This design comes from an exercise in tuning for small area on the open sky130 flow, not from production work.
At most, simulation tests tie the RTL to the original design; equivalence was not proved.
Some runs may be left out. An edit can pass the tests and still lose a function that they never use.
Only the layout flow was run in runs 3 and 4; the RTL was not checked for function there.

==> flow/constraint.sdc <==
create_clock -name core_clock -period 16.0 [get_ports {clk}]
set_input_delay 3.2000 -clock core_clock [delete_from_list [all_inputs] [get_ports {clk}]]
set_output_delay 3.2000 -clock core_clock [all_outputs]
set_load 0.01 [all_outputs]
==> flow/design.v <==
module fp32_add #(
    parameter bit FAST_NORM = 1'b1    
) (
    input  logic [31:0] a,
    input  logic [31:0] b,
    output logic [31:0] y
);
    logic        a_gt, sub, sgn, hb, hs;
    logic [30:0] big, sml;
    logic [7:0]  ea, eb2, eb, da, db, d, e;
    logic        ha, hb2, da_pos;
    logic [30:0] x0, x1, x2, x3, x4, x5;      
    logic [24:0] xs;
    logic        sticky;
    logic [25:0] r, n1, n2, n3, n4, n5;
    logic [4:0]  lz;
    gt31 u_gt (.a(a[30:0]), .b(b[30:0]), .gt(a_gt));
    assign big = a_gt ? a[30:0] : b[30:0];
    assign sml = a_gt ? b[30:0] : a[30:0];
    assign sgn = a_gt ? a[31] : b[31];
    assign sub = a[31] ^ b[31];
    assign hb  = big[30:23] != 8'd0;
    assign hs  = sml[30:23] != 8'd0;
    assign eb  = {big[30:24], big[23] | ~hb};
    assign ha  = a[30:23] != 8'd0;
    assign hb2 = b[30:23] != 8'd0;
    assign ea  = {a[30:24], a[23] | ~ha};
    assign eb2 = {b[30:24], b[23] | ~hb2};
    sub8 u_da (.a(ea), .b(~eb2), .cin(1'b1), .s(da), .cout(da_pos));
    sub8 u_db (.a(eb2), .b(~ea), .cin(1'b1), .s(db), .cout());
    assign d = da_pos ? da : db;
    assign x0 = {hs, sml[22:0], 7'd0};
    assign x1 = d[0] ? {1'b0, x0[30:1]}   : x0;
    assign x2 = d[1] ? {2'b0, x1[30:2]}   : x1;
    assign x3 = d[2] ? {4'b0, x2[30:4]}   : x2;
    assign x4 = d[3] ? {8'b0, x3[30:8]}   : x3;
    assign x5 = d[4] ? {16'b0, x4[30:16]} : x4;
    assign xs     = (d[7:5] != 3'd0) ? 25'd0 : x5[30:6];
    assign sticky = (d[7:5] == 3'd0) & (x5[5:0] != 6'd0);
    add26 u_add (.a({1'b0, hb, big[22:0], 1'b0}), .b({sub, xs ^ {25{sub}}}), .cin(sub & ~sticky), .s(r));
    if (FAST_NORM) begin : g_fast
        lzc26 u_lz (.x(r), .z(lz));
        assign n1 = lz[4] ? {r[9:0], 16'd0} : r;
        assign n2 = lz[3] ? {n1[17:0], 8'd0} : n1;
        assign n3 = lz[2] ? {n2[21:0], 4'd0} : n2;
        assign n4 = lz[1] ? {n3[23:0], 2'd0} : n3;
        assign n5 = lz[0] ? {n4[24:0], 1'd0} : n4;
    end else begin : g_serial
        assign lz[4] = r[25:10] == 16'd0;
        assign n1    = lz[4] ? {r[9:0], 16'd0} : r;
        assign lz[3] = n1[25:18] == 8'd0;
        assign n2    = lz[3] ? {n1[17:0], 8'd0} : n1;
        assign lz[2] = n2[25:22] == 4'd0;
        assign n3    = lz[2] ? {n2[21:0], 4'd0} : n2;
        assign lz[1] = n3[25:24] == 2'd0;
        assign n4    = lz[1] ? {n3[23:0], 2'd0} : n3;
        assign lz[0] = ~n4[25];
        assign n5    = lz[0] ? {n4[24:0], 1'd0} : n4;
    end
    assign e = eb + 8'd1 - {3'd0, lz};
    assign y = n5[25] ? {sgn, e, n5[24:2]} : 32'd0;
endmodule
module gt31 (
    input  logic [30:0] a,
    input  logic [30:0] b,
    output logic gt
);
    logic [30:0] g, q;
    assign g = a & ~b;    
    assign q = a | ~b;    
    logic G1, Q1;
    assign G1 = g[30] | (q[30] & g[29]);
    assign Q1 = g[30] | (q[30] & q[29]);
    logic G2, Q2;
    assign G2 = g[28] | (q[28] & g[27]);
    assign Q2 = g[28] | (q[28] & q[27]);
    logic G3, Q3;
    assign G3 = G1 | (Q1 & G2);
    assign Q3 = G1 | (Q1 & Q2);
    logic G4, Q4;
    assign G4 = g[26] | (q[26] & g[25]);
    assign Q4 = g[26] | (q[26] & q[25]);
    logic G5, Q5;
    assign G5 = g[24] | (q[24] & g[23]);
    assign Q5 = g[24] | (q[24] & q[23]);
    logic G6, Q6;
    assign G6 = G4 | (Q4 & G5);
    assign Q6 = G4 | (Q4 & Q5);
    logic G7, Q7;
    assign G7 = G3 | (Q3 & G6);
    assign Q7 = G3 | (Q3 & Q6);
    logic G8, Q8;
    assign G8 = g[22] | (q[22] & g[21]);
    assign Q8 = g[22] | (q[22] & q[21]);
    logic G9, Q9;
    assign G9 = g[20] | (q[20] & g[19]);
    assign Q9 = g[20] | (q[20] & q[19]);
    logic G10, Q10;
    assign G10 = G8 | (Q8 & G9);
    assign Q10 = G8 | (Q8 & Q9);
    logic G11, Q11;
    assign G11 = g[18] | (q[18] & g[17]);
    assign Q11 = g[18] | (q[18] & q[17]);
    logic G12, Q12;
    assign G12 = g[16] | (q[16] & g[15]);
    assign Q12 = g[16] | (q[16] & q[15]);
    logic G13, Q13;
    assign G13 = G11 | (Q11 & G12);
    assign Q13 = G11 | (Q11 & Q12);
    logic G14, Q14;
    assign G14 = G10 | (Q10 & G13);
    assign Q14 = G10 | (Q10 & Q13);
    logic G15, Q15;
    assign G15 = G7 | (Q7 & G14);
    assign Q15 = G7 | (Q7 & Q14);
    logic G16, Q16;
    assign G16 = g[14] | (q[14] & g[13]);
    assign Q16 = g[14] | (q[14] & q[13]);
    logic G17, Q17;
    assign G17 = g[12] | (q[12] & g[11]);
    assign Q17 = g[12] | (q[12] & q[11]);
    logic G18, Q18;
    assign G18 = G16 | (Q16 & G17);
    assign Q18 = G16 | (Q16 & Q17);
    logic G19, Q19;
    assign G19 = g[10] | (q[10] & g[9]);
    assign Q19 = g[10] | (q[10] & q[9]);
    logic G20, Q20;
    assign G20 = g[8] | (q[8] & g[7]);
    assign Q20 = g[8] | (q[8] & q[7]);
    logic G21, Q21;
    assign G21 = G19 | (Q19 & G20);
    assign Q21 = G19 | (Q19 & Q20);
    logic G22, Q22;
    assign G22 = G18 | (Q18 & G21);
    assign Q22 = G18 | (Q18 & Q21);
    logic G23, Q23;
    assign G23 = g[6] | (q[6] & g[5]);
    assign Q23 = g[6] | (q[6] & q[5]);
    logic G24, Q24;
    assign G24 = g[4] | (q[4] & g[3]);
    assign Q24 = g[4] | (q[4] & q[3]);
    logic G25, Q25;
    assign G25 = G23 | (Q23 & G24);
    assign Q25 = G23 | (Q23 & Q24);
    logic G26, Q26;
    assign G26 = g[2] | (q[2] & g[1]);
    assign Q26 = g[2] | (q[2] & q[1]);
    logic G27, Q27;
    assign G27 = G26 | (Q26 & g[0]);
    assign Q27 = G26 | (Q26 & q[0]);
    logic G28, Q28;
    assign G28 = G25 | (Q25 & G27);
    assign Q28 = G25 | (Q25 & Q27);
    logic G29, Q29;
    assign G29 = G22 | (Q22 & G28);
    assign Q29 = G22 | (Q22 & Q28);
    logic G30, Q30;
    assign G30 = G15 | (Q15 & G29);
    assign Q30 = G15 | (Q15 & Q29);
    assign gt = G30;
endmodule
module sub8 (
    input  logic [7:0] a,
    input  logic [7:0] b,
    input  logic cin,
    output logic [7:0] s,
    output logic cout
);
    logic [7:0] g, p;
    assign g = a & b;
    assign p = a ^ b;
    logic G1, P1;
    assign G1 = g[0] | (p[0] & cin);
    logic G2, P2;
    assign G2 = g[2] | (p[2] & g[1]);
    assign P2 = p[2] & p[1];
    logic G3, P3;
    assign G3 = g[4] | (p[4] & g[3]);
    assign P3 = p[4] & p[3];
    logic G4, P4;
    assign G4 = g[6] | (p[6] & g[5]);
    assign P4 = p[6] & p[5];
    logic G5, P5;
    assign G5 = G2 | (P2 & G1);
    logic G6, P6;
    assign G6 = G4 | (P4 & G3);
    assign P6 = P4 & P3;
    logic G7, P7;
    assign G7 = G6 | (P6 & G5);
    logic G8, P8;
    assign G8 = G3 | (P3 & G5);
    logic G9, P9;
    assign G9 = g[1] | (p[1] & G1);
    logic G10, P10;
    assign G10 = g[3] | (p[3] & G5);
    logic G11, P11;
    assign G11 = g[5] | (p[5] & G8);
    logic G12, P12;
    assign G12 = g[7] | (p[7] & G7);
    assign s[0] = p[0] ^ cin;
    assign s[1] = p[1] ^ G1;
    assign s[2] = p[2] ^ G9;
    assign s[3] = p[3] ^ G5;
    assign s[4] = p[4] ^ G10;
    assign s[5] = p[5] ^ G8;
    assign s[6] = p[6] ^ G11;
    assign s[7] = p[7] ^ G7;
    assign cout = G12;
endmodule
module add26 (
    input  logic [25:0] a,
    input  logic [25:0] b,
    input  logic cin,
    output logic [25:0] s
);
    logic [25:0] g, p;
    assign g = a & b;
    assign p = a ^ b;
    logic G1, P1;
    assign G1 = g[0] | (p[0] & cin);
    logic G2, P2;
    assign G2 = g[2] | (p[2] & g[1]);
    assign P2 = p[2] & p[1];
    logic G3, P3;
    assign G3 = g[4] | (p[4] & g[3]);
    assign P3 = p[4] & p[3];
    logic G4, P4;
    assign G4 = g[6] | (p[6] & g[5]);
    assign P4 = p[6] & p[5];
    logic G5, P5;
    assign G5 = g[8] | (p[8] & g[7]);
    assign P5 = p[8] & p[7];
    logic G6, P6;
    assign G6 = g[10] | (p[10] & g[9]);
    assign P6 = p[10] & p[9];
    logic G7, P7;
    assign G7 = g[12] | (p[12] & g[11]);
    assign P7 = p[12] & p[11];
    logic G8, P8;
    assign G8 = g[14] | (p[14] & g[13]);
    assign P8 = p[14] & p[13];
    logic G9, P9;
    assign G9 = g[16] | (p[16] & g[15]);
    assign P9 = p[16] & p[15];
    logic G10, P10;
    assign G10 = g[18] | (p[18] & g[17]);
    assign P10 = p[18] & p[17];
    logic G11, P11;
    assign G11 = g[20] | (p[20] & g[19]);
    assign P11 = p[20] & p[19];
    logic G12, P12;
    assign G12 = g[22] | (p[22] & g[21]);
    assign P12 = p[22] & p[21];
    logic G13, P13;
    assign G13 = g[24] | (p[24] & g[23]);
    assign P13 = p[24] & p[23];
    logic G14, P14;
    assign G14 = G2 | (P2 & G1);
    logic G15, P15;
    assign G15 = G4 | (P4 & G3);
    assign P15 = P4 & P3;
    logic G16, P16;
    assign G16 = G6 | (P6 & G5);
    assign P16 = P6 & P5;
    logic G17, P17;
    assign G17 = G8 | (P8 & G7);
    assign P17 = P8 & P7;
    logic G18, P18;
    assign G18 = G10 | (P10 & G9);
    assign P18 = P10 & P9;
    logic G19, P19;
    assign G19 = G12 | (P12 & G11);
    assign P19 = P12 & P11;
    logic G20, P20;
    assign G20 = G15 | (P15 & G14);
    logic G21, P21;
    assign G21 = G17 | (P17 & G16);
    assign P21 = P17 & P16;
    logic G22, P22;
    assign G22 = G19 | (P19 & G18);
    assign P22 = P19 & P18;
    logic G23, P23;
    assign G23 = G21 | (P21 & G20);
    logic G24, P24;
    assign G24 = G22 | (P22 & G23);
    logic G25, P25;
    assign G25 = G16 | (P16 & G20);
    logic G26, P26;
    assign G26 = G18 | (P18 & G23);
    logic G27, P27;
    assign G27 = G3 | (P3 & G14);
    logic G28, P28;
    assign G28 = G5 | (P5 & G20);
    logic G29, P29;
    assign G29 = G7 | (P7 & G25);
    logic G30, P30;
    assign G30 = G9 | (P9 & G23);
    logic G31, P31;
    assign G31 = G11 | (P11 & G26);
    logic G32, P32;
    assign G32 = G13 | (P13 & G24);
    logic G33, P33;
    assign G33 = g[1] | (p[1] & G1);
    logic G34, P34;
    assign G34 = g[3] | (p[3] & G14);
    logic G35, P35;
    assign G35 = g[5] | (p[5] & G27);
    logic G36, P36;
    assign G36 = g[7] | (p[7] & G20);
    logic G37, P37;
    assign G37 = g[9] | (p[9] & G28);
    logic G38, P38;
    assign G38 = g[11] | (p[11] & G25);
    logic G39, P39;
    assign G39 = g[13] | (p[13] & G29);
    logic G40, P40;
    assign G40 = g[15] | (p[15] & G23);
    logic G41, P41;
    assign G41 = g[17] | (p[17] & G30);
    logic G42, P42;
    assign G42 = g[19] | (p[19] & G26);
    logic G43, P43;
    assign G43 = g[21] | (p[21] & G31);
    logic G44, P44;
    assign G44 = g[23] | (p[23] & G24);
    logic G45, P45;
    assign G45 = g[25] | (p[25] & G32);
    assign s[0] = p[0] ^ cin;
    assign s[1] = p[1] ^ G1;
    assign s[2] = p[2] ^ G33;
    assign s[3] = p[3] ^ G14;
    assign s[4] = p[4] ^ G34;
    assign s[5] = p[5] ^ G27;
    assign s[6] = p[6] ^ G35;
    assign s[7] = p[7] ^ G20;
    assign s[8] = p[8] ^ G36;
    assign s[9] = p[9] ^ G28;
    assign s[10] = p[10] ^ G37;
    assign s[11] = p[11] ^ G25;
    assign s[12] = p[12] ^ G38;
    assign s[13] = p[13] ^ G29;
    assign s[14] = p[14] ^ G39;
    assign s[15] = p[15] ^ G23;
    assign s[16] = p[16] ^ G40;
    assign s[17] = p[17] ^ G30;
    assign s[18] = p[18] ^ G41;
    assign s[19] = p[19] ^ G26;
    assign s[20] = p[20] ^ G42;
    assign s[21] = p[21] ^ G31;
    assign s[22] = p[22] ^ G43;
    assign s[23] = p[23] ^ G24;
    assign s[24] = p[24] ^ G44;
    assign s[25] = p[25] ^ G32;
endmodule
module lzc26 (
    input  logic [25:0] x,
    output logic [4:0] z
);
    logic [31:0] w;
    assign w = {x, 6'b111111};
    logic v1;
    assign v1 = w[31] | w[30];
    logic v2;
    assign v2 = w[29] | w[28];
    logic v3;
    assign v3 = v1 | v2;
    logic c3_0;
    assign c3_0 = v1 ? ~w[31] : ~w[29];
    logic v4;
    assign v4 = w[27] | w[26];
    logic v5;
    assign v5 = w[25] | w[24];
    logic v6;
    assign v6 = v4 | v5;
    logic c6_0;
    assign c6_0 = v4 ? ~w[27] : ~w[25];
    logic v7;
    assign v7 = v3 | v6;
    logic c7_0;
    assign c7_0 = v3 ? ~v1 : ~v4;
    logic c7_1;
    assign c7_1 = v3 ? c3_0 : c6_0;
    logic v8;
    assign v8 = w[23] | w[22];
    logic v9;
    assign v9 = w[21] | w[20];
    logic v10;
    assign v10 = v8 | v9;
    logic c10_0;
    assign c10_0 = v8 ? ~w[23] : ~w[21];
    logic v11;
    assign v11 = w[19] | w[18];
    logic v12;
    assign v12 = w[17] | w[16];
    logic v13;
    assign v13 = v11 | v12;
    logic c13_0;
    assign c13_0 = v11 ? ~w[19] : ~w[17];
    logic v14;
    assign v14 = v10 | v13;
    logic c14_0;
    assign c14_0 = v10 ? ~v8 : ~v11;
    logic c14_1;
    assign c14_1 = v10 ? c10_0 : c13_0;
    logic v15;
    assign v15 = v7 | v14;
    logic c15_0;
    assign c15_0 = v7 ? ~v3 : ~v10;
    logic c15_1;
    assign c15_1 = v7 ? c7_0 : c14_0;
    logic c15_2;
    assign c15_2 = v7 ? c7_1 : c14_1;
    logic v16;
    assign v16 = w[15] | w[14];
    logic v17;
    assign v17 = w[13] | w[12];
    logic v18;
    assign v18 = v16 | v17;
    logic c18_0;
    assign c18_0 = v16 ? ~w[15] : ~w[13];
    logic v19;
    assign v19 = w[11] | w[10];
    logic v20;
    assign v20 = w[9] | w[8];
    logic v21;
    assign v21 = v19 | v20;
    logic c21_0;
    assign c21_0 = v19 ? ~w[11] : ~w[9];
    logic v22;
    assign v22 = v18 | v21;
    logic c22_0;
    assign c22_0 = v18 ? ~v16 : ~v19;
    logic c22_1;
    assign c22_1 = v18 ? c18_0 : c21_0;
    logic v23;
    assign v23 = w[7] | w[6];
    logic v24;
    assign v24 = w[5] | w[4];
    logic v25;
    assign v25 = v23 | v24;
    logic c25_0;
    assign c25_0 = v23 ? ~w[7] : ~w[5];
    logic v26;
    assign v26 = w[3] | w[2];
    logic v27;
    assign v27 = w[1] | w[0];
    logic v28;
    assign v28 = v26 | v27;
    logic c28_0;
    assign c28_0 = v26 ? ~w[3] : ~w[1];
    logic v29;
    assign v29 = v25 | v28;
    logic c29_0;
    assign c29_0 = v25 ? ~v23 : ~v26;
    logic c29_1;
    assign c29_1 = v25 ? c25_0 : c28_0;
    logic v30;
    assign v30 = v22 | v29;
    logic c30_0;
    assign c30_0 = v22 ? ~v18 : ~v25;
    logic c30_1;
    assign c30_1 = v22 ? c22_0 : c29_0;
    logic c30_2;
    assign c30_2 = v22 ? c22_1 : c29_1;
    logic v31;
    assign v31 = v15 | v30;
    logic c31_0;
    assign c31_0 = v15 ? ~v7 : ~v22;
    logic c31_1;
    assign c31_1 = v15 ? c15_0 : c30_0;
    logic c31_2;
    assign c31_2 = v15 ? c15_1 : c30_1;
    logic c31_3;
    assign c31_3 = v15 ? c15_2 : c30_2;
    assign z[4] = ~v15;
    assign z[3] = c31_0;
    assign z[2] = c31_1;
    assign z[1] = c31_2;
    assign z[0] = c31_3;
endmodule
module booth_enc (
    input  logic [23:0] b,
    output logic [11:0] one, two, neg
);
    for (genvar i = 0; i < 12; i++) begin : g_dig
        wire bm = (i == 0) ? 1'b0 : b[(i == 0) ? 0 : 2*i-1];
        wire b0 = b[2*i];
        wire b1 = b[2*i+1];
        assign one[i] = b0 ^ bm;
        assign two[i] = (b1 & ~b0 & ~bm) | (~b1 & b0 & bm);
        assign neg[i] = b1 & ~(b0 & bm);
    end
endmodule
module fp32_mul (
    input  logic [31:0] a,
    input  logic [31:0] b,
    input  logic [11:0] b_one, b_two, b_neg,
    input  logic        zm,
    output logic [31:0] y
);
    logic [23:0] ma;
    logic [47:0] sx, sy, p;
    logic        zero;
    logic [7:0]  ea, eb, e0, e1, e;
    assign ma = {|a[30:23], a[22:0]};
    mul24_booth u_m (.a(ma), .one(b_one), .two(b_two), .neg(b_neg), .b23(|b[30:23]), .sx(sx), .sy(sy));
    assign p = sx + sy;
    assign zero = zm | (a[30:0] == 31'd0) | (b[30:0] == 31'd0);
    assign ea = {a[30:24], a[23] | (a[30:23] == 8'd0)};
    assign eb = {b[30:24], b[23] | (b[30:23] == 8'd0)};
    assign e0 = ea + eb + 8'd129;
    assign e1 = ea + eb + 8'd130;
    assign e  = p[47] ? e1 : e0;
    assign y[31]    = (a[31] & ~zm) ^ b[31];
    assign y[30:23] = zero ? 8'd0 : e;
    assign y[22:0]  = zero ? 23'd0 : (p[47] ? p[46:24] : p[45:23]);
endmodule
module mul24_booth (
    input  logic [23:0] a,
    input  logic [11:0] one, two, neg,    
    input  logic        b23,
    output logic [47:0] sx, sy           
);
    logic pp_0_0; assign pp_0_0 = ((one[0] & a[0])) ^ neg[0];
    logic pp_0_1; assign pp_0_1 = ((one[0] & a[1]) | (two[0] & a[0])) ^ neg[0];
    logic pp_0_2; assign pp_0_2 = ((one[0] & a[2]) | (two[0] & a[1])) ^ neg[0];
    logic pp_0_3; assign pp_0_3 = ((one[0] & a[3]) | (two[0] & a[2])) ^ neg[0];
    logic pp_0_4; assign pp_0_4 = ((one[0] & a[4]) | (two[0] & a[3])) ^ neg[0];
    logic pp_0_5; assign pp_0_5 = ((one[0] & a[5]) | (two[0] & a[4])) ^ neg[0];
    logic pp_0_6; assign pp_0_6 = ((one[0] & a[6]) | (two[0] & a[5])) ^ neg[0];
    logic pp_0_7; assign pp_0_7 = ((one[0] & a[7]) | (two[0] & a[6])) ^ neg[0];
    logic pp_0_8; assign pp_0_8 = ((one[0] & a[8]) | (two[0] & a[7])) ^ neg[0];
    logic pp_0_9; assign pp_0_9 = ((one[0] & a[9]) | (two[0] & a[8])) ^ neg[0];
    logic pp_0_10; assign pp_0_10 = ((one[0] & a[10]) | (two[0] & a[9])) ^ neg[0];
    logic pp_0_11; assign pp_0_11 = ((one[0] & a[11]) | (two[0] & a[10])) ^ neg[0];
    logic pp_0_12; assign pp_0_12 = ((one[0] & a[12]) | (two[0] & a[11])) ^ neg[0];
    logic pp_0_13; assign pp_0_13 = ((one[0] & a[13]) | (two[0] & a[12])) ^ neg[0];
    logic pp_0_14; assign pp_0_14 = ((one[0] & a[14]) | (two[0] & a[13])) ^ neg[0];
    logic pp_0_15; assign pp_0_15 = ((one[0] & a[15]) | (two[0] & a[14])) ^ neg[0];
    logic pp_0_16; assign pp_0_16 = ((one[0] & a[16]) | (two[0] & a[15])) ^ neg[0];
    logic pp_0_17; assign pp_0_17 = ((one[0] & a[17]) | (two[0] & a[16])) ^ neg[0];
    logic pp_0_18; assign pp_0_18 = ((one[0] & a[18]) | (two[0] & a[17])) ^ neg[0];
    logic pp_0_19; assign pp_0_19 = ((one[0] & a[19]) | (two[0] & a[18])) ^ neg[0];
    logic pp_0_20; assign pp_0_20 = ((one[0] & a[20]) | (two[0] & a[19])) ^ neg[0];
    logic pp_0_21; assign pp_0_21 = ((one[0] & a[21]) | (two[0] & a[20])) ^ neg[0];
    logic pp_0_22; assign pp_0_22 = ((one[0] & a[22]) | (two[0] & a[21])) ^ neg[0];
    logic pp_0_23; assign pp_0_23 = ((one[0] & a[23]) | (two[0] & a[22])) ^ neg[0];
    logic pp_0_24; assign pp_0_24 = ((two[0] & a[23])) ^ neg[0];
    logic pp_0_25; assign pp_0_25 = ~neg[0];
    logic pp_1_0; assign pp_1_0 = ((one[1] & a[0])) ^ neg[1];
    logic pp_1_1; assign pp_1_1 = ((one[1] & a[1]) | (two[1] & a[0])) ^ neg[1];
    logic pp_1_2; assign pp_1_2 = ((one[1] & a[2]) | (two[1] & a[1])) ^ neg[1];
    logic pp_1_3; assign pp_1_3 = ((one[1] & a[3]) | (two[1] & a[2])) ^ neg[1];
    logic pp_1_4; assign pp_1_4 = ((one[1] & a[4]) | (two[1] & a[3])) ^ neg[1];
    logic pp_1_5; assign pp_1_5 = ((one[1] & a[5]) | (two[1] & a[4])) ^ neg[1];
    logic pp_1_6; assign pp_1_6 = ((one[1] & a[6]) | (two[1] & a[5])) ^ neg[1];
    logic pp_1_7; assign pp_1_7 = ((one[1] & a[7]) | (two[1] & a[6])) ^ neg[1];
    logic pp_1_8; assign pp_1_8 = ((one[1] & a[8]) | (two[1] & a[7])) ^ neg[1];
    logic pp_1_9; assign pp_1_9 = ((one[1] & a[9]) | (two[1] & a[8])) ^ neg[1];
    logic pp_1_10; assign pp_1_10 = ((one[1] & a[10]) | (two[1] & a[9])) ^ neg[1];
    logic pp_1_11; assign pp_1_11 = ((one[1] & a[11]) | (two[1] & a[10])) ^ neg[1];
    logic pp_1_12; assign pp_1_12 = ((one[1] & a[12]) | (two[1] & a[11])) ^ neg[1];
    logic pp_1_13; assign pp_1_13 = ((one[1] & a[13]) | (two[1] & a[12])) ^ neg[1];
    logic pp_1_14; assign pp_1_14 = ((one[1] & a[14]) | (two[1] & a[13])) ^ neg[1];
    logic pp_1_15; assign pp_1_15 = ((one[1] & a[15]) | (two[1] & a[14])) ^ neg[1];
    logic pp_1_16; assign pp_1_16 = ((one[1] & a[16]) | (two[1] & a[15])) ^ neg[1];
    logic pp_1_17; assign pp_1_17 = ((one[1] & a[17]) | (two[1] & a[16])) ^ neg[1];
    logic pp_1_18; assign pp_1_18 = ((one[1] & a[18]) | (two[1] & a[17])) ^ neg[1];
    logic pp_1_19; assign pp_1_19 = ((one[1] & a[19]) | (two[1] & a[18])) ^ neg[1];
    logic pp_1_20; assign pp_1_20 = ((one[1] & a[20]) | (two[1] & a[19])) ^ neg[1];
    logic pp_1_21; assign pp_1_21 = ((one[1] & a[21]) | (two[1] & a[20])) ^ neg[1];
    logic pp_1_22; assign pp_1_22 = ((one[1] & a[22]) | (two[1] & a[21])) ^ neg[1];
    logic pp_1_23; assign pp_1_23 = ((one[1] & a[23]) | (two[1] & a[22])) ^ neg[1];
    logic pp_1_24; assign pp_1_24 = ((two[1] & a[23])) ^ neg[1];
    logic pp_1_25; assign pp_1_25 = ~neg[1];
    logic pp_2_0; assign pp_2_0 = ((one[2] & a[0])) ^ neg[2];
    logic pp_2_1; assign pp_2_1 = ((one[2] & a[1]) | (two[2] & a[0])) ^ neg[2];
    logic pp_2_2; assign pp_2_2 = ((one[2] & a[2]) | (two[2] & a[1])) ^ neg[2];
    logic pp_2_3; assign pp_2_3 = ((one[2] & a[3]) | (two[2] & a[2])) ^ neg[2];
    logic pp_2_4; assign pp_2_4 = ((one[2] & a[4]) | (two[2] & a[3])) ^ neg[2];
    logic pp_2_5; assign pp_2_5 = ((one[2] & a[5]) | (two[2] & a[4])) ^ neg[2];
    logic pp_2_6; assign pp_2_6 = ((one[2] & a[6]) | (two[2] & a[5])) ^ neg[2];
    logic pp_2_7; assign pp_2_7 = ((one[2] & a[7]) | (two[2] & a[6])) ^ neg[2];
    logic pp_2_8; assign pp_2_8 = ((one[2] & a[8]) | (two[2] & a[7])) ^ neg[2];
    logic pp_2_9; assign pp_2_9 = ((one[2] & a[9]) | (two[2] & a[8])) ^ neg[2];
    logic pp_2_10; assign pp_2_10 = ((one[2] & a[10]) | (two[2] & a[9])) ^ neg[2];
    logic pp_2_11; assign pp_2_11 = ((one[2] & a[11]) | (two[2] & a[10])) ^ neg[2];
    logic pp_2_12; assign pp_2_12 = ((one[2] & a[12]) | (two[2] & a[11])) ^ neg[2];
    logic pp_2_13; assign pp_2_13 = ((one[2] & a[13]) | (two[2] & a[12])) ^ neg[2];
    logic pp_2_14; assign pp_2_14 = ((one[2] & a[14]) | (two[2] & a[13])) ^ neg[2];
    logic pp_2_15; assign pp_2_15 = ((one[2] & a[15]) | (two[2] & a[14])) ^ neg[2];
    logic pp_2_16; assign pp_2_16 = ((one[2] & a[16]) | (two[2] & a[15])) ^ neg[2];
    logic pp_2_17; assign pp_2_17 = ((one[2] & a[17]) | (two[2] & a[16])) ^ neg[2];
    logic pp_2_18; assign pp_2_18 = ((one[2] & a[18]) | (two[2] & a[17])) ^ neg[2];
    logic pp_2_19; assign pp_2_19 = ((one[2] & a[19]) | (two[2] & a[18])) ^ neg[2];
    logic pp_2_20; assign pp_2_20 = ((one[2] & a[20]) | (two[2] & a[19])) ^ neg[2];
    logic pp_2_21; assign pp_2_21 = ((one[2] & a[21]) | (two[2] & a[20])) ^ neg[2];
    logic pp_2_22; assign pp_2_22 = ((one[2] & a[22]) | (two[2] & a[21])) ^ neg[2];
    logic pp_2_23; assign pp_2_23 = ((one[2] & a[23]) | (two[2] & a[22])) ^ neg[2];
    logic pp_2_24; assign pp_2_24 = ((two[2] & a[23])) ^ neg[2];
    logic pp_2_25; assign pp_2_25 = ~neg[2];
    logic pp_3_0; assign pp_3_0 = ((one[3] & a[0])) ^ neg[3];
    logic pp_3_1; assign pp_3_1 = ((one[3] & a[1]) | (two[3] & a[0])) ^ neg[3];
    logic pp_3_2; assign pp_3_2 = ((one[3] & a[2]) | (two[3] & a[1])) ^ neg[3];
    logic pp_3_3; assign pp_3_3 = ((one[3] & a[3]) | (two[3] & a[2])) ^ neg[3];
    logic pp_3_4; assign pp_3_4 = ((one[3] & a[4]) | (two[3] & a[3])) ^ neg[3];
    logic pp_3_5; assign pp_3_5 = ((one[3] & a[5]) | (two[3] & a[4])) ^ neg[3];
    logic pp_3_6; assign pp_3_6 = ((one[3] & a[6]) | (two[3] & a[5])) ^ neg[3];
    logic pp_3_7; assign pp_3_7 = ((one[3] & a[7]) | (two[3] & a[6])) ^ neg[3];
    logic pp_3_8; assign pp_3_8 = ((one[3] & a[8]) | (two[3] & a[7])) ^ neg[3];
    logic pp_3_9; assign pp_3_9 = ((one[3] & a[9]) | (two[3] & a[8])) ^ neg[3];
    logic pp_3_10; assign pp_3_10 = ((one[3] & a[10]) | (two[3] & a[9])) ^ neg[3];
    logic pp_3_11; assign pp_3_11 = ((one[3] & a[11]) | (two[3] & a[10])) ^ neg[3];
    logic pp_3_12; assign pp_3_12 = ((one[3] & a[12]) | (two[3] & a[11])) ^ neg[3];
    logic pp_3_13; assign pp_3_13 = ((one[3] & a[13]) | (two[3] & a[12])) ^ neg[3];
    logic pp_3_14; assign pp_3_14 = ((one[3] & a[14]) | (two[3] & a[13])) ^ neg[3];
    logic pp_3_15; assign pp_3_15 = ((one[3] & a[15]) | (two[3] & a[14])) ^ neg[3];
    logic pp_3_16; assign pp_3_16 = ((one[3] & a[16]) | (two[3] & a[15])) ^ neg[3];
    logic pp_3_17; assign pp_3_17 = ((one[3] & a[17]) | (two[3] & a[16])) ^ neg[3];
    logic pp_3_18; assign pp_3_18 = ((one[3] & a[18]) | (two[3] & a[17])) ^ neg[3];
    logic pp_3_19; assign pp_3_19 = ((one[3] & a[19]) | (two[3] & a[18])) ^ neg[3];
    logic pp_3_20; assign pp_3_20 = ((one[3] & a[20]) | (two[3] & a[19])) ^ neg[3];
    logic pp_3_21; assign pp_3_21 = ((one[3] & a[21]) | (two[3] & a[20])) ^ neg[3];
    logic pp_3_22; assign pp_3_22 = ((one[3] & a[22]) | (two[3] & a[21])) ^ neg[3];
    logic pp_3_23; assign pp_3_23 = ((one[3] & a[23]) | (two[3] & a[22])) ^ neg[3];
    logic pp_3_24; assign pp_3_24 = ((two[3] & a[23])) ^ neg[3];
    logic pp_3_25; assign pp_3_25 = ~neg[3];
    logic pp_4_0; assign pp_4_0 = ((one[4] & a[0])) ^ neg[4];
    logic pp_4_1; assign pp_4_1 = ((one[4] & a[1]) | (two[4] & a[0])) ^ neg[4];
    logic pp_4_2; assign pp_4_2 = ((one[4] & a[2]) | (two[4] & a[1])) ^ neg[4];
    logic pp_4_3; assign pp_4_3 = ((one[4] & a[3]) | (two[4] & a[2])) ^ neg[4];
    logic pp_4_4; assign pp_4_4 = ((one[4] & a[4]) | (two[4] & a[3])) ^ neg[4];
    logic pp_4_5; assign pp_4_5 = ((one[4] & a[5]) | (two[4] & a[4])) ^ neg[4];
    logic pp_4_6; assign pp_4_6 = ((one[4] & a[6]) | (two[4] & a[5])) ^ neg[4];
    logic pp_4_7; assign pp_4_7 = ((one[4] & a[7]) | (two[4] & a[6])) ^ neg[4];
    logic pp_4_8; assign pp_4_8 = ((one[4] & a[8]) | (two[4] & a[7])) ^ neg[4];
    logic pp_4_9; assign pp_4_9 = ((one[4] & a[9]) | (two[4] & a[8])) ^ neg[4];
    logic pp_4_10; assign pp_4_10 = ((one[4] & a[10]) | (two[4] & a[9])) ^ neg[4];
    logic pp_4_11; assign pp_4_11 = ((one[4] & a[11]) | (two[4] & a[10])) ^ neg[4];
    logic pp_4_12; assign pp_4_12 = ((one[4] & a[12]) | (two[4] & a[11])) ^ neg[4];
    logic pp_4_13; assign pp_4_13 = ((one[4] & a[13]) | (two[4] & a[12])) ^ neg[4];
    logic pp_4_14; assign pp_4_14 = ((one[4] & a[14]) | (two[4] & a[13])) ^ neg[4];
    logic pp_4_15; assign pp_4_15 = ((one[4] & a[15]) | (two[4] & a[14])) ^ neg[4];
    logic pp_4_16; assign pp_4_16 = ((one[4] & a[16]) | (two[4] & a[15])) ^ neg[4];
    logic pp_4_17; assign pp_4_17 = ((one[4] & a[17]) | (two[4] & a[16])) ^ neg[4];
    logic pp_4_18; assign pp_4_18 = ((one[4] & a[18]) | (two[4] & a[17])) ^ neg[4];
    logic pp_4_19; assign pp_4_19 = ((one[4] & a[19]) | (two[4] & a[18])) ^ neg[4];
    logic pp_4_20; assign pp_4_20 = ((one[4] & a[20]) | (two[4] & a[19])) ^ neg[4];
    logic pp_4_21; assign pp_4_21 = ((one[4] & a[21]) | (two[4] & a[20])) ^ neg[4];
    logic pp_4_22; assign pp_4_22 = ((one[4] & a[22]) | (two[4] & a[21])) ^ neg[4];
    logic pp_4_23; assign pp_4_23 = ((one[4] & a[23]) | (two[4] & a[22])) ^ neg[4];
    logic pp_4_24; assign pp_4_24 = ((two[4] & a[23])) ^ neg[4];
    logic pp_4_25; assign pp_4_25 = ~neg[4];
    logic pp_5_0; assign pp_5_0 = ((one[5] & a[0])) ^ neg[5];
    logic pp_5_1; assign pp_5_1 = ((one[5] & a[1]) | (two[5] & a[0])) ^ neg[5];
    logic pp_5_2; assign pp_5_2 = ((one[5] & a[2]) | (two[5] & a[1])) ^ neg[5];
    logic pp_5_3; assign pp_5_3 = ((one[5] & a[3]) | (two[5] & a[2])) ^ neg[5];
    logic pp_5_4; assign pp_5_4 = ((one[5] & a[4]) | (two[5] & a[3])) ^ neg[5];
    logic pp_5_5; assign pp_5_5 = ((one[5] & a[5]) | (two[5] & a[4])) ^ neg[5];
    logic pp_5_6; assign pp_5_6 = ((one[5] & a[6]) | (two[5] & a[5])) ^ neg[5];
    logic pp_5_7; assign pp_5_7 = ((one[5] & a[7]) | (two[5] & a[6])) ^ neg[5];
    logic pp_5_8; assign pp_5_8 = ((one[5] & a[8]) | (two[5] & a[7])) ^ neg[5];
    logic pp_5_9; assign pp_5_9 = ((one[5] & a[9]) | (two[5] & a[8])) ^ neg[5];
    logic pp_5_10; assign pp_5_10 = ((one[5] & a[10]) | (two[5] & a[9])) ^ neg[5];
    logic pp_5_11; assign pp_5_11 = ((one[5] & a[11]) | (two[5] & a[10])) ^ neg[5];
    logic pp_5_12; assign pp_5_12 = ((one[5] & a[12]) | (two[5] & a[11])) ^ neg[5];
    logic pp_5_13; assign pp_5_13 = ((one[5] & a[13]) | (two[5] & a[12])) ^ neg[5];
    logic pp_5_14; assign pp_5_14 = ((one[5] & a[14]) | (two[5] & a[13])) ^ neg[5];
    logic pp_5_15; assign pp_5_15 = ((one[5] & a[15]) | (two[5] & a[14])) ^ neg[5];
    logic pp_5_16; assign pp_5_16 = ((one[5] & a[16]) | (two[5] & a[15])) ^ neg[5];
    logic pp_5_17; assign pp_5_17 = ((one[5] & a[17]) | (two[5] & a[16])) ^ neg[5];
    logic pp_5_18; assign pp_5_18 = ((one[5] & a[18]) | (two[5] & a[17])) ^ neg[5];
    logic pp_5_19; assign pp_5_19 = ((one[5] & a[19]) | (two[5] & a[18])) ^ neg[5];
    logic pp_5_20; assign pp_5_20 = ((one[5] & a[20]) | (two[5] & a[19])) ^ neg[5];
    logic pp_5_21; assign pp_5_21 = ((one[5] & a[21]) | (two[5] & a[20])) ^ neg[5];
    logic pp_5_22; assign pp_5_22 = ((one[5] & a[22]) | (two[5] & a[21])) ^ neg[5];
    logic pp_5_23; assign pp_5_23 = ((one[5] & a[23]) | (two[5] & a[22])) ^ neg[5];
    logic pp_5_24; assign pp_5_24 = ((two[5] & a[23])) ^ neg[5];
    logic pp_5_25; assign pp_5_25 = ~neg[5];
    logic pp_6_0; assign pp_6_0 = ((one[6] & a[0])) ^ neg[6];
    logic pp_6_1; assign pp_6_1 = ((one[6] & a[1]) | (two[6] & a[0])) ^ neg[6];
    logic pp_6_2; assign pp_6_2 = ((one[6] & a[2]) | (two[6] & a[1])) ^ neg[6];
    logic pp_6_3; assign pp_6_3 = ((one[6] & a[3]) | (two[6] & a[2])) ^ neg[6];
    logic pp_6_4; assign pp_6_4 = ((one[6] & a[4]) | (two[6] & a[3])) ^ neg[6];
    logic pp_6_5; assign pp_6_5 = ((one[6] & a[5]) | (two[6] & a[4])) ^ neg[6];
    logic pp_6_6; assign pp_6_6 = ((one[6] & a[6]) | (two[6] & a[5])) ^ neg[6];
    logic pp_6_7; assign pp_6_7 = ((one[6] & a[7]) | (two[6] & a[6])) ^ neg[6];
    logic pp_6_8; assign pp_6_8 = ((one[6] & a[8]) | (two[6] & a[7])) ^ neg[6];
    logic pp_6_9; assign pp_6_9 = ((one[6] & a[9]) | (two[6] & a[8])) ^ neg[6];
    logic pp_6_10; assign pp_6_10 = ((one[6] & a[10]) | (two[6] & a[9])) ^ neg[6];
    logic pp_6_11; assign pp_6_11 = ((one[6] & a[11]) | (two[6] & a[10])) ^ neg[6];
    logic pp_6_12; assign pp_6_12 = ((one[6] & a[12]) | (two[6] & a[11])) ^ neg[6];
    logic pp_6_13; assign pp_6_13 = ((one[6] & a[13]) | (two[6] & a[12])) ^ neg[6];
    logic pp_6_14; assign pp_6_14 = ((one[6] & a[14]) | (two[6] & a[13])) ^ neg[6];
    logic pp_6_15; assign pp_6_15 = ((one[6] & a[15]) | (two[6] & a[14])) ^ neg[6];
    logic pp_6_16; assign pp_6_16 = ((one[6] & a[16]) | (two[6] & a[15])) ^ neg[6];
    logic pp_6_17; assign pp_6_17 = ((one[6] & a[17]) | (two[6] & a[16])) ^ neg[6];
    logic pp_6_18; assign pp_6_18 = ((one[6] & a[18]) | (two[6] & a[17])) ^ neg[6];
    logic pp_6_19; assign pp_6_19 = ((one[6] & a[19]) | (two[6] & a[18])) ^ neg[6];
    logic pp_6_20; assign pp_6_20 = ((one[6] & a[20]) | (two[6] & a[19])) ^ neg[6];
    logic pp_6_21; assign pp_6_21 = ((one[6] & a[21]) | (two[6] & a[20])) ^ neg[6];
    logic pp_6_22; assign pp_6_22 = ((one[6] & a[22]) | (two[6] & a[21])) ^ neg[6];
    logic pp_6_23; assign pp_6_23 = ((one[6] & a[23]) | (two[6] & a[22])) ^ neg[6];
    logic pp_6_24; assign pp_6_24 = ((two[6] & a[23])) ^ neg[6];
    logic pp_6_25; assign pp_6_25 = ~neg[6];
    logic pp_7_0; assign pp_7_0 = ((one[7] & a[0])) ^ neg[7];
    logic pp_7_1; assign pp_7_1 = ((one[7] & a[1]) | (two[7] & a[0])) ^ neg[7];
    logic pp_7_2; assign pp_7_2 = ((one[7] & a[2]) | (two[7] & a[1])) ^ neg[7];
    logic pp_7_3; assign pp_7_3 = ((one[7] & a[3]) | (two[7] & a[2])) ^ neg[7];
    logic pp_7_4; assign pp_7_4 = ((one[7] & a[4]) | (two[7] & a[3])) ^ neg[7];
    logic pp_7_5; assign pp_7_5 = ((one[7] & a[5]) | (two[7] & a[4])) ^ neg[7];
    logic pp_7_6; assign pp_7_6 = ((one[7] & a[6]) | (two[7] & a[5])) ^ neg[7];
    logic pp_7_7; assign pp_7_7 = ((one[7] & a[7]) | (two[7] & a[6])) ^ neg[7];
    logic pp_7_8; assign pp_7_8 = ((one[7] & a[8]) | (two[7] & a[7])) ^ neg[7];
    logic pp_7_9; assign pp_7_9 = ((one[7] & a[9]) | (two[7] & a[8])) ^ neg[7];
    logic pp_7_10; assign pp_7_10 = ((one[7] & a[10]) | (two[7] & a[9])) ^ neg[7];
    logic pp_7_11; assign pp_7_11 = ((one[7] & a[11]) | (two[7] & a[10])) ^ neg[7];
    logic pp_7_12; assign pp_7_12 = ((one[7] & a[12]) | (two[7] & a[11])) ^ neg[7];
    logic pp_7_13; assign pp_7_13 = ((one[7] & a[13]) | (two[7] & a[12])) ^ neg[7];
    logic pp_7_14; assign pp_7_14 = ((one[7] & a[14]) | (two[7] & a[13])) ^ neg[7];
    logic pp_7_15; assign pp_7_15 = ((one[7] & a[15]) | (two[7] & a[14])) ^ neg[7];
    logic pp_7_16; assign pp_7_16 = ((one[7] & a[16]) | (two[7] & a[15])) ^ neg[7];
    logic pp_7_17; assign pp_7_17 = ((one[7] & a[17]) | (two[7] & a[16])) ^ neg[7];
    logic pp_7_18; assign pp_7_18 = ((one[7] & a[18]) | (two[7] & a[17])) ^ neg[7];
    logic pp_7_19; assign pp_7_19 = ((one[7] & a[19]) | (two[7] & a[18])) ^ neg[7];
    logic pp_7_20; assign pp_7_20 = ((one[7] & a[20]) | (two[7] & a[19])) ^ neg[7];
    logic pp_7_21; assign pp_7_21 = ((one[7] & a[21]) | (two[7] & a[20])) ^ neg[7];
    logic pp_7_22; assign pp_7_22 = ((one[7] & a[22]) | (two[7] & a[21])) ^ neg[7];
    logic pp_7_23; assign pp_7_23 = ((one[7] & a[23]) | (two[7] & a[22])) ^ neg[7];
    logic pp_7_24; assign pp_7_24 = ((two[7] & a[23])) ^ neg[7];
    logic pp_7_25; assign pp_7_25 = ~neg[7];
    logic pp_8_0; assign pp_8_0 = ((one[8] & a[0])) ^ neg[8];
    logic pp_8_1; assign pp_8_1 = ((one[8] & a[1]) | (two[8] & a[0])) ^ neg[8];
    logic pp_8_2; assign pp_8_2 = ((one[8] & a[2]) | (two[8] & a[1])) ^ neg[8];
    logic pp_8_3; assign pp_8_3 = ((one[8] & a[3]) | (two[8] & a[2])) ^ neg[8];
    logic pp_8_4; assign pp_8_4 = ((one[8] & a[4]) | (two[8] & a[3])) ^ neg[8];
    logic pp_8_5; assign pp_8_5 = ((one[8] & a[5]) | (two[8] & a[4])) ^ neg[8];
    logic pp_8_6; assign pp_8_6 = ((one[8] & a[6]) | (two[8] & a[5])) ^ neg[8];
    logic pp_8_7; assign pp_8_7 = ((one[8] & a[7]) | (two[8] & a[6])) ^ neg[8];
    logic pp_8_8; assign pp_8_8 = ((one[8] & a[8]) | (two[8] & a[7])) ^ neg[8];
    logic pp_8_9; assign pp_8_9 = ((one[8] & a[9]) | (two[8] & a[8])) ^ neg[8];
    logic pp_8_10; assign pp_8_10 = ((one[8] & a[10]) | (two[8] & a[9])) ^ neg[8];
    logic pp_8_11; assign pp_8_11 = ((one[8] & a[11]) | (two[8] & a[10])) ^ neg[8];
    logic pp_8_12; assign pp_8_12 = ((one[8] & a[12]) | (two[8] & a[11])) ^ neg[8];
    logic pp_8_13; assign pp_8_13 = ((one[8] & a[13]) | (two[8] & a[12])) ^ neg[8];
    logic pp_8_14; assign pp_8_14 = ((one[8] & a[14]) | (two[8] & a[13])) ^ neg[8];
    logic pp_8_15; assign pp_8_15 = ((one[8] & a[15]) | (two[8] & a[14])) ^ neg[8];
    logic pp_8_16; assign pp_8_16 = ((one[8] & a[16]) | (two[8] & a[15])) ^ neg[8];
    logic pp_8_17; assign pp_8_17 = ((one[8] & a[17]) | (two[8] & a[16])) ^ neg[8];
    logic pp_8_18; assign pp_8_18 = ((one[8] & a[18]) | (two[8] & a[17])) ^ neg[8];
    logic pp_8_19; assign pp_8_19 = ((one[8] & a[19]) | (two[8] & a[18])) ^ neg[8];
    logic pp_8_20; assign pp_8_20 = ((one[8] & a[20]) | (two[8] & a[19])) ^ neg[8];
    logic pp_8_21; assign pp_8_21 = ((one[8] & a[21]) | (two[8] & a[20])) ^ neg[8];
    logic pp_8_22; assign pp_8_22 = ((one[8] & a[22]) | (two[8] & a[21])) ^ neg[8];
    logic pp_8_23; assign pp_8_23 = ((one[8] & a[23]) | (two[8] & a[22])) ^ neg[8];
    logic pp_8_24; assign pp_8_24 = ((two[8] & a[23])) ^ neg[8];
    logic pp_8_25; assign pp_8_25 = ~neg[8];
    logic pp_9_0; assign pp_9_0 = ((one[9] & a[0])) ^ neg[9];
    logic pp_9_1; assign pp_9_1 = ((one[9] & a[1]) | (two[9] & a[0])) ^ neg[9];
    logic pp_9_2; assign pp_9_2 = ((one[9] & a[2]) | (two[9] & a[1])) ^ neg[9];
    logic pp_9_3; assign pp_9_3 = ((one[9] & a[3]) | (two[9] & a[2])) ^ neg[9];
    logic pp_9_4; assign pp_9_4 = ((one[9] & a[4]) | (two[9] & a[3])) ^ neg[9];
    logic pp_9_5; assign pp_9_5 = ((one[9] & a[5]) | (two[9] & a[4])) ^ neg[9];
    logic pp_9_6; assign pp_9_6 = ((one[9] & a[6]) | (two[9] & a[5])) ^ neg[9];
    logic pp_9_7; assign pp_9_7 = ((one[9] & a[7]) | (two[9] & a[6])) ^ neg[9];
    logic pp_9_8; assign pp_9_8 = ((one[9] & a[8]) | (two[9] & a[7])) ^ neg[9];
    logic pp_9_9; assign pp_9_9 = ((one[9] & a[9]) | (two[9] & a[8])) ^ neg[9];
    logic pp_9_10; assign pp_9_10 = ((one[9] & a[10]) | (two[9] & a[9])) ^ neg[9];
    logic pp_9_11; assign pp_9_11 = ((one[9] & a[11]) | (two[9] & a[10])) ^ neg[9];
    logic pp_9_12; assign pp_9_12 = ((one[9] & a[12]) | (two[9] & a[11])) ^ neg[9];
    logic pp_9_13; assign pp_9_13 = ((one[9] & a[13]) | (two[9] & a[12])) ^ neg[9];
    logic pp_9_14; assign pp_9_14 = ((one[9] & a[14]) | (two[9] & a[13])) ^ neg[9];
    logic pp_9_15; assign pp_9_15 = ((one[9] & a[15]) | (two[9] & a[14])) ^ neg[9];
    logic pp_9_16; assign pp_9_16 = ((one[9] & a[16]) | (two[9] & a[15])) ^ neg[9];
    logic pp_9_17; assign pp_9_17 = ((one[9] & a[17]) | (two[9] & a[16])) ^ neg[9];
    logic pp_9_18; assign pp_9_18 = ((one[9] & a[18]) | (two[9] & a[17])) ^ neg[9];
    logic pp_9_19; assign pp_9_19 = ((one[9] & a[19]) | (two[9] & a[18])) ^ neg[9];
    logic pp_9_20; assign pp_9_20 = ((one[9] & a[20]) | (two[9] & a[19])) ^ neg[9];
    logic pp_9_21; assign pp_9_21 = ((one[9] & a[21]) | (two[9] & a[20])) ^ neg[9];
    logic pp_9_22; assign pp_9_22 = ((one[9] & a[22]) | (two[9] & a[21])) ^ neg[9];
    logic pp_9_23; assign pp_9_23 = ((one[9] & a[23]) | (two[9] & a[22])) ^ neg[9];
    logic pp_9_24; assign pp_9_24 = ((two[9] & a[23])) ^ neg[9];
    logic pp_9_25; assign pp_9_25 = ~neg[9];
    logic pp_10_0; assign pp_10_0 = ((one[10] & a[0])) ^ neg[10];
    logic pp_10_1; assign pp_10_1 = ((one[10] & a[1]) | (two[10] & a[0])) ^ neg[10];
    logic pp_10_2; assign pp_10_2 = ((one[10] & a[2]) | (two[10] & a[1])) ^ neg[10];
    logic pp_10_3; assign pp_10_3 = ((one[10] & a[3]) | (two[10] & a[2])) ^ neg[10];
    logic pp_10_4; assign pp_10_4 = ((one[10] & a[4]) | (two[10] & a[3])) ^ neg[10];
    logic pp_10_5; assign pp_10_5 = ((one[10] & a[5]) | (two[10] & a[4])) ^ neg[10];
    logic pp_10_6; assign pp_10_6 = ((one[10] & a[6]) | (two[10] & a[5])) ^ neg[10];
    logic pp_10_7; assign pp_10_7 = ((one[10] & a[7]) | (two[10] & a[6])) ^ neg[10];
    logic pp_10_8; assign pp_10_8 = ((one[10] & a[8]) | (two[10] & a[7])) ^ neg[10];
    logic pp_10_9; assign pp_10_9 = ((one[10] & a[9]) | (two[10] & a[8])) ^ neg[10];
    logic pp_10_10; assign pp_10_10 = ((one[10] & a[10]) | (two[10] & a[9])) ^ neg[10];
    logic pp_10_11; assign pp_10_11 = ((one[10] & a[11]) | (two[10] & a[10])) ^ neg[10];
    logic pp_10_12; assign pp_10_12 = ((one[10] & a[12]) | (two[10] & a[11])) ^ neg[10];
    logic pp_10_13; assign pp_10_13 = ((one[10] & a[13]) | (two[10] & a[12])) ^ neg[10];
    logic pp_10_14; assign pp_10_14 = ((one[10] & a[14]) | (two[10] & a[13])) ^ neg[10];
    logic pp_10_15; assign pp_10_15 = ((one[10] & a[15]) | (two[10] & a[14])) ^ neg[10];
    logic pp_10_16; assign pp_10_16 = ((one[10] & a[16]) | (two[10] & a[15])) ^ neg[10];
    logic pp_10_17; assign pp_10_17 = ((one[10] & a[17]) | (two[10] & a[16])) ^ neg[10];
    logic pp_10_18; assign pp_10_18 = ((one[10] & a[18]) | (two[10] & a[17])) ^ neg[10];
    logic pp_10_19; assign pp_10_19 = ((one[10] & a[19]) | (two[10] & a[18])) ^ neg[10];
    logic pp_10_20; assign pp_10_20 = ((one[10] & a[20]) | (two[10] & a[19])) ^ neg[10];
    logic pp_10_21; assign pp_10_21 = ((one[10] & a[21]) | (two[10] & a[20])) ^ neg[10];
    logic pp_10_22; assign pp_10_22 = ((one[10] & a[22]) | (two[10] & a[21])) ^ neg[10];
    logic pp_10_23; assign pp_10_23 = ((one[10] & a[23]) | (two[10] & a[22])) ^ neg[10];
    logic pp_10_24; assign pp_10_24 = ((two[10] & a[23])) ^ neg[10];
    logic pp_10_25; assign pp_10_25 = ~neg[10];
    logic pp_11_0; assign pp_11_0 = ((one[11] & a[0])) ^ neg[11];
    logic pp_11_1; assign pp_11_1 = ((one[11] & a[1]) | (two[11] & a[0])) ^ neg[11];
    logic pp_11_2; assign pp_11_2 = ((one[11] & a[2]) | (two[11] & a[1])) ^ neg[11];
    logic pp_11_3; assign pp_11_3 = ((one[11] & a[3]) | (two[11] & a[2])) ^ neg[11];
    logic pp_11_4; assign pp_11_4 = ((one[11] & a[4]) | (two[11] & a[3])) ^ neg[11];
    logic pp_11_5; assign pp_11_5 = ((one[11] & a[5]) | (two[11] & a[4])) ^ neg[11];
    logic pp_11_6; assign pp_11_6 = ((one[11] & a[6]) | (two[11] & a[5])) ^ neg[11];
    logic pp_11_7; assign pp_11_7 = ((one[11] & a[7]) | (two[11] & a[6])) ^ neg[11];
    logic pp_11_8; assign pp_11_8 = ((one[11] & a[8]) | (two[11] & a[7])) ^ neg[11];
    logic pp_11_9; assign pp_11_9 = ((one[11] & a[9]) | (two[11] & a[8])) ^ neg[11];
    logic pp_11_10; assign pp_11_10 = ((one[11] & a[10]) | (two[11] & a[9])) ^ neg[11];
    logic pp_11_11; assign pp_11_11 = ((one[11] & a[11]) | (two[11] & a[10])) ^ neg[11];
    logic pp_11_12; assign pp_11_12 = ((one[11] & a[12]) | (two[11] & a[11])) ^ neg[11];
    logic pp_11_13; assign pp_11_13 = ((one[11] & a[13]) | (two[11] & a[12])) ^ neg[11];
    logic pp_11_14; assign pp_11_14 = ((one[11] & a[14]) | (two[11] & a[13])) ^ neg[11];
    logic pp_11_15; assign pp_11_15 = ((one[11] & a[15]) | (two[11] & a[14])) ^ neg[11];
    logic pp_11_16; assign pp_11_16 = ((one[11] & a[16]) | (two[11] & a[15])) ^ neg[11];
    logic pp_11_17; assign pp_11_17 = ((one[11] & a[17]) | (two[11] & a[16])) ^ neg[11];
    logic pp_11_18; assign pp_11_18 = ((one[11] & a[18]) | (two[11] & a[17])) ^ neg[11];
    logic pp_11_19; assign pp_11_19 = ((one[11] & a[19]) | (two[11] & a[18])) ^ neg[11];
    logic pp_11_20; assign pp_11_20 = ((one[11] & a[20]) | (two[11] & a[19])) ^ neg[11];
    logic pp_11_21; assign pp_11_21 = ((one[11] & a[21]) | (two[11] & a[20])) ^ neg[11];
    logic pp_11_22; assign pp_11_22 = ((one[11] & a[22]) | (two[11] & a[21])) ^ neg[11];
    logic pp_11_23; assign pp_11_23 = ((one[11] & a[23]) | (two[11] & a[22])) ^ neg[11];
    logic pp_11_24; assign pp_11_24 = ((two[11] & a[23])) ^ neg[11];
    logic pp_11_25; assign pp_11_25 = ~neg[11];
    logic pp_12_0; assign pp_12_0 = b23 & a[0];
    logic pp_12_1; assign pp_12_1 = b23 & a[1];
    logic pp_12_2; assign pp_12_2 = b23 & a[2];
    logic pp_12_3; assign pp_12_3 = b23 & a[3];
    logic pp_12_4; assign pp_12_4 = b23 & a[4];
    logic pp_12_5; assign pp_12_5 = b23 & a[5];
    logic pp_12_6; assign pp_12_6 = b23 & a[6];
    logic pp_12_7; assign pp_12_7 = b23 & a[7];
    logic pp_12_8; assign pp_12_8 = b23 & a[8];
    logic pp_12_9; assign pp_12_9 = b23 & a[9];
    logic pp_12_10; assign pp_12_10 = b23 & a[10];
    logic pp_12_11; assign pp_12_11 = b23 & a[11];
    logic pp_12_12; assign pp_12_12 = b23 & a[12];
    logic pp_12_13; assign pp_12_13 = b23 & a[13];
    logic pp_12_14; assign pp_12_14 = b23 & a[14];
    logic pp_12_15; assign pp_12_15 = b23 & a[15];
    logic pp_12_16; assign pp_12_16 = b23 & a[16];
    logic pp_12_17; assign pp_12_17 = b23 & a[17];
    logic pp_12_18; assign pp_12_18 = b23 & a[18];
    logic pp_12_19; assign pp_12_19 = b23 & a[19];
    logic pp_12_20; assign pp_12_20 = b23 & a[20];
    logic pp_12_21; assign pp_12_21 = b23 & a[21];
    logic pp_12_22; assign pp_12_22 = b23 & a[22];
    logic pp_12_23; assign pp_12_23 = b23 & a[23];
    logic s1, c2;
    assign s1 = 1'b1 ^ pp_0_25;
    assign c2 = 1'b1 & pp_0_25;
    logic s3, c4;
    assign s3 = 1'b1 ^ pp_10_6;
    assign c4 = 1'b1 & pp_10_6;
    logic s5, c6;
    assign s5 = neg[8] ^ pp_0_16;
    assign c6 = neg[8] & pp_0_16;
    logic s7, c8;
    assign s7 = pp_0_17 ^ pp_1_15;
    assign c8 = pp_0_17 & pp_1_15;
    logic s9, c10;
    assign s9 = neg[9] ^ pp_0_18 ^ pp_1_16;
    assign c10 = (neg[9] & pp_0_18) | (neg[9] & pp_1_16) | (pp_0_18 & pp_1_16);
    logic s11, c12;
    assign s11 = pp_2_14 ^ pp_3_12;
    assign c12 = pp_2_14 & pp_3_12;
    logic s13, c14;
    assign s13 = pp_0_19 ^ pp_1_17 ^ pp_2_15;
    assign c14 = (pp_0_19 & pp_1_17) | (pp_0_19 & pp_2_15) | (pp_1_17 & pp_2_15);
    logic s15, c16;
    assign s15 = pp_3_13 ^ pp_4_11;
    assign c16 = pp_3_13 & pp_4_11;
    logic s17, c18;
    assign s17 = neg[10] ^ pp_0_20 ^ pp_10_0;
    assign c18 = (neg[10] & pp_0_20) | (neg[10] & pp_10_0) | (pp_0_20 & pp_10_0);
    logic s19, c20;
    assign s19 = pp_1_18 ^ pp_2_16 ^ pp_3_14;
    assign c20 = (pp_1_18 & pp_2_16) | (pp_1_18 & pp_3_14) | (pp_2_16 & pp_3_14);
    logic s21, c22;
    assign s21 = pp_4_12 ^ pp_5_10;
    assign c22 = pp_4_12 & pp_5_10;
    logic s23, c24;
    assign s23 = pp_0_21 ^ pp_10_1 ^ pp_1_19;
    assign c24 = (pp_0_21 & pp_10_1) | (pp_0_21 & pp_1_19) | (pp_10_1 & pp_1_19);
    logic s25, c26;
    assign s25 = pp_2_17 ^ pp_3_15 ^ pp_4_13;
    assign c26 = (pp_2_17 & pp_3_15) | (pp_2_17 & pp_4_13) | (pp_3_15 & pp_4_13);
    logic s27, c28;
    assign s27 = pp_5_11 ^ pp_6_9;
    assign c28 = pp_5_11 & pp_6_9;
    logic s29, c30;
    assign s29 = neg[11] ^ pp_0_22 ^ pp_10_2;
    assign c30 = (neg[11] & pp_0_22) | (neg[11] & pp_10_2) | (pp_0_22 & pp_10_2);
    logic s31, c32;
    assign s31 = pp_11_0 ^ pp_1_20 ^ pp_2_18;
    assign c32 = (pp_11_0 & pp_1_20) | (pp_11_0 & pp_2_18) | (pp_1_20 & pp_2_18);
    logic s33, c34;
    assign s33 = pp_3_16 ^ pp_4_14 ^ pp_5_12;
    assign c34 = (pp_3_16 & pp_4_14) | (pp_3_16 & pp_5_12) | (pp_4_14 & pp_5_12);
    logic s35, c36;
    assign s35 = pp_6_10 ^ pp_7_8;
    assign c36 = pp_6_10 & pp_7_8;
    logic s37, c38;
    assign s37 = pp_0_23 ^ pp_10_3 ^ pp_11_1;
    assign c38 = (pp_0_23 & pp_10_3) | (pp_0_23 & pp_11_1) | (pp_10_3 & pp_11_1);
    logic s39, c40;
    assign s39 = pp_1_21 ^ pp_2_19 ^ pp_3_17;
    assign c40 = (pp_1_21 & pp_2_19) | (pp_1_21 & pp_3_17) | (pp_2_19 & pp_3_17);
    logic s41, c42;
    assign s41 = pp_4_15 ^ pp_5_13 ^ pp_6_11;
    assign c42 = (pp_4_15 & pp_5_13) | (pp_4_15 & pp_6_11) | (pp_5_13 & pp_6_11);
    logic s43, c44;
    assign s43 = pp_7_9 ^ pp_8_7;
    assign c44 = pp_7_9 & pp_8_7;
    logic s45, c46;
    assign s45 = pp_0_24 ^ pp_10_4 ^ pp_11_2;
    assign c46 = (pp_0_24 & pp_10_4) | (pp_0_24 & pp_11_2) | (pp_10_4 & pp_11_2);
    logic s47, c48;
    assign s47 = pp_12_0 ^ pp_1_22 ^ pp_2_20;
    assign c48 = (pp_12_0 & pp_1_22) | (pp_12_0 & pp_2_20) | (pp_1_22 & pp_2_20);
    logic s49, c50;
    assign s49 = pp_3_18 ^ pp_4_16 ^ pp_5_14;
    assign c50 = (pp_3_18 & pp_4_16) | (pp_3_18 & pp_5_14) | (pp_4_16 & pp_5_14);
    logic s51, c52;
    assign s51 = pp_6_12 ^ pp_7_10 ^ pp_8_8;
    assign c52 = (pp_6_12 & pp_7_10) | (pp_6_12 & pp_8_8) | (pp_7_10 & pp_8_8);
    logic s53, c54;
    assign s53 = pp_10_5 ^ pp_11_3 ^ pp_12_1;
    assign c54 = (pp_10_5 & pp_11_3) | (pp_10_5 & pp_12_1) | (pp_11_3 & pp_12_1);
    logic s55, c56;
    assign s55 = pp_1_23 ^ pp_2_21 ^ pp_3_19;
    assign c56 = (pp_1_23 & pp_2_21) | (pp_1_23 & pp_3_19) | (pp_2_21 & pp_3_19);
    logic s57, c58;
    assign s57 = pp_4_17 ^ pp_5_15 ^ pp_6_13;
    assign c58 = (pp_4_17 & pp_5_15) | (pp_4_17 & pp_6_13) | (pp_5_15 & pp_6_13);
    logic s59, c60;
    assign s59 = pp_7_11 ^ pp_8_9 ^ pp_9_7;
    assign c60 = (pp_7_11 & pp_8_9) | (pp_7_11 & pp_9_7) | (pp_8_9 & pp_9_7);
    logic s61, c62;
    assign s61 = pp_11_4 ^ pp_12_2 ^ pp_1_24;
    assign c62 = (pp_11_4 & pp_12_2) | (pp_11_4 & pp_1_24) | (pp_12_2 & pp_1_24);
    logic s63, c64;
    assign s63 = pp_2_22 ^ pp_3_20 ^ pp_4_18;
    assign c64 = (pp_2_22 & pp_3_20) | (pp_2_22 & pp_4_18) | (pp_3_20 & pp_4_18);
    logic s65, c66;
    assign s65 = pp_5_16 ^ pp_6_14 ^ pp_7_12;
    assign c66 = (pp_5_16 & pp_6_14) | (pp_5_16 & pp_7_12) | (pp_6_14 & pp_7_12);
    logic s67, c68;
    assign s67 = pp_8_10 ^ pp_9_8 ^ c2;
    assign c68 = (pp_8_10 & pp_9_8) | (pp_8_10 & c2) | (pp_9_8 & c2);
    logic s69, c70;
    assign s69 = pp_10_7 ^ pp_11_5 ^ pp_12_3;
    assign c70 = (pp_10_7 & pp_11_5) | (pp_10_7 & pp_12_3) | (pp_11_5 & pp_12_3);
    logic s71, c72;
    assign s71 = pp_1_25 ^ pp_2_23 ^ pp_3_21;
    assign c72 = (pp_1_25 & pp_2_23) | (pp_1_25 & pp_3_21) | (pp_2_23 & pp_3_21);
    logic s73, c74;
    assign s73 = pp_4_19 ^ pp_5_17 ^ pp_6_15;
    assign c74 = (pp_4_19 & pp_5_17) | (pp_4_19 & pp_6_15) | (pp_5_17 & pp_6_15);
    logic s75, c76;
    assign s75 = pp_7_13 ^ pp_8_11 ^ pp_9_9;
    assign c76 = (pp_7_13 & pp_8_11) | (pp_7_13 & pp_9_9) | (pp_8_11 & pp_9_9);
    logic s77, c78;
    assign s77 = 1'b1 ^ pp_10_8 ^ pp_11_6;
    assign c78 = (1'b1 & pp_10_8) | (1'b1 & pp_11_6) | (pp_10_8 & pp_11_6);
    logic s79, c80;
    assign s79 = pp_12_4 ^ pp_2_24 ^ pp_3_22;
    assign c80 = (pp_12_4 & pp_2_24) | (pp_12_4 & pp_3_22) | (pp_2_24 & pp_3_22);
    logic s81, c82;
    assign s81 = pp_4_20 ^ pp_5_18 ^ pp_6_16;
    assign c82 = (pp_4_20 & pp_5_18) | (pp_4_20 & pp_6_16) | (pp_5_18 & pp_6_16);
    logic s83, c84;
    assign s83 = pp_7_14 ^ pp_8_12;
    assign c84 = pp_7_14 & pp_8_12;
    logic s85, c86;
    assign s85 = pp_10_9 ^ pp_11_7 ^ pp_12_5;
    assign c86 = (pp_10_9 & pp_11_7) | (pp_10_9 & pp_12_5) | (pp_11_7 & pp_12_5);
    logic s87, c88;
    assign s87 = pp_2_25 ^ pp_3_23 ^ pp_4_21;
    assign c88 = (pp_2_25 & pp_3_23) | (pp_2_25 & pp_4_21) | (pp_3_23 & pp_4_21);
    logic s89, c90;
    assign s89 = pp_5_19 ^ pp_6_17 ^ pp_7_15;
    assign c90 = (pp_5_19 & pp_6_17) | (pp_5_19 & pp_7_15) | (pp_6_17 & pp_7_15);
    logic s91, c92;
    assign s91 = 1'b1 ^ pp_10_10 ^ pp_11_8;
    assign c92 = (1'b1 & pp_10_10) | (1'b1 & pp_11_8) | (pp_10_10 & pp_11_8);
    logic s93, c94;
    assign s93 = pp_12_6 ^ pp_3_24 ^ pp_4_22;
    assign c94 = (pp_12_6 & pp_3_24) | (pp_12_6 & pp_4_22) | (pp_3_24 & pp_4_22);
    logic s95, c96;
    assign s95 = pp_5_20 ^ pp_6_18;
    assign c96 = pp_5_20 & pp_6_18;
    logic s97, c98;
    assign s97 = pp_10_11 ^ pp_11_9 ^ pp_12_7;
    assign c98 = (pp_10_11 & pp_11_9) | (pp_10_11 & pp_12_7) | (pp_11_9 & pp_12_7);
    logic s99, c100;
    assign s99 = pp_3_25 ^ pp_4_23 ^ pp_5_21;
    assign c100 = (pp_3_25 & pp_4_23) | (pp_3_25 & pp_5_21) | (pp_4_23 & pp_5_21);
    logic s101, c102;
    assign s101 = 1'b1 ^ pp_10_12 ^ pp_11_10;
    assign c102 = (1'b1 & pp_10_12) | (1'b1 & pp_11_10) | (pp_10_12 & pp_11_10);
    logic s103, c104;
    assign s103 = pp_12_8 ^ pp_4_24;
    assign c104 = pp_12_8 & pp_4_24;
    logic s105, c106;
    assign s105 = pp_10_13 ^ pp_11_11 ^ pp_12_9;
    assign c106 = (pp_10_13 & pp_11_11) | (pp_10_13 & pp_12_9) | (pp_11_11 & pp_12_9);
    logic s107, c108;
    assign s107 = 1'b1 ^ pp_10_14;
    assign c108 = 1'b1 & pp_10_14;
    logic s109, c110;
    assign s109 = neg[5] ^ pp_0_10;
    assign c110 = neg[5] & pp_0_10;
    logic s111, c112;
    assign s111 = pp_0_11 ^ pp_1_9;
    assign c112 = pp_0_11 & pp_1_9;
    logic s113, c114;
    assign s113 = neg[6] ^ pp_0_12 ^ pp_1_10;
    assign c114 = (neg[6] & pp_0_12) | (neg[6] & pp_1_10) | (pp_0_12 & pp_1_10);
    logic s115, c116;
    assign s115 = pp_2_8 ^ pp_3_6;
    assign c116 = pp_2_8 & pp_3_6;
    logic s117, c118;
    assign s117 = pp_0_13 ^ pp_1_11 ^ pp_2_9;
    assign c118 = (pp_0_13 & pp_1_11) | (pp_0_13 & pp_2_9) | (pp_1_11 & pp_2_9);
    logic s119, c120;
    assign s119 = pp_3_7 ^ pp_4_5;
    assign c120 = pp_3_7 & pp_4_5;
    logic s121, c122;
    assign s121 = neg[7] ^ pp_0_14 ^ pp_1_12;
    assign c122 = (neg[7] & pp_0_14) | (neg[7] & pp_1_12) | (pp_0_14 & pp_1_12);
    logic s123, c124;
    assign s123 = pp_2_10 ^ pp_3_8 ^ pp_4_6;
    assign c124 = (pp_2_10 & pp_3_8) | (pp_2_10 & pp_4_6) | (pp_3_8 & pp_4_6);
    logic s125, c126;
    assign s125 = pp_5_4 ^ pp_6_2;
    assign c126 = pp_5_4 & pp_6_2;
    logic s127, c128;
    assign s127 = pp_0_15 ^ pp_1_13 ^ pp_2_11;
    assign c128 = (pp_0_15 & pp_1_13) | (pp_0_15 & pp_2_11) | (pp_1_13 & pp_2_11);
    logic s129, c130;
    assign s129 = pp_3_9 ^ pp_4_7 ^ pp_5_5;
    assign c130 = (pp_3_9 & pp_4_7) | (pp_3_9 & pp_5_5) | (pp_4_7 & pp_5_5);
    logic s131, c132;
    assign s131 = pp_6_3 ^ pp_7_1;
    assign c132 = pp_6_3 & pp_7_1;
    logic s133, c134;
    assign s133 = pp_1_14 ^ pp_2_12 ^ pp_3_10;
    assign c134 = (pp_1_14 & pp_2_12) | (pp_1_14 & pp_3_10) | (pp_2_12 & pp_3_10);
    logic s135, c136;
    assign s135 = pp_4_8 ^ pp_5_6 ^ pp_6_4;
    assign c136 = (pp_4_8 & pp_5_6) | (pp_4_8 & pp_6_4) | (pp_5_6 & pp_6_4);
    logic s137, c138;
    assign s137 = pp_7_2 ^ pp_8_0 ^ s5;
    assign c138 = (pp_7_2 & pp_8_0) | (pp_7_2 & s5) | (pp_8_0 & s5);
    logic s139, c140;
    assign s139 = pp_2_13 ^ pp_3_11 ^ pp_4_9;
    assign c140 = (pp_2_13 & pp_3_11) | (pp_2_13 & pp_4_9) | (pp_3_11 & pp_4_9);
    logic s141, c142;
    assign s141 = pp_5_7 ^ pp_6_5 ^ pp_7_3;
    assign c142 = (pp_5_7 & pp_6_5) | (pp_5_7 & pp_7_3) | (pp_6_5 & pp_7_3);
    logic s143, c144;
    assign s143 = pp_8_1 ^ c6 ^ s7;
    assign c144 = (pp_8_1 & c6) | (pp_8_1 & s7) | (c6 & s7);
    logic s145, c146;
    assign s145 = pp_4_10 ^ pp_5_8 ^ pp_6_6;
    assign c146 = (pp_4_10 & pp_5_8) | (pp_4_10 & pp_6_6) | (pp_5_8 & pp_6_6);
    logic s147, c148;
    assign s147 = pp_7_4 ^ pp_8_2 ^ pp_9_0;
    assign c148 = (pp_7_4 & pp_8_2) | (pp_7_4 & pp_9_0) | (pp_8_2 & pp_9_0);
    logic s149, c150;
    assign s149 = c8 ^ s11 ^ s9;
    assign c150 = (c8 & s11) | (c8 & s9) | (s11 & s9);
    logic s151, c152;
    assign s151 = pp_5_9 ^ pp_6_7 ^ pp_7_5;
    assign c152 = (pp_5_9 & pp_6_7) | (pp_5_9 & pp_7_5) | (pp_6_7 & pp_7_5);
    logic s153, c154;
    assign s153 = pp_8_3 ^ pp_9_1 ^ c12;
    assign c154 = (pp_8_3 & pp_9_1) | (pp_8_3 & c12) | (pp_9_1 & c12);
    logic s155, c156;
    assign s155 = s15 ^ c10 ^ s13;
    assign c156 = (s15 & c10) | (s15 & s13) | (c10 & s13);
    logic s157, c158;
    assign s157 = pp_6_8 ^ pp_7_6 ^ pp_8_4;
    assign c158 = (pp_6_8 & pp_7_6) | (pp_6_8 & pp_8_4) | (pp_7_6 & pp_8_4);
    logic s159, c160;
    assign s159 = pp_9_2 ^ c16 ^ s21;
    assign c160 = (pp_9_2 & c16) | (pp_9_2 & s21) | (c16 & s21);
    logic s161, c162;
    assign s161 = c14 ^ s17 ^ s19;
    assign c162 = (c14 & s17) | (c14 & s19) | (s17 & s19);
    logic s163, c164;
    assign s163 = pp_7_7 ^ pp_8_5 ^ pp_9_3;
    assign c164 = (pp_7_7 & pp_8_5) | (pp_7_7 & pp_9_3) | (pp_8_5 & pp_9_3);
    logic s165, c166;
    assign s165 = c22 ^ s27 ^ c18;
    assign c166 = (c22 & s27) | (c22 & c18) | (s27 & c18);
    logic s167, c168;
    assign s167 = c20 ^ s23 ^ s25;
    assign c168 = (c20 & s23) | (c20 & s25) | (s23 & s25);
    logic s169, c170;
    assign s169 = pp_8_6 ^ pp_9_4 ^ c28;
    assign c170 = (pp_8_6 & pp_9_4) | (pp_8_6 & c28) | (pp_9_4 & c28);
    logic s171, c172;
    assign s171 = s35 ^ c24 ^ c26;
    assign c172 = (s35 & c24) | (s35 & c26) | (c24 & c26);
    logic s173, c174;
    assign s173 = s29 ^ s31 ^ s33;
    assign c174 = (s29 & s31) | (s29 & s33) | (s31 & s33);
    logic s175, c176;
    assign s175 = pp_9_5 ^ c36 ^ s43;
    assign c176 = (pp_9_5 & c36) | (pp_9_5 & s43) | (c36 & s43);
    logic s177, c178;
    assign s177 = c30 ^ c32 ^ c34;
    assign c178 = (c30 & c32) | (c30 & c34) | (c32 & c34);
    logic s179, c180;
    assign s179 = s37 ^ s39 ^ s41;
    assign c180 = (s37 & s39) | (s37 & s41) | (s39 & s41);
    logic s181, c182;
    assign s181 = pp_9_6 ^ c44 ^ c38;
    assign c182 = (pp_9_6 & c44) | (pp_9_6 & c38) | (c44 & c38);
    logic s183, c184;
    assign s183 = c40 ^ c42 ^ s45;
    assign c184 = (c40 & c42) | (c40 & s45) | (c42 & s45);
    logic s185, c186;
    assign s185 = s47 ^ s49 ^ s51;
    assign c186 = (s47 & s49) | (s47 & s51) | (s49 & s51);
    logic s187, c188;
    assign s187 = s1 ^ c46 ^ c48;
    assign c188 = (s1 & c46) | (s1 & c48) | (c46 & c48);
    logic s189, c190;
    assign s189 = c50 ^ c52 ^ s53;
    assign c190 = (c50 & c52) | (c50 & s53) | (c52 & s53);
    logic s191, c192;
    assign s191 = s55 ^ s57 ^ s59;
    assign c192 = (s55 & s57) | (s55 & s59) | (s57 & s59);
    logic s193, c194;
    assign s193 = s3 ^ c54 ^ c56;
    assign c194 = (s3 & c54) | (s3 & c56) | (c54 & c56);
    logic s195, c196;
    assign s195 = c58 ^ c60 ^ s61;
    assign c196 = (c58 & c60) | (c58 & s61) | (c60 & s61);
    logic s197, c198;
    assign s197 = s63 ^ s65 ^ s67;
    assign c198 = (s63 & s65) | (s63 & s67) | (s65 & s67);
    logic s199, c200;
    assign s199 = c4 ^ c62 ^ c64;
    assign c200 = (c4 & c62) | (c4 & c64) | (c62 & c64);
    logic s201, c202;
    assign s201 = c66 ^ s69 ^ s71;
    assign c202 = (c66 & s69) | (c66 & s71) | (s69 & s71);
    logic s203, c204;
    assign s203 = s73 ^ s75 ^ c68;
    assign c204 = (s73 & s75) | (s73 & c68) | (s75 & c68);
    logic s205, c206;
    assign s205 = pp_9_10 ^ s83 ^ c70;
    assign c206 = (pp_9_10 & s83) | (pp_9_10 & c70) | (s83 & c70);
    logic s207, c208;
    assign s207 = c72 ^ c74 ^ c76;
    assign c208 = (c72 & c74) | (c72 & c76) | (c74 & c76);
    logic s209, c210;
    assign s209 = s77 ^ s79 ^ s81;
    assign c210 = (s77 & s79) | (s77 & s81) | (s79 & s81);
    logic s211, c212;
    assign s211 = pp_8_13 ^ pp_9_11 ^ c84;
    assign c212 = (pp_8_13 & pp_9_11) | (pp_8_13 & c84) | (pp_9_11 & c84);
    logic s213, c214;
    assign s213 = c78 ^ c80 ^ c82;
    assign c214 = (c78 & c80) | (c78 & c82) | (c80 & c82);
    logic s215, c216;
    assign s215 = s85 ^ s87 ^ s89;
    assign c216 = (s85 & s87) | (s85 & s89) | (s87 & s89);
    logic s217, c218;
    assign s217 = pp_7_16 ^ pp_8_14 ^ pp_9_12;
    assign c218 = (pp_7_16 & pp_8_14) | (pp_7_16 & pp_9_12) | (pp_8_14 & pp_9_12);
    logic s219, c220;
    assign s219 = s95 ^ c86 ^ c88;
    assign c220 = (s95 & c86) | (s95 & c88) | (c86 & c88);
    logic s221, c222;
    assign s221 = c90 ^ s91 ^ s93;
    assign c222 = (c90 & s91) | (c90 & s93) | (s91 & s93);
    logic s223, c224;
    assign s223 = pp_6_19 ^ pp_7_17 ^ pp_8_15;
    assign c224 = (pp_6_19 & pp_7_17) | (pp_6_19 & pp_8_15) | (pp_7_17 & pp_8_15);
    logic s225, c226;
    assign s225 = pp_9_13 ^ c96 ^ c92;
    assign c226 = (pp_9_13 & c96) | (pp_9_13 & c92) | (c96 & c92);
    logic s227, c228;
    assign s227 = c94 ^ s97 ^ s99;
    assign c228 = (c94 & s97) | (c94 & s99) | (s97 & s99);
    logic s229, c230;
    assign s229 = pp_5_22 ^ pp_6_20 ^ pp_7_18;
    assign c230 = (pp_5_22 & pp_6_20) | (pp_5_22 & pp_7_18) | (pp_6_20 & pp_7_18);
    logic s231, c232;
    assign s231 = pp_8_16 ^ pp_9_14 ^ s103;
    assign c232 = (pp_8_16 & pp_9_14) | (pp_8_16 & s103) | (pp_9_14 & s103);
    logic s233, c234;
    assign s233 = c100 ^ c98 ^ s101;
    assign c234 = (c100 & c98) | (c100 & s101) | (c98 & s101);
    logic s235, c236;
    assign s235 = pp_4_25 ^ pp_5_23 ^ pp_6_21;
    assign c236 = (pp_4_25 & pp_5_23) | (pp_4_25 & pp_6_21) | (pp_5_23 & pp_6_21);
    logic s237, c238;
    assign s237 = pp_7_19 ^ pp_8_17 ^ pp_9_15;
    assign c238 = (pp_7_19 & pp_8_17) | (pp_7_19 & pp_9_15) | (pp_8_17 & pp_9_15);
    logic s239, c240;
    assign s239 = c104 ^ c102 ^ s105;
    assign c240 = (c104 & c102) | (c104 & s105) | (c102 & s105);
    logic s241, c242;
    assign s241 = pp_11_12 ^ pp_12_10 ^ pp_5_24;
    assign c242 = (pp_11_12 & pp_12_10) | (pp_11_12 & pp_5_24) | (pp_12_10 & pp_5_24);
    logic s243, c244;
    assign s243 = pp_6_22 ^ pp_7_20 ^ pp_8_18;
    assign c244 = (pp_6_22 & pp_7_20) | (pp_6_22 & pp_8_18) | (pp_7_20 & pp_8_18);
    logic s245, c246;
    assign s245 = pp_9_16 ^ s107 ^ c106;
    assign c246 = (pp_9_16 & s107) | (pp_9_16 & c106) | (s107 & c106);
    logic s247, c248;
    assign s247 = pp_10_15 ^ pp_11_13 ^ pp_12_11;
    assign c248 = (pp_10_15 & pp_11_13) | (pp_10_15 & pp_12_11) | (pp_11_13 & pp_12_11);
    logic s249, c250;
    assign s249 = pp_5_25 ^ pp_6_23 ^ pp_7_21;
    assign c250 = (pp_5_25 & pp_6_23) | (pp_5_25 & pp_7_21) | (pp_6_23 & pp_7_21);
    logic s251, c252;
    assign s251 = pp_8_19 ^ pp_9_17 ^ c108;
    assign c252 = (pp_8_19 & pp_9_17) | (pp_8_19 & c108) | (pp_9_17 & c108);
    logic s253, c254;
    assign s253 = 1'b1 ^ pp_10_16 ^ pp_11_14;
    assign c254 = (1'b1 & pp_10_16) | (1'b1 & pp_11_14) | (pp_10_16 & pp_11_14);
    logic s255, c256;
    assign s255 = pp_12_12 ^ pp_6_24 ^ pp_7_22;
    assign c256 = (pp_12_12 & pp_6_24) | (pp_12_12 & pp_7_22) | (pp_6_24 & pp_7_22);
    logic s257, c258;
    assign s257 = pp_8_20 ^ pp_9_18;
    assign c258 = pp_8_20 & pp_9_18;
    logic s259, c260;
    assign s259 = pp_10_17 ^ pp_11_15 ^ pp_12_13;
    assign c260 = (pp_10_17 & pp_11_15) | (pp_10_17 & pp_12_13) | (pp_11_15 & pp_12_13);
    logic s261, c262;
    assign s261 = pp_6_25 ^ pp_7_23 ^ pp_8_21;
    assign c262 = (pp_6_25 & pp_7_23) | (pp_6_25 & pp_8_21) | (pp_7_23 & pp_8_21);
    logic s263, c264;
    assign s263 = 1'b1 ^ pp_10_18 ^ pp_11_16;
    assign c264 = (1'b1 & pp_10_18) | (1'b1 & pp_11_16) | (pp_10_18 & pp_11_16);
    logic s265, c266;
    assign s265 = pp_12_14 ^ pp_7_24;
    assign c266 = pp_12_14 & pp_7_24;
    logic s267, c268;
    assign s267 = pp_10_19 ^ pp_11_17 ^ pp_12_15;
    assign c268 = (pp_10_19 & pp_11_17) | (pp_10_19 & pp_12_15) | (pp_11_17 & pp_12_15);
    logic s269, c270;
    assign s269 = 1'b1 ^ pp_10_20;
    assign c270 = 1'b1 & pp_10_20;
    logic s271, c272;
    assign s271 = neg[3] ^ pp_0_6;
    assign c272 = neg[3] & pp_0_6;
    logic s273, c274;
    assign s273 = pp_0_7 ^ pp_1_5;
    assign c274 = pp_0_7 & pp_1_5;
    logic s275, c276;
    assign s275 = neg[4] ^ pp_0_8 ^ pp_1_6;
    assign c276 = (neg[4] & pp_0_8) | (neg[4] & pp_1_6) | (pp_0_8 & pp_1_6);
    logic s277, c278;
    assign s277 = pp_2_4 ^ pp_3_2;
    assign c278 = pp_2_4 & pp_3_2;
    logic s279, c280;
    assign s279 = pp_0_9 ^ pp_1_7 ^ pp_2_5;
    assign c280 = (pp_0_9 & pp_1_7) | (pp_0_9 & pp_2_5) | (pp_1_7 & pp_2_5);
    logic s281, c282;
    assign s281 = pp_3_3 ^ pp_4_1;
    assign c282 = pp_3_3 & pp_4_1;
    logic s283, c284;
    assign s283 = pp_1_8 ^ pp_2_6 ^ pp_3_4;
    assign c284 = (pp_1_8 & pp_2_6) | (pp_1_8 & pp_3_4) | (pp_2_6 & pp_3_4);
    logic s285, c286;
    assign s285 = pp_4_2 ^ pp_5_0 ^ s109;
    assign c286 = (pp_4_2 & pp_5_0) | (pp_4_2 & s109) | (pp_5_0 & s109);
    logic s287, c288;
    assign s287 = pp_2_7 ^ pp_3_5 ^ pp_4_3;
    assign c288 = (pp_2_7 & pp_3_5) | (pp_2_7 & pp_4_3) | (pp_3_5 & pp_4_3);
    logic s289, c290;
    assign s289 = pp_5_1 ^ c110 ^ s111;
    assign c290 = (pp_5_1 & c110) | (pp_5_1 & s111) | (c110 & s111);
    logic s291, c292;
    assign s291 = pp_4_4 ^ pp_5_2 ^ pp_6_0;
    assign c292 = (pp_4_4 & pp_5_2) | (pp_4_4 & pp_6_0) | (pp_5_2 & pp_6_0);
    logic s293, c294;
    assign s293 = c112 ^ s115 ^ s113;
    assign c294 = (c112 & s115) | (c112 & s113) | (s115 & s113);
    logic s295, c296;
    assign s295 = pp_5_3 ^ pp_6_1 ^ c116;
    assign c296 = (pp_5_3 & pp_6_1) | (pp_5_3 & c116) | (pp_6_1 & c116);
    logic s297, c298;
    assign s297 = s119 ^ c114 ^ s117;
    assign c298 = (s119 & c114) | (s119 & s117) | (c114 & s117);
    logic s299, c300;
    assign s299 = pp_7_0 ^ c120 ^ s125;
    assign c300 = (pp_7_0 & c120) | (pp_7_0 & s125) | (c120 & s125);
    logic s301, c302;
    assign s301 = c118 ^ s121 ^ s123;
    assign c302 = (c118 & s121) | (c118 & s123) | (s121 & s123);
    logic s303, c304;
    assign s303 = c126 ^ s131 ^ c122;
    assign c304 = (c126 & s131) | (c126 & c122) | (s131 & c122);
    logic s305, c306;
    assign s305 = c124 ^ s127 ^ s129;
    assign c306 = (c124 & s127) | (c124 & s129) | (s127 & s129);
    logic s307, c308;
    assign s307 = c132 ^ c128 ^ c130;
    assign c308 = (c132 & c128) | (c132 & c130) | (c128 & c130);
    logic s309, c310;
    assign s309 = s133 ^ s135 ^ s137;
    assign c310 = (s133 & s135) | (s133 & s137) | (s135 & s137);
    logic s311, c312;
    assign s311 = c134 ^ c136 ^ s139;
    assign c312 = (c134 & c136) | (c134 & s139) | (c136 & s139);
    logic s313, c314;
    assign s313 = s141 ^ c138 ^ s143;
    assign c314 = (s141 & c138) | (s141 & s143) | (c138 & s143);
    logic s315, c316;
    assign s315 = c140 ^ c142 ^ s145;
    assign c316 = (c140 & c142) | (c140 & s145) | (c142 & s145);
    logic s317, c318;
    assign s317 = s147 ^ c144 ^ s149;
    assign c318 = (s147 & c144) | (s147 & s149) | (c144 & s149);
    logic s319, c320;
    assign s319 = c146 ^ c148 ^ s151;
    assign c320 = (c146 & c148) | (c146 & s151) | (c148 & s151);
    logic s321, c322;
    assign s321 = s153 ^ c150 ^ s155;
    assign c322 = (s153 & c150) | (s153 & s155) | (c150 & s155);
    logic s323, c324;
    assign s323 = c152 ^ s157 ^ c154;
    assign c324 = (c152 & s157) | (c152 & c154) | (s157 & c154);
    logic s325, c326;
    assign s325 = s159 ^ c156 ^ s161;
    assign c326 = (s159 & c156) | (s159 & s161) | (c156 & s161);
    logic s327, c328;
    assign s327 = c158 ^ s163 ^ c160;
    assign c328 = (c158 & s163) | (c158 & c160) | (s163 & c160);
    logic s329, c330;
    assign s329 = c162 ^ s165 ^ s167;
    assign c330 = (c162 & s165) | (c162 & s167) | (s165 & s167);
    logic s331, c332;
    assign s331 = c164 ^ s169 ^ c166;
    assign c332 = (c164 & s169) | (c164 & c166) | (s169 & c166);
    logic s333, c334;
    assign s333 = c168 ^ s171 ^ s173;
    assign c334 = (c168 & s171) | (c168 & s173) | (s171 & s173);
    logic s335, c336;
    assign s335 = c170 ^ c172 ^ s175;
    assign c336 = (c170 & c172) | (c170 & s175) | (c172 & s175);
    logic s337, c338;
    assign s337 = c174 ^ s177 ^ s179;
    assign c338 = (c174 & s177) | (c174 & s179) | (s177 & s179);
    logic s339, c340;
    assign s339 = c176 ^ c178 ^ c180;
    assign c340 = (c176 & c178) | (c176 & c180) | (c178 & c180);
    logic s341, c342;
    assign s341 = s181 ^ s183 ^ s185;
    assign c342 = (s181 & s183) | (s181 & s185) | (s183 & s185);
    logic s343, c344;
    assign s343 = c182 ^ c184 ^ c186;
    assign c344 = (c182 & c184) | (c182 & c186) | (c184 & c186);
    logic s345, c346;
    assign s345 = s187 ^ s189 ^ s191;
    assign c346 = (s187 & s189) | (s187 & s191) | (s189 & s191);
    logic s347, c348;
    assign s347 = c188 ^ c190 ^ c192;
    assign c348 = (c188 & c190) | (c188 & c192) | (c190 & c192);
    logic s349, c350;
    assign s349 = s193 ^ s195 ^ s197;
    assign c350 = (s193 & s195) | (s193 & s197) | (s195 & s197);
    logic s351, c352;
    assign s351 = c194 ^ c196 ^ s199;
    assign c352 = (c194 & c196) | (c194 & s199) | (c196 & s199);
    logic s353, c354;
    assign s353 = s201 ^ c198 ^ s203;
    assign c354 = (s201 & c198) | (s201 & s203) | (c198 & s203);
    logic s355, c356;
    assign s355 = c200 ^ c202 ^ s205;
    assign c356 = (c200 & c202) | (c200 & s205) | (c202 & s205);
    logic s357, c358;
    assign s357 = s207 ^ s209 ^ c204;
    assign c358 = (s207 & s209) | (s207 & c204) | (s209 & c204);
    logic s359, c360;
    assign s359 = s211 ^ c206 ^ c208;
    assign c360 = (s211 & c206) | (s211 & c208) | (c206 & c208);
    logic s361, c362;
    assign s361 = c210 ^ s213 ^ s215;
    assign c362 = (c210 & s213) | (c210 & s215) | (s213 & s215);
    logic s363, c364;
    assign s363 = s217 ^ c212 ^ c214;
    assign c364 = (s217 & c212) | (s217 & c214) | (c212 & c214);
    logic s365, c366;
    assign s365 = c216 ^ s219 ^ s221;
    assign c366 = (c216 & s219) | (c216 & s221) | (s219 & s221);
    logic s367, c368;
    assign s367 = c218 ^ s223 ^ c220;
    assign c368 = (c218 & s223) | (c218 & c220) | (s223 & c220);
    logic s369, c370;
    assign s369 = c222 ^ s225 ^ s227;
    assign c370 = (c222 & s225) | (c222 & s227) | (s225 & s227);
    logic s371, c372;
    assign s371 = c224 ^ s229 ^ c226;
    assign c372 = (c224 & s229) | (c224 & c226) | (s229 & c226);
    logic s373, c374;
    assign s373 = s231 ^ c228 ^ s233;
    assign c374 = (s231 & c228) | (s231 & s233) | (c228 & s233);
    logic s375, c376;
    assign s375 = c230 ^ s235 ^ s237;
    assign c376 = (c230 & s235) | (c230 & s237) | (s235 & s237);
    logic s377, c378;
    assign s377 = c232 ^ c234 ^ s239;
    assign c378 = (c232 & c234) | (c232 & s239) | (c234 & s239);
    logic s379, c380;
    assign s379 = c236 ^ c238 ^ s241;
    assign c380 = (c236 & c238) | (c236 & s241) | (c238 & s241);
    logic s381, c382;
    assign s381 = s243 ^ c240 ^ s245;
    assign c382 = (s243 & c240) | (s243 & s245) | (c240 & s245);
    logic s383, c384;
    assign s383 = c242 ^ c244 ^ s247;
    assign c384 = (c242 & c244) | (c242 & s247) | (c244 & s247);
    logic s385, c386;
    assign s385 = s249 ^ s251 ^ c246;
    assign c386 = (s249 & s251) | (s249 & c246) | (s251 & c246);
    logic s387, c388;
    assign s387 = s257 ^ c248 ^ c250;
    assign c388 = (s257 & c248) | (s257 & c250) | (c248 & c250);
    logic s389, c390;
    assign s389 = s253 ^ s255 ^ c252;
    assign c390 = (s253 & s255) | (s253 & c252) | (s255 & c252);
    logic s391, c392;
    assign s391 = pp_9_19 ^ c258 ^ c254;
    assign c392 = (pp_9_19 & c258) | (pp_9_19 & c254) | (c258 & c254);
    logic s393, c394;
    assign s393 = c256 ^ s259 ^ s261;
    assign c394 = (c256 & s259) | (c256 & s261) | (s259 & s261);
    logic s395, c396;
    assign s395 = pp_8_22 ^ pp_9_20 ^ s265;
    assign c396 = (pp_8_22 & pp_9_20) | (pp_8_22 & s265) | (pp_9_20 & s265);
    logic s397, c398;
    assign s397 = c260 ^ c262 ^ s263;
    assign c398 = (c260 & c262) | (c260 & s263) | (c262 & s263);
    logic s399, c400;
    assign s399 = pp_7_25 ^ pp_8_23 ^ pp_9_21;
    assign c400 = (pp_7_25 & pp_8_23) | (pp_7_25 & pp_9_21) | (pp_8_23 & pp_9_21);
    logic s401, c402;
    assign s401 = c266 ^ c264 ^ s267;
    assign c402 = (c266 & c264) | (c266 & s267) | (c264 & s267);
    logic s403, c404;
    assign s403 = pp_11_18 ^ pp_12_16 ^ pp_8_24;
    assign c404 = (pp_11_18 & pp_12_16) | (pp_11_18 & pp_8_24) | (pp_12_16 & pp_8_24);
    logic s405, c406;
    assign s405 = pp_9_22 ^ s269 ^ c268;
    assign c406 = (pp_9_22 & s269) | (pp_9_22 & c268) | (s269 & c268);
    logic s407, c408;
    assign s407 = pp_10_21 ^ pp_11_19 ^ pp_12_17;
    assign c408 = (pp_10_21 & pp_11_19) | (pp_10_21 & pp_12_17) | (pp_11_19 & pp_12_17);
    logic s409, c410;
    assign s409 = pp_8_25 ^ pp_9_23 ^ c270;
    assign c410 = (pp_8_25 & pp_9_23) | (pp_8_25 & c270) | (pp_9_23 & c270);
    logic s411, c412;
    assign s411 = 1'b1 ^ pp_10_22 ^ pp_11_20;
    assign c412 = (1'b1 & pp_10_22) | (1'b1 & pp_11_20) | (pp_10_22 & pp_11_20);
    logic s413, c414;
    assign s413 = pp_12_18 ^ pp_9_24;
    assign c414 = pp_12_18 & pp_9_24;
    logic s415, c416;
    assign s415 = pp_10_23 ^ pp_11_21 ^ pp_12_19;
    assign c416 = (pp_10_23 & pp_11_21) | (pp_10_23 & pp_12_19) | (pp_11_21 & pp_12_19);
    logic s417, c418;
    assign s417 = 1'b1 ^ pp_10_24;
    assign c418 = 1'b1 & pp_10_24;
    logic s419, c420;
    assign s419 = neg[2] ^ pp_0_4;
    assign c420 = neg[2] & pp_0_4;
    logic s421, c422;
    assign s421 = pp_0_5 ^ pp_1_3;
    assign c422 = pp_0_5 & pp_1_3;
    logic s423, c424;
    assign s423 = pp_1_4 ^ pp_2_2 ^ pp_3_0;
    assign c424 = (pp_1_4 & pp_2_2) | (pp_1_4 & pp_3_0) | (pp_2_2 & pp_3_0);
    logic s425, c426;
    assign s425 = pp_2_3 ^ pp_3_1 ^ c272;
    assign c426 = (pp_2_3 & pp_3_1) | (pp_2_3 & c272) | (pp_3_1 & c272);
    logic s427, c428;
    assign s427 = pp_4_0 ^ c274 ^ s277;
    assign c428 = (pp_4_0 & c274) | (pp_4_0 & s277) | (c274 & s277);
    logic s429, c430;
    assign s429 = c278 ^ s281 ^ c276;
    assign c430 = (c278 & s281) | (c278 & c276) | (s281 & c276);
    logic s431, c432;
    assign s431 = c282 ^ c280 ^ s283;
    assign c432 = (c282 & c280) | (c282 & s283) | (c280 & s283);
    logic s433, c434;
    assign s433 = c284 ^ s287 ^ c286;
    assign c434 = (c284 & s287) | (c284 & c286) | (s287 & c286);
    logic s435, c436;
    assign s435 = c288 ^ s291 ^ c290;
    assign c436 = (c288 & s291) | (c288 & c290) | (s291 & c290);
    logic s437, c438;
    assign s437 = c292 ^ s295 ^ c294;
    assign c438 = (c292 & s295) | (c292 & c294) | (s295 & c294);
    logic s439, c440;
    assign s439 = c296 ^ s299 ^ c298;
    assign c440 = (c296 & s299) | (c296 & c298) | (s299 & c298);
    logic s441, c442;
    assign s441 = c300 ^ c302 ^ s303;
    assign c442 = (c300 & c302) | (c300 & s303) | (c302 & s303);
    logic s443, c444;
    assign s443 = c304 ^ c306 ^ s307;
    assign c444 = (c304 & c306) | (c304 & s307) | (c306 & s307);
    logic s445, c446;
    assign s445 = c308 ^ s311 ^ c310;
    assign c446 = (c308 & s311) | (c308 & c310) | (s311 & c310);
    logic s447, c448;
    assign s447 = c312 ^ s315 ^ c314;
    assign c448 = (c312 & s315) | (c312 & c314) | (s315 & c314);
    logic s449, c450;
    assign s449 = c316 ^ s319 ^ c318;
    assign c450 = (c316 & s319) | (c316 & c318) | (s319 & c318);
    logic s451, c452;
    assign s451 = c320 ^ s323 ^ c322;
    assign c452 = (c320 & s323) | (c320 & c322) | (s323 & c322);
    logic s453, c454;
    assign s453 = c324 ^ s327 ^ c326;
    assign c454 = (c324 & s327) | (c324 & c326) | (s327 & c326);
    logic s455, c456;
    assign s455 = c328 ^ s331 ^ c330;
    assign c456 = (c328 & s331) | (c328 & c330) | (s331 & c330);
    logic s457, c458;
    assign s457 = c332 ^ s335 ^ c334;
    assign c458 = (c332 & s335) | (c332 & c334) | (s335 & c334);
    logic s459, c460;
    assign s459 = c336 ^ c338 ^ s339;
    assign c460 = (c336 & c338) | (c336 & s339) | (c338 & s339);
    logic s461, c462;
    assign s461 = c340 ^ c342 ^ s343;
    assign c462 = (c340 & c342) | (c340 & s343) | (c342 & s343);
    logic s463, c464;
    assign s463 = c344 ^ c346 ^ s347;
    assign c464 = (c344 & c346) | (c344 & s347) | (c346 & s347);
    logic s465, c466;
    assign s465 = c348 ^ s351 ^ c350;
    assign c466 = (c348 & s351) | (c348 & c350) | (s351 & c350);
    logic s467, c468;
    assign s467 = c352 ^ s355 ^ c354;
    assign c468 = (c352 & s355) | (c352 & c354) | (s355 & c354);
    logic s469, c470;
    assign s469 = c356 ^ s359 ^ c358;
    assign c470 = (c356 & s359) | (c356 & c358) | (s359 & c358);
    logic s471, c472;
    assign s471 = c360 ^ s363 ^ c362;
    assign c472 = (c360 & s363) | (c360 & c362) | (s363 & c362);
    logic s473, c474;
    assign s473 = c364 ^ s367 ^ c366;
    assign c474 = (c364 & s367) | (c364 & c366) | (s367 & c366);
    logic s475, c476;
    assign s475 = c368 ^ s371 ^ c370;
    assign c476 = (c368 & s371) | (c368 & c370) | (s371 & c370);
    logic s477, c478;
    assign s477 = s375 ^ c372 ^ c374;
    assign c478 = (s375 & c372) | (s375 & c374) | (c372 & c374);
    logic s479, c480;
    assign s479 = c376 ^ s379 ^ c378;
    assign c480 = (c376 & s379) | (c376 & c378) | (s379 & c378);
    logic s481, c482;
    assign s481 = c380 ^ s383 ^ c382;
    assign c482 = (c380 & s383) | (c380 & c382) | (s383 & c382);
    logic s483, c484;
    assign s483 = c384 ^ s387 ^ s389;
    assign c484 = (c384 & s387) | (c384 & s389) | (s387 & s389);
    logic s485, c486;
    assign s485 = c388 ^ s391 ^ s393;
    assign c486 = (c388 & s391) | (c388 & s393) | (s391 & s393);
    logic s487, c488;
    assign s487 = c392 ^ s395 ^ c394;
    assign c488 = (c392 & s395) | (c392 & c394) | (s395 & c394);
    logic s489, c490;
    assign s489 = s399 ^ c396 ^ c398;
    assign c490 = (s399 & c396) | (s399 & c398) | (c396 & c398);
    logic s491, c492;
    assign s491 = c400 ^ s403 ^ c402;
    assign c492 = (c400 & s403) | (c400 & c402) | (s403 & c402);
    logic s493, c494;
    assign s493 = c404 ^ s407 ^ s409;
    assign c494 = (c404 & s407) | (c404 & s409) | (s407 & s409);
    logic s495, c496;
    assign s495 = s413 ^ c408 ^ s411;
    assign c496 = (s413 & c408) | (s413 & s411) | (c408 & s411);
    logic s497, c498;
    assign s497 = pp_9_25 ^ c414 ^ c412;
    assign c498 = (pp_9_25 & c414) | (pp_9_25 & c412) | (c414 & c412);
    logic s499, c500;
    assign s499 = pp_11_22 ^ pp_12_20 ^ s417;
    assign c500 = (pp_11_22 & pp_12_20) | (pp_11_22 & s417) | (pp_12_20 & s417);
    logic s501, c502;
    assign s501 = pp_10_25 ^ pp_11_23 ^ pp_12_21;
    assign c502 = (pp_10_25 & pp_11_23) | (pp_10_25 & pp_12_21) | (pp_11_23 & pp_12_21);
    logic s503, c504;
    assign s503 = 1'b1 ^ pp_11_24;
    assign c504 = 1'b1 & pp_11_24;
    logic s505, c506;
    assign s505 = neg[1] ^ pp_0_2;
    assign c506 = neg[1] & pp_0_2;
    logic s507, c508;
    assign s507 = pp_0_3 ^ pp_1_1;
    assign c508 = pp_0_3 & pp_1_1;
    logic s509, c510;
    assign s509 = pp_1_2 ^ pp_2_0 ^ s419;
    assign c510 = (pp_1_2 & pp_2_0) | (pp_1_2 & s419) | (pp_2_0 & s419);
    logic s511, c512;
    assign s511 = pp_2_1 ^ c420 ^ s421;
    assign c512 = (pp_2_1 & c420) | (pp_2_1 & s421) | (c420 & s421);
    logic s513, c514;
    assign s513 = c422 ^ s271 ^ s423;
    assign c514 = (c422 & s271) | (c422 & s423) | (s271 & s423);
    logic s515, c516;
    assign s515 = s273 ^ c424 ^ s425;
    assign c516 = (s273 & c424) | (s273 & s425) | (c424 & s425);
    logic s517, c518;
    assign s517 = s275 ^ c426 ^ s427;
    assign c518 = (s275 & c426) | (s275 & s427) | (c426 & s427);
    logic s519, c520;
    assign s519 = s279 ^ c428 ^ s429;
    assign c520 = (s279 & c428) | (s279 & s429) | (c428 & s429);
    logic s521, c522;
    assign s521 = c430 ^ s285 ^ s431;
    assign c522 = (c430 & s285) | (c430 & s431) | (s285 & s431);
    logic s523, c524;
    assign s523 = s289 ^ c432 ^ s433;
    assign c524 = (s289 & c432) | (s289 & s433) | (c432 & s433);
    logic s525, c526;
    assign s525 = s293 ^ c434 ^ s435;
    assign c526 = (s293 & c434) | (s293 & s435) | (c434 & s435);
    logic s527, c528;
    assign s527 = s297 ^ c436 ^ s437;
    assign c528 = (s297 & c436) | (s297 & s437) | (c436 & s437);
    logic s529, c530;
    assign s529 = s301 ^ c438 ^ s439;
    assign c530 = (s301 & c438) | (s301 & s439) | (c438 & s439);
    logic s531, c532;
    assign s531 = s305 ^ c440 ^ s441;
    assign c532 = (s305 & c440) | (s305 & s441) | (c440 & s441);
    logic s533, c534;
    assign s533 = c442 ^ s309 ^ s443;
    assign c534 = (c442 & s309) | (c442 & s443) | (s309 & s443);
    logic s535, c536;
    assign s535 = c444 ^ s313 ^ s445;
    assign c536 = (c444 & s313) | (c444 & s445) | (s313 & s445);
    logic s537, c538;
    assign s537 = s317 ^ c446 ^ s447;
    assign c538 = (s317 & c446) | (s317 & s447) | (c446 & s447);
    logic s539, c540;
    assign s539 = s321 ^ c448 ^ s449;
    assign c540 = (s321 & c448) | (s321 & s449) | (c448 & s449);
    logic s541, c542;
    assign s541 = s325 ^ c450 ^ s451;
    assign c542 = (s325 & c450) | (s325 & s451) | (c450 & s451);
    logic s543, c544;
    assign s543 = s329 ^ c452 ^ s453;
    assign c544 = (s329 & c452) | (s329 & s453) | (c452 & s453);
    logic s545, c546;
    assign s545 = s333 ^ c454 ^ s455;
    assign c546 = (s333 & c454) | (s333 & s455) | (c454 & s455);
    logic s547, c548;
    assign s547 = s337 ^ c456 ^ s457;
    assign c548 = (s337 & c456) | (s337 & s457) | (c456 & s457);
    logic s549, c550;
    assign s549 = s341 ^ c458 ^ s459;
    assign c550 = (s341 & c458) | (s341 & s459) | (c458 & s459);
    logic s551, c552;
    assign s551 = s345 ^ c460 ^ s461;
    assign c552 = (s345 & c460) | (s345 & s461) | (c460 & s461);
    logic s553, c554;
    assign s553 = s349 ^ c462 ^ s463;
    assign c554 = (s349 & c462) | (s349 & s463) | (c462 & s463);
    logic s555, c556;
    assign s555 = s353 ^ c464 ^ s465;
    assign c556 = (s353 & c464) | (s353 & s465) | (c464 & s465);
    logic s557, c558;
    assign s557 = s357 ^ c466 ^ s467;
    assign c558 = (s357 & c466) | (s357 & s467) | (c466 & s467);
    logic s559, c560;
    assign s559 = s361 ^ c468 ^ s469;
    assign c560 = (s361 & c468) | (s361 & s469) | (c468 & s469);
    logic s561, c562;
    assign s561 = s365 ^ c470 ^ s471;
    assign c562 = (s365 & c470) | (s365 & s471) | (c470 & s471);
    logic s563, c564;
    assign s563 = s369 ^ c472 ^ s473;
    assign c564 = (s369 & c472) | (s369 & s473) | (c472 & s473);
    logic s565, c566;
    assign s565 = s373 ^ c474 ^ s475;
    assign c566 = (s373 & c474) | (s373 & s475) | (c474 & s475);
    logic s567, c568;
    assign s567 = s377 ^ c476 ^ s477;
    assign c568 = (s377 & c476) | (s377 & s477) | (c476 & s477);
    logic s569, c570;
    assign s569 = s381 ^ c478 ^ s479;
    assign c570 = (s381 & c478) | (s381 & s479) | (c478 & s479);
    logic s571, c572;
    assign s571 = s385 ^ c480 ^ s481;
    assign c572 = (s385 & c480) | (s385 & s481) | (c480 & s481);
    logic s573, c574;
    assign s573 = c386 ^ s483 ^ c482;
    assign c574 = (c386 & s483) | (c386 & c482) | (s483 & c482);
    logic s575, c576;
    assign s575 = c390 ^ s485 ^ c484;
    assign c576 = (c390 & s485) | (c390 & c484) | (s485 & c484);
    logic s577, c578;
    assign s577 = s397 ^ c486 ^ s487;
    assign c578 = (s397 & c486) | (s397 & s487) | (c486 & s487);
    logic s579, c580;
    assign s579 = s401 ^ c488 ^ s489;
    assign c580 = (s401 & c488) | (s401 & s489) | (c488 & s489);
    logic s581, c582;
    assign s581 = s405 ^ c490 ^ s491;
    assign c582 = (s405 & c490) | (s405 & s491) | (c490 & s491);
    logic s583, c584;
    assign s583 = c406 ^ s493 ^ c492;
    assign c584 = (c406 & s493) | (c406 & c492) | (s493 & c492);
    logic s585, c586;
    assign s585 = c410 ^ s495 ^ c494;
    assign c586 = (c410 & s495) | (c410 & c494) | (s495 & c494);
    logic s587, c588;
    assign s587 = s415 ^ c496 ^ s497;
    assign c588 = (s415 & c496) | (s415 & s497) | (c496 & s497);
    logic s589, c590;
    assign s589 = c416 ^ c498 ^ s499;
    assign c590 = (c416 & c498) | (c416 & s499) | (c498 & s499);
    logic s591, c592;
    assign s591 = c418 ^ s501 ^ c500;
    assign c592 = (c418 & s501) | (c418 & c500) | (s501 & c500);
    logic s593, c594;
    assign s593 = pp_12_22 ^ s503 ^ c502;
    assign c594 = (pp_12_22 & s503) | (pp_12_22 & c502) | (s503 & c502);
    logic s595, c596;
    assign s595 = pp_11_25 ^ pp_12_23 ^ c504;
    assign c596 = (pp_11_25 & pp_12_23) | (pp_11_25 & c504) | (pp_12_23 & c504);
    assign sx[0] = neg[0];
    assign sy[0] = pp_0_0;
    assign sx[1] = pp_0_1;
    assign sy[1] = 1'b0;
    assign sx[2] = pp_1_0;
    assign sy[2] = s505;
    assign sx[3] = c506;
    assign sy[3] = s507;
    assign sx[4] = c508;
    assign sy[4] = s509;
    assign sx[5] = c510;
    assign sy[5] = s511;
    assign sx[6] = c512;
    assign sy[6] = s513;
    assign sx[7] = c514;
    assign sy[7] = s515;
    assign sx[8] = c516;
    assign sy[8] = s517;
    assign sx[9] = c518;
    assign sy[9] = s519;
    assign sx[10] = c520;
    assign sy[10] = s521;
    assign sx[11] = c522;
    assign sy[11] = s523;
    assign sx[12] = c524;
    assign sy[12] = s525;
    assign sx[13] = c526;
    assign sy[13] = s527;
    assign sx[14] = c528;
    assign sy[14] = s529;
    assign sx[15] = c530;
    assign sy[15] = s531;
    assign sx[16] = c532;
    assign sy[16] = s533;
    assign sx[17] = c534;
    assign sy[17] = s535;
    assign sx[18] = c536;
    assign sy[18] = s537;
    assign sx[19] = c538;
    assign sy[19] = s539;
    assign sx[20] = c540;
    assign sy[20] = s541;
    assign sx[21] = c542;
    assign sy[21] = s543;
    assign sx[22] = c544;
    assign sy[22] = s545;
    assign sx[23] = c546;
    assign sy[23] = s547;
    assign sx[24] = c548;
    assign sy[24] = s549;
    assign sx[25] = c550;
    assign sy[25] = s551;
    assign sx[26] = c552;
    assign sy[26] = s553;
    assign sx[27] = c554;
    assign sy[27] = s555;
    assign sx[28] = c556;
    assign sy[28] = s557;
    assign sx[29] = c558;
    assign sy[29] = s559;
    assign sx[30] = c560;
    assign sy[30] = s561;
    assign sx[31] = c562;
    assign sy[31] = s563;
    assign sx[32] = c564;
    assign sy[32] = s565;
    assign sx[33] = c566;
    assign sy[33] = s567;
    assign sx[34] = c568;
    assign sy[34] = s569;
    assign sx[35] = c570;
    assign sy[35] = s571;
    assign sx[36] = c572;
    assign sy[36] = s573;
    assign sx[37] = c574;
    assign sy[37] = s575;
    assign sx[38] = c576;
    assign sy[38] = s577;
    assign sx[39] = c578;
    assign sy[39] = s579;
    assign sx[40] = c580;
    assign sy[40] = s581;
    assign sx[41] = c582;
    assign sy[41] = s583;
    assign sx[42] = c584;
    assign sy[42] = s585;
    assign sx[43] = c586;
    assign sy[43] = s587;
    assign sx[44] = c588;
    assign sy[44] = s589;
    assign sx[45] = c590;
    assign sy[45] = s591;
    assign sx[46] = c592;
    assign sy[46] = s593;
    assign sx[47] = c594;
    assign sy[47] = s595;
endmodule
module mv_mul_4x4_fp32 (
    input  logic        clk,
    input  logic        rst,
    input  logic        m_valid,
    input  logic [31:0] m00_i, m01_i, m02_i, m03_i,
    input  logic [31:0] m10_i, m11_i, m12_i, m13_i,
    input  logic [31:0] m20_i, m21_i, m22_i, m23_i,
    input  logic [31:0] m30_i, m31_i, m32_i, m33_i,
    input  logic        in_valid,
    input  logic [31:0] vx, vy, vz, vw,
    output logic        out_valid,
    output logic [31:0] ox, oy, oz, ow
);
    logic [511:0] m_reg, m_in, m_sel;
    logic         m_zero;
    assign m_in = {m33_i, m32_i, m31_i, m30_i, m23_i, m22_i, m21_i, m20_i,
                   m13_i, m12_i, m11_i, m10_i, m03_i, m02_i, m01_i, m00_i};
    assign m_sel = ({512{m_valid}} & m_in) | ({512{~m_valid}} & m_reg);
    always_ff @(posedge clk) begin
        m_reg <= m_sel;
        if (rst)          m_zero <= 1'b1;
        else if (m_valid) m_zero <= 1'b0;
    end
    wire zm = m_zero & ~m_valid;
    wire [127:0] v = {vw, vz, vy, vx};
    logic [511:0] p;
    for (genvar c = 0; c < 4; c++) begin : g_col
        wire [31:0] vc = v[32*c +: 32];
        wire [11:0] one, two, neg;
        booth_enc u_enc (.b({|vc[30:23], vc[22:0]}), .one(one), .two(two), .neg(neg));
        for (genvar r = 0; r < 4; r++) begin : g_row
            fp32_mul u_mul (.a(m_sel[32*(4*r+c) +: 32]), .b(vc), .b_one(one), .b_two(two),
                            .b_neg(neg), .zm(zm), .y(p[32*(4*r+c) +: 32]));
        end
    end
    logic         s1_valid;
    logic [511:0] s1_p;
    always_ff @(posedge clk) begin
        s1_valid <= in_valid & ~rst;
        s1_p     <= p;
    end
    logic [255:0] a;
    for (genvar i = 0; i < 8; i++) begin : g_add1
        fp32_add #(.FAST_NORM(1'b0)) u_add (.a(s1_p[64*i +: 32]), .b(s1_p[64*i+32 +: 32]), .y(a[32*i +: 32]));
    end
    logic [255:0] s2_a;
    always_ff @(posedge clk) begin
        out_valid <= s1_valid & ~rst;
        s2_a      <= a;
    end
    fp32_add u_addf0 (.a(s2_a[ 31:  0]), .b(s2_a[ 63: 32]), .y(ox));
    fp32_add u_addf1 (.a(s2_a[ 95: 64]), .b(s2_a[127: 96]), .y(oy));
    fp32_add u_addf2 (.a(s2_a[159:128]), .b(s2_a[191:160]), .y(oz));
    fp32_add u_addf3 (.a(s2_a[223:192]), .b(s2_a[255:224]), .y(ow));
endmodule
==> flow/config.mk <==
export PLATFORM = sky130hd
export DESIGN_NAME = mv_mul_4x4_fp32
export DESIGN_NICKNAME = mv_mul_4x4_fp32
export VERILOG_FILES = /design/flow/design.v
export SDC_FILE = /design/flow/constraint.sdc
export NUM_CORES = 8
export LEC_CHECK = 0
export CAP_MARGIN = 20
export CORE_MARGIN = 2
export CORE_UTILIZATION = 35
export PLACE_DENSITY = 0.42
export SLEW_MARGIN = 20
==> flow/run.sh <==
#!/bin/bash
# synth_recipe.tcl (not shown) runs the flow's synth.tcl, then flattens the netlist and writes it again
# the make line also repeats each setting of config.mk as NAME=value (left out here)
make -C /OpenROAD-flow-scripts/flow DESIGN_CONFIG=/design/flow/config.mk WORK_HOME=/design/flow/orfs CLKGATE_MAP_FILE= SYNTH_SCRIPT=/design/flow/synth_recipe.tcl finish
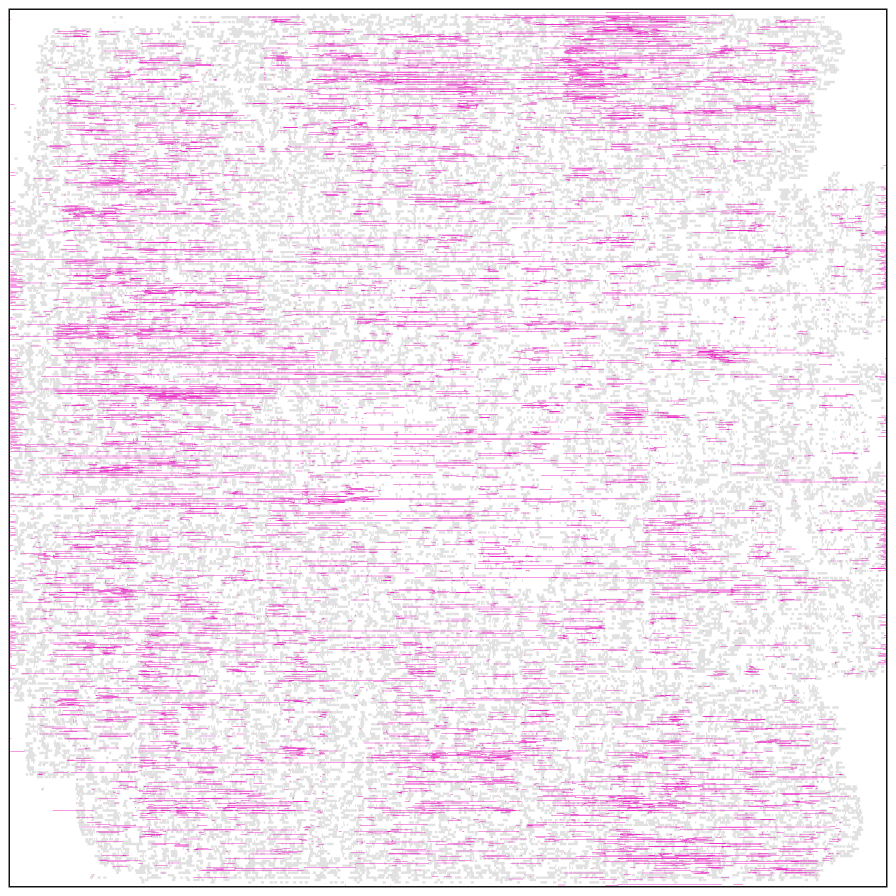
(run_1/m3.png)
longest straight run	420 µm
wire length on this layer	130 mm
main direction	horizontal
nets with wire on the layer	3440
via count of the routed design: 307667
met3 usage: 6.14%
WL final: 1670 mm

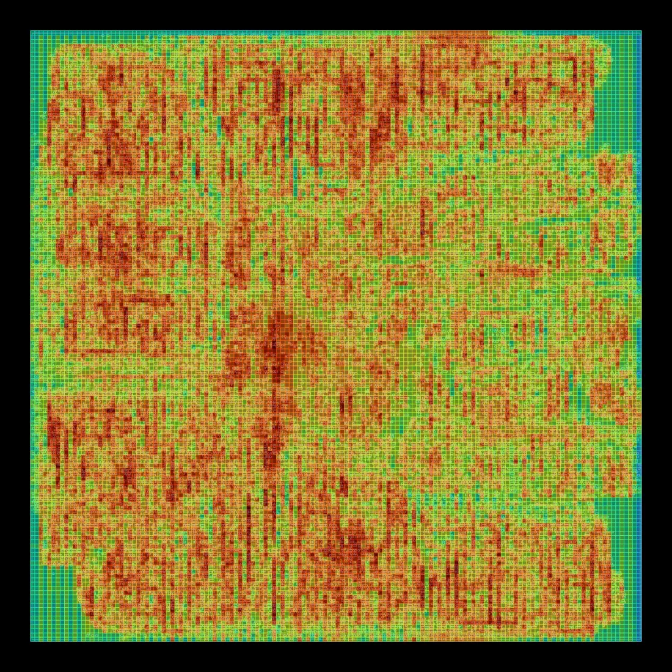
(run_1/congestion_map.png)
post-DR wirelength/cell: 31.9 µm
All-Layer GR Usage: 32.5%
grt peak-use layer: met2
Final Util: 38.3%

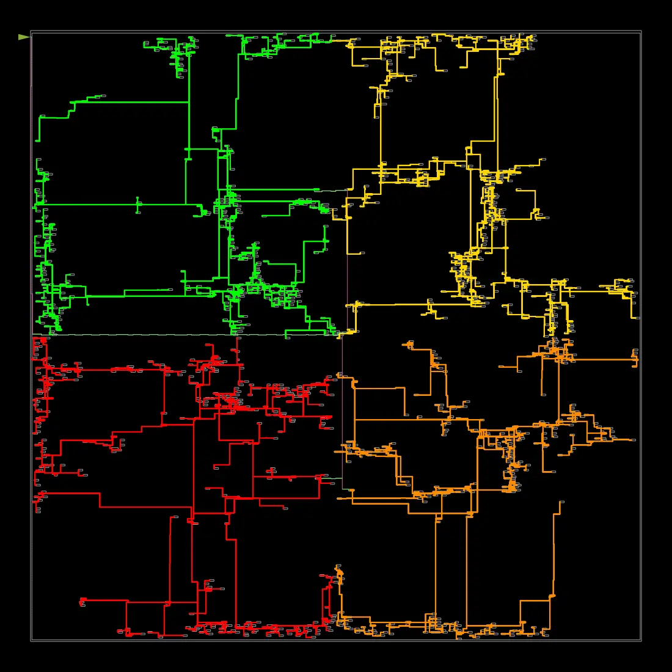
(run_1/cts.png)
CTS Sinks: 1283
Root Buffer: clkbuf_16
H-tree depth: 4
num sequential: 1283

==> summary.txt, run 1 <==
Synthesis
  • Ys flop type: dfxtp_1
  • Seq/Total Area, Yosys: 7.48%
  • Number of synthesized flops with an enable pin: 0

Place
  • Placed insts: 51679
  • Post-DP HPWL: 1240 mm
  • Port Buf Inserts: 772
  • Pre-CTS WS: 0.895 ns

Route
  • Detailed route wirelength on metal3: 130 mm
  • # DRC: 0
  • M1 WL: 752 mm

Run
  • # Max-Cap Violations: 0

Setup path
  • Worst Path Required: 12.80 ns
  • CP max-delay cell: clkdlybuf4s50_1
  • WP data arrival: 11.97 ns
  • R2R Path Start: s1_p[254]
  • Worst Reg-to-Reg Cells: 52

Cells and area
  • #MultiIn Comb: 30483
  • Design area: 0.375 mm²
  • Fraction of area in registers: 6.86%
  • Most frequent cells in the layout: 4992 x inv_1, 4332 x fa_1, 4228 x a22oi_1
  • Invs w/o clock: 5040
  • Inserted Diodes: 172
  • Clock buffers: 224

Global routing
  • Global-route wire length before repair: 2380 mm

Run status
  • Outcome: finished clean

Clock network
  • Maximum buffer depth of the clock tree: 4
  • Worst skew pair latency: 1.00 ns
  • CTS tree: yes

STA
  • Hold Fails Final Rpt: 0
  • Max-slew violations: 0
  • Hold Slack: 0.449 ns
  • Final-report setup violation count: 0
  • Worst-margin pin slew: 1.35 ns
  • Fmax: 65.9 MHz

Floorplanning
  • Die Wd: 994 µm
-- run 1: synthesized netlist by cell type (48+ instances only) --
cell type  count
o22ai_1      264
o21bai_1     152
a21oi_1     1441
and3_1       120
ha_1        2085
o31ai_1       68
a221oi_1      81
xor2_1      1530
o21a_1       175
o221ai_1      72
or2_2         76
buf_2        174
nand2_1     2292
nor2b_1      318
nor4_1       204
mux4_2       175
or3_1        107
buf_1        922
nand3_1      332
nand2b_1     307
a211oi_1     218
mux2i_1     1232
o21ai_1       68
o211ai_1     127
o21ai_0      885
nand4_1      191
nor2_1      1663
nor3_1       411
a21o_1       603
a31oi_1      132
and2_1       396
dfxtp_1     1283
a22o_1       292
maj3_1       142
mux2_2       792
a2111oi_0     70
a22oi_1     4228
fa_1        4336
inv_1       4993
clkbuf_1    1998
a21boi_0      48
xnor2_1     4031
-- run 1: cell families after synthesis --
kind of cell               synth area share (%)
AOI/OAI and AO/OA                          19.5
buffers and inverters                      9.09
and+or+nand+nor                            9.06
adders and majority gates                  33.3
xor gates and xnor gates                   14.2
muxes                                      7.37
DFF                                        7.48
==> run_1/util_map.png <==
The die is cut into 25 by 25 equal tiles; white is low, dark blue is high, 0 to 100% covered.
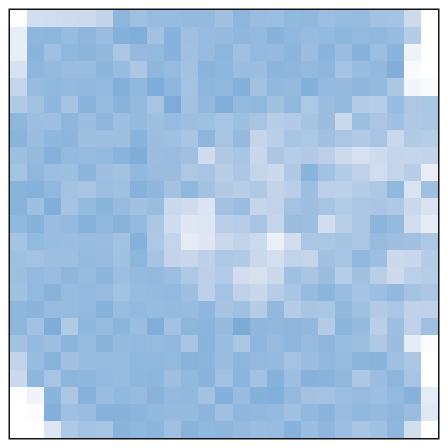

==> inputs of run 2 (changes only) <==
==> flow/config.mk (replaced) <==
export PLATFORM = sky130hd
export DESIGN_NAME = mv_mul_4x4_fp32
export DESIGN_NICKNAME = mv_mul_4x4_fp32
export VERILOG_FILES = /design/flow/design.v
export SDC_FILE = /design/flow/constraint.sdc
export NUM_CORES = 8
export LEC_CHECK = 0
export CAP_MARGIN = 0
export CORE_MARGIN = 2
export CORE_UTILIZATION = 55
export PLACE_DENSITY = 0.65
export SLEW_MARGIN = 0
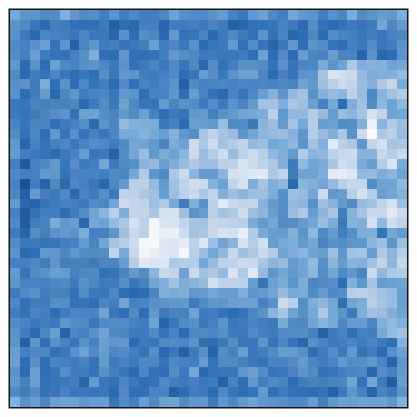
(run_2/util_map.png)
Scale: 0.5 px per µm. The die is cut into 40 by 40 equal tiles; white is low, dark blue is high, 0 to 100% covered.
fullest tile	86%
mean over tiles	56%
emptiest ninth of the die	centre
tiles over 75% full	5.9%
Final Util: 58.8%
Initial Utilization: 55.1%
Core ar.: 0.623 mm²

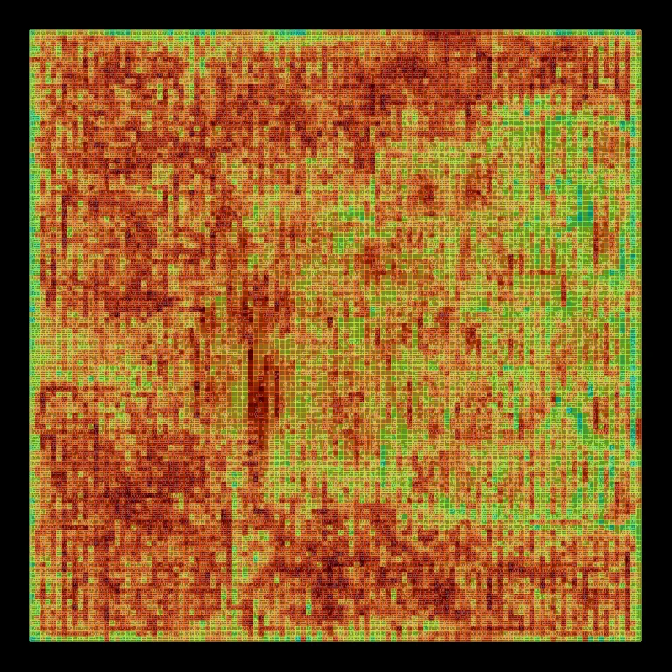
(run_2/congestion_map.png)
GR Util met1: 57.8%
met2 global-route usage: 64.7%
met3 usage: 15.7%
post-DR wirelength/cell: 30.9 µm
All-Layer GR Usage: 44.8%

==> summary.txt, run 2 <==
STA
  • Hold Fails Final Rpt: 0 (unchanged)
  • Fin worst setup slack: 0.800 ns (was 0.834 ns)
  • Max-slew violations: 3 (was 0)
  • Fmax: 65.8 MHz (was 65.9 MHz)
  • Worst-margin pin slew: 1.58 ns (was 1.35 ns)
  • Final-report setup violation count: 0 (unchanged)
  • Hold Slack: 0.441 ns (was 0.449 ns)

Route
  • Via count of the routed design: 318407 (was 307667)
  • WL final: 1460 mm (was 1670 mm)
  • Detailed route wirelength on metal3: 202 mm (was 130 mm)
  • M1 WL: 552 mm (was 752 mm)
  • Detailed Routing Iterations Pass 1: 12 (was 7)
  • # DRC: 0 (unchanged)
  • Post-route ant nets: 0 (unchanged)
  • Uppermost routed layer: met5 (unchanged)

Global routing
  • Vias in the first global route: 320740 (was 313858)
  • Global-route wire length before repair: 2140 mm (was 2380 mm)
  • Initial antenna violation count: 179 (was 180)
  • Grt peak-use layer: met2 (unchanged)

Setup path
  • Critical path launch point: s2_a[250] (was s2_a[57])
  • Worst setup EP type: output port (unchanged)
  • CP max-delay cell: clkdlybuf4s50_1 (unchanged)
  • R2R Path Start: s1_p[312] (was s1_p[254])
  • Worst Reg-to-Reg Cells: 55 (was 52)
  • WP data arrival: 12.00 ns (was 11.97 ns)
  • Worst Path Required: 12.80 ns (about the same)
  • CP endpoint: ow[30] (was ox[30])
  • Crit Path Category: reg -> out (unchanged)

Synthesis
  • Most common library cells after synthesis: 4993 x inv_1, 4336 x fa_1, 4228 x a22oi_1 (unchanged)
  • Netlist cell types: 128 (unchanged)
  • Number of synthesized flops with an enable pin: 0 (unchanged)
  • Most frequent cell after synthesis: inv_1 (unchanged)
  • Ys flop type: dfxtp_1 (unchanged)
  • Synth Cell Area: 0.343 mm² (unchanged)
  • Seq/Total Area, Yosys: 7.48% (unchanged)
  • Top-area cell type share of the netlist area: 25.3% (unchanged)

Min path
  • Worst hold-check path type: reg -> reg (unchanged)
  • Hold Path End: out_valid (unchanged)
  • Hold path startpoint: s1_valid (unchanged)

Cells and area
  • Most common cell after layout, fill and taps aside: inv_1 (unchanged)
  • Most frequent cells in the layout: 4992 x inv_1, 4330 x fa_1, 4228 x a22oi_1 (was 4992 x inv_1, 4332 x fa_1, 4228 x a22oi_1)
  • Design area: 0.366 mm² (was 0.375 mm²)
  • Layout cell share with drive strength beyond 1: 7.06% (was 7.79%)

Run
  • # Max-Cap Violations: 1 (was 0)

Clock network
  • CTS tree: yes (unchanged)
  • Root Buffer: clkbuf_16 (unchanged)
  • CTS Sinks: 1283 (unchanged)
  • Maximum buffer depth of the clock tree: 4 (unchanged)
  • Worst skew pair latency: 1.07 ns (was 1.00 ns)
  • H-tree depth: 4 (unchanged)

Place
  • Pre-CTS WS: 0.939 ns (was 0.895 ns)
  • Placed insts: 46755 (was 51679)
  • Post-DP HPWL: 1060 mm (was 1240 mm)

Run status
  • Outcome: complete, but fails checks (was finished clean)
  • Failed layout checks: capacitance limit, slew limit

Floorplanning
  • IO Count: 773 (unchanged)
  • Row count: 290 (was 363)
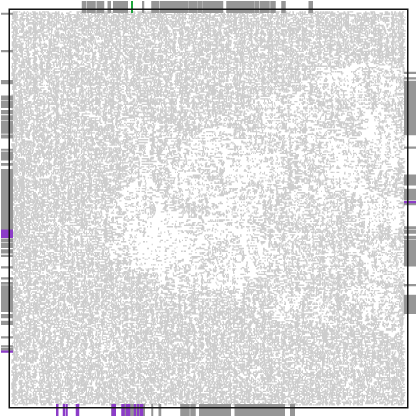
(run_2/pinout.png)
Scale: 0.5 px per µm. Pins as bars across the die edge, other pins in grey.
port	colour	pins	direction	edge
`m_valid`	green	1	input	top
`m20_i`	purple	32	input	22 bottom, 9 left, 1 right
all pins by edge	205 bottom, 204 top, 200 left, 164 right
Die Wd: 794 µm
Port Buf Inserts: 772
Die H: 794 µm

## run 2: cell count changes in the layout (fill, tap and decap cells not counted), sizes merged
cell	change
buf	-278
diode	-47
inv	-15
clkbuf	-9
clkinv	+8
bufinv	-7
clkinvlp	+7
clkdlybuf4s50	+1
xnor2	+1
## run 2: final cells by class
cell class / instances / area, µm² / area share, %
antenna: 125 / 313 / 0.0855
clock buffer: 215 / 4850 / 1.32
clock inverter: 115 / 1380 / 0.376
inverter: 5040 / 18900 / 5.17
multi-input combinational: 30484 / 289000 / 79.0
sequential: 1283 / 25700 / 7.02
tap: 8322 / 10400 / 2.84
timing repair buffer: 1662 / 15400 / 4.22
## run 2: kinds of logic after synthesis
| logic type | share of synthesized area [%] |
|---|---|
| muxes | 7.37 |
| and+or+nand+nor | 9.06 |
| adders and majority gates | 33.3 |
| DFF | 7.48 |
| AOI/OAI and AO/OA | 19.5 |
| xor gates and xnor gates | 14.2 |
| buffers and inverters | 9.09 |
==> run_2/m3.png <==
Scale: 1 px per µm.
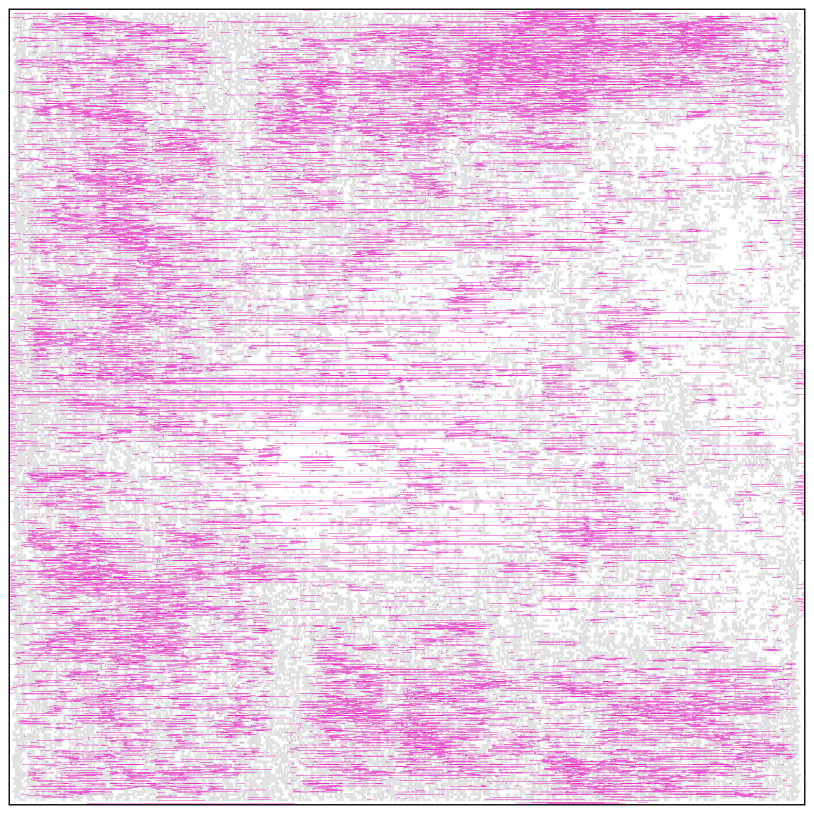

==> inputs of run 3 (changes only) <==
--- a/flow/design.v
+++ b/flow/design.v
@@ -505,7 +505,10 @@
     logic [7:0]  ea, eb, e0, e1, e;
     assign ma = {|a[30:23], a[22:0]};
     mul24_booth u_m (.a(ma), .one(b_one), .two(b_two), .neg(b_neg), .b23(|b[30:23]), .sx(sx), .sy(sy));
-    assign p = sx + sy;
+    logic c23;
+    carry23 u_c (.a(sx[22:0]), .b(sy[22:0]), .cout(c23));
+    add25 u_cpa (.a(sx[47:23]), .b(sy[47:23]), .cin(c23), .s(p[47:23]));
+    assign p[22:0] = 23'd0;
     assign zero = zm | (a[30:0] == 31'd0) | (b[30:0] == 31'd0);
     assign ea = {a[30:24], a[23] | (a[30:23] == 8'd0)};
     assign eb = {b[30:24], b[23] | (b[30:23] == 8'd0)};
@@ -1849,6 +1852,224 @@
     assign sx[47] = c594;
     assign sy[47] = s595;
 endmodule
+module carry23 (
+    input  logic [22:0] a,
+    input  logic [22:0] b,
+    output logic cout
+);
+    logic [22:0] g, p;
+    assign g = a & b;
+    assign p = a | b;
+    logic G1, P1;
+    assign G1 = g[22] | (p[22] & g[21]);
+    assign P1 = p[22] & p[21];
+    logic G2, P2;
+    assign G2 = G1 | (P1 & g[20]);
+    assign P2 = P1 & p[20];
+    logic G3, P3;
+    assign G3 = g[19] | (p[19] & g[18]);
+    assign P3 = p[19] & p[18];
+    logic G4, P4;
+    assign G4 = G3 | (P3 & g[17]);
+    assign P4 = P3 & p[17];
+    logic G5, P5;
+    assign G5 = G2 | (P2 & G4);
+    assign P5 = P2 & P4;
+    logic G6, P6;
+    assign G6 = g[16] | (p[16] & g[15]);
+    assign P6 = p[16] & p[15];
+    logic G7, P7;
+    assign G7 = G6 | (P6 & g[14]);
+    assign P7 = P6 & p[14];
+    logic G8, P8;
+    assign G8 = g[13] | (p[13] & g[12]);
+    assign P8 = p[13] & p[12];
+    logic G9, P9;
+    assign G9 = G8 | (P8 & g[11]);
+    assign P9 = P8 & p[11];
+    logic G10, P10;
+    assign G10 = G7 | (P7 & G9);
+    assign P10 = P7 & P9;
+    logic G11, P11;
+    assign G11 = G5 | (P5 & G10);
+    assign P11 = P5 & P10;
+    logic G12, P12;
+    assign G12 = g[10] | (p[10] & g[9]);
+    assign P12 = p[10] & p[9];
+    logic G13, P13;
+    assign G13 = G12 | (P12 & g[8]);
+    assign P13 = P12 & p[8];
+    logic G14, P14;
+    assign G14 = g[7] | (p[7] & g[6]);
+    assign P14 = p[7] & p[6];
+    logic G15, P15;
+    assign G15 = G14 | (P14 & g[5]);
+    assign P15 = P14 & p[5];
+    logic G16, P16;
+    assign G16 = G13 | (P13 & G15);
+    assign P16 = P13 & P15;
+    logic G17, P17;
+    assign G17 = g[4] | (p[4] & g[3]);
+    assign P17 = p[4] & p[3];
+    logic G18, P18;
+    assign G18 = G17 | (P17 & g[2]);
+    assign P18 = P17 & p[2];
+    logic G19, P19;
+    assign G19 = g[1] | (p[1] & g[0]);
+    assign P19 = p[1] & p[0];
+    logic G20, P20;
+    assign G20 = G18 | (P18 & G19);
+    assign P20 = P18 & P19;
+    logic G21, P21;
+    assign G21 = G16 | (P16 & G20);
+    assign P21 = P16 & P20;
+    logic G22, P22;
+    assign G22 = G11 | (P11 & G21);
+    assign P22 = P11 & P21;
+    assign cout = G22;
+endmodule
+module add25 (
+    input  logic [24:0] a,
+    input  logic [24:0] b,
+    input  logic cin,
+    output logic [24:0] s
+);
+    logic [24:0] g, p;
+    assign g = a & b;
+    assign p = a ^ b;
+    logic G1, P1;
+    assign G1 = g[0] | (p[0] & cin);
+    logic G2, P2;
+    assign G2 = g[2] | (p[2] & g[1]);
+    assign P2 = p[2] & p[1];
+    logic G3, P3;
+    assign G3 = g[4] | (p[4] & g[3]);
+    assign P3 = p[4] & p[3];
+    logic G4, P4;
+    assign G4 = g[6] | (p[6] & g[5]);
+    assign P4 = p[6] & p[5];
+    logic G5, P5;
+    assign G5 = g[8] | (p[8] & g[7]);
+    assign P5 = p[8] & p[7];
+    logic G6, P6;
+    assign G6 = g[10] | (p[10] & g[9]);
+    assign P6 = p[10] & p[9];
+    logic G7, P7;
+    assign G7 = g[12] | (p[12] & g[11]);
+    assign P7 = p[12] & p[11];
+    logic G8, P8;
+    assign G8 = g[14] | (p[14] & g[13]);
+    assign P8 = p[14] & p[13];
+    logic G9, P9;
+    assign G9 = g[16] | (p[16] & g[15]);
+    assign P9 = p[16] & p[15];
+    logic G10, P10;
+    assign G10 = g[18] | (p[18] & g[17]);
+    assign P10 = p[18] & p[17];
+    logic G11, P11;
+    assign G11 = g[20] | (p[20] & g[19]);
+    assign P11 = p[20] & p[19];
+    logic G12, P12;
+    assign G12 = g[22] | (p[22] & g[21]);
+    assign P12 = p[22] & p[21];
+    logic G13, P13;
+    assign G13 = g[24] | (p[24] & g[23]);
+    assign P13 = p[24] & p[23];
+    logic G14, P14;
+    assign G14 = G2 | (P2 & G1);
+    logic G15, P15;
+    assign G15 = G4 | (P4 & G3);
+    assign P15 = P4 & P3;
+    logic G16, P16;
+    assign G16 = G6 | (P6 & G5);
+    assign P16 = P6 & P5;
+    logic G17, P17;
+    assign G17 = G8 | (P8 & G7);
+    assign P17 = P8 & P7;
+    logic G18, P18;
+    assign G18 = G10 | (P10 & G9);
+    assign P18 = P10 & P9;
+    logic G19, P19;
+    assign G19 = G12 | (P12 & G11);
+    assign P19 = P12 & P11;
+    logic G20, P20;
+    assign G20 = G15 | (P15 & G14);
+    logic G21, P21;
+    assign G21 = G17 | (P17 & G16);
+    assign P21 = P17 & P16;
+    logic G22, P22;
+    assign G22 = G19 | (P19 & G18);
+    assign P22 = P19 & P18;
+    logic G23, P23;
+    assign G23 = G21 | (P21 & G20);
+    logic G24, P24;
+    assign G24 = G22 | (P22 & G23);
+    logic G25, P25;
+    assign G25 = G16 | (P16 & G20);
+    logic G26, P26;
+    assign G26 = G18 | (P18 & G23);
+    logic G27, P27;
+    assign G27 = G3 | (P3 & G14);
+    logic G28, P28;
+    assign G28 = G5 | (P5 & G20);
+    logic G29, P29;
+    assign G29 = G7 | (P7 & G25);
+    logic G30, P30;
+    assign G30 = G9 | (P9 & G23);
+    logic G31, P31;
+    assign G31 = G11 | (P11 & G26);
+    logic G32, P32;
+    assign G32 = G13 | (P13 & G24);
+    logic G33, P33;
+    assign G33 = g[1] | (p[1] & G1);
+    logic G34, P34;
+    assign G34 = g[3] | (p[3] & G14);
+    logic G35, P35;
+    assign G35 = g[5] | (p[5] & G27);
+    logic G36, P36;
+    assign G36 = g[7] | (p[7] & G20);
+    logic G37, P37;
+    assign G37 = g[9] | (p[9] & G28);
+    logic G38, P38;
+    assign G38 = g[11] | (p[11] & G25);
+    logic G39, P39;
+    assign G39 = g[13] | (p[13] & G29);
+    logic G40, P40;
+    assign G40 = g[15] | (p[15] & G23);
+    logic G41, P41;
+    assign G41 = g[17] | (p[17] & G30);
+    logic G42, P42;
+    assign G42 = g[19] | (p[19] & G26);
+    logic G43, P43;
+    assign G43 = g[21] | (p[21] & G31);
+    logic G44, P44;
+    assign G44 = g[23] | (p[23] & G24);
+    assign s[0] = p[0] ^ cin;
+    assign s[1] = p[1] ^ G1;
+    assign s[2] = p[2] ^ G33;
+    assign s[3] = p[3] ^ G14;
+    assign s[4] = p[4] ^ G34;
+    assign s[5] = p[5] ^ G27;
+    assign s[6] = p[6] ^ G35;
+    assign s[7] = p[7] ^ G20;
+    assign s[8] = p[8] ^ G36;
+    assign s[9] = p[9] ^ G28;
+    assign s[10] = p[10] ^ G37;
+    assign s[11] = p[11] ^ G25;
+    assign s[12] = p[12] ^ G38;
+    assign s[13] = p[13] ^ G29;
+    assign s[14] = p[14] ^ G39;
+    assign s[15] = p[15] ^ G23;
+    assign s[16] = p[16] ^ G40;
+    assign s[17] = p[17] ^ G30;
+    assign s[18] = p[18] ^ G41;
+    assign s[19] = p[19] ^ G26;
+    assign s[20] = p[20] ^ G42;
+    assign s[21] = p[21] ^ G31;
+    assign s[22] = p[22] ^ G43;
+    assign s[23] = p[23] ^ G24;
+    assign s[24] = p[24] ^ G44;
+endmodule
 module mv_mul_4x4_fp32 (
     input  logic        clk,
     input  logic        rst,
--- a/flow/config.mk
+++ b/flow/config.mk
@@ -5,8 +5,8 @@
 export SDC_FILE = /design/flow/constraint.sdc
 export NUM_CORES = 8
 export LEC_CHECK = 0
-export CAP_MARGIN = 0
+export CAP_MARGIN = 20
 export CORE_MARGIN = 2
 export CORE_UTILIZATION = 55
 export PLACE_DENSITY = 0.65
-export SLEW_MARGIN = 0
+export SLEW_MARGIN = 20
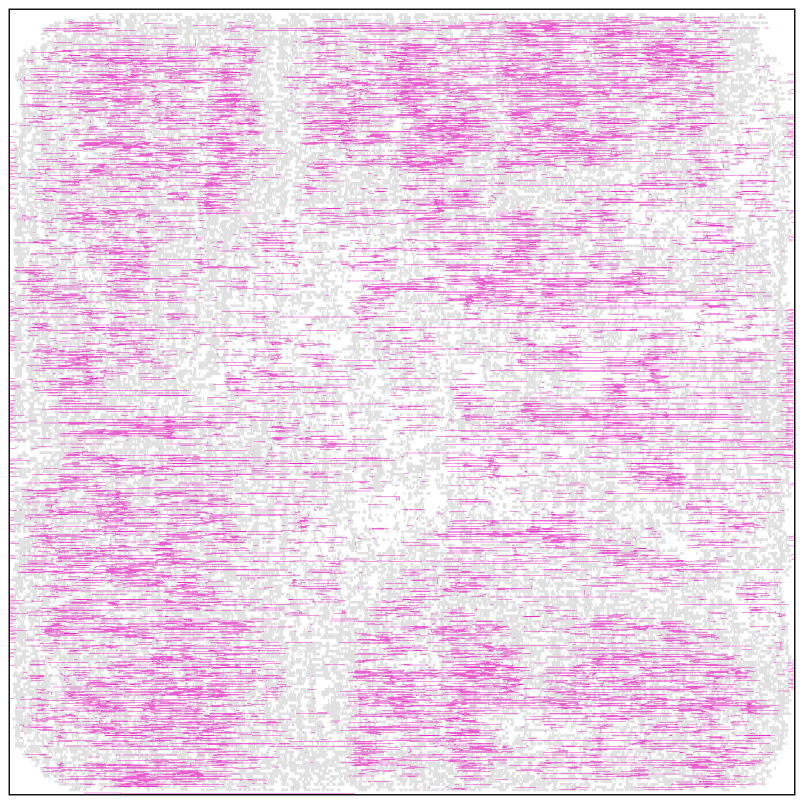
(run_3/m3.png)
Scale: 1 px per µm.
main direction	horizontal
share of all routed wire	12%
wire length on this layer	166 mm
longest straight run	291 µm
met3 usage: 11.8%
WL final: 1350 mm
via count of the routed design: 301761

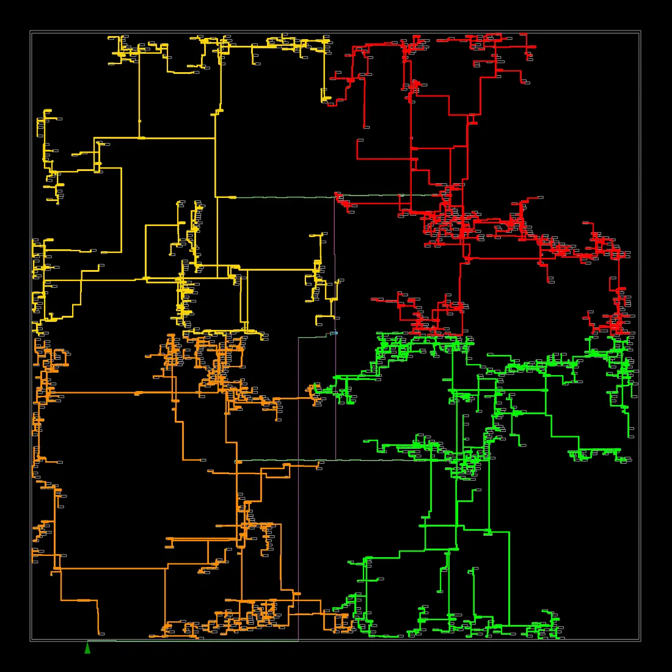
(run_3/cts.png)
TritonCTS buffer count: 168

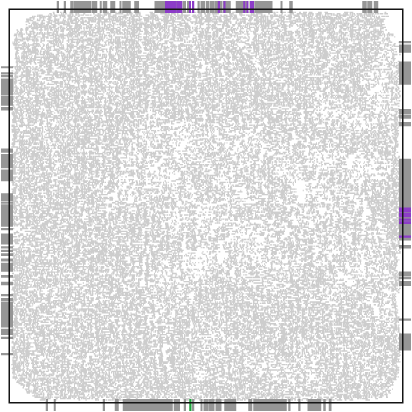
(run_3/pinout.png)
Scale: 0.5 px per µm. Pins as bars across the die edge, other pins in grey.
port	colour	pins	direction	edge
`m_valid`	green	1	input	bottom
`m20_i`	purple	32	input	23 top, 9 right
Die Wd: 784 µm
Die H: 784 µm

==> summary.txt, run 3 <==
Setup path
  • Crit Path Category: reg -> out (unchanged)
  • WP data arrival: 12.09 ns (was 12.00 ns)
  • CP max-delay cell: fa_1 (was clkdlybuf4s50_1)
  • R2R Path Start: s1_p[344] (was s1_p[312])

Place
  • Post-DP HPWL: 1020 mm (was 1060 mm)
  • Port Buf Inserts: 772 (unchanged)

Synthesis
  • Seq/Total Area, Yosys: 7.68% (was 7.48%)
  • Ys flop type: dfxtp_1 (unchanged)
  • Netlist cell types: 110 (was 128)
  • Most frequent cell after synthesis: inv_1 (unchanged)

Route
  • # DRC: 0 (unchanged)
  • Post-route ant nets: 0 (unchanged)
  • Detailed Routing Iterations Pass 1: 9 (was 12)

Cells and area
  • Final Util: 59.3% (was 58.8%)
  • #MultiIn Comb: 29089 (was 30484)
  • Most common cell after layout, fill and taps aside: inv_1 (unchanged)
  • Multi-input combinational area share: 78.1% (was 79.0%)
  • Non-clk buf share: 4.97% (was 4.22%)
  • Clock buffers: 214 (was 215)
  • Invs w/o clock: 5090 (was 5040)
  • Clock-cell share: 1.58% (was 1.70%)
  • Layout cell share with drive strength beyond 1: 7.65% (was 7.06%)
  • Buffers, non-clock: 2018 (was 1662)

Clock network
  • CTS tree: yes (unchanged)
  • Root Buffer: clkbuf_16 (unchanged)

Min path
  • Hold path startpoint: s1_valid (unchanged)

Floorplanning
  • Core ar.: 0.606 mm² (was 0.623 mm²)

Run status
  • Outcome: finished clean (was complete, but fails checks)

Global routing
  • All-Layer GR Usage: 42.6% (was 44.8%)

STA
  • Max-slew violations: 0 (was 3)
  • Final-report setup violation count: 0 (unchanged)
  • Fmax: 65.4 MHz (was 65.8 MHz)
## run 3: routing by layer
layer  track usage [%]  up-vias  wire, µm
li1                  -   128386         -
met1              56.2   149303    520000
met2              62.8    19835    565000
met3              11.8     4170    166000
met4              24.9       67     95400
met5                 0        -       494
## run 3: what timing repair did
action,CTS,global route
endpoints found under the hold margin,0,0
gates resized for setup,10,81
cloned,0,6
endpoints found under the setup margin,7,85
pin swaps,0,7
setup buffers,0,37
## run 3: cells by family (layout without fill, tap and decap cells)
| kind of cell | Yosys count | count (layout) | synth area share [%] |
|---|---|---|---|
| AO/OA/AOI/OAI | 9083 | 9086 | 19.1 |
| XOR/XNOR | 5532 | 5532 | 14.5 |
| adder cells (fa/ha/maj) | 6515 | 6515 | 34.4 |
| buffers and inverters | 8180 | 7409 | 9.23 |
| flip-flops | 1283 | 1283 | 7.68 |
| multiplexers | 2053 | 2055 | 6.96 |
| other | 0 | 46 | 0 |
| AND/OR/NAND/NOR | 5901 | 5901 | 8.15 |
## run 3: worst min path at each step
stage,to,cells past startpoint
finish,out_valid,1
global route,out_valid,1
detailed placement,out_valid,1
floorplan,out_valid,1
CTS,out_valid,1
global placement,out_valid,1
==> run_3/util_map.png <==
Scale: 0.5 px per µm. The die is cut into 39 by 39 equal tiles; white is low, dark blue is high, 0 to 100% covered.
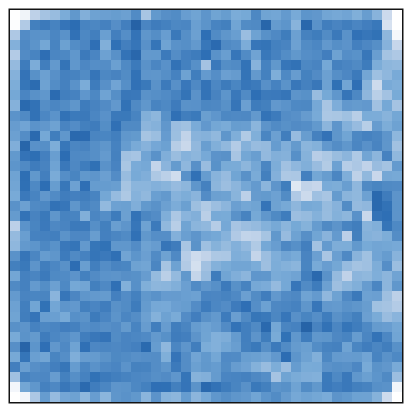

==> run 4: a larger rewrite; changed files in full <==
==> flow/design.v <==
module fp32_addsub (
    input  logic        sub,
    input  logic [31:0] a,
    input  logic [31:0] b,
    output logic        overflow,
    output logic [31:0] y
);
    logic        sign_a, sign_b;
    logic [ 7:0] exp_a_raw , exp_b_raw;
    logic [ 7:0] exp_a_eff , exp_b_eff;
    logic [22:0] frac_a_raw, frac_b_raw;
    logic        a_is_zero, b_is_zero;
    logic        a_is_denorm, b_is_denorm;
    logic [ 7:0] exp_a , exp_b;
    logic [31:0] mant_a, mant_b;
    logic [ 7:0] exp_diff, exp_res;
    logic [31:0] mant_a_align, mant_b_align;
    logic [31:0] alu_mant_res, mant_sub, mant_add;
    logic        alu_sign_res;
    logic        exact_zero_add;
    logic [ 4:0] leading_zeros;
    logic [31:0] alu_mant_norm;
    logic [ 8:0] alu_exp_norm;
    logic        alu_sign_out;
    logic [22:0] alu_mant_out;
    logic [ 8:0] alu_exp_out;
    always_comb begin
        sign_a      = a[31];
        sign_b      = sub ? ~b[31] : b[31];
        exp_a_raw   = a[30:23];
        exp_b_raw   = b[30:23];
        frac_a_raw  = a[22:0];
        frac_b_raw  = b[22:0];
        a_is_zero   = (exp_a_raw == 8'd0) && (frac_a_raw == 23'd0);
        b_is_zero   = (exp_b_raw == 8'd0) && (frac_b_raw == 23'd0);
        a_is_denorm = (exp_a_raw == 8'd0) && (frac_a_raw != 23'd0);
        b_is_denorm = (exp_b_raw == 8'd0) && (frac_b_raw != 23'd0);
        exp_a_eff   = (exp_a_raw == 8'd0) ? 8'd1 : exp_a_raw;
        exp_b_eff   = (exp_b_raw == 8'd0) ? 8'd1 : exp_b_raw;
        exp_a       = exp_a_eff;
        exp_b       = exp_b_eff;
        mant_a      = (exp_a_raw == 8'd0)
                        ? {2'b00, frac_a_raw, 7'd0}
                        : {2'b01, frac_a_raw, 7'd0};
        mant_b      = (exp_b_raw == 8'd0)
                        ? {2'b00, frac_b_raw, 7'd0}
                        : {2'b01, frac_b_raw, 7'd0};
    end
    always_comb begin
        if (exp_a > exp_b) begin
            exp_res      = exp_a;
            exp_diff     = exp_a - exp_b;
            mant_a_align = mant_a;
            mant_b_align = mant_b >> exp_diff;
        end else begin
            exp_res      = exp_b;
            exp_diff     = exp_b - exp_a;
            mant_a_align = mant_a >> exp_diff;
            mant_b_align = mant_b;
        end
    end
    always_comb begin
        mant_add = mant_a_align + mant_b_align;
        mant_sub = mant_a_align - mant_b_align;
        if (sign_a == sign_b) begin
            alu_sign_res = sign_a;
            alu_mant_res = mant_add;
        end else begin
            alu_sign_res = mant_sub[31] ? sign_b : sign_a;
            alu_mant_res = mant_sub[31] ? -mant_sub : mant_sub;
        end
        exact_zero_add = (alu_mant_res == 32'd0);
    end
    always_comb begin
        if (alu_mant_res == 32'd0) begin
            leading_zeros = 5'd31;
            alu_mant_norm = 32'd0;
            alu_exp_norm  = 9'd0;
        end else begin
            priority case (1'b1)
                alu_mant_res[30]: leading_zeros = 5'd0;
                alu_mant_res[29]: leading_zeros = 5'd1;
                alu_mant_res[28]: leading_zeros = 5'd2;
                alu_mant_res[27]: leading_zeros = 5'd3;
                alu_mant_res[26]: leading_zeros = 5'd4;
                alu_mant_res[25]: leading_zeros = 5'd5;
                alu_mant_res[24]: leading_zeros = 5'd6;
                alu_mant_res[23]: leading_zeros = 5'd7;
                alu_mant_res[22]: leading_zeros = 5'd8;
                alu_mant_res[21]: leading_zeros = 5'd9;
                alu_mant_res[20]: leading_zeros = 5'd10;
                alu_mant_res[19]: leading_zeros = 5'd11;
                alu_mant_res[18]: leading_zeros = 5'd12;
                alu_mant_res[17]: leading_zeros = 5'd13;
                alu_mant_res[16]: leading_zeros = 5'd14;
                alu_mant_res[15]: leading_zeros = 5'd15;
                alu_mant_res[14]: leading_zeros = 5'd16;
                alu_mant_res[13]: leading_zeros = 5'd17;
                alu_mant_res[12]: leading_zeros = 5'd18;
                alu_mant_res[11]: leading_zeros = 5'd19;
                alu_mant_res[10]: leading_zeros = 5'd20;
                alu_mant_res[9] : leading_zeros = 5'd21;
                alu_mant_res[8] : leading_zeros = 5'd22;
                alu_mant_res[7] : leading_zeros = 5'd23;
                alu_mant_res[6] : leading_zeros = 5'd24;
                alu_mant_res[5] : leading_zeros = 5'd25;
                alu_mant_res[4] : leading_zeros = 5'd26;
                alu_mant_res[3] : leading_zeros = 5'd27;
                alu_mant_res[2] : leading_zeros = 5'd28;
                alu_mant_res[1] : leading_zeros = 5'd29;
                alu_mant_res[0] : leading_zeros = 5'd30;
                default         : leading_zeros = 5'd31;
            endcase
            if (alu_mant_res[31]) begin
                alu_mant_norm = {1'd0, alu_mant_res[31:1]};
                alu_exp_norm  = {1'b0, exp_res} + 9'd1;
            end else begin
                alu_mant_norm = alu_mant_res << leading_zeros;
                alu_exp_norm  = {1'b0, exp_res} - {4'b0, leading_zeros};
            end
        end
    end
    always_comb begin
        alu_mant_out = alu_mant_norm[29:7];
        alu_exp_out  = alu_exp_norm;
        alu_sign_out = exact_zero_add ? 1'b0 : alu_sign_res;
        y = {alu_sign_out, alu_exp_out[7:0], alu_mant_out};
        overflow = alu_exp_norm[8] | alu_exp_out[8];
    end
endmodule
module fp32_mul (
    input  logic [31:0] a,
    input  logic [31:0] b,
    output logic        overflow,
    output logic [31:0] y
);
    logic        sign_1, sign_2;
    logic [ 7:0] exp1_raw, exp2_raw;
    logic [22:0] frac1_raw, frac2_raw;
    logic        is_zero_1, is_zero_2;
    logic        is_denorm_1, is_denorm_2;
    logic [ 8:0] exp_1 , exp_2;
    logic [23:0] mant_1, mant_2;
    logic        mul_sign_res;
    logic [ 8:0] mul_exp_res;
    logic [47:0] mul_mant_res;
    logic [ 8:0] mul_exp_norm;
    logic [31:0] mul_mant_norm;
    logic        mul_any_zero;
    logic        mul_sign_out;
    logic [ 8:0] mul_exp_out;
    logic [22:0] mul_mant_out;
    always_comb begin
        sign_1    = a[31];
        sign_2    = b[31];
        exp1_raw  = a[30:23];
        exp2_raw  = b[30:23];
        frac1_raw = a[22:0];
        frac2_raw = b[22:0];
        is_zero_1   = (exp1_raw == 8'd0) && (frac1_raw == 23'd0);
        is_zero_2   = (exp2_raw == 8'd0) && (frac2_raw == 23'd0);
        is_denorm_1 = (exp1_raw == 8'd0) && (frac1_raw != 23'd0);
        is_denorm_2 = (exp2_raw == 8'd0) && (frac2_raw != 23'd0);
        exp_1 = {1'b0, (exp1_raw == 8'd0) ? 8'd1 : exp1_raw};
        exp_2 = {1'b0, (exp2_raw == 8'd0) ? 8'd1 : exp2_raw};
        mant_1 = (exp1_raw == 8'd0) ? {1'b0, frac1_raw} : {1'b1, frac1_raw};
        mant_2 = (exp2_raw == 8'd0) ? {1'b0, frac2_raw} : {1'b1, frac2_raw};
        mul_any_zero = is_zero_1 || is_zero_2;
    end
    always_comb begin
        mul_sign_res = sign_1 ^ sign_2;
        mul_exp_res  = exp_1 + exp_2 - 9'd127;
        mul_mant_res = mant_1 * mant_2;
    end
    always_comb begin
        if (mul_mant_res == 48'd0 || mul_any_zero) begin
            mul_mant_norm = 32'd0;
            mul_exp_norm  = 9'd0;
        end else if (mul_mant_res[47]) begin
            mul_mant_norm = {1'd0, mul_mant_res[47:17]};
            mul_exp_norm  = mul_exp_res + 9'd1;
        end else begin
            mul_mant_norm = {1'd0, mul_mant_res[46:16]};
            mul_exp_norm  = mul_exp_res;
        end
    end
    always_comb begin
        mul_mant_out = mul_mant_norm[29:7];
        mul_exp_out  = mul_exp_norm;
        mul_sign_out = mul_sign_res;
        y = {mul_sign_out, mul_exp_out[7:0], mul_mant_out};
        overflow = mul_exp_res[8] | mul_exp_norm[8] | mul_exp_out[8];
    end
endmodule
module mv_mul_4x4_fp32 (
    input  logic        clk,
    input  logic        rst,
    input  logic        m_valid,
    input  logic [31:0] m00_i, m01_i, m02_i, m03_i,
    input  logic [31:0] m10_i, m11_i, m12_i, m13_i,
    input  logic [31:0] m20_i, m21_i, m22_i, m23_i,
    input  logic [31:0] m30_i, m31_i, m32_i, m33_i,
    input  logic        in_valid,
    input  logic [31:0] vx, vy, vz, vw,
    output logic        out_valid,
    output logic [31:0] ox, oy, oz, ow
);
    logic [127:0] m0_reg, m1_reg, m2_reg, m3_reg;
    always_ff @(posedge clk) begin
        if (rst) begin
            m0_reg <= '0;
            m1_reg <= '0;
            m2_reg <= '0;
            m3_reg <= '0;
        end else if (m_valid) begin
            m0_reg <= {m00_i, m01_i, m02_i, m03_i};
            m1_reg <= {m10_i, m11_i, m12_i, m13_i};
            m2_reg <= {m20_i, m21_i, m22_i, m23_i};
            m3_reg <= {m30_i, m31_i, m32_i, m33_i};
        end
    end
    logic [31:0] m00, m01, m02, m03;
    logic [31:0] m10, m11, m12, m13;
    logic [31:0] m20, m21, m22, m23;
    logic [31:0] m30, m31, m32, m33;
    always_comb begin
        if (m_valid) begin
            {m00, m01, m02, m03} = {m00_i, m01_i, m02_i, m03_i};
            {m10, m11, m12, m13} = {m10_i, m11_i, m12_i, m13_i};
            {m20, m21, m22, m23} = {m20_i, m21_i, m22_i, m23_i};
            {m30, m31, m32, m33} = {m30_i, m31_i, m32_i, m33_i};
        end else begin
            {m00, m01, m02, m03} = m0_reg;
            {m10, m11, m12, m13} = m1_reg;
            {m20, m21, m22, m23} = m2_reg;
            {m30, m31, m32, m33} = m3_reg;
        end
    end
    logic [31:0] p00,p01,p02,p03;
    logic [31:0] p10,p11,p12,p13;
    logic [31:0] p20,p21,p22,p23;
    logic [31:0] p30,p31,p32,p33;
    fp32_mul u_mul00 (.a(m00), .b(vx), .overflow(), .y(p00));
    fp32_mul u_mul01 (.a(m01), .b(vy), .overflow(), .y(p01));
    fp32_mul u_mul02 (.a(m02), .b(vz), .overflow(), .y(p02));
    fp32_mul u_mul03 (.a(m03), .b(vw), .overflow(), .y(p03));
    fp32_mul u_mul10 (.a(m10), .b(vx), .overflow(), .y(p10));
    fp32_mul u_mul11 (.a(m11), .b(vy), .overflow(), .y(p11));
    fp32_mul u_mul12 (.a(m12), .b(vz), .overflow(), .y(p12));
    fp32_mul u_mul13 (.a(m13), .b(vw), .overflow(), .y(p13));
    fp32_mul u_mul20 (.a(m20), .b(vx), .overflow(), .y(p20));
    fp32_mul u_mul21 (.a(m21), .b(vy), .overflow(), .y(p21));
    fp32_mul u_mul22 (.a(m22), .b(vz), .overflow(), .y(p22));
    fp32_mul u_mul23 (.a(m23), .b(vw), .overflow(), .y(p23));
    fp32_mul u_mul30 (.a(m30), .b(vx), .overflow(), .y(p30));
    fp32_mul u_mul31 (.a(m31), .b(vy), .overflow(), .y(p31));
    fp32_mul u_mul32 (.a(m32), .b(vz), .overflow(), .y(p32));
    fp32_mul u_mul33 (.a(m33), .b(vw), .overflow(), .y(p33));
    logic s1_valid;
    logic [31:0] s1_p00,s1_p01,s1_p02,s1_p03;
    logic [31:0] s1_p10,s1_p11,s1_p12,s1_p13;
    logic [31:0] s1_p20,s1_p21,s1_p22,s1_p23;
    logic [31:0] s1_p30,s1_p31,s1_p32,s1_p33;
    always_ff @(posedge clk) begin
        if (rst) begin
            s1_valid <= 1'b0;
        end else begin
            s1_valid <= in_valid;
            s1_p00 <= p00; s1_p01 <= p01; s1_p02 <= p02; s1_p03 <= p03;
            s1_p10 <= p10; s1_p11 <= p11; s1_p12 <= p12; s1_p13 <= p13;
            s1_p20 <= p20; s1_p21 <= p21; s1_p22 <= p22; s1_p23 <= p23;
            s1_p30 <= p30; s1_p31 <= p31; s1_p32 <= p32; s1_p33 <= p33;
        end
    end
    logic [31:0] a00,a01,a10,a11,a20,a21,a30,a31;
    fp32_addsub u_add00 (.sub(1'b0), .a(s1_p00), .b(s1_p01), .overflow(), .y(a00));
    fp32_addsub u_add01 (.sub(1'b0), .a(s1_p02), .b(s1_p03), .overflow(), .y(a01));
    fp32_addsub u_add10 (.sub(1'b0), .a(s1_p10), .b(s1_p11), .overflow(), .y(a10));
    fp32_addsub u_add11 (.sub(1'b0), .a(s1_p12), .b(s1_p13), .overflow(), .y(a11));
    fp32_addsub u_add20 (.sub(1'b0), .a(s1_p20), .b(s1_p21), .overflow(), .y(a20));
    fp32_addsub u_add21 (.sub(1'b0), .a(s1_p22), .b(s1_p23), .overflow(), .y(a21));
    fp32_addsub u_add30 (.sub(1'b0), .a(s1_p30), .b(s1_p31), .overflow(), .y(a30));
    fp32_addsub u_add31 (.sub(1'b0), .a(s1_p32), .b(s1_p33), .overflow(), .y(a31));
    logic [31:0] s2_a00, s2_a01, s2_a10, s2_a11;
    logic [31:0] s2_a20, s2_a21, s2_a30, s2_a31;
    logic         s2_valid;
    always_ff @(posedge clk) begin
        if (rst) begin
            out_valid <= 1'b0;
            s2_a00 <= '0; s2_a01 <= '0;
            s2_a10 <= '0; s2_a11 <= '0;
            s2_a20 <= '0; s2_a21 <= '0;
            s2_a30 <= '0; s2_a31 <= '0;
        end else begin
            out_valid <= s1_valid;
            s2_a00 <= a00; s2_a01 <= a01;
            s2_a10 <= a10; s2_a11 <= a11;
            s2_a20 <= a20; s2_a21 <= a21;
            s2_a30 <= a30; s2_a31 <= a31;
        end
    end
    fp32_addsub u_addf0 (.sub(1'b0), .a(s2_a00), .b(s2_a01), .overflow(), .y(ox));
    fp32_addsub u_addf1 (.sub(1'b0), .a(s2_a10), .b(s2_a11), .overflow(), .y(oy));
    fp32_addsub u_addf2 (.sub(1'b0), .a(s2_a20), .b(s2_a21), .overflow(), .y(oz));
    fp32_addsub u_addf3 (.sub(1'b0), .a(s2_a30), .b(s2_a31), .overflow(), .y(ow));
endmodule
==> flow/config.mk <==
export PLATFORM = sky130hd
export DESIGN_NAME = mv_mul_4x4_fp32
export DESIGN_NICKNAME = mv_mul_4x4_fp32
export VERILOG_FILES = /design/flow/design.v
export SDC_FILE = /design/flow/constraint.sdc
export NUM_CORES = 8
export LEC_CHECK = 0
export CAP_MARGIN = 20
export CORE_MARGIN = 2
export CORE_UTILIZATION = 35
export PLACE_DENSITY = 0.42
export SLEW_MARGIN = 20
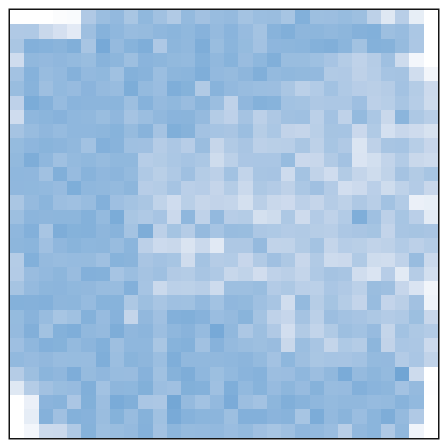
(run_4/util_map.png)
The die is cut into 30 by 30 equal tiles; white is low, dark blue is high, 0 to 100% covered.
nearly empty tiles	1.8%
fullest tile	52%
mean over tiles	36%
Initial Utilization: 35.1%
Core ar.: 1.39 mm²
Final Util: 38.0%

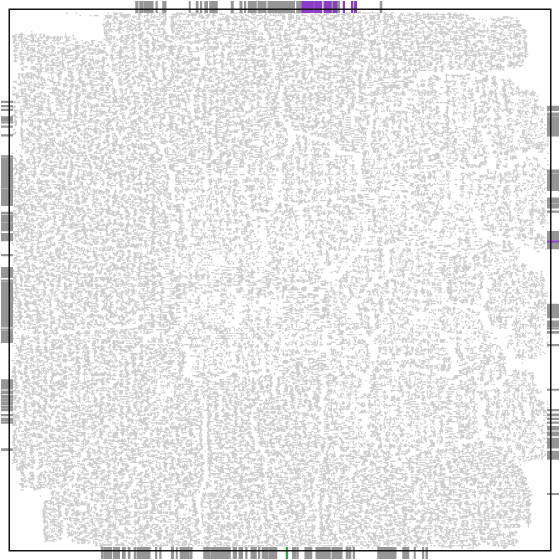
(run_4/pinout.png)
Pins as bars across the die edge, other pins in grey.
Die H: 1.18 mm
Die Wd: 1.18 mm

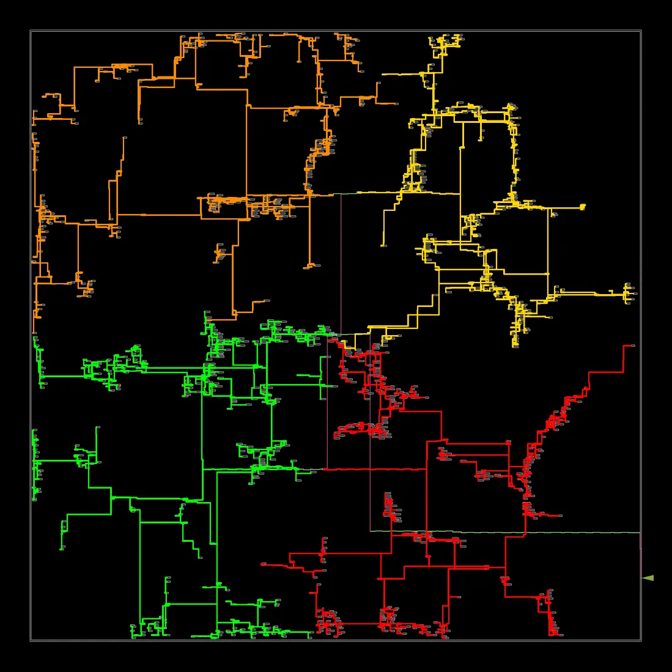
(run_4/cts.png)
TritonCTS buffer count: 210
CTS Sinks: 1282
num sequential: 1282

==> summary.txt, run 4 <==
Synthesis
  • Xor/xnor share of the synthesized area: 3.31% (was 14.5%)
  • Synth Area in Compound Gates: 11.9% (was 19.1%)
  • Synth Area in Adders: 42.2% (was 34.4%)
  • Top-area cell type share of the netlist area: 31.9% (was 27.2%)
  • Number of synthesized flops with an enable pin: 512 (was 0)
  • Ys flop type: dfxtp_1 (unchanged)
  • Most common library cells after synthesis: 9207 x inv_1, 8659 x nand2_1, 7762 x fa_1 (was 5048 x inv_1, 4544 x fa_1, 4200 x a22oi_1)
  • Most frequent cell after synthesis: inv_1 (unchanged)
  • Largest family of logic cells by synthesized area: adder cells (unchanged)
  • Synth Cell Area: 0.487 mm² (was 0.335 mm²)
  • Post-synthesis async set-or-reset flop share: 0% (unchanged)
  • Seq/Total Area, Yosys: 6.32% (was 7.68%)

Setup path
  • Worst Reg-to-Reg Cells: 44 (was 53)
  • CP top delay family: compound AO/OA/AOI/OAI gates (was simple AND/OR/NAND/NOR gates)
  • Crit Path Category: reg -> reg (was reg -> out)
  • CP most frequent cell: nor2_1 (was a21o_1)
  • Worst setup SP type: flip-flop (unchanged)
  • CP max-delay cell: edfxtp_1 (was fa_1)
  • Worst setup EP type: flip-flop (was output port)

Route
  • Via count of the routed design: 427181 (was 301761)
  • # DRC: 0 (unchanged)
  • WL final: 2100 mm (was 1350 mm)
  • Post-route ant nets: 0 (unchanged)
  • Detailed Routing Iterations Pass 1: 8 (was 9)
  • Post-DR wirelength/cell: 27.2 µm (was 29.3 µm)

STA
  • Fin worst setup slack: 0.508 ns (was 0.708 ns)
  • Hold Slack: 0.463 ns (was 0.446 ns)
  • Hold Fails Final Rpt: 0 (unchanged)
  • Max-slew violations: 0 (unchanged)
  • Final-report setup violation count: 0 (unchanged)
  • Worst-margin pin slew: 1.32 ns (was 1.31 ns)

Run
  • # Max-Cap Violations: 0 (unchanged)

Global routing
  • Vias in the first global route: 445873 (was 304030)
  • Global-route wire length before repair: 3090 mm (was 1990 mm)
  • All-Layer GR Usage: 29.4% (was 42.6%)
  • Initial antenna violation count: 245 (was 89)

Cells and area
  • Most common cell after layout, fill and taps aside: inv_1 (unchanged)
  • Most frequent cells in the layout: 9205 x inv_1, 8649 x nand2_1, 7757 x fa_1 (was 5042 x inv_1, 4539 x fa_1, 4200 x a22oi_1)
  • Layout cell share with drive strength beyond 1: 7.26% (was 7.65%)
  • Design area: 0.528 mm² (was 0.359 mm²)

Run status
  • Outcome: finished clean (unchanged)

Floorplanning
  • Die ar.: 1.40 mm² (was 0.615 mm²)
  • Row count: 433 (was 286)
  • IO Count: 773 (unchanged)

Clock network
  • Maximum buffer depth of the clock tree: 5 (was 4)
  • Worst skew pair latency: 1.20 ns (was 0.99 ns)
  • Root Buffer: clkbuf_16 (unchanged)
  • Post-CTS Resized: 77 (was 10)
  • H-tree depth: 4 (unchanged)
  • Postcts setup bufs: 18 (was 0)

Min path
  • Min-Delay Path Depth: 1 (unchanged)
  • Worst hold-check path type: reg -> reg (unchanged)

Place
  • Post-DP HPWL: 1690 mm (was 1020 mm)
  • Placed insts: 76628 (was 45498)
  • Pre-CTS WS: 0.213 ns (was 0.483 ns)
## run 4: worst paths after layout
path / from / endpoint / slack, ns
worst max register to register: s1_p21[25] / s2_a20[30] / 0.51
worst min register to register: s1_valid / out_valid / 0.46
worst min-delay path: s1_valid / out_valid / 0.46
worst max-delay path: s1_p21[25] / s2_a20[30] / 0.51
## run 4: per-layer routing
layer  part of all wire (%)  GRT usage, %  vias up
met2                     45          47.4    13744
met4                    3.4          8.63      108
li1                       -             -   190057
met3                    5.9          3.78     2264
met1                     45          41.3   221008
met5                  0.036             0        -
## run 4: cell type report
class,count,area (µm²)
Antenna cell,87,218
Clock buffer,254,5750
Clock inverter,123,1470
Fill cell,143619,860000
Inverter,9256,34800
Multi-Input combinational cell,45119,410000
Sequential cell,1282,30800
Tap cell,18487,23100
Timing Repair Buffer,2555,21700
## run 4: cell families after synthesis
group / after synthesis
AOI/OAI and AO/OA: 8623
xor gates and xnor gates: 1822
adders and majority gates: 11774
buffers and inverters: 12828
DFF: 1282
muxes: 2803
and+or+nand+nor: 20096
==> run_4/m3.png <==
Scale: 0.5 px per µm.
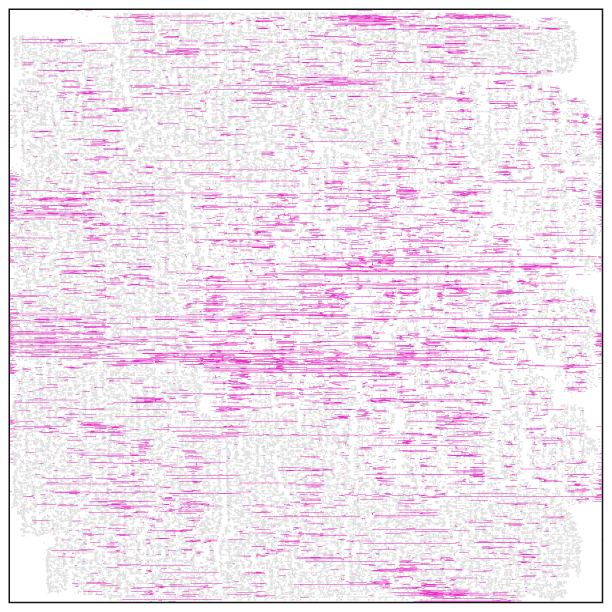

## Run 5: large edit since run 4, in outline
flow/design.v: 306 -> 2391 lines; modules unchanged: 0
  ha: new, 7 lines
  gt31: new, 99 lines
  sub8: new, 58 lines
  add26: new, 187 lines
  lzc26: new, 126 lines
  fa: new, 7 lines
  aoi222: new, 6 lines
  cpa48: new, 256 lines
  mv_mul_4x4_fp32: edited, 112 -> 1645 lines
  removed: fp32_addsub, fp32_mul
==> module ha as of run 5 <==
module ha (
    input  logic a, b,
    output logic s, co
);
    assign s  = a ^ b;
    assign co = a & b;
endmodule
==> module fa as of run 5 <==
module fa (
    input  logic a, b, c,
    output logic s, co
);
    assign s  = a ^ b ^ c;
    assign co = (a & b) | (a & c) | (b & c);
endmodule
==> module cpa48 as of run 5 <==
module cpa48 (
    input  logic [47:0] xn, yn,
    output logic [24:0] phn
);
    logic c23;
    logic [22:0] k_g, k_p;
    assign k_g = xn[22:0] & yn[22:0];
    assign k_p = xn[22:0] | yn[22:0];
    logic k_G1, k_P1;
    assign k_G1 = k_g[22] | (k_p[22] & k_g[21]);
    assign k_P1 = k_p[22] & k_p[21];
    logic k_G2, k_P2;
    assign k_G2 = k_G1 | (k_P1 & k_g[20]);
    assign k_P2 = k_P1 & k_p[20];
    logic k_G3, k_P3;
    assign k_G3 = k_g[19] | (k_p[19] & k_g[18]);
    assign k_P3 = k_p[19] & k_p[18];
    logic k_G4, k_P4;
    assign k_G4 = k_G3 | (k_P3 & k_g[17]);
    assign k_P4 = k_P3 & k_p[17];
    logic k_G5, k_P5;
    assign k_G5 = k_G2 | (k_P2 & k_G4);
    assign k_P5 = k_P2 & k_P4;
    logic k_G6, k_P6;
    assign k_G6 = k_g[16] | (k_p[16] & k_g[15]);
    assign k_P6 = k_p[16] & k_p[15];
    logic k_G7, k_P7;
    assign k_G7 = k_G6 | (k_P6 & k_g[14]);
    assign k_P7 = k_P6 & k_p[14];
    logic k_G8, k_P8;
    assign k_G8 = k_g[13] | (k_p[13] & k_g[12]);
    assign k_P8 = k_p[13] & k_p[12];
    logic k_G9, k_P9;
    assign k_G9 = k_G8 | (k_P8 & k_g[11]);
    assign k_P9 = k_P8 & k_p[11];
    logic k_G10, k_P10;
    assign k_G10 = k_G7 | (k_P7 & k_G9);
    assign k_P10 = k_P7 & k_P9;
    logic k_G11, k_P11;
    assign k_G11 = k_G5 | (k_P5 & k_G10);
    assign k_P11 = k_P5 & k_P10;
    logic k_G12, k_P12;
    assign k_G12 = k_g[10] | (k_p[10] & k_g[9]);
    assign k_P12 = k_p[10] & k_p[9];
    logic k_G13, k_P13;
    assign k_G13 = k_G12 | (k_P12 & k_g[8]);
    assign k_P13 = k_P12 & k_p[8];
    logic k_G14, k_P14;
    assign k_G14 = k_g[7] | (k_p[7] & k_g[6]);
    assign k_P14 = k_p[7] & k_p[6];
    logic k_G15, k_P15;
    assign k_G15 = k_G14 | (k_P14 & k_g[5]);
    assign k_P15 = k_P14 & k_p[5];
    logic k_G16, k_P16;
    assign k_G16 = k_G13 | (k_P13 & k_G15);
    assign k_P16 = k_P13 & k_P15;
    logic k_G17, k_P17;
    assign k_G17 = k_g[4] | (k_p[4] & k_g[3]);
    assign k_P17 = k_p[4] & k_p[3];
    logic k_G18, k_P18;
    assign k_G18 = k_G17 | (k_P17 & k_g[2]);
    assign k_P18 = k_P17 & k_p[2];
    logic k_G19, k_P19;
    assign k_G19 = k_g[1] | (k_p[1] & k_g[0]);
    assign k_P19 = k_p[1] & k_p[0];
    logic k_G20, k_P20;
    assign k_G20 = k_G18 | (k_P18 & k_G19);
    assign k_P20 = k_P18 & k_P19;
    logic k_G21, k_P21;
    assign k_G21 = k_G16 | (k_P16 & k_G20);
    assign k_P21 = k_P16 & k_P20;
    logic k_G22, k_P22;
    assign k_G22 = k_G11 | (k_P11 & k_G21);
    assign k_P22 = k_P11 & k_P21;
    assign c23 = k_G22 | (k_P22 & 1'b1);
    logic [24:0] q_a, q_b;
    assign q_a = xn[47:23];
    assign q_b = yn[47:23];
    logic [24:0] q_g, q_p;
    ha q_h0 (.a(q_a[0]), .b(q_b[0]), .s(q_p[0]), .co(q_g[0]));
    ha q_h1 (.a(q_a[1]), .b(q_b[1]), .s(q_p[1]), .co(q_g[1]));
    ha q_h2 (.a(q_a[2]), .b(q_b[2]), .s(q_p[2]), .co(q_g[2]));
    ha q_h3 (.a(q_a[3]), .b(q_b[3]), .s(q_p[3]), .co(q_g[3]));
    ha q_h4 (.a(q_a[4]), .b(q_b[4]), .s(q_p[4]), .co(q_g[4]));
    ha q_h5 (.a(q_a[5]), .b(q_b[5]), .s(q_p[5]), .co(q_g[5]));
    ha q_h6 (.a(q_a[6]), .b(q_b[6]), .s(q_p[6]), .co(q_g[6]));
    ha q_h7 (.a(q_a[7]), .b(q_b[7]), .s(q_p[7]), .co(q_g[7]));
    ha q_h8 (.a(q_a[8]), .b(q_b[8]), .s(q_p[8]), .co(q_g[8]));
    ha q_h9 (.a(q_a[9]), .b(q_b[9]), .s(q_p[9]), .co(q_g[9]));
    ha q_h10 (.a(q_a[10]), .b(q_b[10]), .s(q_p[10]), .co(q_g[10]));
    ha q_h11 (.a(q_a[11]), .b(q_b[11]), .s(q_p[11]), .co(q_g[11]));
    ha q_h12 (.a(q_a[12]), .b(q_b[12]), .s(q_p[12]), .co(q_g[12]));
    ha q_h13 (.a(q_a[13]), .b(q_b[13]), .s(q_p[13]), .co(q_g[13]));
    ha q_h14 (.a(q_a[14]), .b(q_b[14]), .s(q_p[14]), .co(q_g[14]));
    ha q_h15 (.a(q_a[15]), .b(q_b[15]), .s(q_p[15]), .co(q_g[15]));
    ha q_h16 (.a(q_a[16]), .b(q_b[16]), .s(q_p[16]), .co(q_g[16]));
    ha q_h17 (.a(q_a[17]), .b(q_b[17]), .s(q_p[17]), .co(q_g[17]));
    ha q_h18 (.a(q_a[18]), .b(q_b[18]), .s(q_p[18]), .co(q_g[18]));
    ha q_h19 (.a(q_a[19]), .b(q_b[19]), .s(q_p[19]), .co(q_g[19]));
    ha q_h20 (.a(q_a[20]), .b(q_b[20]), .s(q_p[20]), .co(q_g[20]));
    ha q_h21 (.a(q_a[21]), .b(q_b[21]), .s(q_p[21]), .co(q_g[21]));
    ha q_h22 (.a(q_a[22]), .b(q_b[22]), .s(q_p[22]), .co(q_g[22]));
    ha q_h23 (.a(q_a[23]), .b(q_b[23]), .s(q_p[23]), .co(q_g[23]));
    ha q_h24 (.a(q_a[24]), .b(q_b[24]), .s(q_p[24]), .co(q_g[24]));
    logic q_G1;
    assign q_G1 = q_g[0] | (q_p[0] & c23);
    logic q_G2;
    assign q_G2 = q_g[2] | (q_p[2] & q_g[1]);
    logic q_P2;
    assign q_P2 = q_p[2] & q_p[1];
    logic q_G3;
    assign q_G3 = q_g[4] | (q_p[4] & q_g[3]);
    logic q_P3;
    assign q_P3 = q_p[4] & q_p[3];
    logic q_G4;
    assign q_G4 = q_g[6] | (q_p[6] & q_g[5]);
    logic q_P4;
    assign q_P4 = q_p[6] & q_p[5];
    logic q_G5;
    assign q_G5 = q_g[8] | (q_p[8] & q_g[7]);
    logic q_P5;
    assign q_P5 = q_p[8] & q_p[7];
    logic q_G6;
    assign q_G6 = q_g[10] | (q_p[10] & q_g[9]);
    logic q_P6;
    assign q_P6 = q_p[10] & q_p[9];
    logic q_G7;
    assign q_G7 = q_g[12] | (q_p[12] & q_g[11]);
    logic q_P7;
    assign q_P7 = q_p[12] & q_p[11];
    logic q_G8;
    assign q_G8 = q_g[14] | (q_p[14] & q_g[13]);
    logic q_P8;
    assign q_P8 = q_p[14] & q_p[13];
    logic q_G9;
    assign q_G9 = q_g[16] | (q_p[16] & q_g[15]);
    logic q_P9;
    assign q_P9 = q_p[16] & q_p[15];
    logic q_G10;
    assign q_G10 = q_g[18] | (q_p[18] & q_g[17]);
    logic q_P10;
    assign q_P10 = q_p[18] & q_p[17];
    logic q_G11;
    assign q_G11 = q_g[20] | (q_p[20] & q_g[19]);
    logic q_P11;
    assign q_P11 = q_p[20] & q_p[19];
    logic q_G12;
    assign q_G12 = q_g[22] | (q_p[22] & q_g[21]);
    logic q_P12;
    assign q_P12 = q_p[22] & q_p[21];
    logic q_G13;
    assign q_G13 = q_g[24] | (q_p[24] & q_g[23]);
    logic q_P13;
    assign q_P13 = q_p[24] & q_p[23];
    logic q_G14;
    assign q_G14 = q_G2 | (q_P2 & q_G1);
    logic q_G15;
    assign q_G15 = q_G4 | (q_P4 & q_G3);
    logic q_P15;
    assign q_P15 = q_P4 & q_P3;
    logic q_G16;
    assign q_G16 = q_G6 | (q_P6 & q_G5);
    logic q_P16;
    assign q_P16 = q_P6 & q_P5;
    logic q_G17;
    assign q_G17 = q_G8 | (q_P8 & q_G7);
    logic q_P17;
    assign q_P17 = q_P8 & q_P7;
    logic q_G18;
    assign q_G18 = q_G10 | (q_P10 & q_G9);
    logic q_P18;
    assign q_P18 = q_P10 & q_P9;
    logic q_G19;
    assign q_G19 = q_G12 | (q_P12 & q_G11);
    logic q_P19;
    assign q_P19 = q_P12 & q_P11;
    logic q_G20;
    assign q_G20 = q_G15 | (q_P15 & q_G14);
    logic q_G21;
    assign q_G21 = q_G17 | (q_P17 & q_G16);
    logic q_P21;
    assign q_P21 = q_P17 & q_P16;
    logic q_G22;
    assign q_G22 = q_G19 | (q_P19 & q_G18);
    logic q_P22;
    assign q_P22 = q_P19 & q_P18;
    logic q_G23;
    assign q_G23 = q_G21 | (q_P21 & q_G20);
    logic q_G24;
    assign q_G24 = q_G22 | (q_P22 & q_G23);
    logic q_G25;
    assign q_G25 = q_G16 | (q_P16 & q_G20);
    logic q_G26;
    assign q_G26 = q_G18 | (q_P18 & q_G23);
    logic q_G27;
    assign q_G27 = q_G3 | (q_P3 & q_G14);
    logic q_G28;
    assign q_G28 = q_G5 | (q_P5 & q_G20);
    logic q_G29;
    assign q_G29 = q_G7 | (q_P7 & q_G25);
    logic q_G30;
    assign q_G30 = q_G9 | (q_P9 & q_G23);
    logic q_G31;
    assign q_G31 = q_G11 | (q_P11 & q_G26);
    logic q_G32;
    assign q_G32 = q_G13 | (q_P13 & q_G24);
    logic q_G33;
    assign q_G33 = q_g[1] | (q_p[1] & q_G1);
    logic q_G34;
    assign q_G34 = q_g[3] | (q_p[3] & q_G14);
    logic q_G35;
    assign q_G35 = q_g[5] | (q_p[5] & q_G27);
    logic q_G36;
    assign q_G36 = q_g[7] | (q_p[7] & q_G20);
    logic q_G37;
    assign q_G37 = q_g[9] | (q_p[9] & q_G28);
    logic q_G38;
    assign q_G38 = q_g[11] | (q_p[11] & q_G25);
    logic q_G39;
    assign q_G39 = q_g[13] | (q_p[13] & q_G29);
    logic q_G40;
    assign q_G40 = q_g[15] | (q_p[15] & q_G23);
    logic q_G41;
    assign q_G41 = q_g[17] | (q_p[17] & q_G30);
    logic q_G42;
    assign q_G42 = q_g[19] | (q_p[19] & q_G26);
    logic q_G43;
    assign q_G43 = q_g[21] | (q_p[21] & q_G31);
    logic q_G44;
    assign q_G44 = q_g[23] | (q_p[23] & q_G24);
    assign phn[0] = q_p[0] ^ c23;
    assign phn[1] = q_p[1] ^ q_G1;
    assign phn[2] = q_p[2] ^ q_G33;
    assign phn[3] = q_p[3] ^ q_G14;
    assign phn[4] = q_p[4] ^ q_G34;
    assign phn[5] = q_p[5] ^ q_G27;
    assign phn[6] = q_p[6] ^ q_G35;
    assign phn[7] = q_p[7] ^ q_G20;
    assign phn[8] = q_p[8] ^ q_G36;
    assign phn[9] = q_p[9] ^ q_G28;
    assign phn[10] = q_p[10] ^ q_G37;
    assign phn[11] = q_p[11] ^ q_G25;
    assign phn[12] = q_p[12] ^ q_G38;
    assign phn[13] = q_p[13] ^ q_G29;
    assign phn[14] = q_p[14] ^ q_G39;
    assign phn[15] = q_p[15] ^ q_G23;
    assign phn[16] = q_p[16] ^ q_G40;
    assign phn[17] = q_p[17] ^ q_G30;
    assign phn[18] = q_p[18] ^ q_G41;
    assign phn[19] = q_p[19] ^ q_G26;
    assign phn[20] = q_p[20] ^ q_G42;
    assign phn[21] = q_p[21] ^ q_G31;
    assign phn[22] = q_p[22] ^ q_G43;
    assign phn[23] = q_p[23] ^ q_G24;
    assign phn[24] = q_p[24] ^ q_G44;
endmodule
==> module gt31 as of run 5 <==
module gt31 (
    input  logic [30:0] a, b,
    output logic gt
);
    logic [30:0] g, q;
    assign g = a & ~b;
    assign q = a | ~b;
    logic G1, Q1;
    assign G1 = g[30] | (q[30] & g[29]);
    assign Q1 = g[30] | (q[30] & q[29]);
    logic G2, Q2;
    assign G2 = g[28] | (q[28] & g[27]);
    assign Q2 = g[28] | (q[28] & q[27]);
    logic G3, Q3;
    assign G3 = G1 | (Q1 & G2);
    assign Q3 = G1 | (Q1 & Q2);
    logic G4, Q4;
    assign G4 = g[26] | (q[26] & g[25]);
    assign Q4 = g[26] | (q[26] & q[25]);
    logic G5, Q5;
    assign G5 = g[24] | (q[24] & g[23]);
    assign Q5 = g[24] | (q[24] & q[23]);
    logic G6, Q6;
    assign G6 = G4 | (Q4 & G5);
    assign Q6 = G4 | (Q4 & Q5);
    logic G7, Q7;
    assign G7 = G3 | (Q3 & G6);
    assign Q7 = G3 | (Q3 & Q6);
    logic G8, Q8;
    assign G8 = g[22] | (q[22] & g[21]);
    assign Q8 = g[22] | (q[22] & q[21]);
    logic G9, Q9;
    assign G9 = g[20] | (q[20] & g[19]);
    assign Q9 = g[20] | (q[20] & q[19]);
    logic G10, Q10;
    assign G10 = G8 | (Q8 & G9);
    assign Q10 = G8 | (Q8 & Q9);
    logic G11, Q11;
    assign G11 = g[18] | (q[18] & g[17]);
    assign Q11 = g[18] | (q[18] & q[17]);
    logic G12, Q12;
    assign G12 = g[16] | (q[16] & g[15]);
    assign Q12 = g[16] | (q[16] & q[15]);
    logic G13, Q13;
    assign G13 = G11 | (Q11 & G12);
    assign Q13 = G11 | (Q11 & Q12);
    logic G14, Q14;
    assign G14 = G10 | (Q10 & G13);
    assign Q14 = G10 | (Q10 & Q13);
    logic G15, Q15;
    assign G15 = G7 | (Q7 & G14);
    assign Q15 = G7 | (Q7 & Q14);
    logic G16, Q16;
    assign G16 = g[14] | (q[14] & g[13]);
    assign Q16 = g[14] | (q[14] & q[13]);
    logic G17, Q17;
    assign G17 = g[12] | (q[12] & g[11]);
    assign Q17 = g[12] | (q[12] & q[11]);
    logic G18, Q18;
    assign G18 = G16 | (Q16 & G17);
    assign Q18 = G16 | (Q16 & Q17);
    logic G19, Q19;
    assign G19 = g[10] | (q[10] & g[9]);
    assign Q19 = g[10] | (q[10] & q[9]);
    logic G20, Q20;
    assign G20 = g[8] | (q[8] & g[7]);
    assign Q20 = g[8] | (q[8] & q[7]);
    logic G21, Q21;
    assign G21 = G19 | (Q19 & G20);
    assign Q21 = G19 | (Q19 & Q20);
    logic G22, Q22;
    assign G22 = G18 | (Q18 & G21);
    assign Q22 = G18 | (Q18 & Q21);
    logic G23, Q23;
    assign G23 = g[6] | (q[6] & g[5]);
    assign Q23 = g[6] | (q[6] & q[5]);
    logic G24, Q24;
    assign G24 = g[4] | (q[4] & g[3]);
    assign Q24 = g[4] | (q[4] & q[3]);
    logic G25, Q25;
    assign G25 = G23 | (Q23 & G24);
    assign Q25 = G23 | (Q23 & Q24);
    logic G26, Q26;
    assign G26 = g[2] | (q[2] & g[1]);
    assign Q26 = g[2] | (q[2] & q[1]);
    logic G27, Q27;
    assign G27 = G26 | (Q26 & g[0]);
    assign Q27 = G26 | (Q26 & q[0]);
    logic G28, Q28;
    assign G28 = G25 | (Q25 & G27);
    assign Q28 = G25 | (Q25 & Q27);
    logic G29, Q29;
    assign G29 = G22 | (Q22 & G28);
    assign Q29 = G22 | (Q22 & Q28);
    logic G30, Q30;
    assign G30 = G15 | (Q15 & G29);
    assign Q30 = G15 | (Q15 & Q29);
    assign gt = G30;
endmodule
==> module sub8 as of run 5 <==
module sub8 (
    input  logic [7:0] a, b,
    output logic [7:0] d,
    output logic pos
);
    logic [7:0] nb;
    assign nb = ~b;
    logic [7:0] g, p;
    ha h0 (.a(a[0]), .b(nb[0]), .s(p[0]), .co(g[0]));
    ha h1 (.a(a[1]), .b(nb[1]), .s(p[1]), .co(g[1]));
    ha h2 (.a(a[2]), .b(nb[2]), .s(p[2]), .co(g[2]));
    ha h3 (.a(a[3]), .b(nb[3]), .s(p[3]), .co(g[3]));
    ha h4 (.a(a[4]), .b(nb[4]), .s(p[4]), .co(g[4]));
    ha h5 (.a(a[5]), .b(nb[5]), .s(p[5]), .co(g[5]));
    ha h6 (.a(a[6]), .b(nb[6]), .s(p[6]), .co(g[6]));
    ha h7 (.a(a[7]), .b(nb[7]), .s(p[7]), .co(g[7]));
    logic G1;
    assign G1 = g[0] | (p[0] & 1'b1);
    logic G2;
    assign G2 = g[2] | (p[2] & g[1]);
    logic P2;
    assign P2 = p[2] & p[1];
    logic G3;
    assign G3 = g[4] | (p[4] & g[3]);
    logic P3;
    assign P3 = p[4] & p[3];
    logic G4;
    assign G4 = g[6] | (p[6] & g[5]);
    logic P4;
    assign P4 = p[6] & p[5];
    logic G5;
    assign G5 = G2 | (P2 & G1);
    logic G6;
    assign G6 = G4 | (P4 & G3);
    logic P6;
    assign P6 = P4 & P3;
    logic G7;
    assign G7 = G6 | (P6 & G5);
    logic G8;
    assign G8 = G3 | (P3 & G5);
    logic G9;
    assign G9 = g[1] | (p[1] & G1);
    logic G10;
    assign G10 = g[3] | (p[3] & G5);
    logic G11;
    assign G11 = g[5] | (p[5] & G8);
    logic G12;
    assign G12 = g[7] | (p[7] & G7);
    assign d[0] = p[0] ^ 1'b1;
    assign d[1] = p[1] ^ G1;
    assign d[2] = p[2] ^ G9;
    assign d[3] = p[3] ^ G5;
    assign d[4] = p[4] ^ G10;
    assign d[5] = p[5] ^ G8;
    assign d[6] = p[6] ^ G11;
    assign d[7] = p[7] ^ G7;
    assign pos = G12;
endmodule
==> module aoi222 as of run 5 <==
module aoi222 (
    input  logic a1, a2, b1, b2, c1, c2,
    output logic y
);
    assign y = ~((a1 & a2) | (b1 & b2) | (c1 & c2));
endmodule
--- a/flow/config.mk
+++ b/flow/config.mk
@@ -8,5 +8,6 @@
 export CAP_MARGIN = 20
 export CORE_MARGIN = 2
-export CORE_UTILIZATION = 35
-export PLACE_DENSITY = 0.42
+export CORE_UTILIZATION = 33
+export PLACE_DENSITY = 0.4
 export SLEW_MARGIN = 20
+export SYNTH_HIERARCHICAL = 1
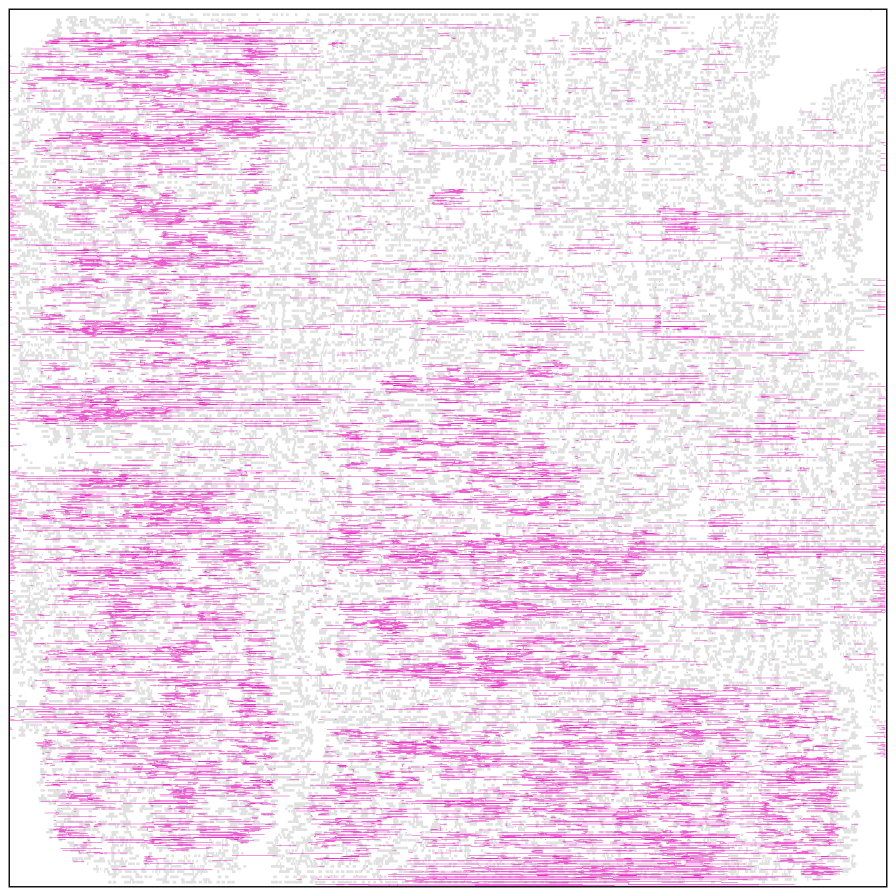
(run_5/m3.png)
nets with wire on the layer	4026
main direction	horizontal
wire length on this layer	170 mm
share of all routed wire	11%
longest straight run	332 µm
met3 usage: 8.84%
via count of the routed design: 277098
WL final: 1530 mm

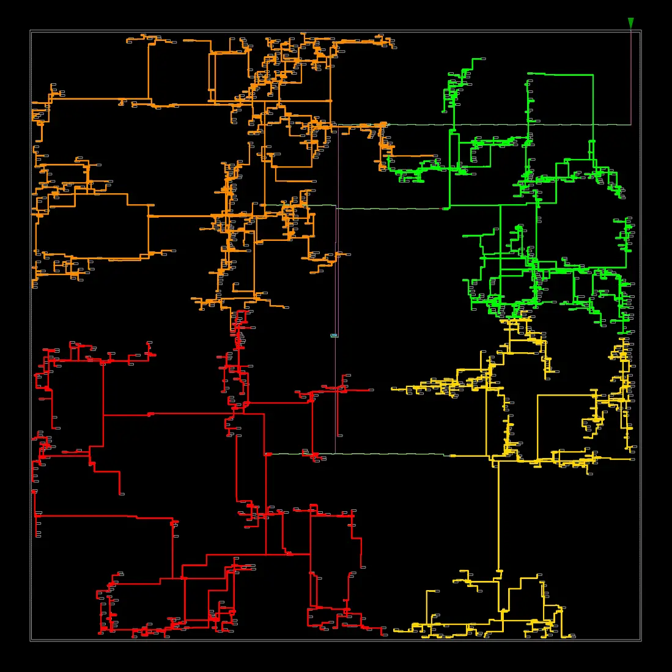
(run_5/cts.png)
num sequential: 1283
CTS Sinks: 1283
TritonCTS buffer count: 184

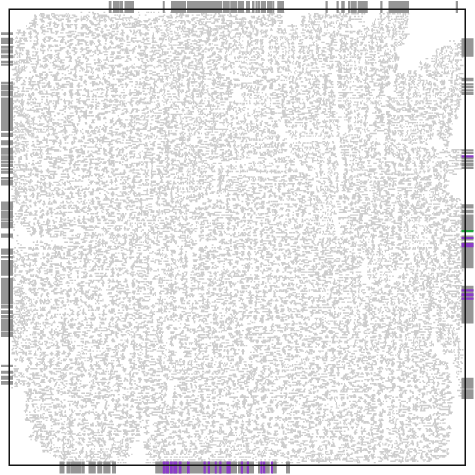
(run_5/pinout.png)
Scale: 0.5 px per µm. Pins as bars across the die edge, other pins in grey.
port	colour	pins	direction	edge
`m_valid`	green	1	input	right
`m20_i`	purple	32	input	23 bottom, 9 right
all pins by edge	204 bottom, 203 left, 191 top, 175 right
Die H: 909 µm
Die Wd: 909 µm

==> summary.txt, run 5 <==
Cells and area
  • Layout cell share with drive strength beyond 1: 13.0% (was 7.26%)
  • Most common cell after layout, fill and taps aside: a222oi_1 (was inv_1)
  • Most frequent cells in the layout: 4420 x a222oi_1, 3852 x fa_1, 2272 x nand2_1 (was 9205 x inv_1, 8649 x nand2_1, 7757 x fa_1)

Setup path
  • Worst setup EP type: output port (was flip-flop)
  • CP top delay family: compound AO/OA/AOI/OAI gates (unchanged)
  • Crit Path Category: reg -> out (was reg -> reg)
  • Worst setup SP type: flip-flop (unchanged)
  • R2R Path Start: s1_p[459] (was s1_p21[25])
  • Worst Path Required: 12.80 ns (was 16.87 ns)
  • WP data arrival: 12.20 ns (was 16.37 ns)
  • FF-to-FF setup slack: 0.81 ns (was 0.51 ns)

Global routing
  • Grt peak-use layer: met2 (unchanged)
  • GR Util met1: 47.4% (was 41.3%)
  • Vias in the first global route: 276885 (was 445873)
  • Initial antenna violation count: 157 (was 245)
  • Global-route wire length before repair: 2160 mm (was 3090 mm)

STA
  • Fmax: 65.0 MHz (was 64.5 MHz)
  • Hold Fails Final Rpt: 0 (unchanged)
  • Worst-margin pin slew: 1.37 ns (was 1.32 ns)

Synthesis
  • Synth Cell Area: 0.270 mm² (was 0.487 mm²)

Clock network
  • Worst skew pair latency: 1.09 ns (was 1.20 ns)
  • CTS tree: yes (unchanged)
  • Maximum buffer depth of the clock tree: 4 (was 5)

Floorplanning
  • Row count: 332 (was 433)
  • Die ar.: 0.827 mm² (was 1.40 mm²)
  • IO Count: 773 (unchanged)

Route
  • Detailed Routing Iterations Pass 1: 15 (was 8)
  • Post-DR wirelength/cell: 37.9 µm (was 27.2 µm)
  • Met2 Routed Length: 662 mm (was 950 mm)
  • # DRC: 0 (unchanged)

Min path
  • Worst hold-check path type: reg -> reg (unchanged)
  • Hold path startpoint: s1_valid (unchanged)

Place
  • Pre-CTS WS: 0.883 ns (was 0.213 ns)
  • Port Buf Inserts: 772 (unchanged)

Run status
  • Outcome: finished clean (unchanged)
## run 5: final timing paths
| path | endpoint | cells after the start |
|---|---|---|
| max | ox[30] | 45 |
| min | out_valid | 1 |
| max reg2reg | s2_a[254] | 52 |
| min reg2reg | out_valid | 1 |
## run 5: timing repair
| action | 4_1_cts | 5_1_grt |
|---|---|---|
| buffers inserted | 0 | 0 |
| endpoints found under the setup margin | 0 | 60 |
| resized for setup | 0 | 12 |
## run 5: stage by stage
stage               std cells  util, %  instance area (µm²)
floorplan               27570        -               272000
global placement        39746     37.1               303000
detailed placement      39754     37.1               303000
CTS                     40085     37.9               310000
global route            40245     38.0               311000
finish                  40311     38.0               311000
## run 5: cell type report
| class | instances | area [µm²] |
|---|---|---|
| Fill cell | 81995 | 506000 |
| Multi-Input combinational cell | 24290 | 241000 |
| Sequential cell | 1283 | 25700 |
| Timing Repair Buffer | 2129 | 18400 |
| Tap cell | 10855 | 13600 |
| Clock buffer | 229 | 5050 |
| Inverter | 1202 | 4520 |
| Clock inverter | 102 | 1450 |
| Antenna cell | 221 | 553 |
==> run_5/util_map.png <==
The die is cut into 23 by 23 equal tiles; white is low, dark blue is high, 0 to 100% covered.
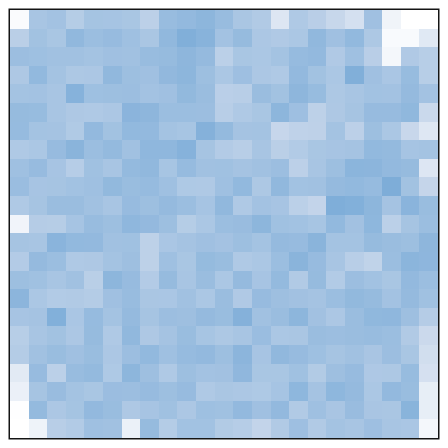

==> inputs of run 6 (changes only) <==
--- a/flow/design.v
+++ b/flow/design.v
@@ -779,6 +779,7 @@
         logic [25:0] tb;
         wire  [24:0] tb_a = {1'b0, bm};
         wire  [24:0] tb_b = {bm, 1'b0};
+        logic [24:0] tb_s;
         logic [24:0] tb_g, tb_p;
         ha tb_h0 (.a(tb_a[0]), .b(tb_b[0]), .s(tb_p[0]), .co(tb_g[0]));
         ha tb_h1 (.a(tb_a[1]), .b(tb_b[1]), .s(tb_p[1]), .co(tb_g[1]));
@@ -973,32 +974,33 @@
         assign tb_G42 = tb_g[24] | (tb_p[24] & tb_G23);
         logic tb_P42;
         assign tb_P42 = tb_p[24] & tb_P23;
-        assign tb[24:0][0] = tb_p[0];
-        assign tb[24:0][1] = tb_p[1] ^ tb_g[0];
-        assign tb[24:0][2] = tb_p[2] ^ tb_G1;
-        assign tb[24:0][3] = tb_p[3] ^ tb_G31;
-        assign tb[24:0][4] = tb_p[4] ^ tb_G13;
-        assign tb[24:0][5] = tb_p[5] ^ tb_G32;
-        assign tb[24:0][6] = tb_p[6] ^ tb_G26;
-        assign tb[24:0][7] = tb_p[7] ^ tb_G33;
-        assign tb[24:0][8] = tb_p[8] ^ tb_G19;
-        assign tb[24:0][9] = tb_p[9] ^ tb_G34;
-        assign tb[24:0][10] = tb_p[10] ^ tb_G27;
-        assign tb[24:0][11] = tb_p[11] ^ tb_G35;
-        assign tb[24:0][12] = tb_p[12] ^ tb_G24;
-        assign tb[24:0][13] = tb_p[13] ^ tb_G36;
-        assign tb[24:0][14] = tb_p[14] ^ tb_G28;
-        assign tb[24:0][15] = tb_p[15] ^ tb_G37;
-        assign tb[24:0][16] = tb_p[16] ^ tb_G22;
-        assign tb[24:0][17] = tb_p[17] ^ tb_G38;
-        assign tb[24:0][18] = tb_p[18] ^ tb_G29;
-        assign tb[24:0][19] = tb_p[19] ^ tb_G39;
-        assign tb[24:0][20] = tb_p[20] ^ tb_G25;
-        assign tb[24:0][21] = tb_p[21] ^ tb_G40;
-        assign tb[24:0][22] = tb_p[22] ^ tb_G30;
-        assign tb[24:0][23] = tb_p[23] ^ tb_G41;
-        assign tb[24:0][24] = tb_p[24] ^ tb_G23;
+        assign tb_s[0] = tb_p[0];
+        assign tb_s[1] = tb_p[1] ^ tb_g[0];
+        assign tb_s[2] = tb_p[2] ^ tb_G1;
+        assign tb_s[3] = tb_p[3] ^ tb_G31;
+        assign tb_s[4] = tb_p[4] ^ tb_G13;
+        assign tb_s[5] = tb_p[5] ^ tb_G32;
+        assign tb_s[6] = tb_p[6] ^ tb_G26;
+        assign tb_s[7] = tb_p[7] ^ tb_G33;
+        assign tb_s[8] = tb_p[8] ^ tb_G19;
+        assign tb_s[9] = tb_p[9] ^ tb_G34;
+        assign tb_s[10] = tb_p[10] ^ tb_G27;
+        assign tb_s[11] = tb_p[11] ^ tb_G35;
+        assign tb_s[12] = tb_p[12] ^ tb_G24;
+        assign tb_s[13] = tb_p[13] ^ tb_G36;
+        assign tb_s[14] = tb_p[14] ^ tb_G28;
+        assign tb_s[15] = tb_p[15] ^ tb_G37;
+        assign tb_s[16] = tb_p[16] ^ tb_G22;
+        assign tb_s[17] = tb_p[17] ^ tb_G38;
+        assign tb_s[18] = tb_p[18] ^ tb_G29;
+        assign tb_s[19] = tb_p[19] ^ tb_G39;
+        assign tb_s[20] = tb_p[20] ^ tb_G25;
+        assign tb_s[21] = tb_p[21] ^ tb_G40;
+        assign tb_s[22] = tb_p[22] ^ tb_G30;
+        assign tb_s[23] = tb_p[23] ^ tb_G41;
+        assign tb_s[24] = tb_p[24] ^ tb_G23;
         assign tb[25] = tb_G42;
+        assign tb[24:0] = tb_s;
         for (genvar r = 0; r < 4; r++) begin : g_row
             wire  [31:0] a = m_sel[32*(4*r+c) +: 32];
             logic [31:0] y;
==> flow/flow/run.sh (new file) <==
#!/bin/bash
# The standard layout (standard.sh: ORFS from synthesis to the routed layout, with the
# standard synthesis), with one change: the buffer that global placement puts on every input
# and output port is the smallest buffer cell, sky130_fd_sc_hd__buf_1, instead of the delay
# buffer the flow picks by default. Later repair steps may still resize these buffers.
# ORFS writes each step's full log under orfs/logs/; make's own output goes to make.log.
set -euo pipefail
export BUFFER_PORTS_ARGS="-buffer_cell sky130_fd_sc_hd__buf_1"
bash standard.sh finish > make.log 2>&1
==> flow/standard.sh (new file) <==
#!/bin/bash
# synth_recipe.tcl (not shown) runs the flow's synth.tcl, then flattens the netlist and writes it again
# the make line also repeats each setting of config.mk as NAME=value (left out here)
make -C /OpenROAD-flow-scripts/flow DESIGN_CONFIG=/design/flow/config.mk WORK_HOME=/design/flow/orfs CLKGATE_MAP_FILE= SYNTH_SCRIPT=/design/flow/synth_recipe.tcl "${@:-finish}"
--- a/flow/config.mk
+++ b/flow/config.mk
@@ -6,6 +6,8 @@
 export NUM_CORES = 8
 export LEC_CHECK = 0
 export CAP_MARGIN = 20
+export CELL_PAD_IN_SITES_DETAIL_PLACEMENT = 2
+export CELL_PAD_IN_SITES_GLOBAL_PLACEMENT = 2
 export CORE_MARGIN = 2
 export CORE_UTILIZATION = 33
 export PLACE_DENSITY = 0.4
removed: flow/run.sh
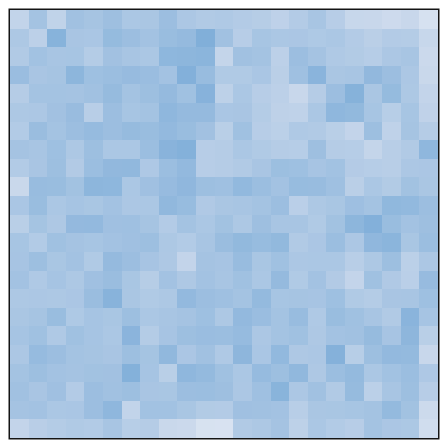
(run_6/util_map.png)
The die is cut into 23 by 23 equal tiles; white is low, dark blue is high, 0 to 100% covered.
fullest tile	47%
mean over tiles	36%
Core ar.: 0.817 mm²
Final Util: 37.6%

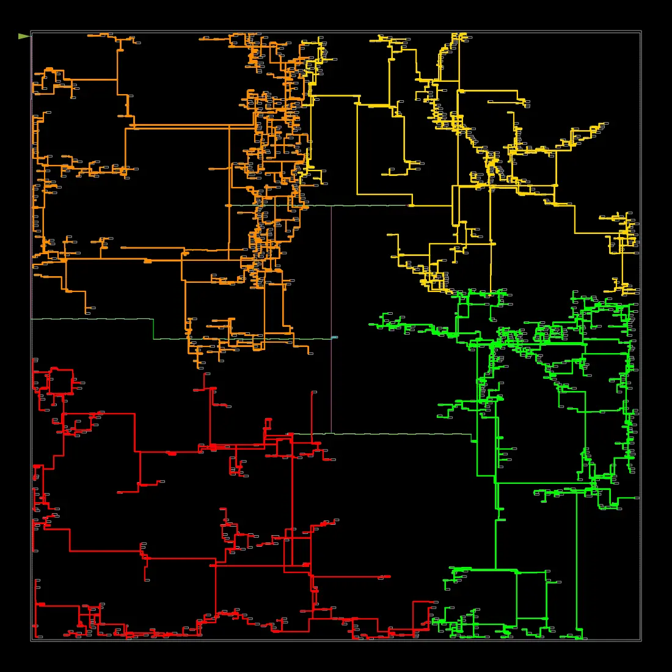
(run_6/cts.png)
TritonCTS buffer count: 189

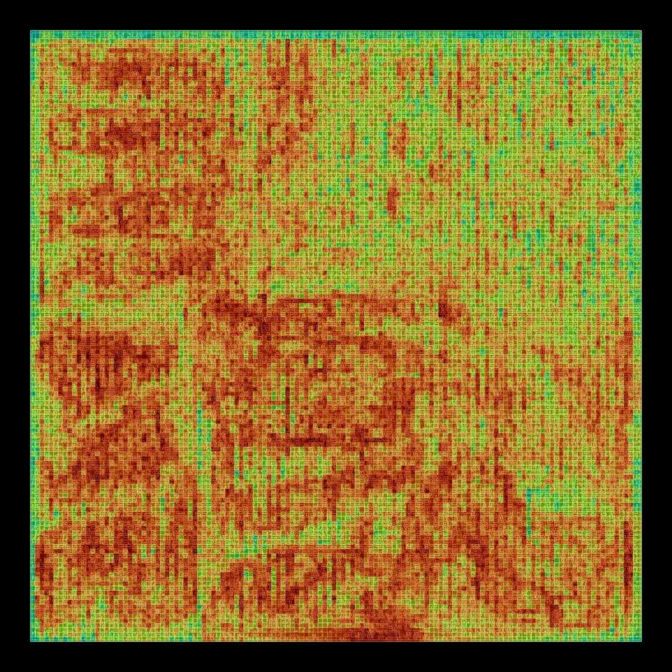
(run_6/congestion_map.png)
met2 global-route usage: 57.6%
GR Util met1: 50.3%

==> summary.txt, run 6 <==
Run status
  • Outcome: finished clean (unchanged)

Place
  • Area after DPL: 0.300 mm² (was 0.303 mm²)

Setup path
  • Worst setup SP type: flip-flop (unchanged)
  • CP top delay family: simple AND/OR/NAND/NOR gates (was compound AO/OA/AOI/OAI gates)
  • Worst Path Required: 12.80 ns (about the same)
  • CP max-delay cell: mux4_2 (was clkdlybuf4s50_1)
  • WP data arrival: 12.13 ns (was 12.20 ns)

STA
  • Fin worst setup slack: 0.674 ns (was 0.604 ns)
  • Final-report setup violation count: 0 (unchanged)

Route
  • M1 WL: 661 mm (was 616 mm)
  • Uppermost routed layer: met5 (unchanged)
  • Post-route ant nets: 0 (unchanged)
  • # DRC: 0 (unchanged)

Synthesis
  • Synth Cell Area: 0.270 mm² (about the same)

Floorplanning
  • Row count: 332 (unchanged)
  • Die ar.: 0.827 mm² (about the same)
  • IO Count: 773 (unchanged)
  • Initial Utilization: 33.1% (about the same)

Run
  • # Max-Cap Violations: 0 (unchanged)

Cells and area
  • Area of the multi-input gates: 0.242 mm² (was 0.241 mm²)
  • Register Area: 0.0257 mm² (about the same)
  • Most frequent cells in the layout: 4420 x a222oi_1, 3852 x fa_1, 2272 x nand2_1 (unchanged)
  • Fillers: 88492 (was 81995)

Global routing
  • Initial antenna violation count: 191 (was 157)
  • Vias in the first global route: 301240 (was 276885)

Clock network
  • Root Buffer: clkbuf_16 (unchanged)
  • Worst skew pair latency: 1.09 ns (about the same)
  • CTS tree: yes (unchanged)
[run 6: what timing repair did]
action	CTS	global route
gates resized for setup	0	9
setup buffers	0	0
endpoints found under the setup margin	0	29
[run 6: layout make-up]
| class | count | area share [%] |
|---|---|---|
| flip-flops and latches | 1283 | 8.35 |
| repair inverters | 1 | 0.00163 |
| multi-input cells | 24290 | 78.6 |
| well taps | 10855 | 4.42 |
| diodes | 275 | 0.224 |
| repair buffers | 2186 | 4.79 |
| inverters | 1202 | 1.47 |
| clock inverters | 103 | 0.430 |
| clock buffers | 245 | 1.72 |
[run 6: final timing paths]
path / startpoint / endpoint / slack, ns / depth (start not counted)
setup / recovery: s2_a[251] / ow[8] / 0.67 / 42
hold / removal: s1_valid / out_valid / 0.44 / 1
setup reg to reg: s1_p[491] / s2_a[254] / 0.93 / 53
hold reg to reg: s1_valid / out_valid / 0.44 / 1
==> run_6/m3.png <==
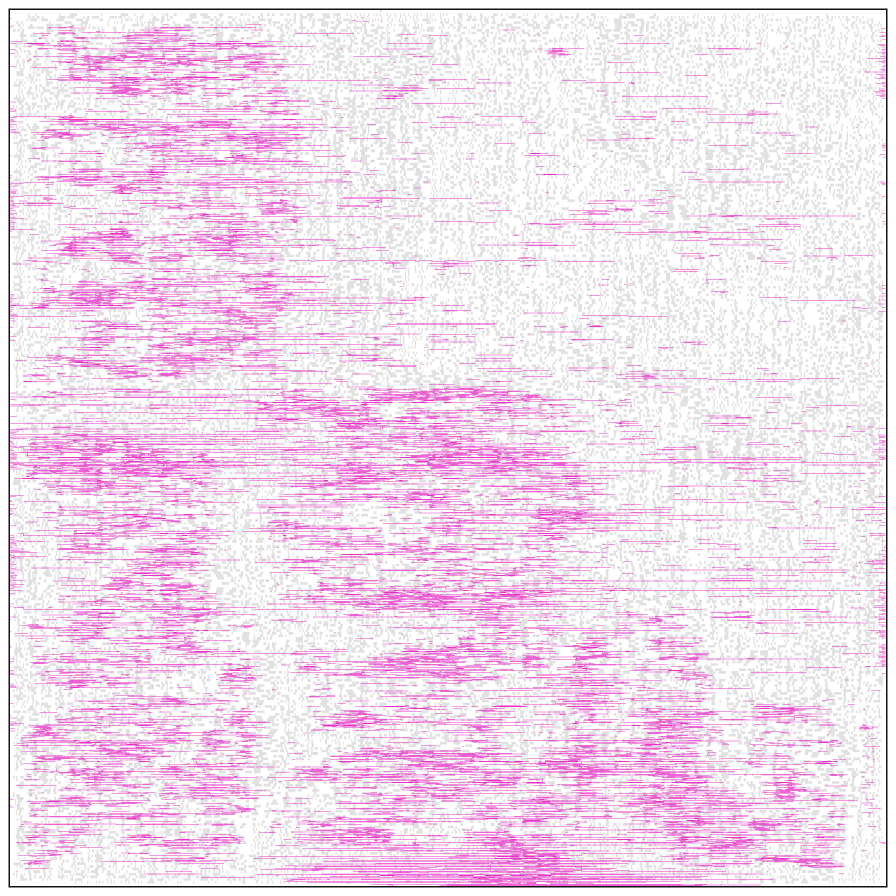

==> inputs of run 7 (changes only) <==
--- a/flow/design.v
+++ b/flow/design.v
@@ -163,10 +163,13 @@
     assign pos = G12;
 endmodule
 module add26 (
-    input  logic [25:0] a, b,
+    input  logic [24:1] ah,
+    input  logic [25:0] b,
     input  logic cin,
     output logic [25:0] s
 );
+    logic [25:0] a;
+    assign a = {1'b0, ah, 1'b0};
     logic [25:0] g, p;
     ha h0 (.a(a[0]), .b(b[0]), .s(p[0]), .co(g[0]));
     ha h1 (.a(a[1]), .b(b[1]), .s(p[1]), .co(g[1]));
@@ -482,6 +485,18 @@
     assign s  = a ^ b ^ c;
     assign co = (a & b) | (a & c) | (b & c);
 endmodule
+module xnr (
+    input  logic a, b,
+    output logic y
+);
+    assign y = ~(a ^ b);
+endmodule
+module orr (
+    input  logic a, b,
+    output logic y
+);
+    assign y = a | b;
+endmodule
 module aoi222 (
     input  logic a1, a2, b1, b2, c1, c2,
     output logic y
@@ -489,10 +504,108 @@
     assign y = ~((a1 & a2) | (b1 & b2) | (c1 & c2));
 endmodule
 module cpa48 (
-    input  logic [47:0] xn, yn,
+    input  logic [47:0] xv,
+    input  logic [44:0] yv,
     output logic [24:0] phn
 );
+    logic [47:0] xn, yn;
     logic c23;
+    assign xn[0] = xv[0];
+    assign yn[0] = 1'b1;
+    assign xn[1] = xv[1];
+    assign yn[1] = 1'b1;
+    assign xn[2] = xv[2];
+    assign yn[2] = yv[0];
+    assign xn[3] = xv[3];
+    assign yn[3] = yv[1];
+    assign xn[4] = xv[4];
+    assign yn[4] = yv[2];
+    assign xn[5] = xv[5];
+    assign yn[5] = yv[3];
+    assign xn[6] = xv[6];
+    assign yn[6] = yv[4];
+    assign xn[7] = xv[7];
+    assign yn[7] = yv[5];
+    assign xn[8] = xv[8];
+    assign yn[8] = yv[6];
+    assign xn[9] = xv[9];
+    assign yn[9] = yv[7];
+    assign xn[10] = xv[10];
+    assign yn[10] = yv[8];
+    assign xn[11] = xv[11];
+    assign yn[11] = yv[9];
+    assign xn[12] = xv[12];
+    assign yn[12] = yv[10];
+    assign xn[13] = xv[13];
+    assign yn[13] = yv[11];
+    assign xn[14] = xv[14];
+    assign yn[14] = yv[12];
+    assign xn[15] = xv[15];
+    assign yn[15] = yv[13];
+    assign xn[16] = xv[16];
+    assign yn[16] = yv[14];
+    assign xn[17] = xv[17];
+    assign yn[17] = yv[15];
+    assign xn[18] = xv[18];
+    assign yn[18] = yv[16];
+    assign xn[19] = xv[19];
+    assign yn[19] = yv[17];
+    assign xn[20] = xv[20];
+    assign yn[20] = yv[18];
+    assign xn[21] = xv[21];
+    assign yn[21] = yv[19];
+    assign xn[22] = xv[22];
+    assign yn[22] = yv[20];
+    assign xn[23] = xv[23];
+    assign yn[23] = yv[21];
+    assign xn[24] = xv[24];
+    assign yn[24] = yv[22];
+    assign xn[25] = xv[25];
+    assign yn[25] = yv[23];
+    assign xn[26] = xv[26];
+    assign yn[26] = yv[24];
+    assign xn[27] = xv[27];
+    assign yn[27] = yv[25];
+    assign xn[28] = xv[28];
+    assign yn[28] = yv[26];
+    assign xn[29] = xv[29];
+    assign yn[29] = yv[27];
+    assign xn[30] = xv[30];
+    assign yn[30] = yv[28];
+    assign xn[31] = xv[31];
+    assign yn[31] = yv[29];
+    assign xn[32] = xv[32];
+    assign yn[32] = yv[30];
+    assign xn[33] = xv[33];
+    assign yn[33] = yv[31];
+    assign xn[34] = xv[34];
+    assign yn[34] = yv[32];
+    assign xn[35] = xv[35];
+    assign yn[35] = yv[33];
+    assign xn[36] = xv[36];
+    assign yn[36] = yv[34];
+    assign xn[37] = xv[37];
+    assign yn[37] = yv[35];
+    assign xn[38] = xv[38];
+    assign yn[38] = yv[36];
+    assign xn[39] = xv[39];
+    assign yn[39] = yv[37];
+    assign xn[40] = xv[40];
+    assign yn[40] = yv[38];
+    assign xn[41] = xv[41];
+    assign yn[41] = yv[39];
+    assign xn[42] = xv[42];
+    assign yn[42] = yv[40];
+    assign xn[43] = xv[43];
+    assign yn[43] = yv[41];
+    assign xn[44] = xv[44];
+    assign yn[44] = yv[42];
+    assign xn[45] = xv[45];
+    assign yn[45] = yv[43];
+    assign xn[46] = xv[46];
+    assign yn[46] = yv[44];
+    assign xn[47] = xv[47];
+    assign yn[47] = 1'b1;
     logic [22:0] k_g, k_p;
     assign k_g = xn[22:0] & yn[22:0];
     assign k_p = xn[22:0] | yn[22:0];
@@ -1642,13 +1755,15 @@
             logic t_pn11_25;
             assign t_pn11_25 = ~((s3[11] & tb[25]));
             logic t_s1, t_c2;
-            fa t_s1_u (.a(t_pn0_18), .b(t_pn1_16), .c(1'b1), .s(t_s1), .co(t_c2));
+            xnr t_s1_u (.a(t_pn0_18), .b(t_pn1_16), .y(t_s1));
+            orr t_c2_u (.a(t_pn0_18), .b(t_pn1_16), .y(t_c2));
             logic t_s3, t_c4;
             fa t_s3_u (.a(t_pn0_19), .b(t_pn1_17), .c(t_pn2_15), .s(t_s3), .co(t_c4));
             logic t_s5, t_c6;
             fa t_s5_u (.a(t_pn0_20), .b(t_pn10_0), .c(t_pn1_18), .s(t_s5), .co(t_c6));
             logic t_s7, t_c8;
-            fa t_s7_u (.a(t_pn2_16), .b(t_pn3_14), .c(1'b1), .s(t_s7), .co(t_c8));
+            xnr t_s7_u (.a(t_pn2_16), .b(t_pn3_14), .y(t_s7));
+            orr t_c8_u (.a(t_pn2_16), .b(t_pn3_14), .y(t_c8));
             logic t_s9, t_c10;
             fa t_s9_u (.a(t_pn0_21), .b(t_pn10_1), .c(t_pn1_19), .s(t_s9), .co(t_c10));
             logic t_s11, t_c12;
@@ -1658,7 +1773,8 @@
             logic t_s15, t_c16;
             fa t_s15_u (.a(t_pn1_20), .b(t_pn2_18), .c(t_pn3_16), .s(t_s15), .co(t_c16));
             logic t_s17, t_c18;
-            fa t_s17_u (.a(t_pn4_14), .b(t_pn5_12), .c(1'b1), .s(t_s17), .co(t_c18));
+            xnr t_s17_u (.a(t_pn4_14), .b(t_pn5_12), .y(t_s17));
+            orr t_c18_u (.a(t_pn4_14), .b(t_pn5_12), .y(t_c18));
             logic t_s19, t_c20;
             fa t_s19_u (.a(t_pn0_23), .b(t_pn10_3), .c(t_pn11_1), .s(t_s19), .co(t_c20));
             logic t_s21, t_c22;
@@ -1682,13 +1798,15 @@
             logic t_s39, t_c40;
             fa t_s39_u (.a(t_pn2_22), .b(t_pn3_20), .c(t_pn4_18), .s(t_s39), .co(t_c40));
             logic t_s41, t_c42;
-            fa t_s41_u (.a(t_pn5_16), .b(t_pn6_14), .c(1'b1), .s(t_s41), .co(t_c42));
+            xnr t_s41_u (.a(t_pn5_16), .b(t_pn6_14), .y(t_s41));
+            orr t_c42_u (.a(t_pn5_16), .b(t_pn6_14), .y(t_c42));
             logic t_s43, t_c44;
             fa t_s43_u (.a(t_pn10_7), .b(t_pn11_5), .c(t_pn1_25), .s(t_s43), .co(t_c44));
             logic t_s45, t_c46;
             fa t_s45_u (.a(t_pn2_23), .b(t_pn3_21), .c(t_pn4_19), .s(t_s45), .co(t_c46));
             logic t_s47, t_c48;
-            fa t_s47_u (.a(t_pn5_17), .b(t_pn6_15), .c(1'b1), .s(t_s47), .co(t_c48));
+            xnr t_s47_u (.a(t_pn5_17), .b(t_pn6_15), .y(t_s47));
+            orr t_c48_u (.a(t_pn5_17), .b(t_pn6_15), .y(t_c48));
             logic t_s49, t_c50;
             fa t_s49_u (.a(t_pn10_8), .b(t_pn11_6), .c(t_pn2_24), .s(t_s49), .co(t_c50));
             logic t_s51, t_c52;
@@ -1696,19 +1814,23 @@
             logic t_s53, t_c54;
             fa t_s53_u (.a(t_pn10_9), .b(t_pn11_7), .c(t_pn2_25), .s(t_s53), .co(t_c54));
             logic t_s55, t_c56;
-            fa t_s55_u (.a(t_pn3_23), .b(t_pn4_21), .c(1'b1), .s(t_s55), .co(t_c56));
+            xnr t_s55_u (.a(t_pn3_23), .b(t_pn4_21), .y(t_s55));
+            orr t_c56_u (.a(t_pn3_23), .b(t_pn4_21), .y(t_c56));
             logic t_s57, t_c58;
             fa t_s57_u (.a(t_pn10_10), .b(t_pn11_8), .c(t_pn3_24), .s(t_s57), .co(t_c58));
             logic t_s59, t_c60;
-            fa t_s59_u (.a(t_pn10_11), .b(t_pn11_9), .c(1'b1), .s(t_s59), .co(t_c60));
+            xnr t_s59_u (.a(t_pn10_11), .b(t_pn11_9), .y(t_s59));
+            orr t_c60_u (.a(t_pn10_11), .b(t_pn11_9), .y(t_c60));
             logic t_s61, t_c62;
-            fa t_s61_u (.a(t_pn0_12), .b(t_pn1_10), .c(1'b1), .s(t_s61), .co(t_c62));
+            xnr t_s61_u (.a(t_pn0_12), .b(t_pn1_10), .y(t_s61));
+            orr t_c62_u (.a(t_pn0_12), .b(t_pn1_10), .y(t_c62));
             logic t_s63, t_c64;
             fa t_s63_u (.a(t_pn0_13), .b(t_pn1_11), .c(t_pn2_9), .s(t_s63), .co(t_c64));
             logic t_s65, t_c66;
             fa t_s65_u (.a(t_pn0_14), .b(t_pn1_12), .c(t_pn2_10), .s(t_s65), .co(t_c66));
             logic t_s67, t_c68;
-            fa t_s67_u (.a(t_pn3_8), .b(t_pn4_6), .c(1'b1), .s(t_s67), .co(t_c68));
+            xnr t_s67_u (.a(t_pn3_8), .b(t_pn4_6), .y(t_s67));
+            orr t_c68_u (.a(t_pn3_8), .b(t_pn4_6), .y(t_c68));
             logic t_s69, t_c70;
             fa t_s69_u (.a(t_pn0_15), .b(t_pn1_13), .c(t_pn2_11), .s(t_s69), .co(t_c70));
             logic t_s71, t_c72;
@@ -1718,7 +1840,8 @@
             logic t_s75, t_c76;
             fa t_s75_u (.a(t_pn3_10), .b(t_pn4_8), .c(t_pn5_6), .s(t_s75), .co(t_c76));
             logic t_s77, t_c78;
-            fa t_s77_u (.a(t_pn6_4), .b(t_pn7_2), .c(1'b1), .s(t_s77), .co(t_c78));
+            xnr t_s77_u (.a(t_pn6_4), .b(t_pn7_2), .y(t_s77));
+            orr t_c78_u (.a(t_pn6_4), .b(t_pn7_2), .y(t_c78));
             logic t_s79, t_c80;
             fa t_s79_u (.a(t_pn0_17), .b(t_pn1_15), .c(t_pn2_13), .s(t_s79), .co(t_c80));
             logic t_s81, t_c82;
@@ -1820,7 +1943,8 @@
             logic t_s177, t_c178;
             fa t_s177_u (.a(t_pn5_23), .b(t_pn6_21), .c(t_pn7_19), .s(t_s177), .co(t_c178));
             logic t_s179, t_c180;
-            fa t_s179_u (.a(t_pn8_17), .b(t_pn9_15), .c(1'b1), .s(t_s179), .co(t_c180));
+            xnr t_s179_u (.a(t_pn8_17), .b(t_pn9_15), .y(t_s179));
+            orr t_c180_u (.a(t_pn8_17), .b(t_pn9_15), .y(t_c180));
             logic t_s181, t_c182;
             fa t_s181_u (.a(t_pn10_14), .b(t_pn11_12), .c(t_pn5_24), .s(t_s181), .co(t_c182));
             logic t_s183, t_c184;
@@ -1828,19 +1952,23 @@
             logic t_s185, t_c186;
             fa t_s185_u (.a(t_pn10_15), .b(t_pn11_13), .c(t_pn5_25), .s(t_s185), .co(t_c186));
             logic t_s187, t_c188;
-            fa t_s187_u (.a(t_pn6_23), .b(t_pn7_21), .c(1'b1), .s(t_s187), .co(t_c188));
+            xnr t_s187_u (.a(t_pn6_23), .b(t_pn7_21), .y(t_s187));
+            orr t_c188_u (.a(t_pn6_23), .b(t_pn7_21), .y(t_c188));
             logic t_s189, t_c190;
             fa t_s189_u (.a(t_pn10_16), .b(t_pn11_14), .c(t_pn6_24), .s(t_s189), .co(t_c190));
             logic t_s191, t_c192;
-            fa t_s191_u (.a(t_pn10_17), .b(t_pn11_15), .c(1'b1), .s(t_s191), .co(t_c192));
+            xnr t_s191_u (.a(t_pn10_17), .b(t_pn11_15), .y(t_s191));
+            orr t_c192_u (.a(t_pn10_17), .b(t_pn11_15), .y(t_c192));
             logic t_s193, t_c194;
-            fa t_s193_u (.a(t_pn0_8), .b(t_pn1_6), .c(1'b1), .s(t_s193), .co(t_c194));
+            xnr t_s193_u (.a(t_pn0_8), .b(t_pn1_6), .y(t_s193));
+            orr t_c194_u (.a(t_pn0_8), .b(t_pn1_6), .y(t_c194));
             logic t_s195, t_c196;
             fa t_s195_u (.a(t_pn0_9), .b(t_pn1_7), .c(t_pn2_5), .s(t_s195), .co(t_c196));
             logic t_s197, t_c198;
             fa t_s197_u (.a(t_pn0_10), .b(t_pn1_8), .c(t_pn2_6), .s(t_s197), .co(t_c198));
             logic t_s199, t_c200;
-            fa t_s199_u (.a(t_pn3_4), .b(t_pn4_2), .c(1'b1), .s(t_s199), .co(t_c200));
+            xnr t_s199_u (.a(t_pn3_4), .b(t_pn4_2), .y(t_s199));
+            orr t_c200_u (.a(t_pn3_4), .b(t_pn4_2), .y(t_c200));
             logic t_s201, t_c202;
             fa t_s201_u (.a(t_pn0_11), .b(t_pn1_9), .c(t_pn2_7), .s(t_s201), .co(t_c202));
             logic t_s203, t_c204;
@@ -1956,13 +2084,16 @@
             logic t_s313, t_c314;
             fa t_s313_u (.a(t_pn10_19), .b(t_pn11_17), .c(t_pn7_25), .s(t_s313), .co(t_c314));
             logic t_s315, t_c316;
-            fa t_s315_u (.a(t_pn8_23), .b(t_pn9_21), .c(1'b1), .s(t_s315), .co(t_c316));
+            xnr t_s315_u (.a(t_pn8_23), .b(t_pn9_21), .y(t_s315));
+            orr t_c316_u (.a(t_pn8_23), .b(t_pn9_21), .y(t_c316));
             logic t_s317, t_c318;
             fa t_s317_u (.a(t_pn10_20), .b(t_pn11_18), .c(t_pn8_24), .s(t_s317), .co(t_c318));
             logic t_s319, t_c320;
-            fa t_s319_u (.a(t_pn10_21), .b(t_pn11_19), .c(1'b1), .s(t_s319), .co(t_c320));
+            xnr t_s319_u (.a(t_pn10_21), .b(t_pn11_19), .y(t_s319));
+            orr t_c320_u (.a(t_pn10_21), .b(t_pn11_19), .y(t_c320));
             logic t_s321, t_c322;
-            fa t_s321_u (.a(t_pn0_6), .b(t_pn1_4), .c(1'b1), .s(t_s321), .co(t_c322));
+            xnr t_s321_u (.a(t_pn0_6), .b(t_pn1_4), .y(t_s321));
+            orr t_c322_u (.a(t_pn0_6), .b(t_pn1_4), .y(t_c322));
             logic t_s323, t_c324;
             fa t_s323_u (.a(t_pn0_7), .b(t_pn1_5), .c(t_pn2_3), .s(t_s323), .co(t_c324));
             logic t_s325, t_c326;
@@ -2036,9 +2167,11 @@
             logic t_s393, t_c394;
             fa t_s393_u (.a(t_pn10_22), .b(t_pn11_20), .c(t_pn9_24), .s(t_s393), .co(t_c394));
             logic t_s395, t_c396;
-            fa t_s395_u (.a(t_pn10_23), .b(t_pn11_21), .c(1'b1), .s(t_s395), .co(t_c396));
+            xnr t_s395_u (.a(t_pn10_23), .b(t_pn11_21), .y(t_s395));
+            orr t_c396_u (.a(t_pn10_23), .b(t_pn11_21), .y(t_c396));
             logic t_s397, t_c398;
-            fa t_s397_u (.a(t_pn0_4), .b(t_pn1_2), .c(1'b1), .s(t_s397), .co(t_c398));
+            xnr t_s397_u (.a(t_pn0_4), .b(t_pn1_2), .y(t_s397));
+            orr t_c398_u (.a(t_pn0_4), .b(t_pn1_2), .y(t_c398));
             logic t_s399, t_c400;
             fa t_s399_u (.a(t_pn0_5), .b(t_pn1_3), .c(t_pn2_1), .s(t_s399), .co(t_c400));
             logic t_s401, t_c402;
@@ -2120,7 +2253,8 @@
             logic t_s477, t_c478;
             fa t_s477_u (.a(t_pn10_24), .b(t_pn11_22), .c(t_c396), .s(t_s477), .co(t_c478));
             logic t_s479, t_c480;
-            fa t_s479_u (.a(t_pn10_25), .b(t_pn11_23), .c(1'b1), .s(t_s479), .co(t_c480));
+            xnr t_s479_u (.a(t_pn10_25), .b(t_pn11_23), .y(t_s479));
+            orr t_c480_u (.a(t_pn10_25), .b(t_pn11_23), .y(t_c480));
             assign xn[0] = t_pn0_0;
             assign yn[0] = 1'b1;
             assign xn[1] = t_pn0_1;
@@ -2217,7 +2351,8 @@
             assign yn[46] = t_pn11_24;
             assign xn[47] = t_pn11_25;
             assign yn[47] = 1'b1;
-            cpa48 k_u (.xn(xn), .yn(yn), .phn(phn));
+            cpa48 k_u (.xv({xn[47], xn[46], xn[45], xn[44], xn[43], xn[42], xn[41], xn[40], xn[39], xn[38], xn[37], xn[36], xn[35], xn[34], xn[33], xn[32], xn[31], xn[30], xn[29], xn[28], xn[27], xn[26], xn[25], xn[24], xn[23], xn[22], xn[21], xn[20], xn[19], xn[18], xn[17], xn[16], xn[15], xn[14], xn[13], xn[12], xn[11], xn[10], xn[9], xn[8], xn[7], xn[6], xn[5], xn[4], xn[3], xn[2], xn[1], xn[0]}),
+                       .yv({yn[46], yn[45], yn[44], yn[43], yn[42], yn[41], yn[40], yn[39], yn[38], yn[37], yn[36], yn[35], yn[34], yn[33], yn[32], yn[31], yn[30], yn[29], yn[28], yn[27], yn[26], yn[25], yn[24], yn[23], yn[22], yn[21], yn[20], yn[19], yn[18], yn[17], yn[16], yn[15], yn[14], yn[13], yn[12], yn[11], yn[10], yn[9], yn[8], yn[7], yn[6], yn[5], yn[4], yn[3], yn[2]}), .phn(phn));
             assign ph   = ~phn;
             assign zero = zm | (a[30:0] == 31'd0) | bz;
             assign ea = {a[30:24], a[23] | (a[30:23] == 8'd0)};
@@ -2317,7 +2452,7 @@
         assign ad_b = {sub, xs ^ {25{sub}}};
         logic ad_ci;
         assign ad_ci = sub & ~sticky;
-        add26 ad_u (.a(ad_a), .b(ad_b), .cin(ad_ci), .s(r));
+        add26 ad_u (.ah(ad_a[24:1]), .b(ad_b), .cin(ad_ci), .s(r));
         assign lz[4] = r[25:10] == 16'd0;
         assign n1    = lz[4] ? {r[9:0], 16'd0} : r;
         assign lz[3] = n1[25:18] == 8'd0;
@@ -2378,7 +2513,7 @@
         assign ad_b = {sub, xs ^ {25{sub}}};
         logic ad_ci;
         assign ad_ci = sub & ~sticky;
-        add26 ad_u (.a(ad_a), .b(ad_b), .cin(ad_ci), .s(r));
+        add26 ad_u (.ah(ad_a[24:1]), .b(ad_b), .cin(ad_ci), .s(r));
         lzc26 lz_u (.x(r), .z(lz));
         assign n1 = lz[4] ? {r[9:0], 16'd0} : r;
         assign n2 = lz[3] ? {n1[17:0], 8'd0} : n1;
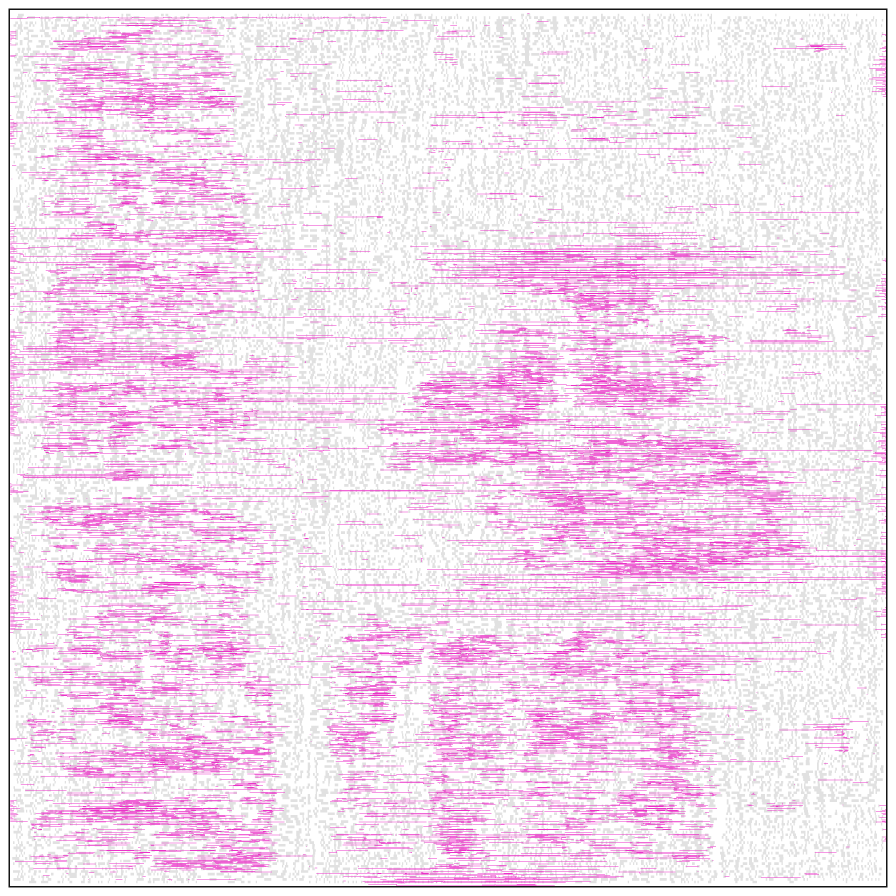
(run_7/m3.png)
nets with wire on the layer	3415
wire length on this layer	177 mm
met3 usage: 10.0%
WL final: 1600 mm

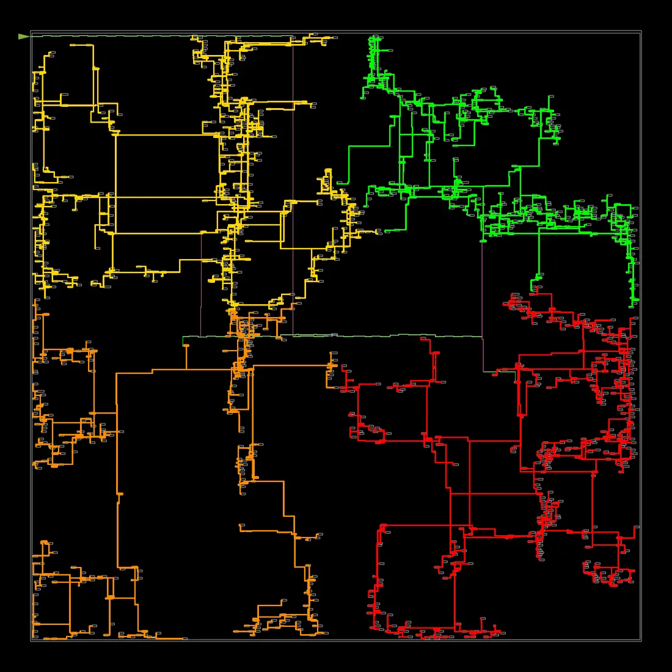
(run_7/cts.png)
TritonCTS buffer count: 190

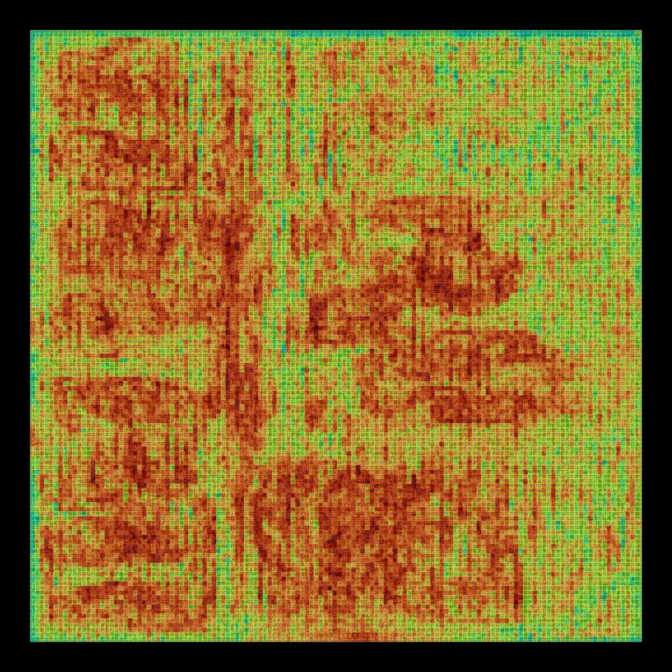
(run_7/congestion_map.png)
All-Layer GR Usage: 37.2%
Final Util: 37.4%

==> summary.txt, run 7 <==
Setup path
  • Worst setup EP type: output port (unchanged)
  • WP data arrival: 12.00 ns (was 12.13 ns)
  • Worst Path Required: 12.80 ns (about the same)
  • CP max-delay cell: mux2i_2 (was mux4_2)
  • Crit Path Category: reg -> out (unchanged)
  • CP top delay family: simple AND/OR/NAND/NOR gates (unchanged)
  • Worst setup SP type: flip-flop (unchanged)

Clock network
  • CTS Sinks: 1283 (unchanged)
  • Root Buffer: clkbuf_16 (unchanged)
  • Worst skew pair latency: 1.09 ns (about the same)
  • CTS tree: yes (unchanged)

Global routing
  • Vias in the first global route: 301816 (was 301240)
  • GR Util met1: 47.6% (was 50.3%)
  • Grt peak-use layer: met2 (unchanged)
  • Initial antenna violation count: 227 (was 191)

Place
  • Port Buf Inserts: 772 (unchanged)
  • Pre-CTS WS: 0.982 ns (was 0.656 ns)
  • Post-DP HPWL: 1160 mm (was 1220 mm)
  • Area after DPL: 0.296 mm² (was 0.300 mm²)

Floorplanning
  • Core ar.: 0.813 mm² (was 0.817 mm²)
  • Die Wd: 907 µm (was 909 µm)
  • Die H: 907 µm (was 909 µm)
  • Row count: 331 (was 332)
  • Die ar.: 0.822 mm² (was 0.827 mm²)
  • IO Count: 773 (unchanged)

STA
  • Fin worst setup slack: 0.805 ns (was 0.674 ns)
  • Fmax: 65.8 MHz (was 65.2 MHz)
  • Max-slew violations: 28 (was 0)
  • Hold Fails Final Rpt: 0 (unchanged)
  • Final-report setup violation count: 0 (unchanged)
  • Hold Slack: 0.452 ns (was 0.444 ns)

Run status
  • Outcome: complete, but fails checks (was finished clean)
  • Failed layout checks: capacitance limit, slew limit

Cells and area
  • Fillers: 88232 (was 88492)
  • Most common cell after layout, fill and taps aside: a222oi_1 (unchanged)
  • Final non-filler cell total: 40407 (was 40440)
  • Most frequent cells in the layout: 4416 x a222oi_1, 3516 x fa_1, 2270 x nand2_1 (was 4420 x a222oi_1, 3852 x fa_1, 2272 x nand2_1)

Route
  • Via count of the routed design: 283094 (was 284794)
  • Post-DR wirelength/cell: 39.7 µm (was 40.5 µm)
  • Post-route ant nets: 0 (unchanged)

Run
  • # Max-Cap Violations: 5 (was 0)
==> run 7: final timing paths <==
kind | startpoint | endpoint | slack, ns | depth (start not counted)
worst max register to register | s1_p[331] | s2_a[190] | 0.94 | 51
worst max-delay path | s2_a[251] | ow[30] | 0.80 | 44
worst min register to register | s1_valid | out_valid | 0.45 | 1
worst min-delay path | s1_valid | out_valid | 0.45 | 1
==> run 7: routing by layer <==
metal | routed length, µm | vias to the layer above | share of wire [%]
met1 | 627000 | 146740 | 39
li1 | - | 114835 | -
met5 | 800 | - | 0.050
met4 | 99400 | 120 | 6.2
met2 | 700000 | 17940 | 44
met3 | 177000 | 3459 | 11
==> run 7: area by class of cell <==
type	count	area (µm²)	area share, %
timing repair buffer	2054	13500	4.42
clock inverter	128	1570	0.517
clock buffer	223	5080	1.67
tap	10822	13500	4.45
inverter	1165	4380	1.44
multi-input combinational	24172	239000	78.6
antenna	560	1400	0.461
sequential	1283	25700	8.45
==> run_7/pinout.png <==
Scale: 0.5 px per µm. Pins as bars across the die edge, other pins in grey.
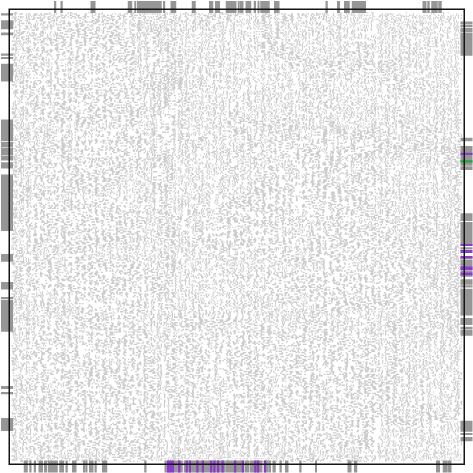

==> inputs of run 8 (changes only) <==
--- a/flow/config.mk
+++ b/flow/config.mk
@@ -5,11 +5,11 @@
 export SDC_FILE = /design/flow/constraint.sdc
 export NUM_CORES = 8
 export LEC_CHECK = 0
-export CAP_MARGIN = 20
+export CAP_MARGIN = 30
 export CELL_PAD_IN_SITES_DETAIL_PLACEMENT = 2
 export CELL_PAD_IN_SITES_GLOBAL_PLACEMENT = 2
 export CORE_MARGIN = 2
 export CORE_UTILIZATION = 33
 export PLACE_DENSITY = 0.4
-export SLEW_MARGIN = 20
+export SLEW_MARGIN = 30
 export SYNTH_HIERARCHICAL = 1
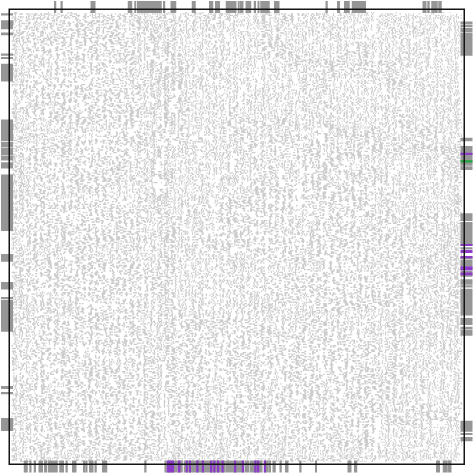
(run_8/pinout.png)
Scale: 0.5 px per µm. Pins as bars across the die edge, other pins in grey.
Die Wd: 907 µm
Die H: 907 µm

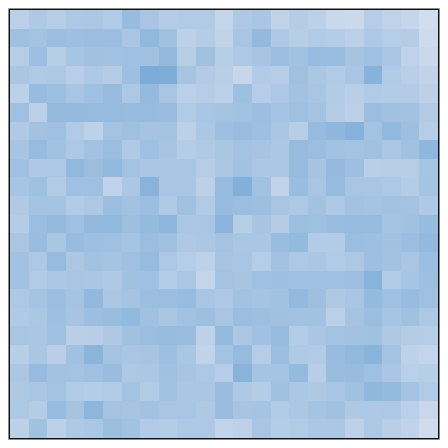
(run_8/util_map.png)
The die is cut into 23 by 23 equal tiles; white is low, dark blue is high, 0 to 100% covered.
Core ar.: 0.813 mm²
Initial Utilization: 33.1%
Final Util: 37.5%

==> summary.txt, run 8 <==
STA
  • Worst-margin pin slew: 1.38 ns (was 1.69 ns)
  • Max-slew violations: 0 (was 28)
  • Fmax: 65.9 MHz (was 65.8 MHz)
  • Final-report setup violation count: 0 (unchanged)
  • Hold Fails Final Rpt: 0 (unchanged)
  • Hold Slack: 0.456 ns (was 0.452 ns)

Setup path
  • CP max-delay cell: nor2_1 (was mux2i_2)
  • Worst Path Required: 16.86 ns (was 12.80 ns)
  • WP data arrival: 16.04 ns (was 12.00 ns)
  • Critical path launch point: s1_p[107] (was s2_a[251])
  • Worst setup EP type: flip-flop (was output port)
  • R2R Path Start: s1_p[107] (was s1_p[331])
  • CP most frequent cell: ha_1
  • CP endpoint: s2_a[62] (was ow[30])
  • FF-to-FF setup slack: 0.82 ns (was 0.94 ns)
  • Crit Path Category: reg -> reg (was reg -> out)
  • Worst Reg-to-Reg Cells: 51 (unchanged)

Min path
  • Min-Delay Path Depth: 1 (unchanged)
  • Hold path startpoint: s1_valid (unchanged)
  • Worst hold-check path type: reg -> reg (unchanged)

Cells and area
  • Clock buffers: 224 (was 223)
  • Most frequent cells in the layout: 4416 x a222oi_1, 3516 x fa_1, 2270 x nand2_1 (unchanged)
  • Area of the multi-input gates: 0.239 mm² (about the same)
  • Fraction of area in registers: 8.43% (was 8.45%)
  • Largest class: multi-input gates (unchanged)
  • Num sequential: 1283 (unchanged)
  • Most common cell after layout, fill and taps aside: a222oi_1 (unchanged)
  • Layout cell share with drive strength beyond 1: 13.6% (was 13.4%)
  • Buffers, non-clock: 2059 (was 2054)
  • #MultiIn Comb: 24172 (unchanged)
  • Clock-cell share: 2.21% (was 2.19%)
  • Invs w/o clock: 1165 (unchanged)
  • Multi-input combinational area share: 78.6% (about the same)

Clock network
  • TritonCTS buffer count: 189 (was 190)
  • Post-CTS Resized: 0 (unchanged)
  • CTS Sinks: 1283 (unchanged)
  • Root Buffer: clkbuf_16 (unchanged)
  • CTS tree: yes (unchanged)
  • Postcts setup bufs: 0 (unchanged)

Route
  • Detailed Routing Iterations Pass 1: 15 (unchanged)
  • Post-route ant nets: 0 (unchanged)
  • Post-DR wirelength/cell: 39.7 µm (about the same)

Run
  • # Max-Cap Violations: 0 (was 5)

Floorplanning
  • Row count: 331 (unchanged)
  • N_taps: 10822 (unchanged)
  • IO Count: 773 (unchanged)

Global routing
  • All-Layer GR Usage: 37.2% (about the same)
  • Initial antenna violation count: 214 (was 227)

Place
  • Port Buf Inserts: 772 (unchanged)

Run status
  • Outcome: finished clean (was complete, but fails checks)
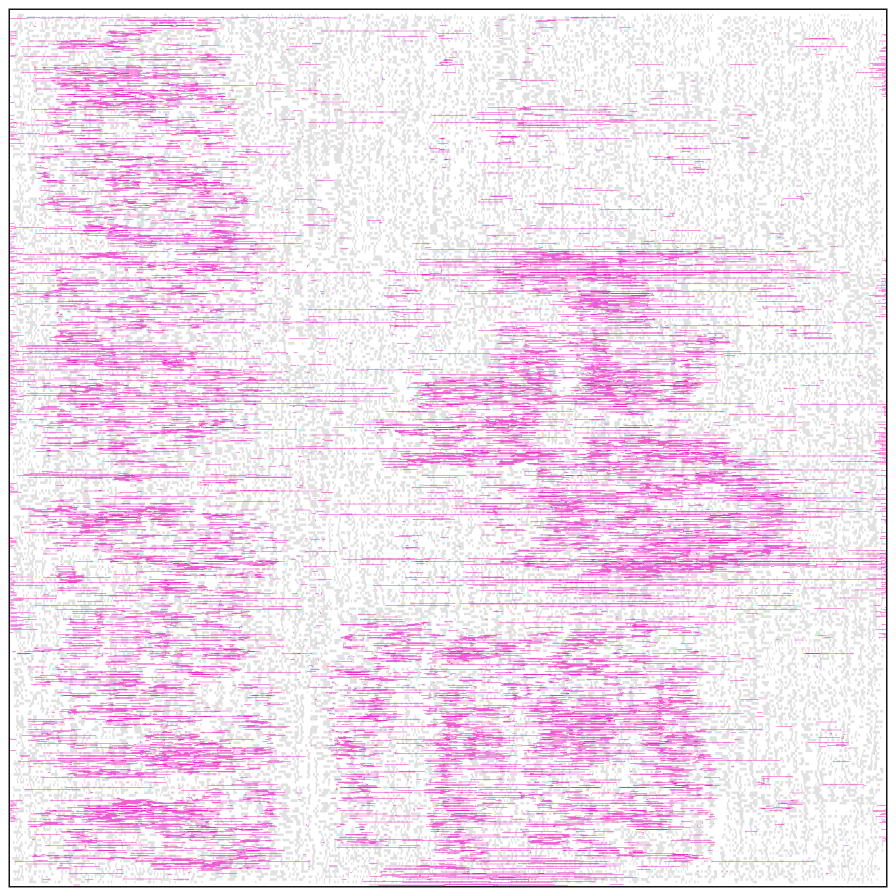
(run_8/m3.png)
longest straight run	395 µm
wire length on this layer	174 mm
share of all routed wire	11%
main direction	horizontal
via count of the routed design: 283783
met3 usage: 9.43%

-- run 8: through the flow --
| stage | area, µm² | util [%] | std cells | worst slack, ns |
|---|---|---|---|---|
| 5_1_grt | 304000 | 37.5 | 40305 | 0.0559 |
| 3_5_place_dp | 296000 | 36.5 | 39496 | 0.925 |
| 4_1_cts | 303000 | 37.3 | 39845 | 0.721 |
| 3_3_place_gp | 296000 | 36.4 | 39492 | 1.27 |
| 2_1_floorplan | 269000 | - | 27435 | 2.15 |
| 6_report | 305000 | 37.5 | 40379 | 0.820 |
-- run 8: worst max-delay path, delay by kind of cell (launching register included) --
| kind | cells | cell delay [ns] |
|---|---|---|
| mux | 2 | 0.89 |
| simple gates | 16 | 4.75 |
| buf+inv | 2 | 0.98 |
| xor+xnor | 4 | 0.93 |
| compound gates | 16 | 4.05 |
| flops | 1 | 0.34 |
| fa+ha+maj | 11 | 3.06 |
-- run 8: layer usage --
layer	track usage (%)	part of all wire [%]	wire (µm)
met5	0	0.040	635
met2	57.1	44	702000
met4	20.4	6.2	99300
met1	47.9	39	628000
met3	9.43	11	174000
==> run_8/cts.png <==
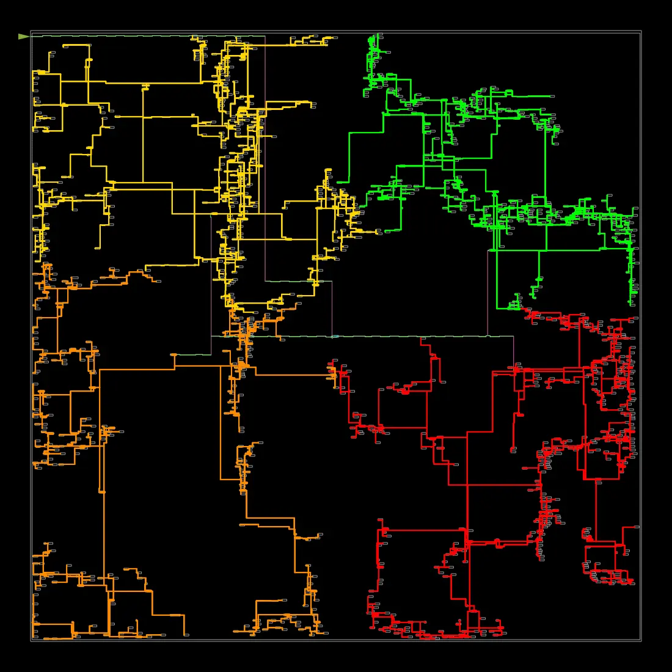

==> inputs of run 9 (changes only) <==
==> flow/run.sh (new file) <==
#!/bin/bash
# synth_recipe.tcl (not shown) runs the flow's synth.tcl, then flattens the netlist and writes it again
# the make line also repeats each setting of config.mk as NAME=value (left out here)
make -C /OpenROAD-flow-scripts/flow DESIGN_CONFIG=/design/flow/config.mk WORK_HOME=/design/flow/orfs CLKGATE_MAP_FILE= SYNTH_SCRIPT=/design/flow/synth_recipe.tcl finish
--- a/flow/config.mk
+++ b/flow/config.mk
@@ -5,11 +5,11 @@
 export SDC_FILE = /design/flow/constraint.sdc
 export NUM_CORES = 8
 export LEC_CHECK = 0
-export CAP_MARGIN = 30
+export CAP_MARGIN = 20
 export CELL_PAD_IN_SITES_DETAIL_PLACEMENT = 2
 export CELL_PAD_IN_SITES_GLOBAL_PLACEMENT = 2
 export CORE_MARGIN = 2
 export CORE_UTILIZATION = 33
 export PLACE_DENSITY = 0.4
-export SLEW_MARGIN = 30
+export SLEW_MARGIN = 20
 export SYNTH_HIERARCHICAL = 1
removed: flow/flow/run.sh
removed: flow/standard.sh
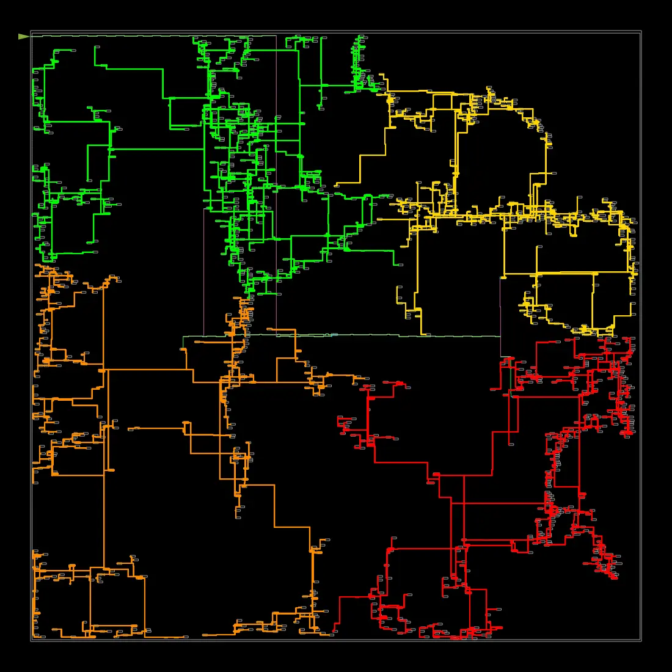
(run_9/cts.png)
TritonCTS buffer count: 188

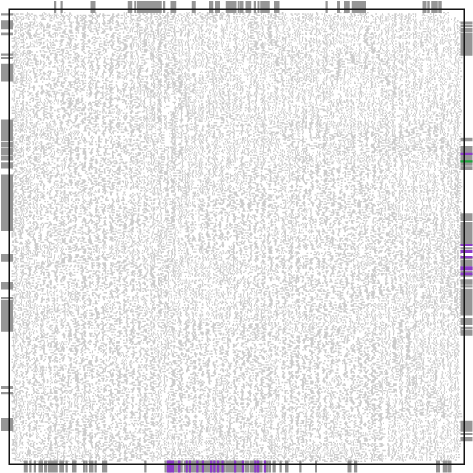
(run_9/pinout.png)
Scale: 0.5 px per µm. Pins as bars across the die edge, other pins in grey.
port	colour	pins	direction	edge
`m20_i`	purple	32	input	23 bottom, 9 right
`m_valid`	green	1	input	right
all pins by edge	239 left, 205 bottom, 189 right, 140 top

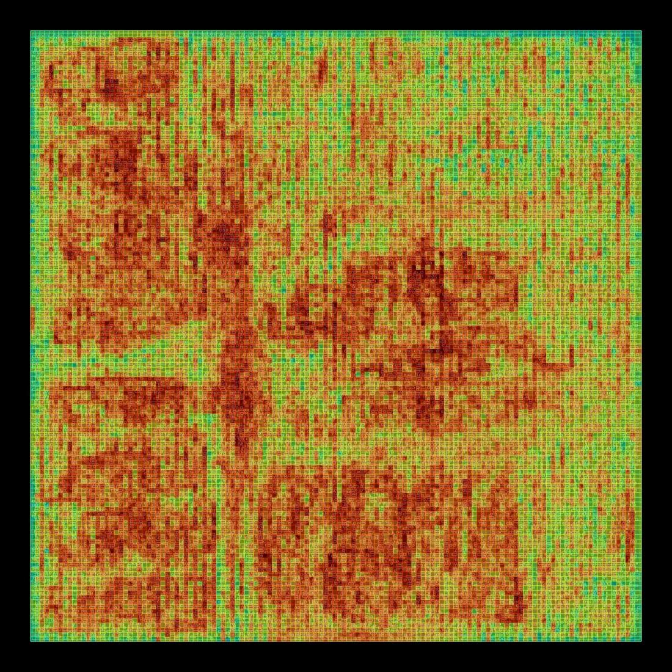
(run_9/congestion_map.png)
met2 global-route usage: 56.7%
met3 usage: 8.85%

==> summary.txt, run 9 <==
Run status
  • Outcome: complete, but fails checks (was finished clean)
  • Failed layout checks: capacitance limit

Cells and area
  • Inserted Diodes: 641 (was 529)
  • Invs w/o clock: 1165 (unchanged)
  • Clock buffers: 236 (was 224)
  • Most frequent cells in the layout: 4416 x a222oi_1, 3516 x fa_1, 2270 x nand2_1 (unchanged)
  • Largest class: multi-input gates (unchanged)
  • Multi-input combinational area share: 77.5% (was 78.6%)
  • Fraction of area in registers: 8.34% (was 8.43%)
  • Final non-filler cell total: 40498 (was 40379)

Setup path
  • Crit path buffers/inverters: 4 (was 2)
  • Worst setup SP type: flip-flop (unchanged)
  • Worst Path Required: 12.80 ns (was 16.86 ns)
  • Worst setup EP type: output port (was flip-flop)
  • Crit Path Category: reg -> out (was reg -> reg)
  • CP max-delay cell: clkdlybuf4s50_1 (was nor2_1)
  • WP data arrival: 11.94 ns (was 16.04 ns)
  • CP most frequent cell: ha_1 (unchanged)

Floorplanning
  • IO Count: 773 (unchanged)
  • Die Wd: 907 µm (unchanged)
  • Die ar.: 0.822 mm² (unchanged)
  • Core ar.: 0.813 mm² (unchanged)
  • Initial Utilization: 33.1% (unchanged)

Clock network
  • Maximum buffer depth of the clock tree: 4 (unchanged)
  • Worst skew pair latency: 1.06 ns (was 1.09 ns)
  • Root Buffer: clkbuf_16 (unchanged)

Route
  • Uppermost routed layer: met5 (unchanged)
  • Post-DR wirelength/cell: 39.5 µm (was 39.7 µm)
  • # DRC: 0 (unchanged)
  • WL final: 1600 mm (about the same)
  • Via count of the routed design: 283887 (was 283783)

Run
  • # Max-Cap Violations: 2 (was 0)

STA
  • Worst-margin pin slew: 1.57 ns (was 1.38 ns)

Place
  • Placed insts: 39506 (was 39496)
  • Post-DP HPWL: 1160 mm (about the same)
  • Port Buf Inserts: 772 (unchanged)

Global routing
  • All-Layer GR Usage: 36.9% (was 37.2%)

Min path
  • Worst hold-check path type: reg -> reg (unchanged)
==> run 9: what timing repair did <==
item | in CTS | in global routing
buffers inserted | 0 | 3
setup endpoints to repair | 0 | 34
resized for setup | 0 | 6
==> run 9: per-stage QoR <==
stage	setup WS, ns	area (µm²)	hold slack (ns)	util (%)
finish	0.861	308000	0.454	37.9
global route	0.0405	308000	0.478	37.9
CTS	0.323	306000	0.457	37.7
detailed placement	1.20	300000	0.439	36.9
global placement	1.45	300000	0.422	36.9
floorplan	2.15	269000	0.414	-
==> run 9: path summary, 6_finish.rpt <==
kind / to / slack, ns / cells past startpoint / startpoint
hold reg to reg: out_valid / 0.45 / 1 / s1_valid
hold / removal: out_valid / 0.45 / 1 / s1_valid
setup reg to reg: s2_a[186] / 1.13 / 48 / s1_p[363]
setup / recovery: oy[30] / 0.86 / 45 / s2_a[122]
==> run_9/m3.png <==
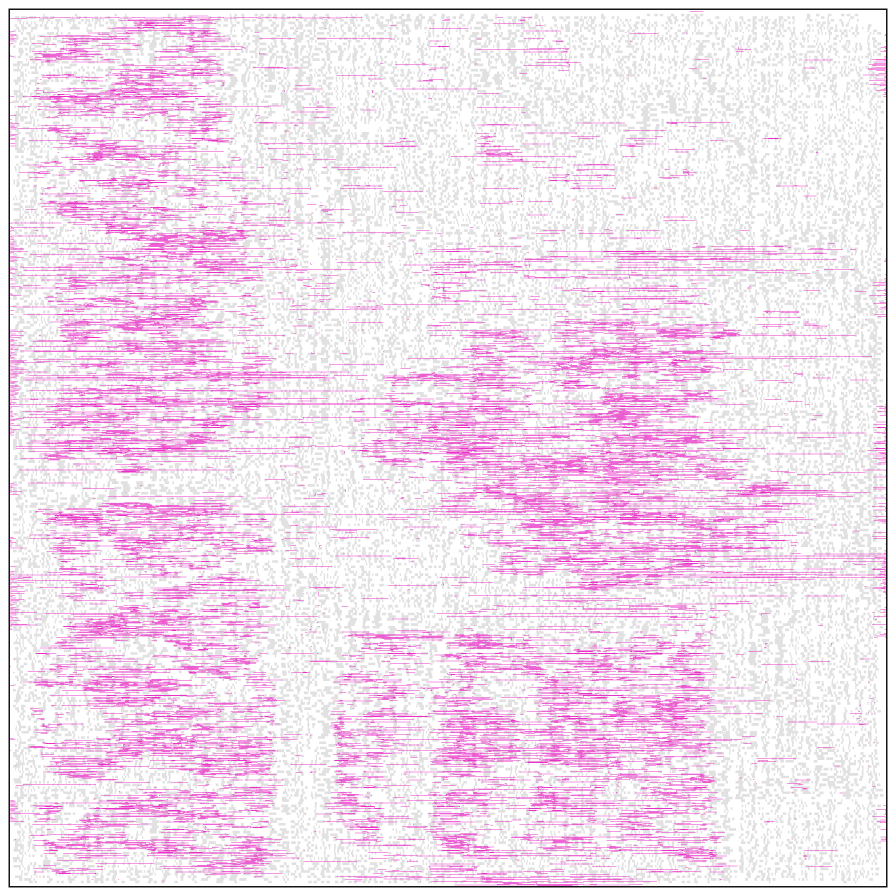

==> inputs of run 10 (changes only) <==
--- a/flow/config.mk
+++ b/flow/config.mk
@@ -5,11 +5,11 @@
 export SDC_FILE = /design/flow/constraint.sdc
 export NUM_CORES = 8
 export LEC_CHECK = 0
-export CAP_MARGIN = 20
+export CAP_MARGIN = 30
 export CELL_PAD_IN_SITES_DETAIL_PLACEMENT = 2
 export CELL_PAD_IN_SITES_GLOBAL_PLACEMENT = 2
 export CORE_MARGIN = 2
 export CORE_UTILIZATION = 33
 export PLACE_DENSITY = 0.4
-export SLEW_MARGIN = 20
+export SLEW_MARGIN = 30
 export SYNTH_HIERARCHICAL = 1
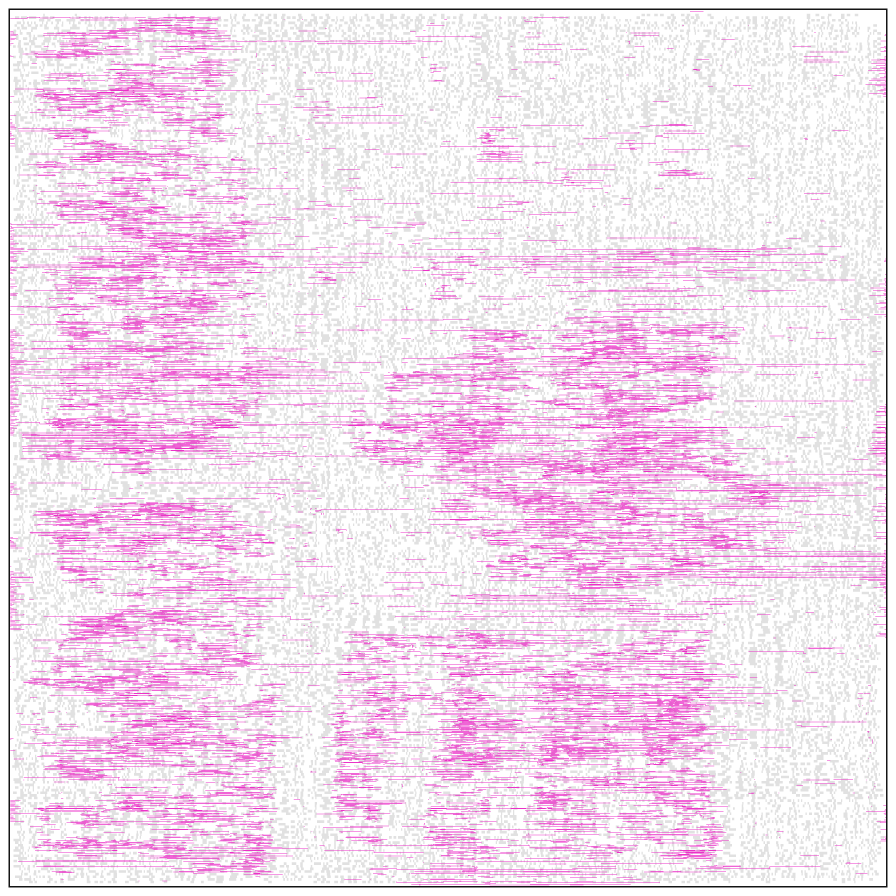
(run_10/m3.png)
WL final: 1600 mm
met3 usage: 9.23%
via count of the routed design: 283361

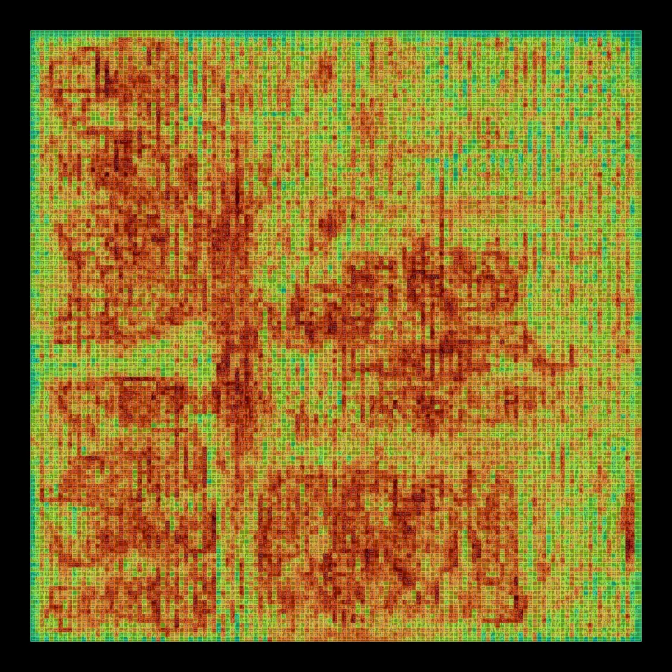
(run_10/congestion_map.png)
post-DR wirelength/cell: 39.4 µm
All-Layer GR Usage: 36.9%
Final Util: 38.0%

==> summary.txt, run 10 <==
Run status
  • Outcome: finished clean (was complete, but fails checks)

STA
  • Hold Fails Final Rpt: 0 (unchanged)
  • Worst-margin pin slew: 1.40 ns (was 1.57 ns)
  • Final-report setup violation count: 0 (unchanged)
  • Fin worst setup slack: 0.773 ns (was 0.861 ns)
  • Fmax: 65.7 MHz (was 66.1 MHz)
  • Hold Slack: 0.456 ns (was 0.454 ns)
  • Max-slew violations: 0 (was 11)

Min path
  • Worst hold-check path type: reg -> reg (unchanged)
  • Min-Delay Path Depth: 1 (unchanged)
  • Hold path startpoint: s1_valid (unchanged)
  • Hold Path End: out_valid (unchanged)

Setup path
  • Worst Path Required: 12.80 ns (about the same)
  • Crit path buffers/inverters: 5 (was 4)
  • Worst setup SP type: flip-flop (unchanged)
  • CP endpoint: ow[30] (was oy[30])
  • CP top delay family: compound AO/OA/AOI/OAI gates (unchanged)
  • FF-to-FF setup slack: 1.31 ns (was 1.13 ns)
  • R2R Path Start: s1_p[331] (was s1_p[363])
  • Critical path launch point: s2_a[250] (was s2_a[122])
  • Worst setup EP type: output port (unchanged)
  • Critical path depth in cells: 43 (was 45)
  • Crit Path Category: reg -> out (unchanged)
  • Worst Reg-to-Reg Cells: 48 (unchanged)

Floorplanning
  • Die Wd: 907 µm (unchanged)
  • Die ar.: 0.822 mm² (unchanged)
  • Row count: 331 (unchanged)
  • IO Count: 773 (unchanged)
  • Die H: 907 µm (unchanged)

Cells and area
  • Fillers: 87945 (was 88180)
  • Layout cell share with drive strength beyond 1: 13.4% (was 13.2%)
  • Most common cell after layout, fill and taps aside: a222oi_1 (unchanged)
  • Design area: 0.309 mm² (was 0.308 mm²)

Global routing
  • Initial antenna violation count: 190 (unchanged)
  • Global-route wire length before repair: 2270 mm (about the same)
  • Vias in the first global route: 301592 (was 301665)

Clock network
  • Maximum buffer depth of the clock tree: 4 (unchanged)
  • TritonCTS buffer count: 186 (was 188)
  • H-tree depth: 4 (unchanged)
  • CTS Sinks: 1283 (unchanged)
  • CTS tree: yes (unchanged)
  • Root Buffer: clkbuf_16 (unchanged)

Route
  • Post-route ant nets: 0 (unchanged)

Place
  • Pre-CTS WS: 1.17 ns (was 1.20 ns)
  • Area after DPL: 0.300 mm² (about the same)

Synthesis
  • Synth Cell Area: 0.269 mm² (unchanged)

Run
  • # Max-Cap Violations: 0 (was 2)
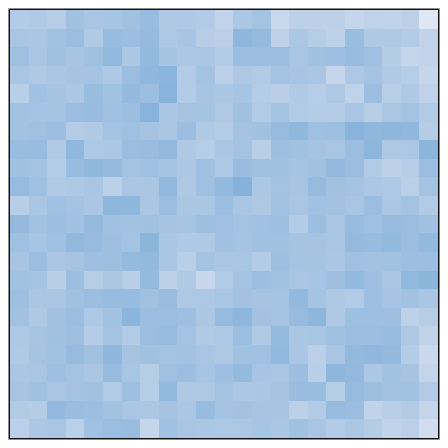
(run_10/util_map.png)
The die is cut into 23 by 23 equal tiles; white is low, dark blue is high, 0 to 100% covered.

-- run 10: cell types whose count changed in the layout (fill, tap and decap cells not counted), sizes merged, moves of 5 or more --
| cell | previous run | this run |
|---|---|---|
| clkinvlp | 19 | 14 |
| clkinv | 54 | 62 |
| bufinv | 19 | 24 |
| clkdlybuf4s50 | 679 | 674 |
| diode | 641 | 604 |
| clkbuf | 236 | 225 |
-- run 10: layer usage --
| metal | GRT usage [%] | vias up | routed length, µm |
|---|---|---|---|
| li1 | - | 114802 | - |
| met1 | 47.8 | 146655 | 628000 |
| met2 | 56.7 | 18314 | 698000 |
| met3 | 9.23 | 3494 | 171000 |
| met4 | 20.0 | 96 | 98800 |
| met5 | 0.0347 | - | 639 |
-- run 10: final cells by class --
class                      instances  area, µm²  area share (%)
sequential                      1283      25700            8.32
multi-input combinational      24172     239000            77.5
clock buffer                     224       5040            1.63
timing repair buffer            2070      17700            5.74
tap                            10822      13500            4.39
antenna                          604       1510           0.490
inverter                        1165       4370            1.42
clock inverter                   119       1550           0.502

[separate check: timing with driven ports]
Ports are ideal in the flow. The routed layouts listed here were re-timed in OpenROAD.
Step 1 (the two cells are an assumption about what drives the block):
set clk [get_ports {clk}]
set_driving_cell -lib_cell sky130_fd_sc_hd__clkbuf_16 $clk
set_driving_cell -lib_cell sky130_fd_sc_hd__buf_2 [delete_from_list [all_inputs] $clk]
Step 2 also shifts input and output timing later by t, the mid clock arrival at the registers, as if the neighbouring blocks saw the same clock.
Three values: ideal ports, drivers, drivers and shift; two values: the first two.
| run | shift t [ns] | slack for setup (ns) | slew at the worst register clock pin (ns) |
|---|---|---|---|
| run 1 | 1.108 | 0.834 / 0.671 / 1.258 | 0.08 / 0.08 |
| run 2 | 1.171 | 0.800 / 0.640 / 1.466 | 0.09 / 0.09 |
| run 3 | 1.087 | 0.708 / 0.577 / 0.338 | 0.09 / 0.09 |
| run 4 | 1.287 | 0.508 / 0.410 / 0.249 | 0.09 / 0.09 |
| run 5 | 1.169 | 0.604 / 0.442 / 0.648 | 0.08 / 0.08 |
| run 6 | 1.169 | 0.674 / 0.519 / 0.605 | 0.07 / 0.07 |
| run 7 | 1.183 | 0.805 / 0.640 / 0.895 | 0.08 / 0.08 |
| run 8 | 1.188 | 0.820 / 0.756 / 0.820 | 0.09 / 0.09 |
| run 9 | 1.161 | 0.861 / 0.693 / 1.028 | 0.09 / 0.09 |
| run 10 | 1.177 | 0.773 / 0.607 / 0.917 | 0.09 / 0.09 |
For run 3, which loses most, drivers alone change the setup slack by -0.131 ns; drivers and shift together by -0.370 ns.
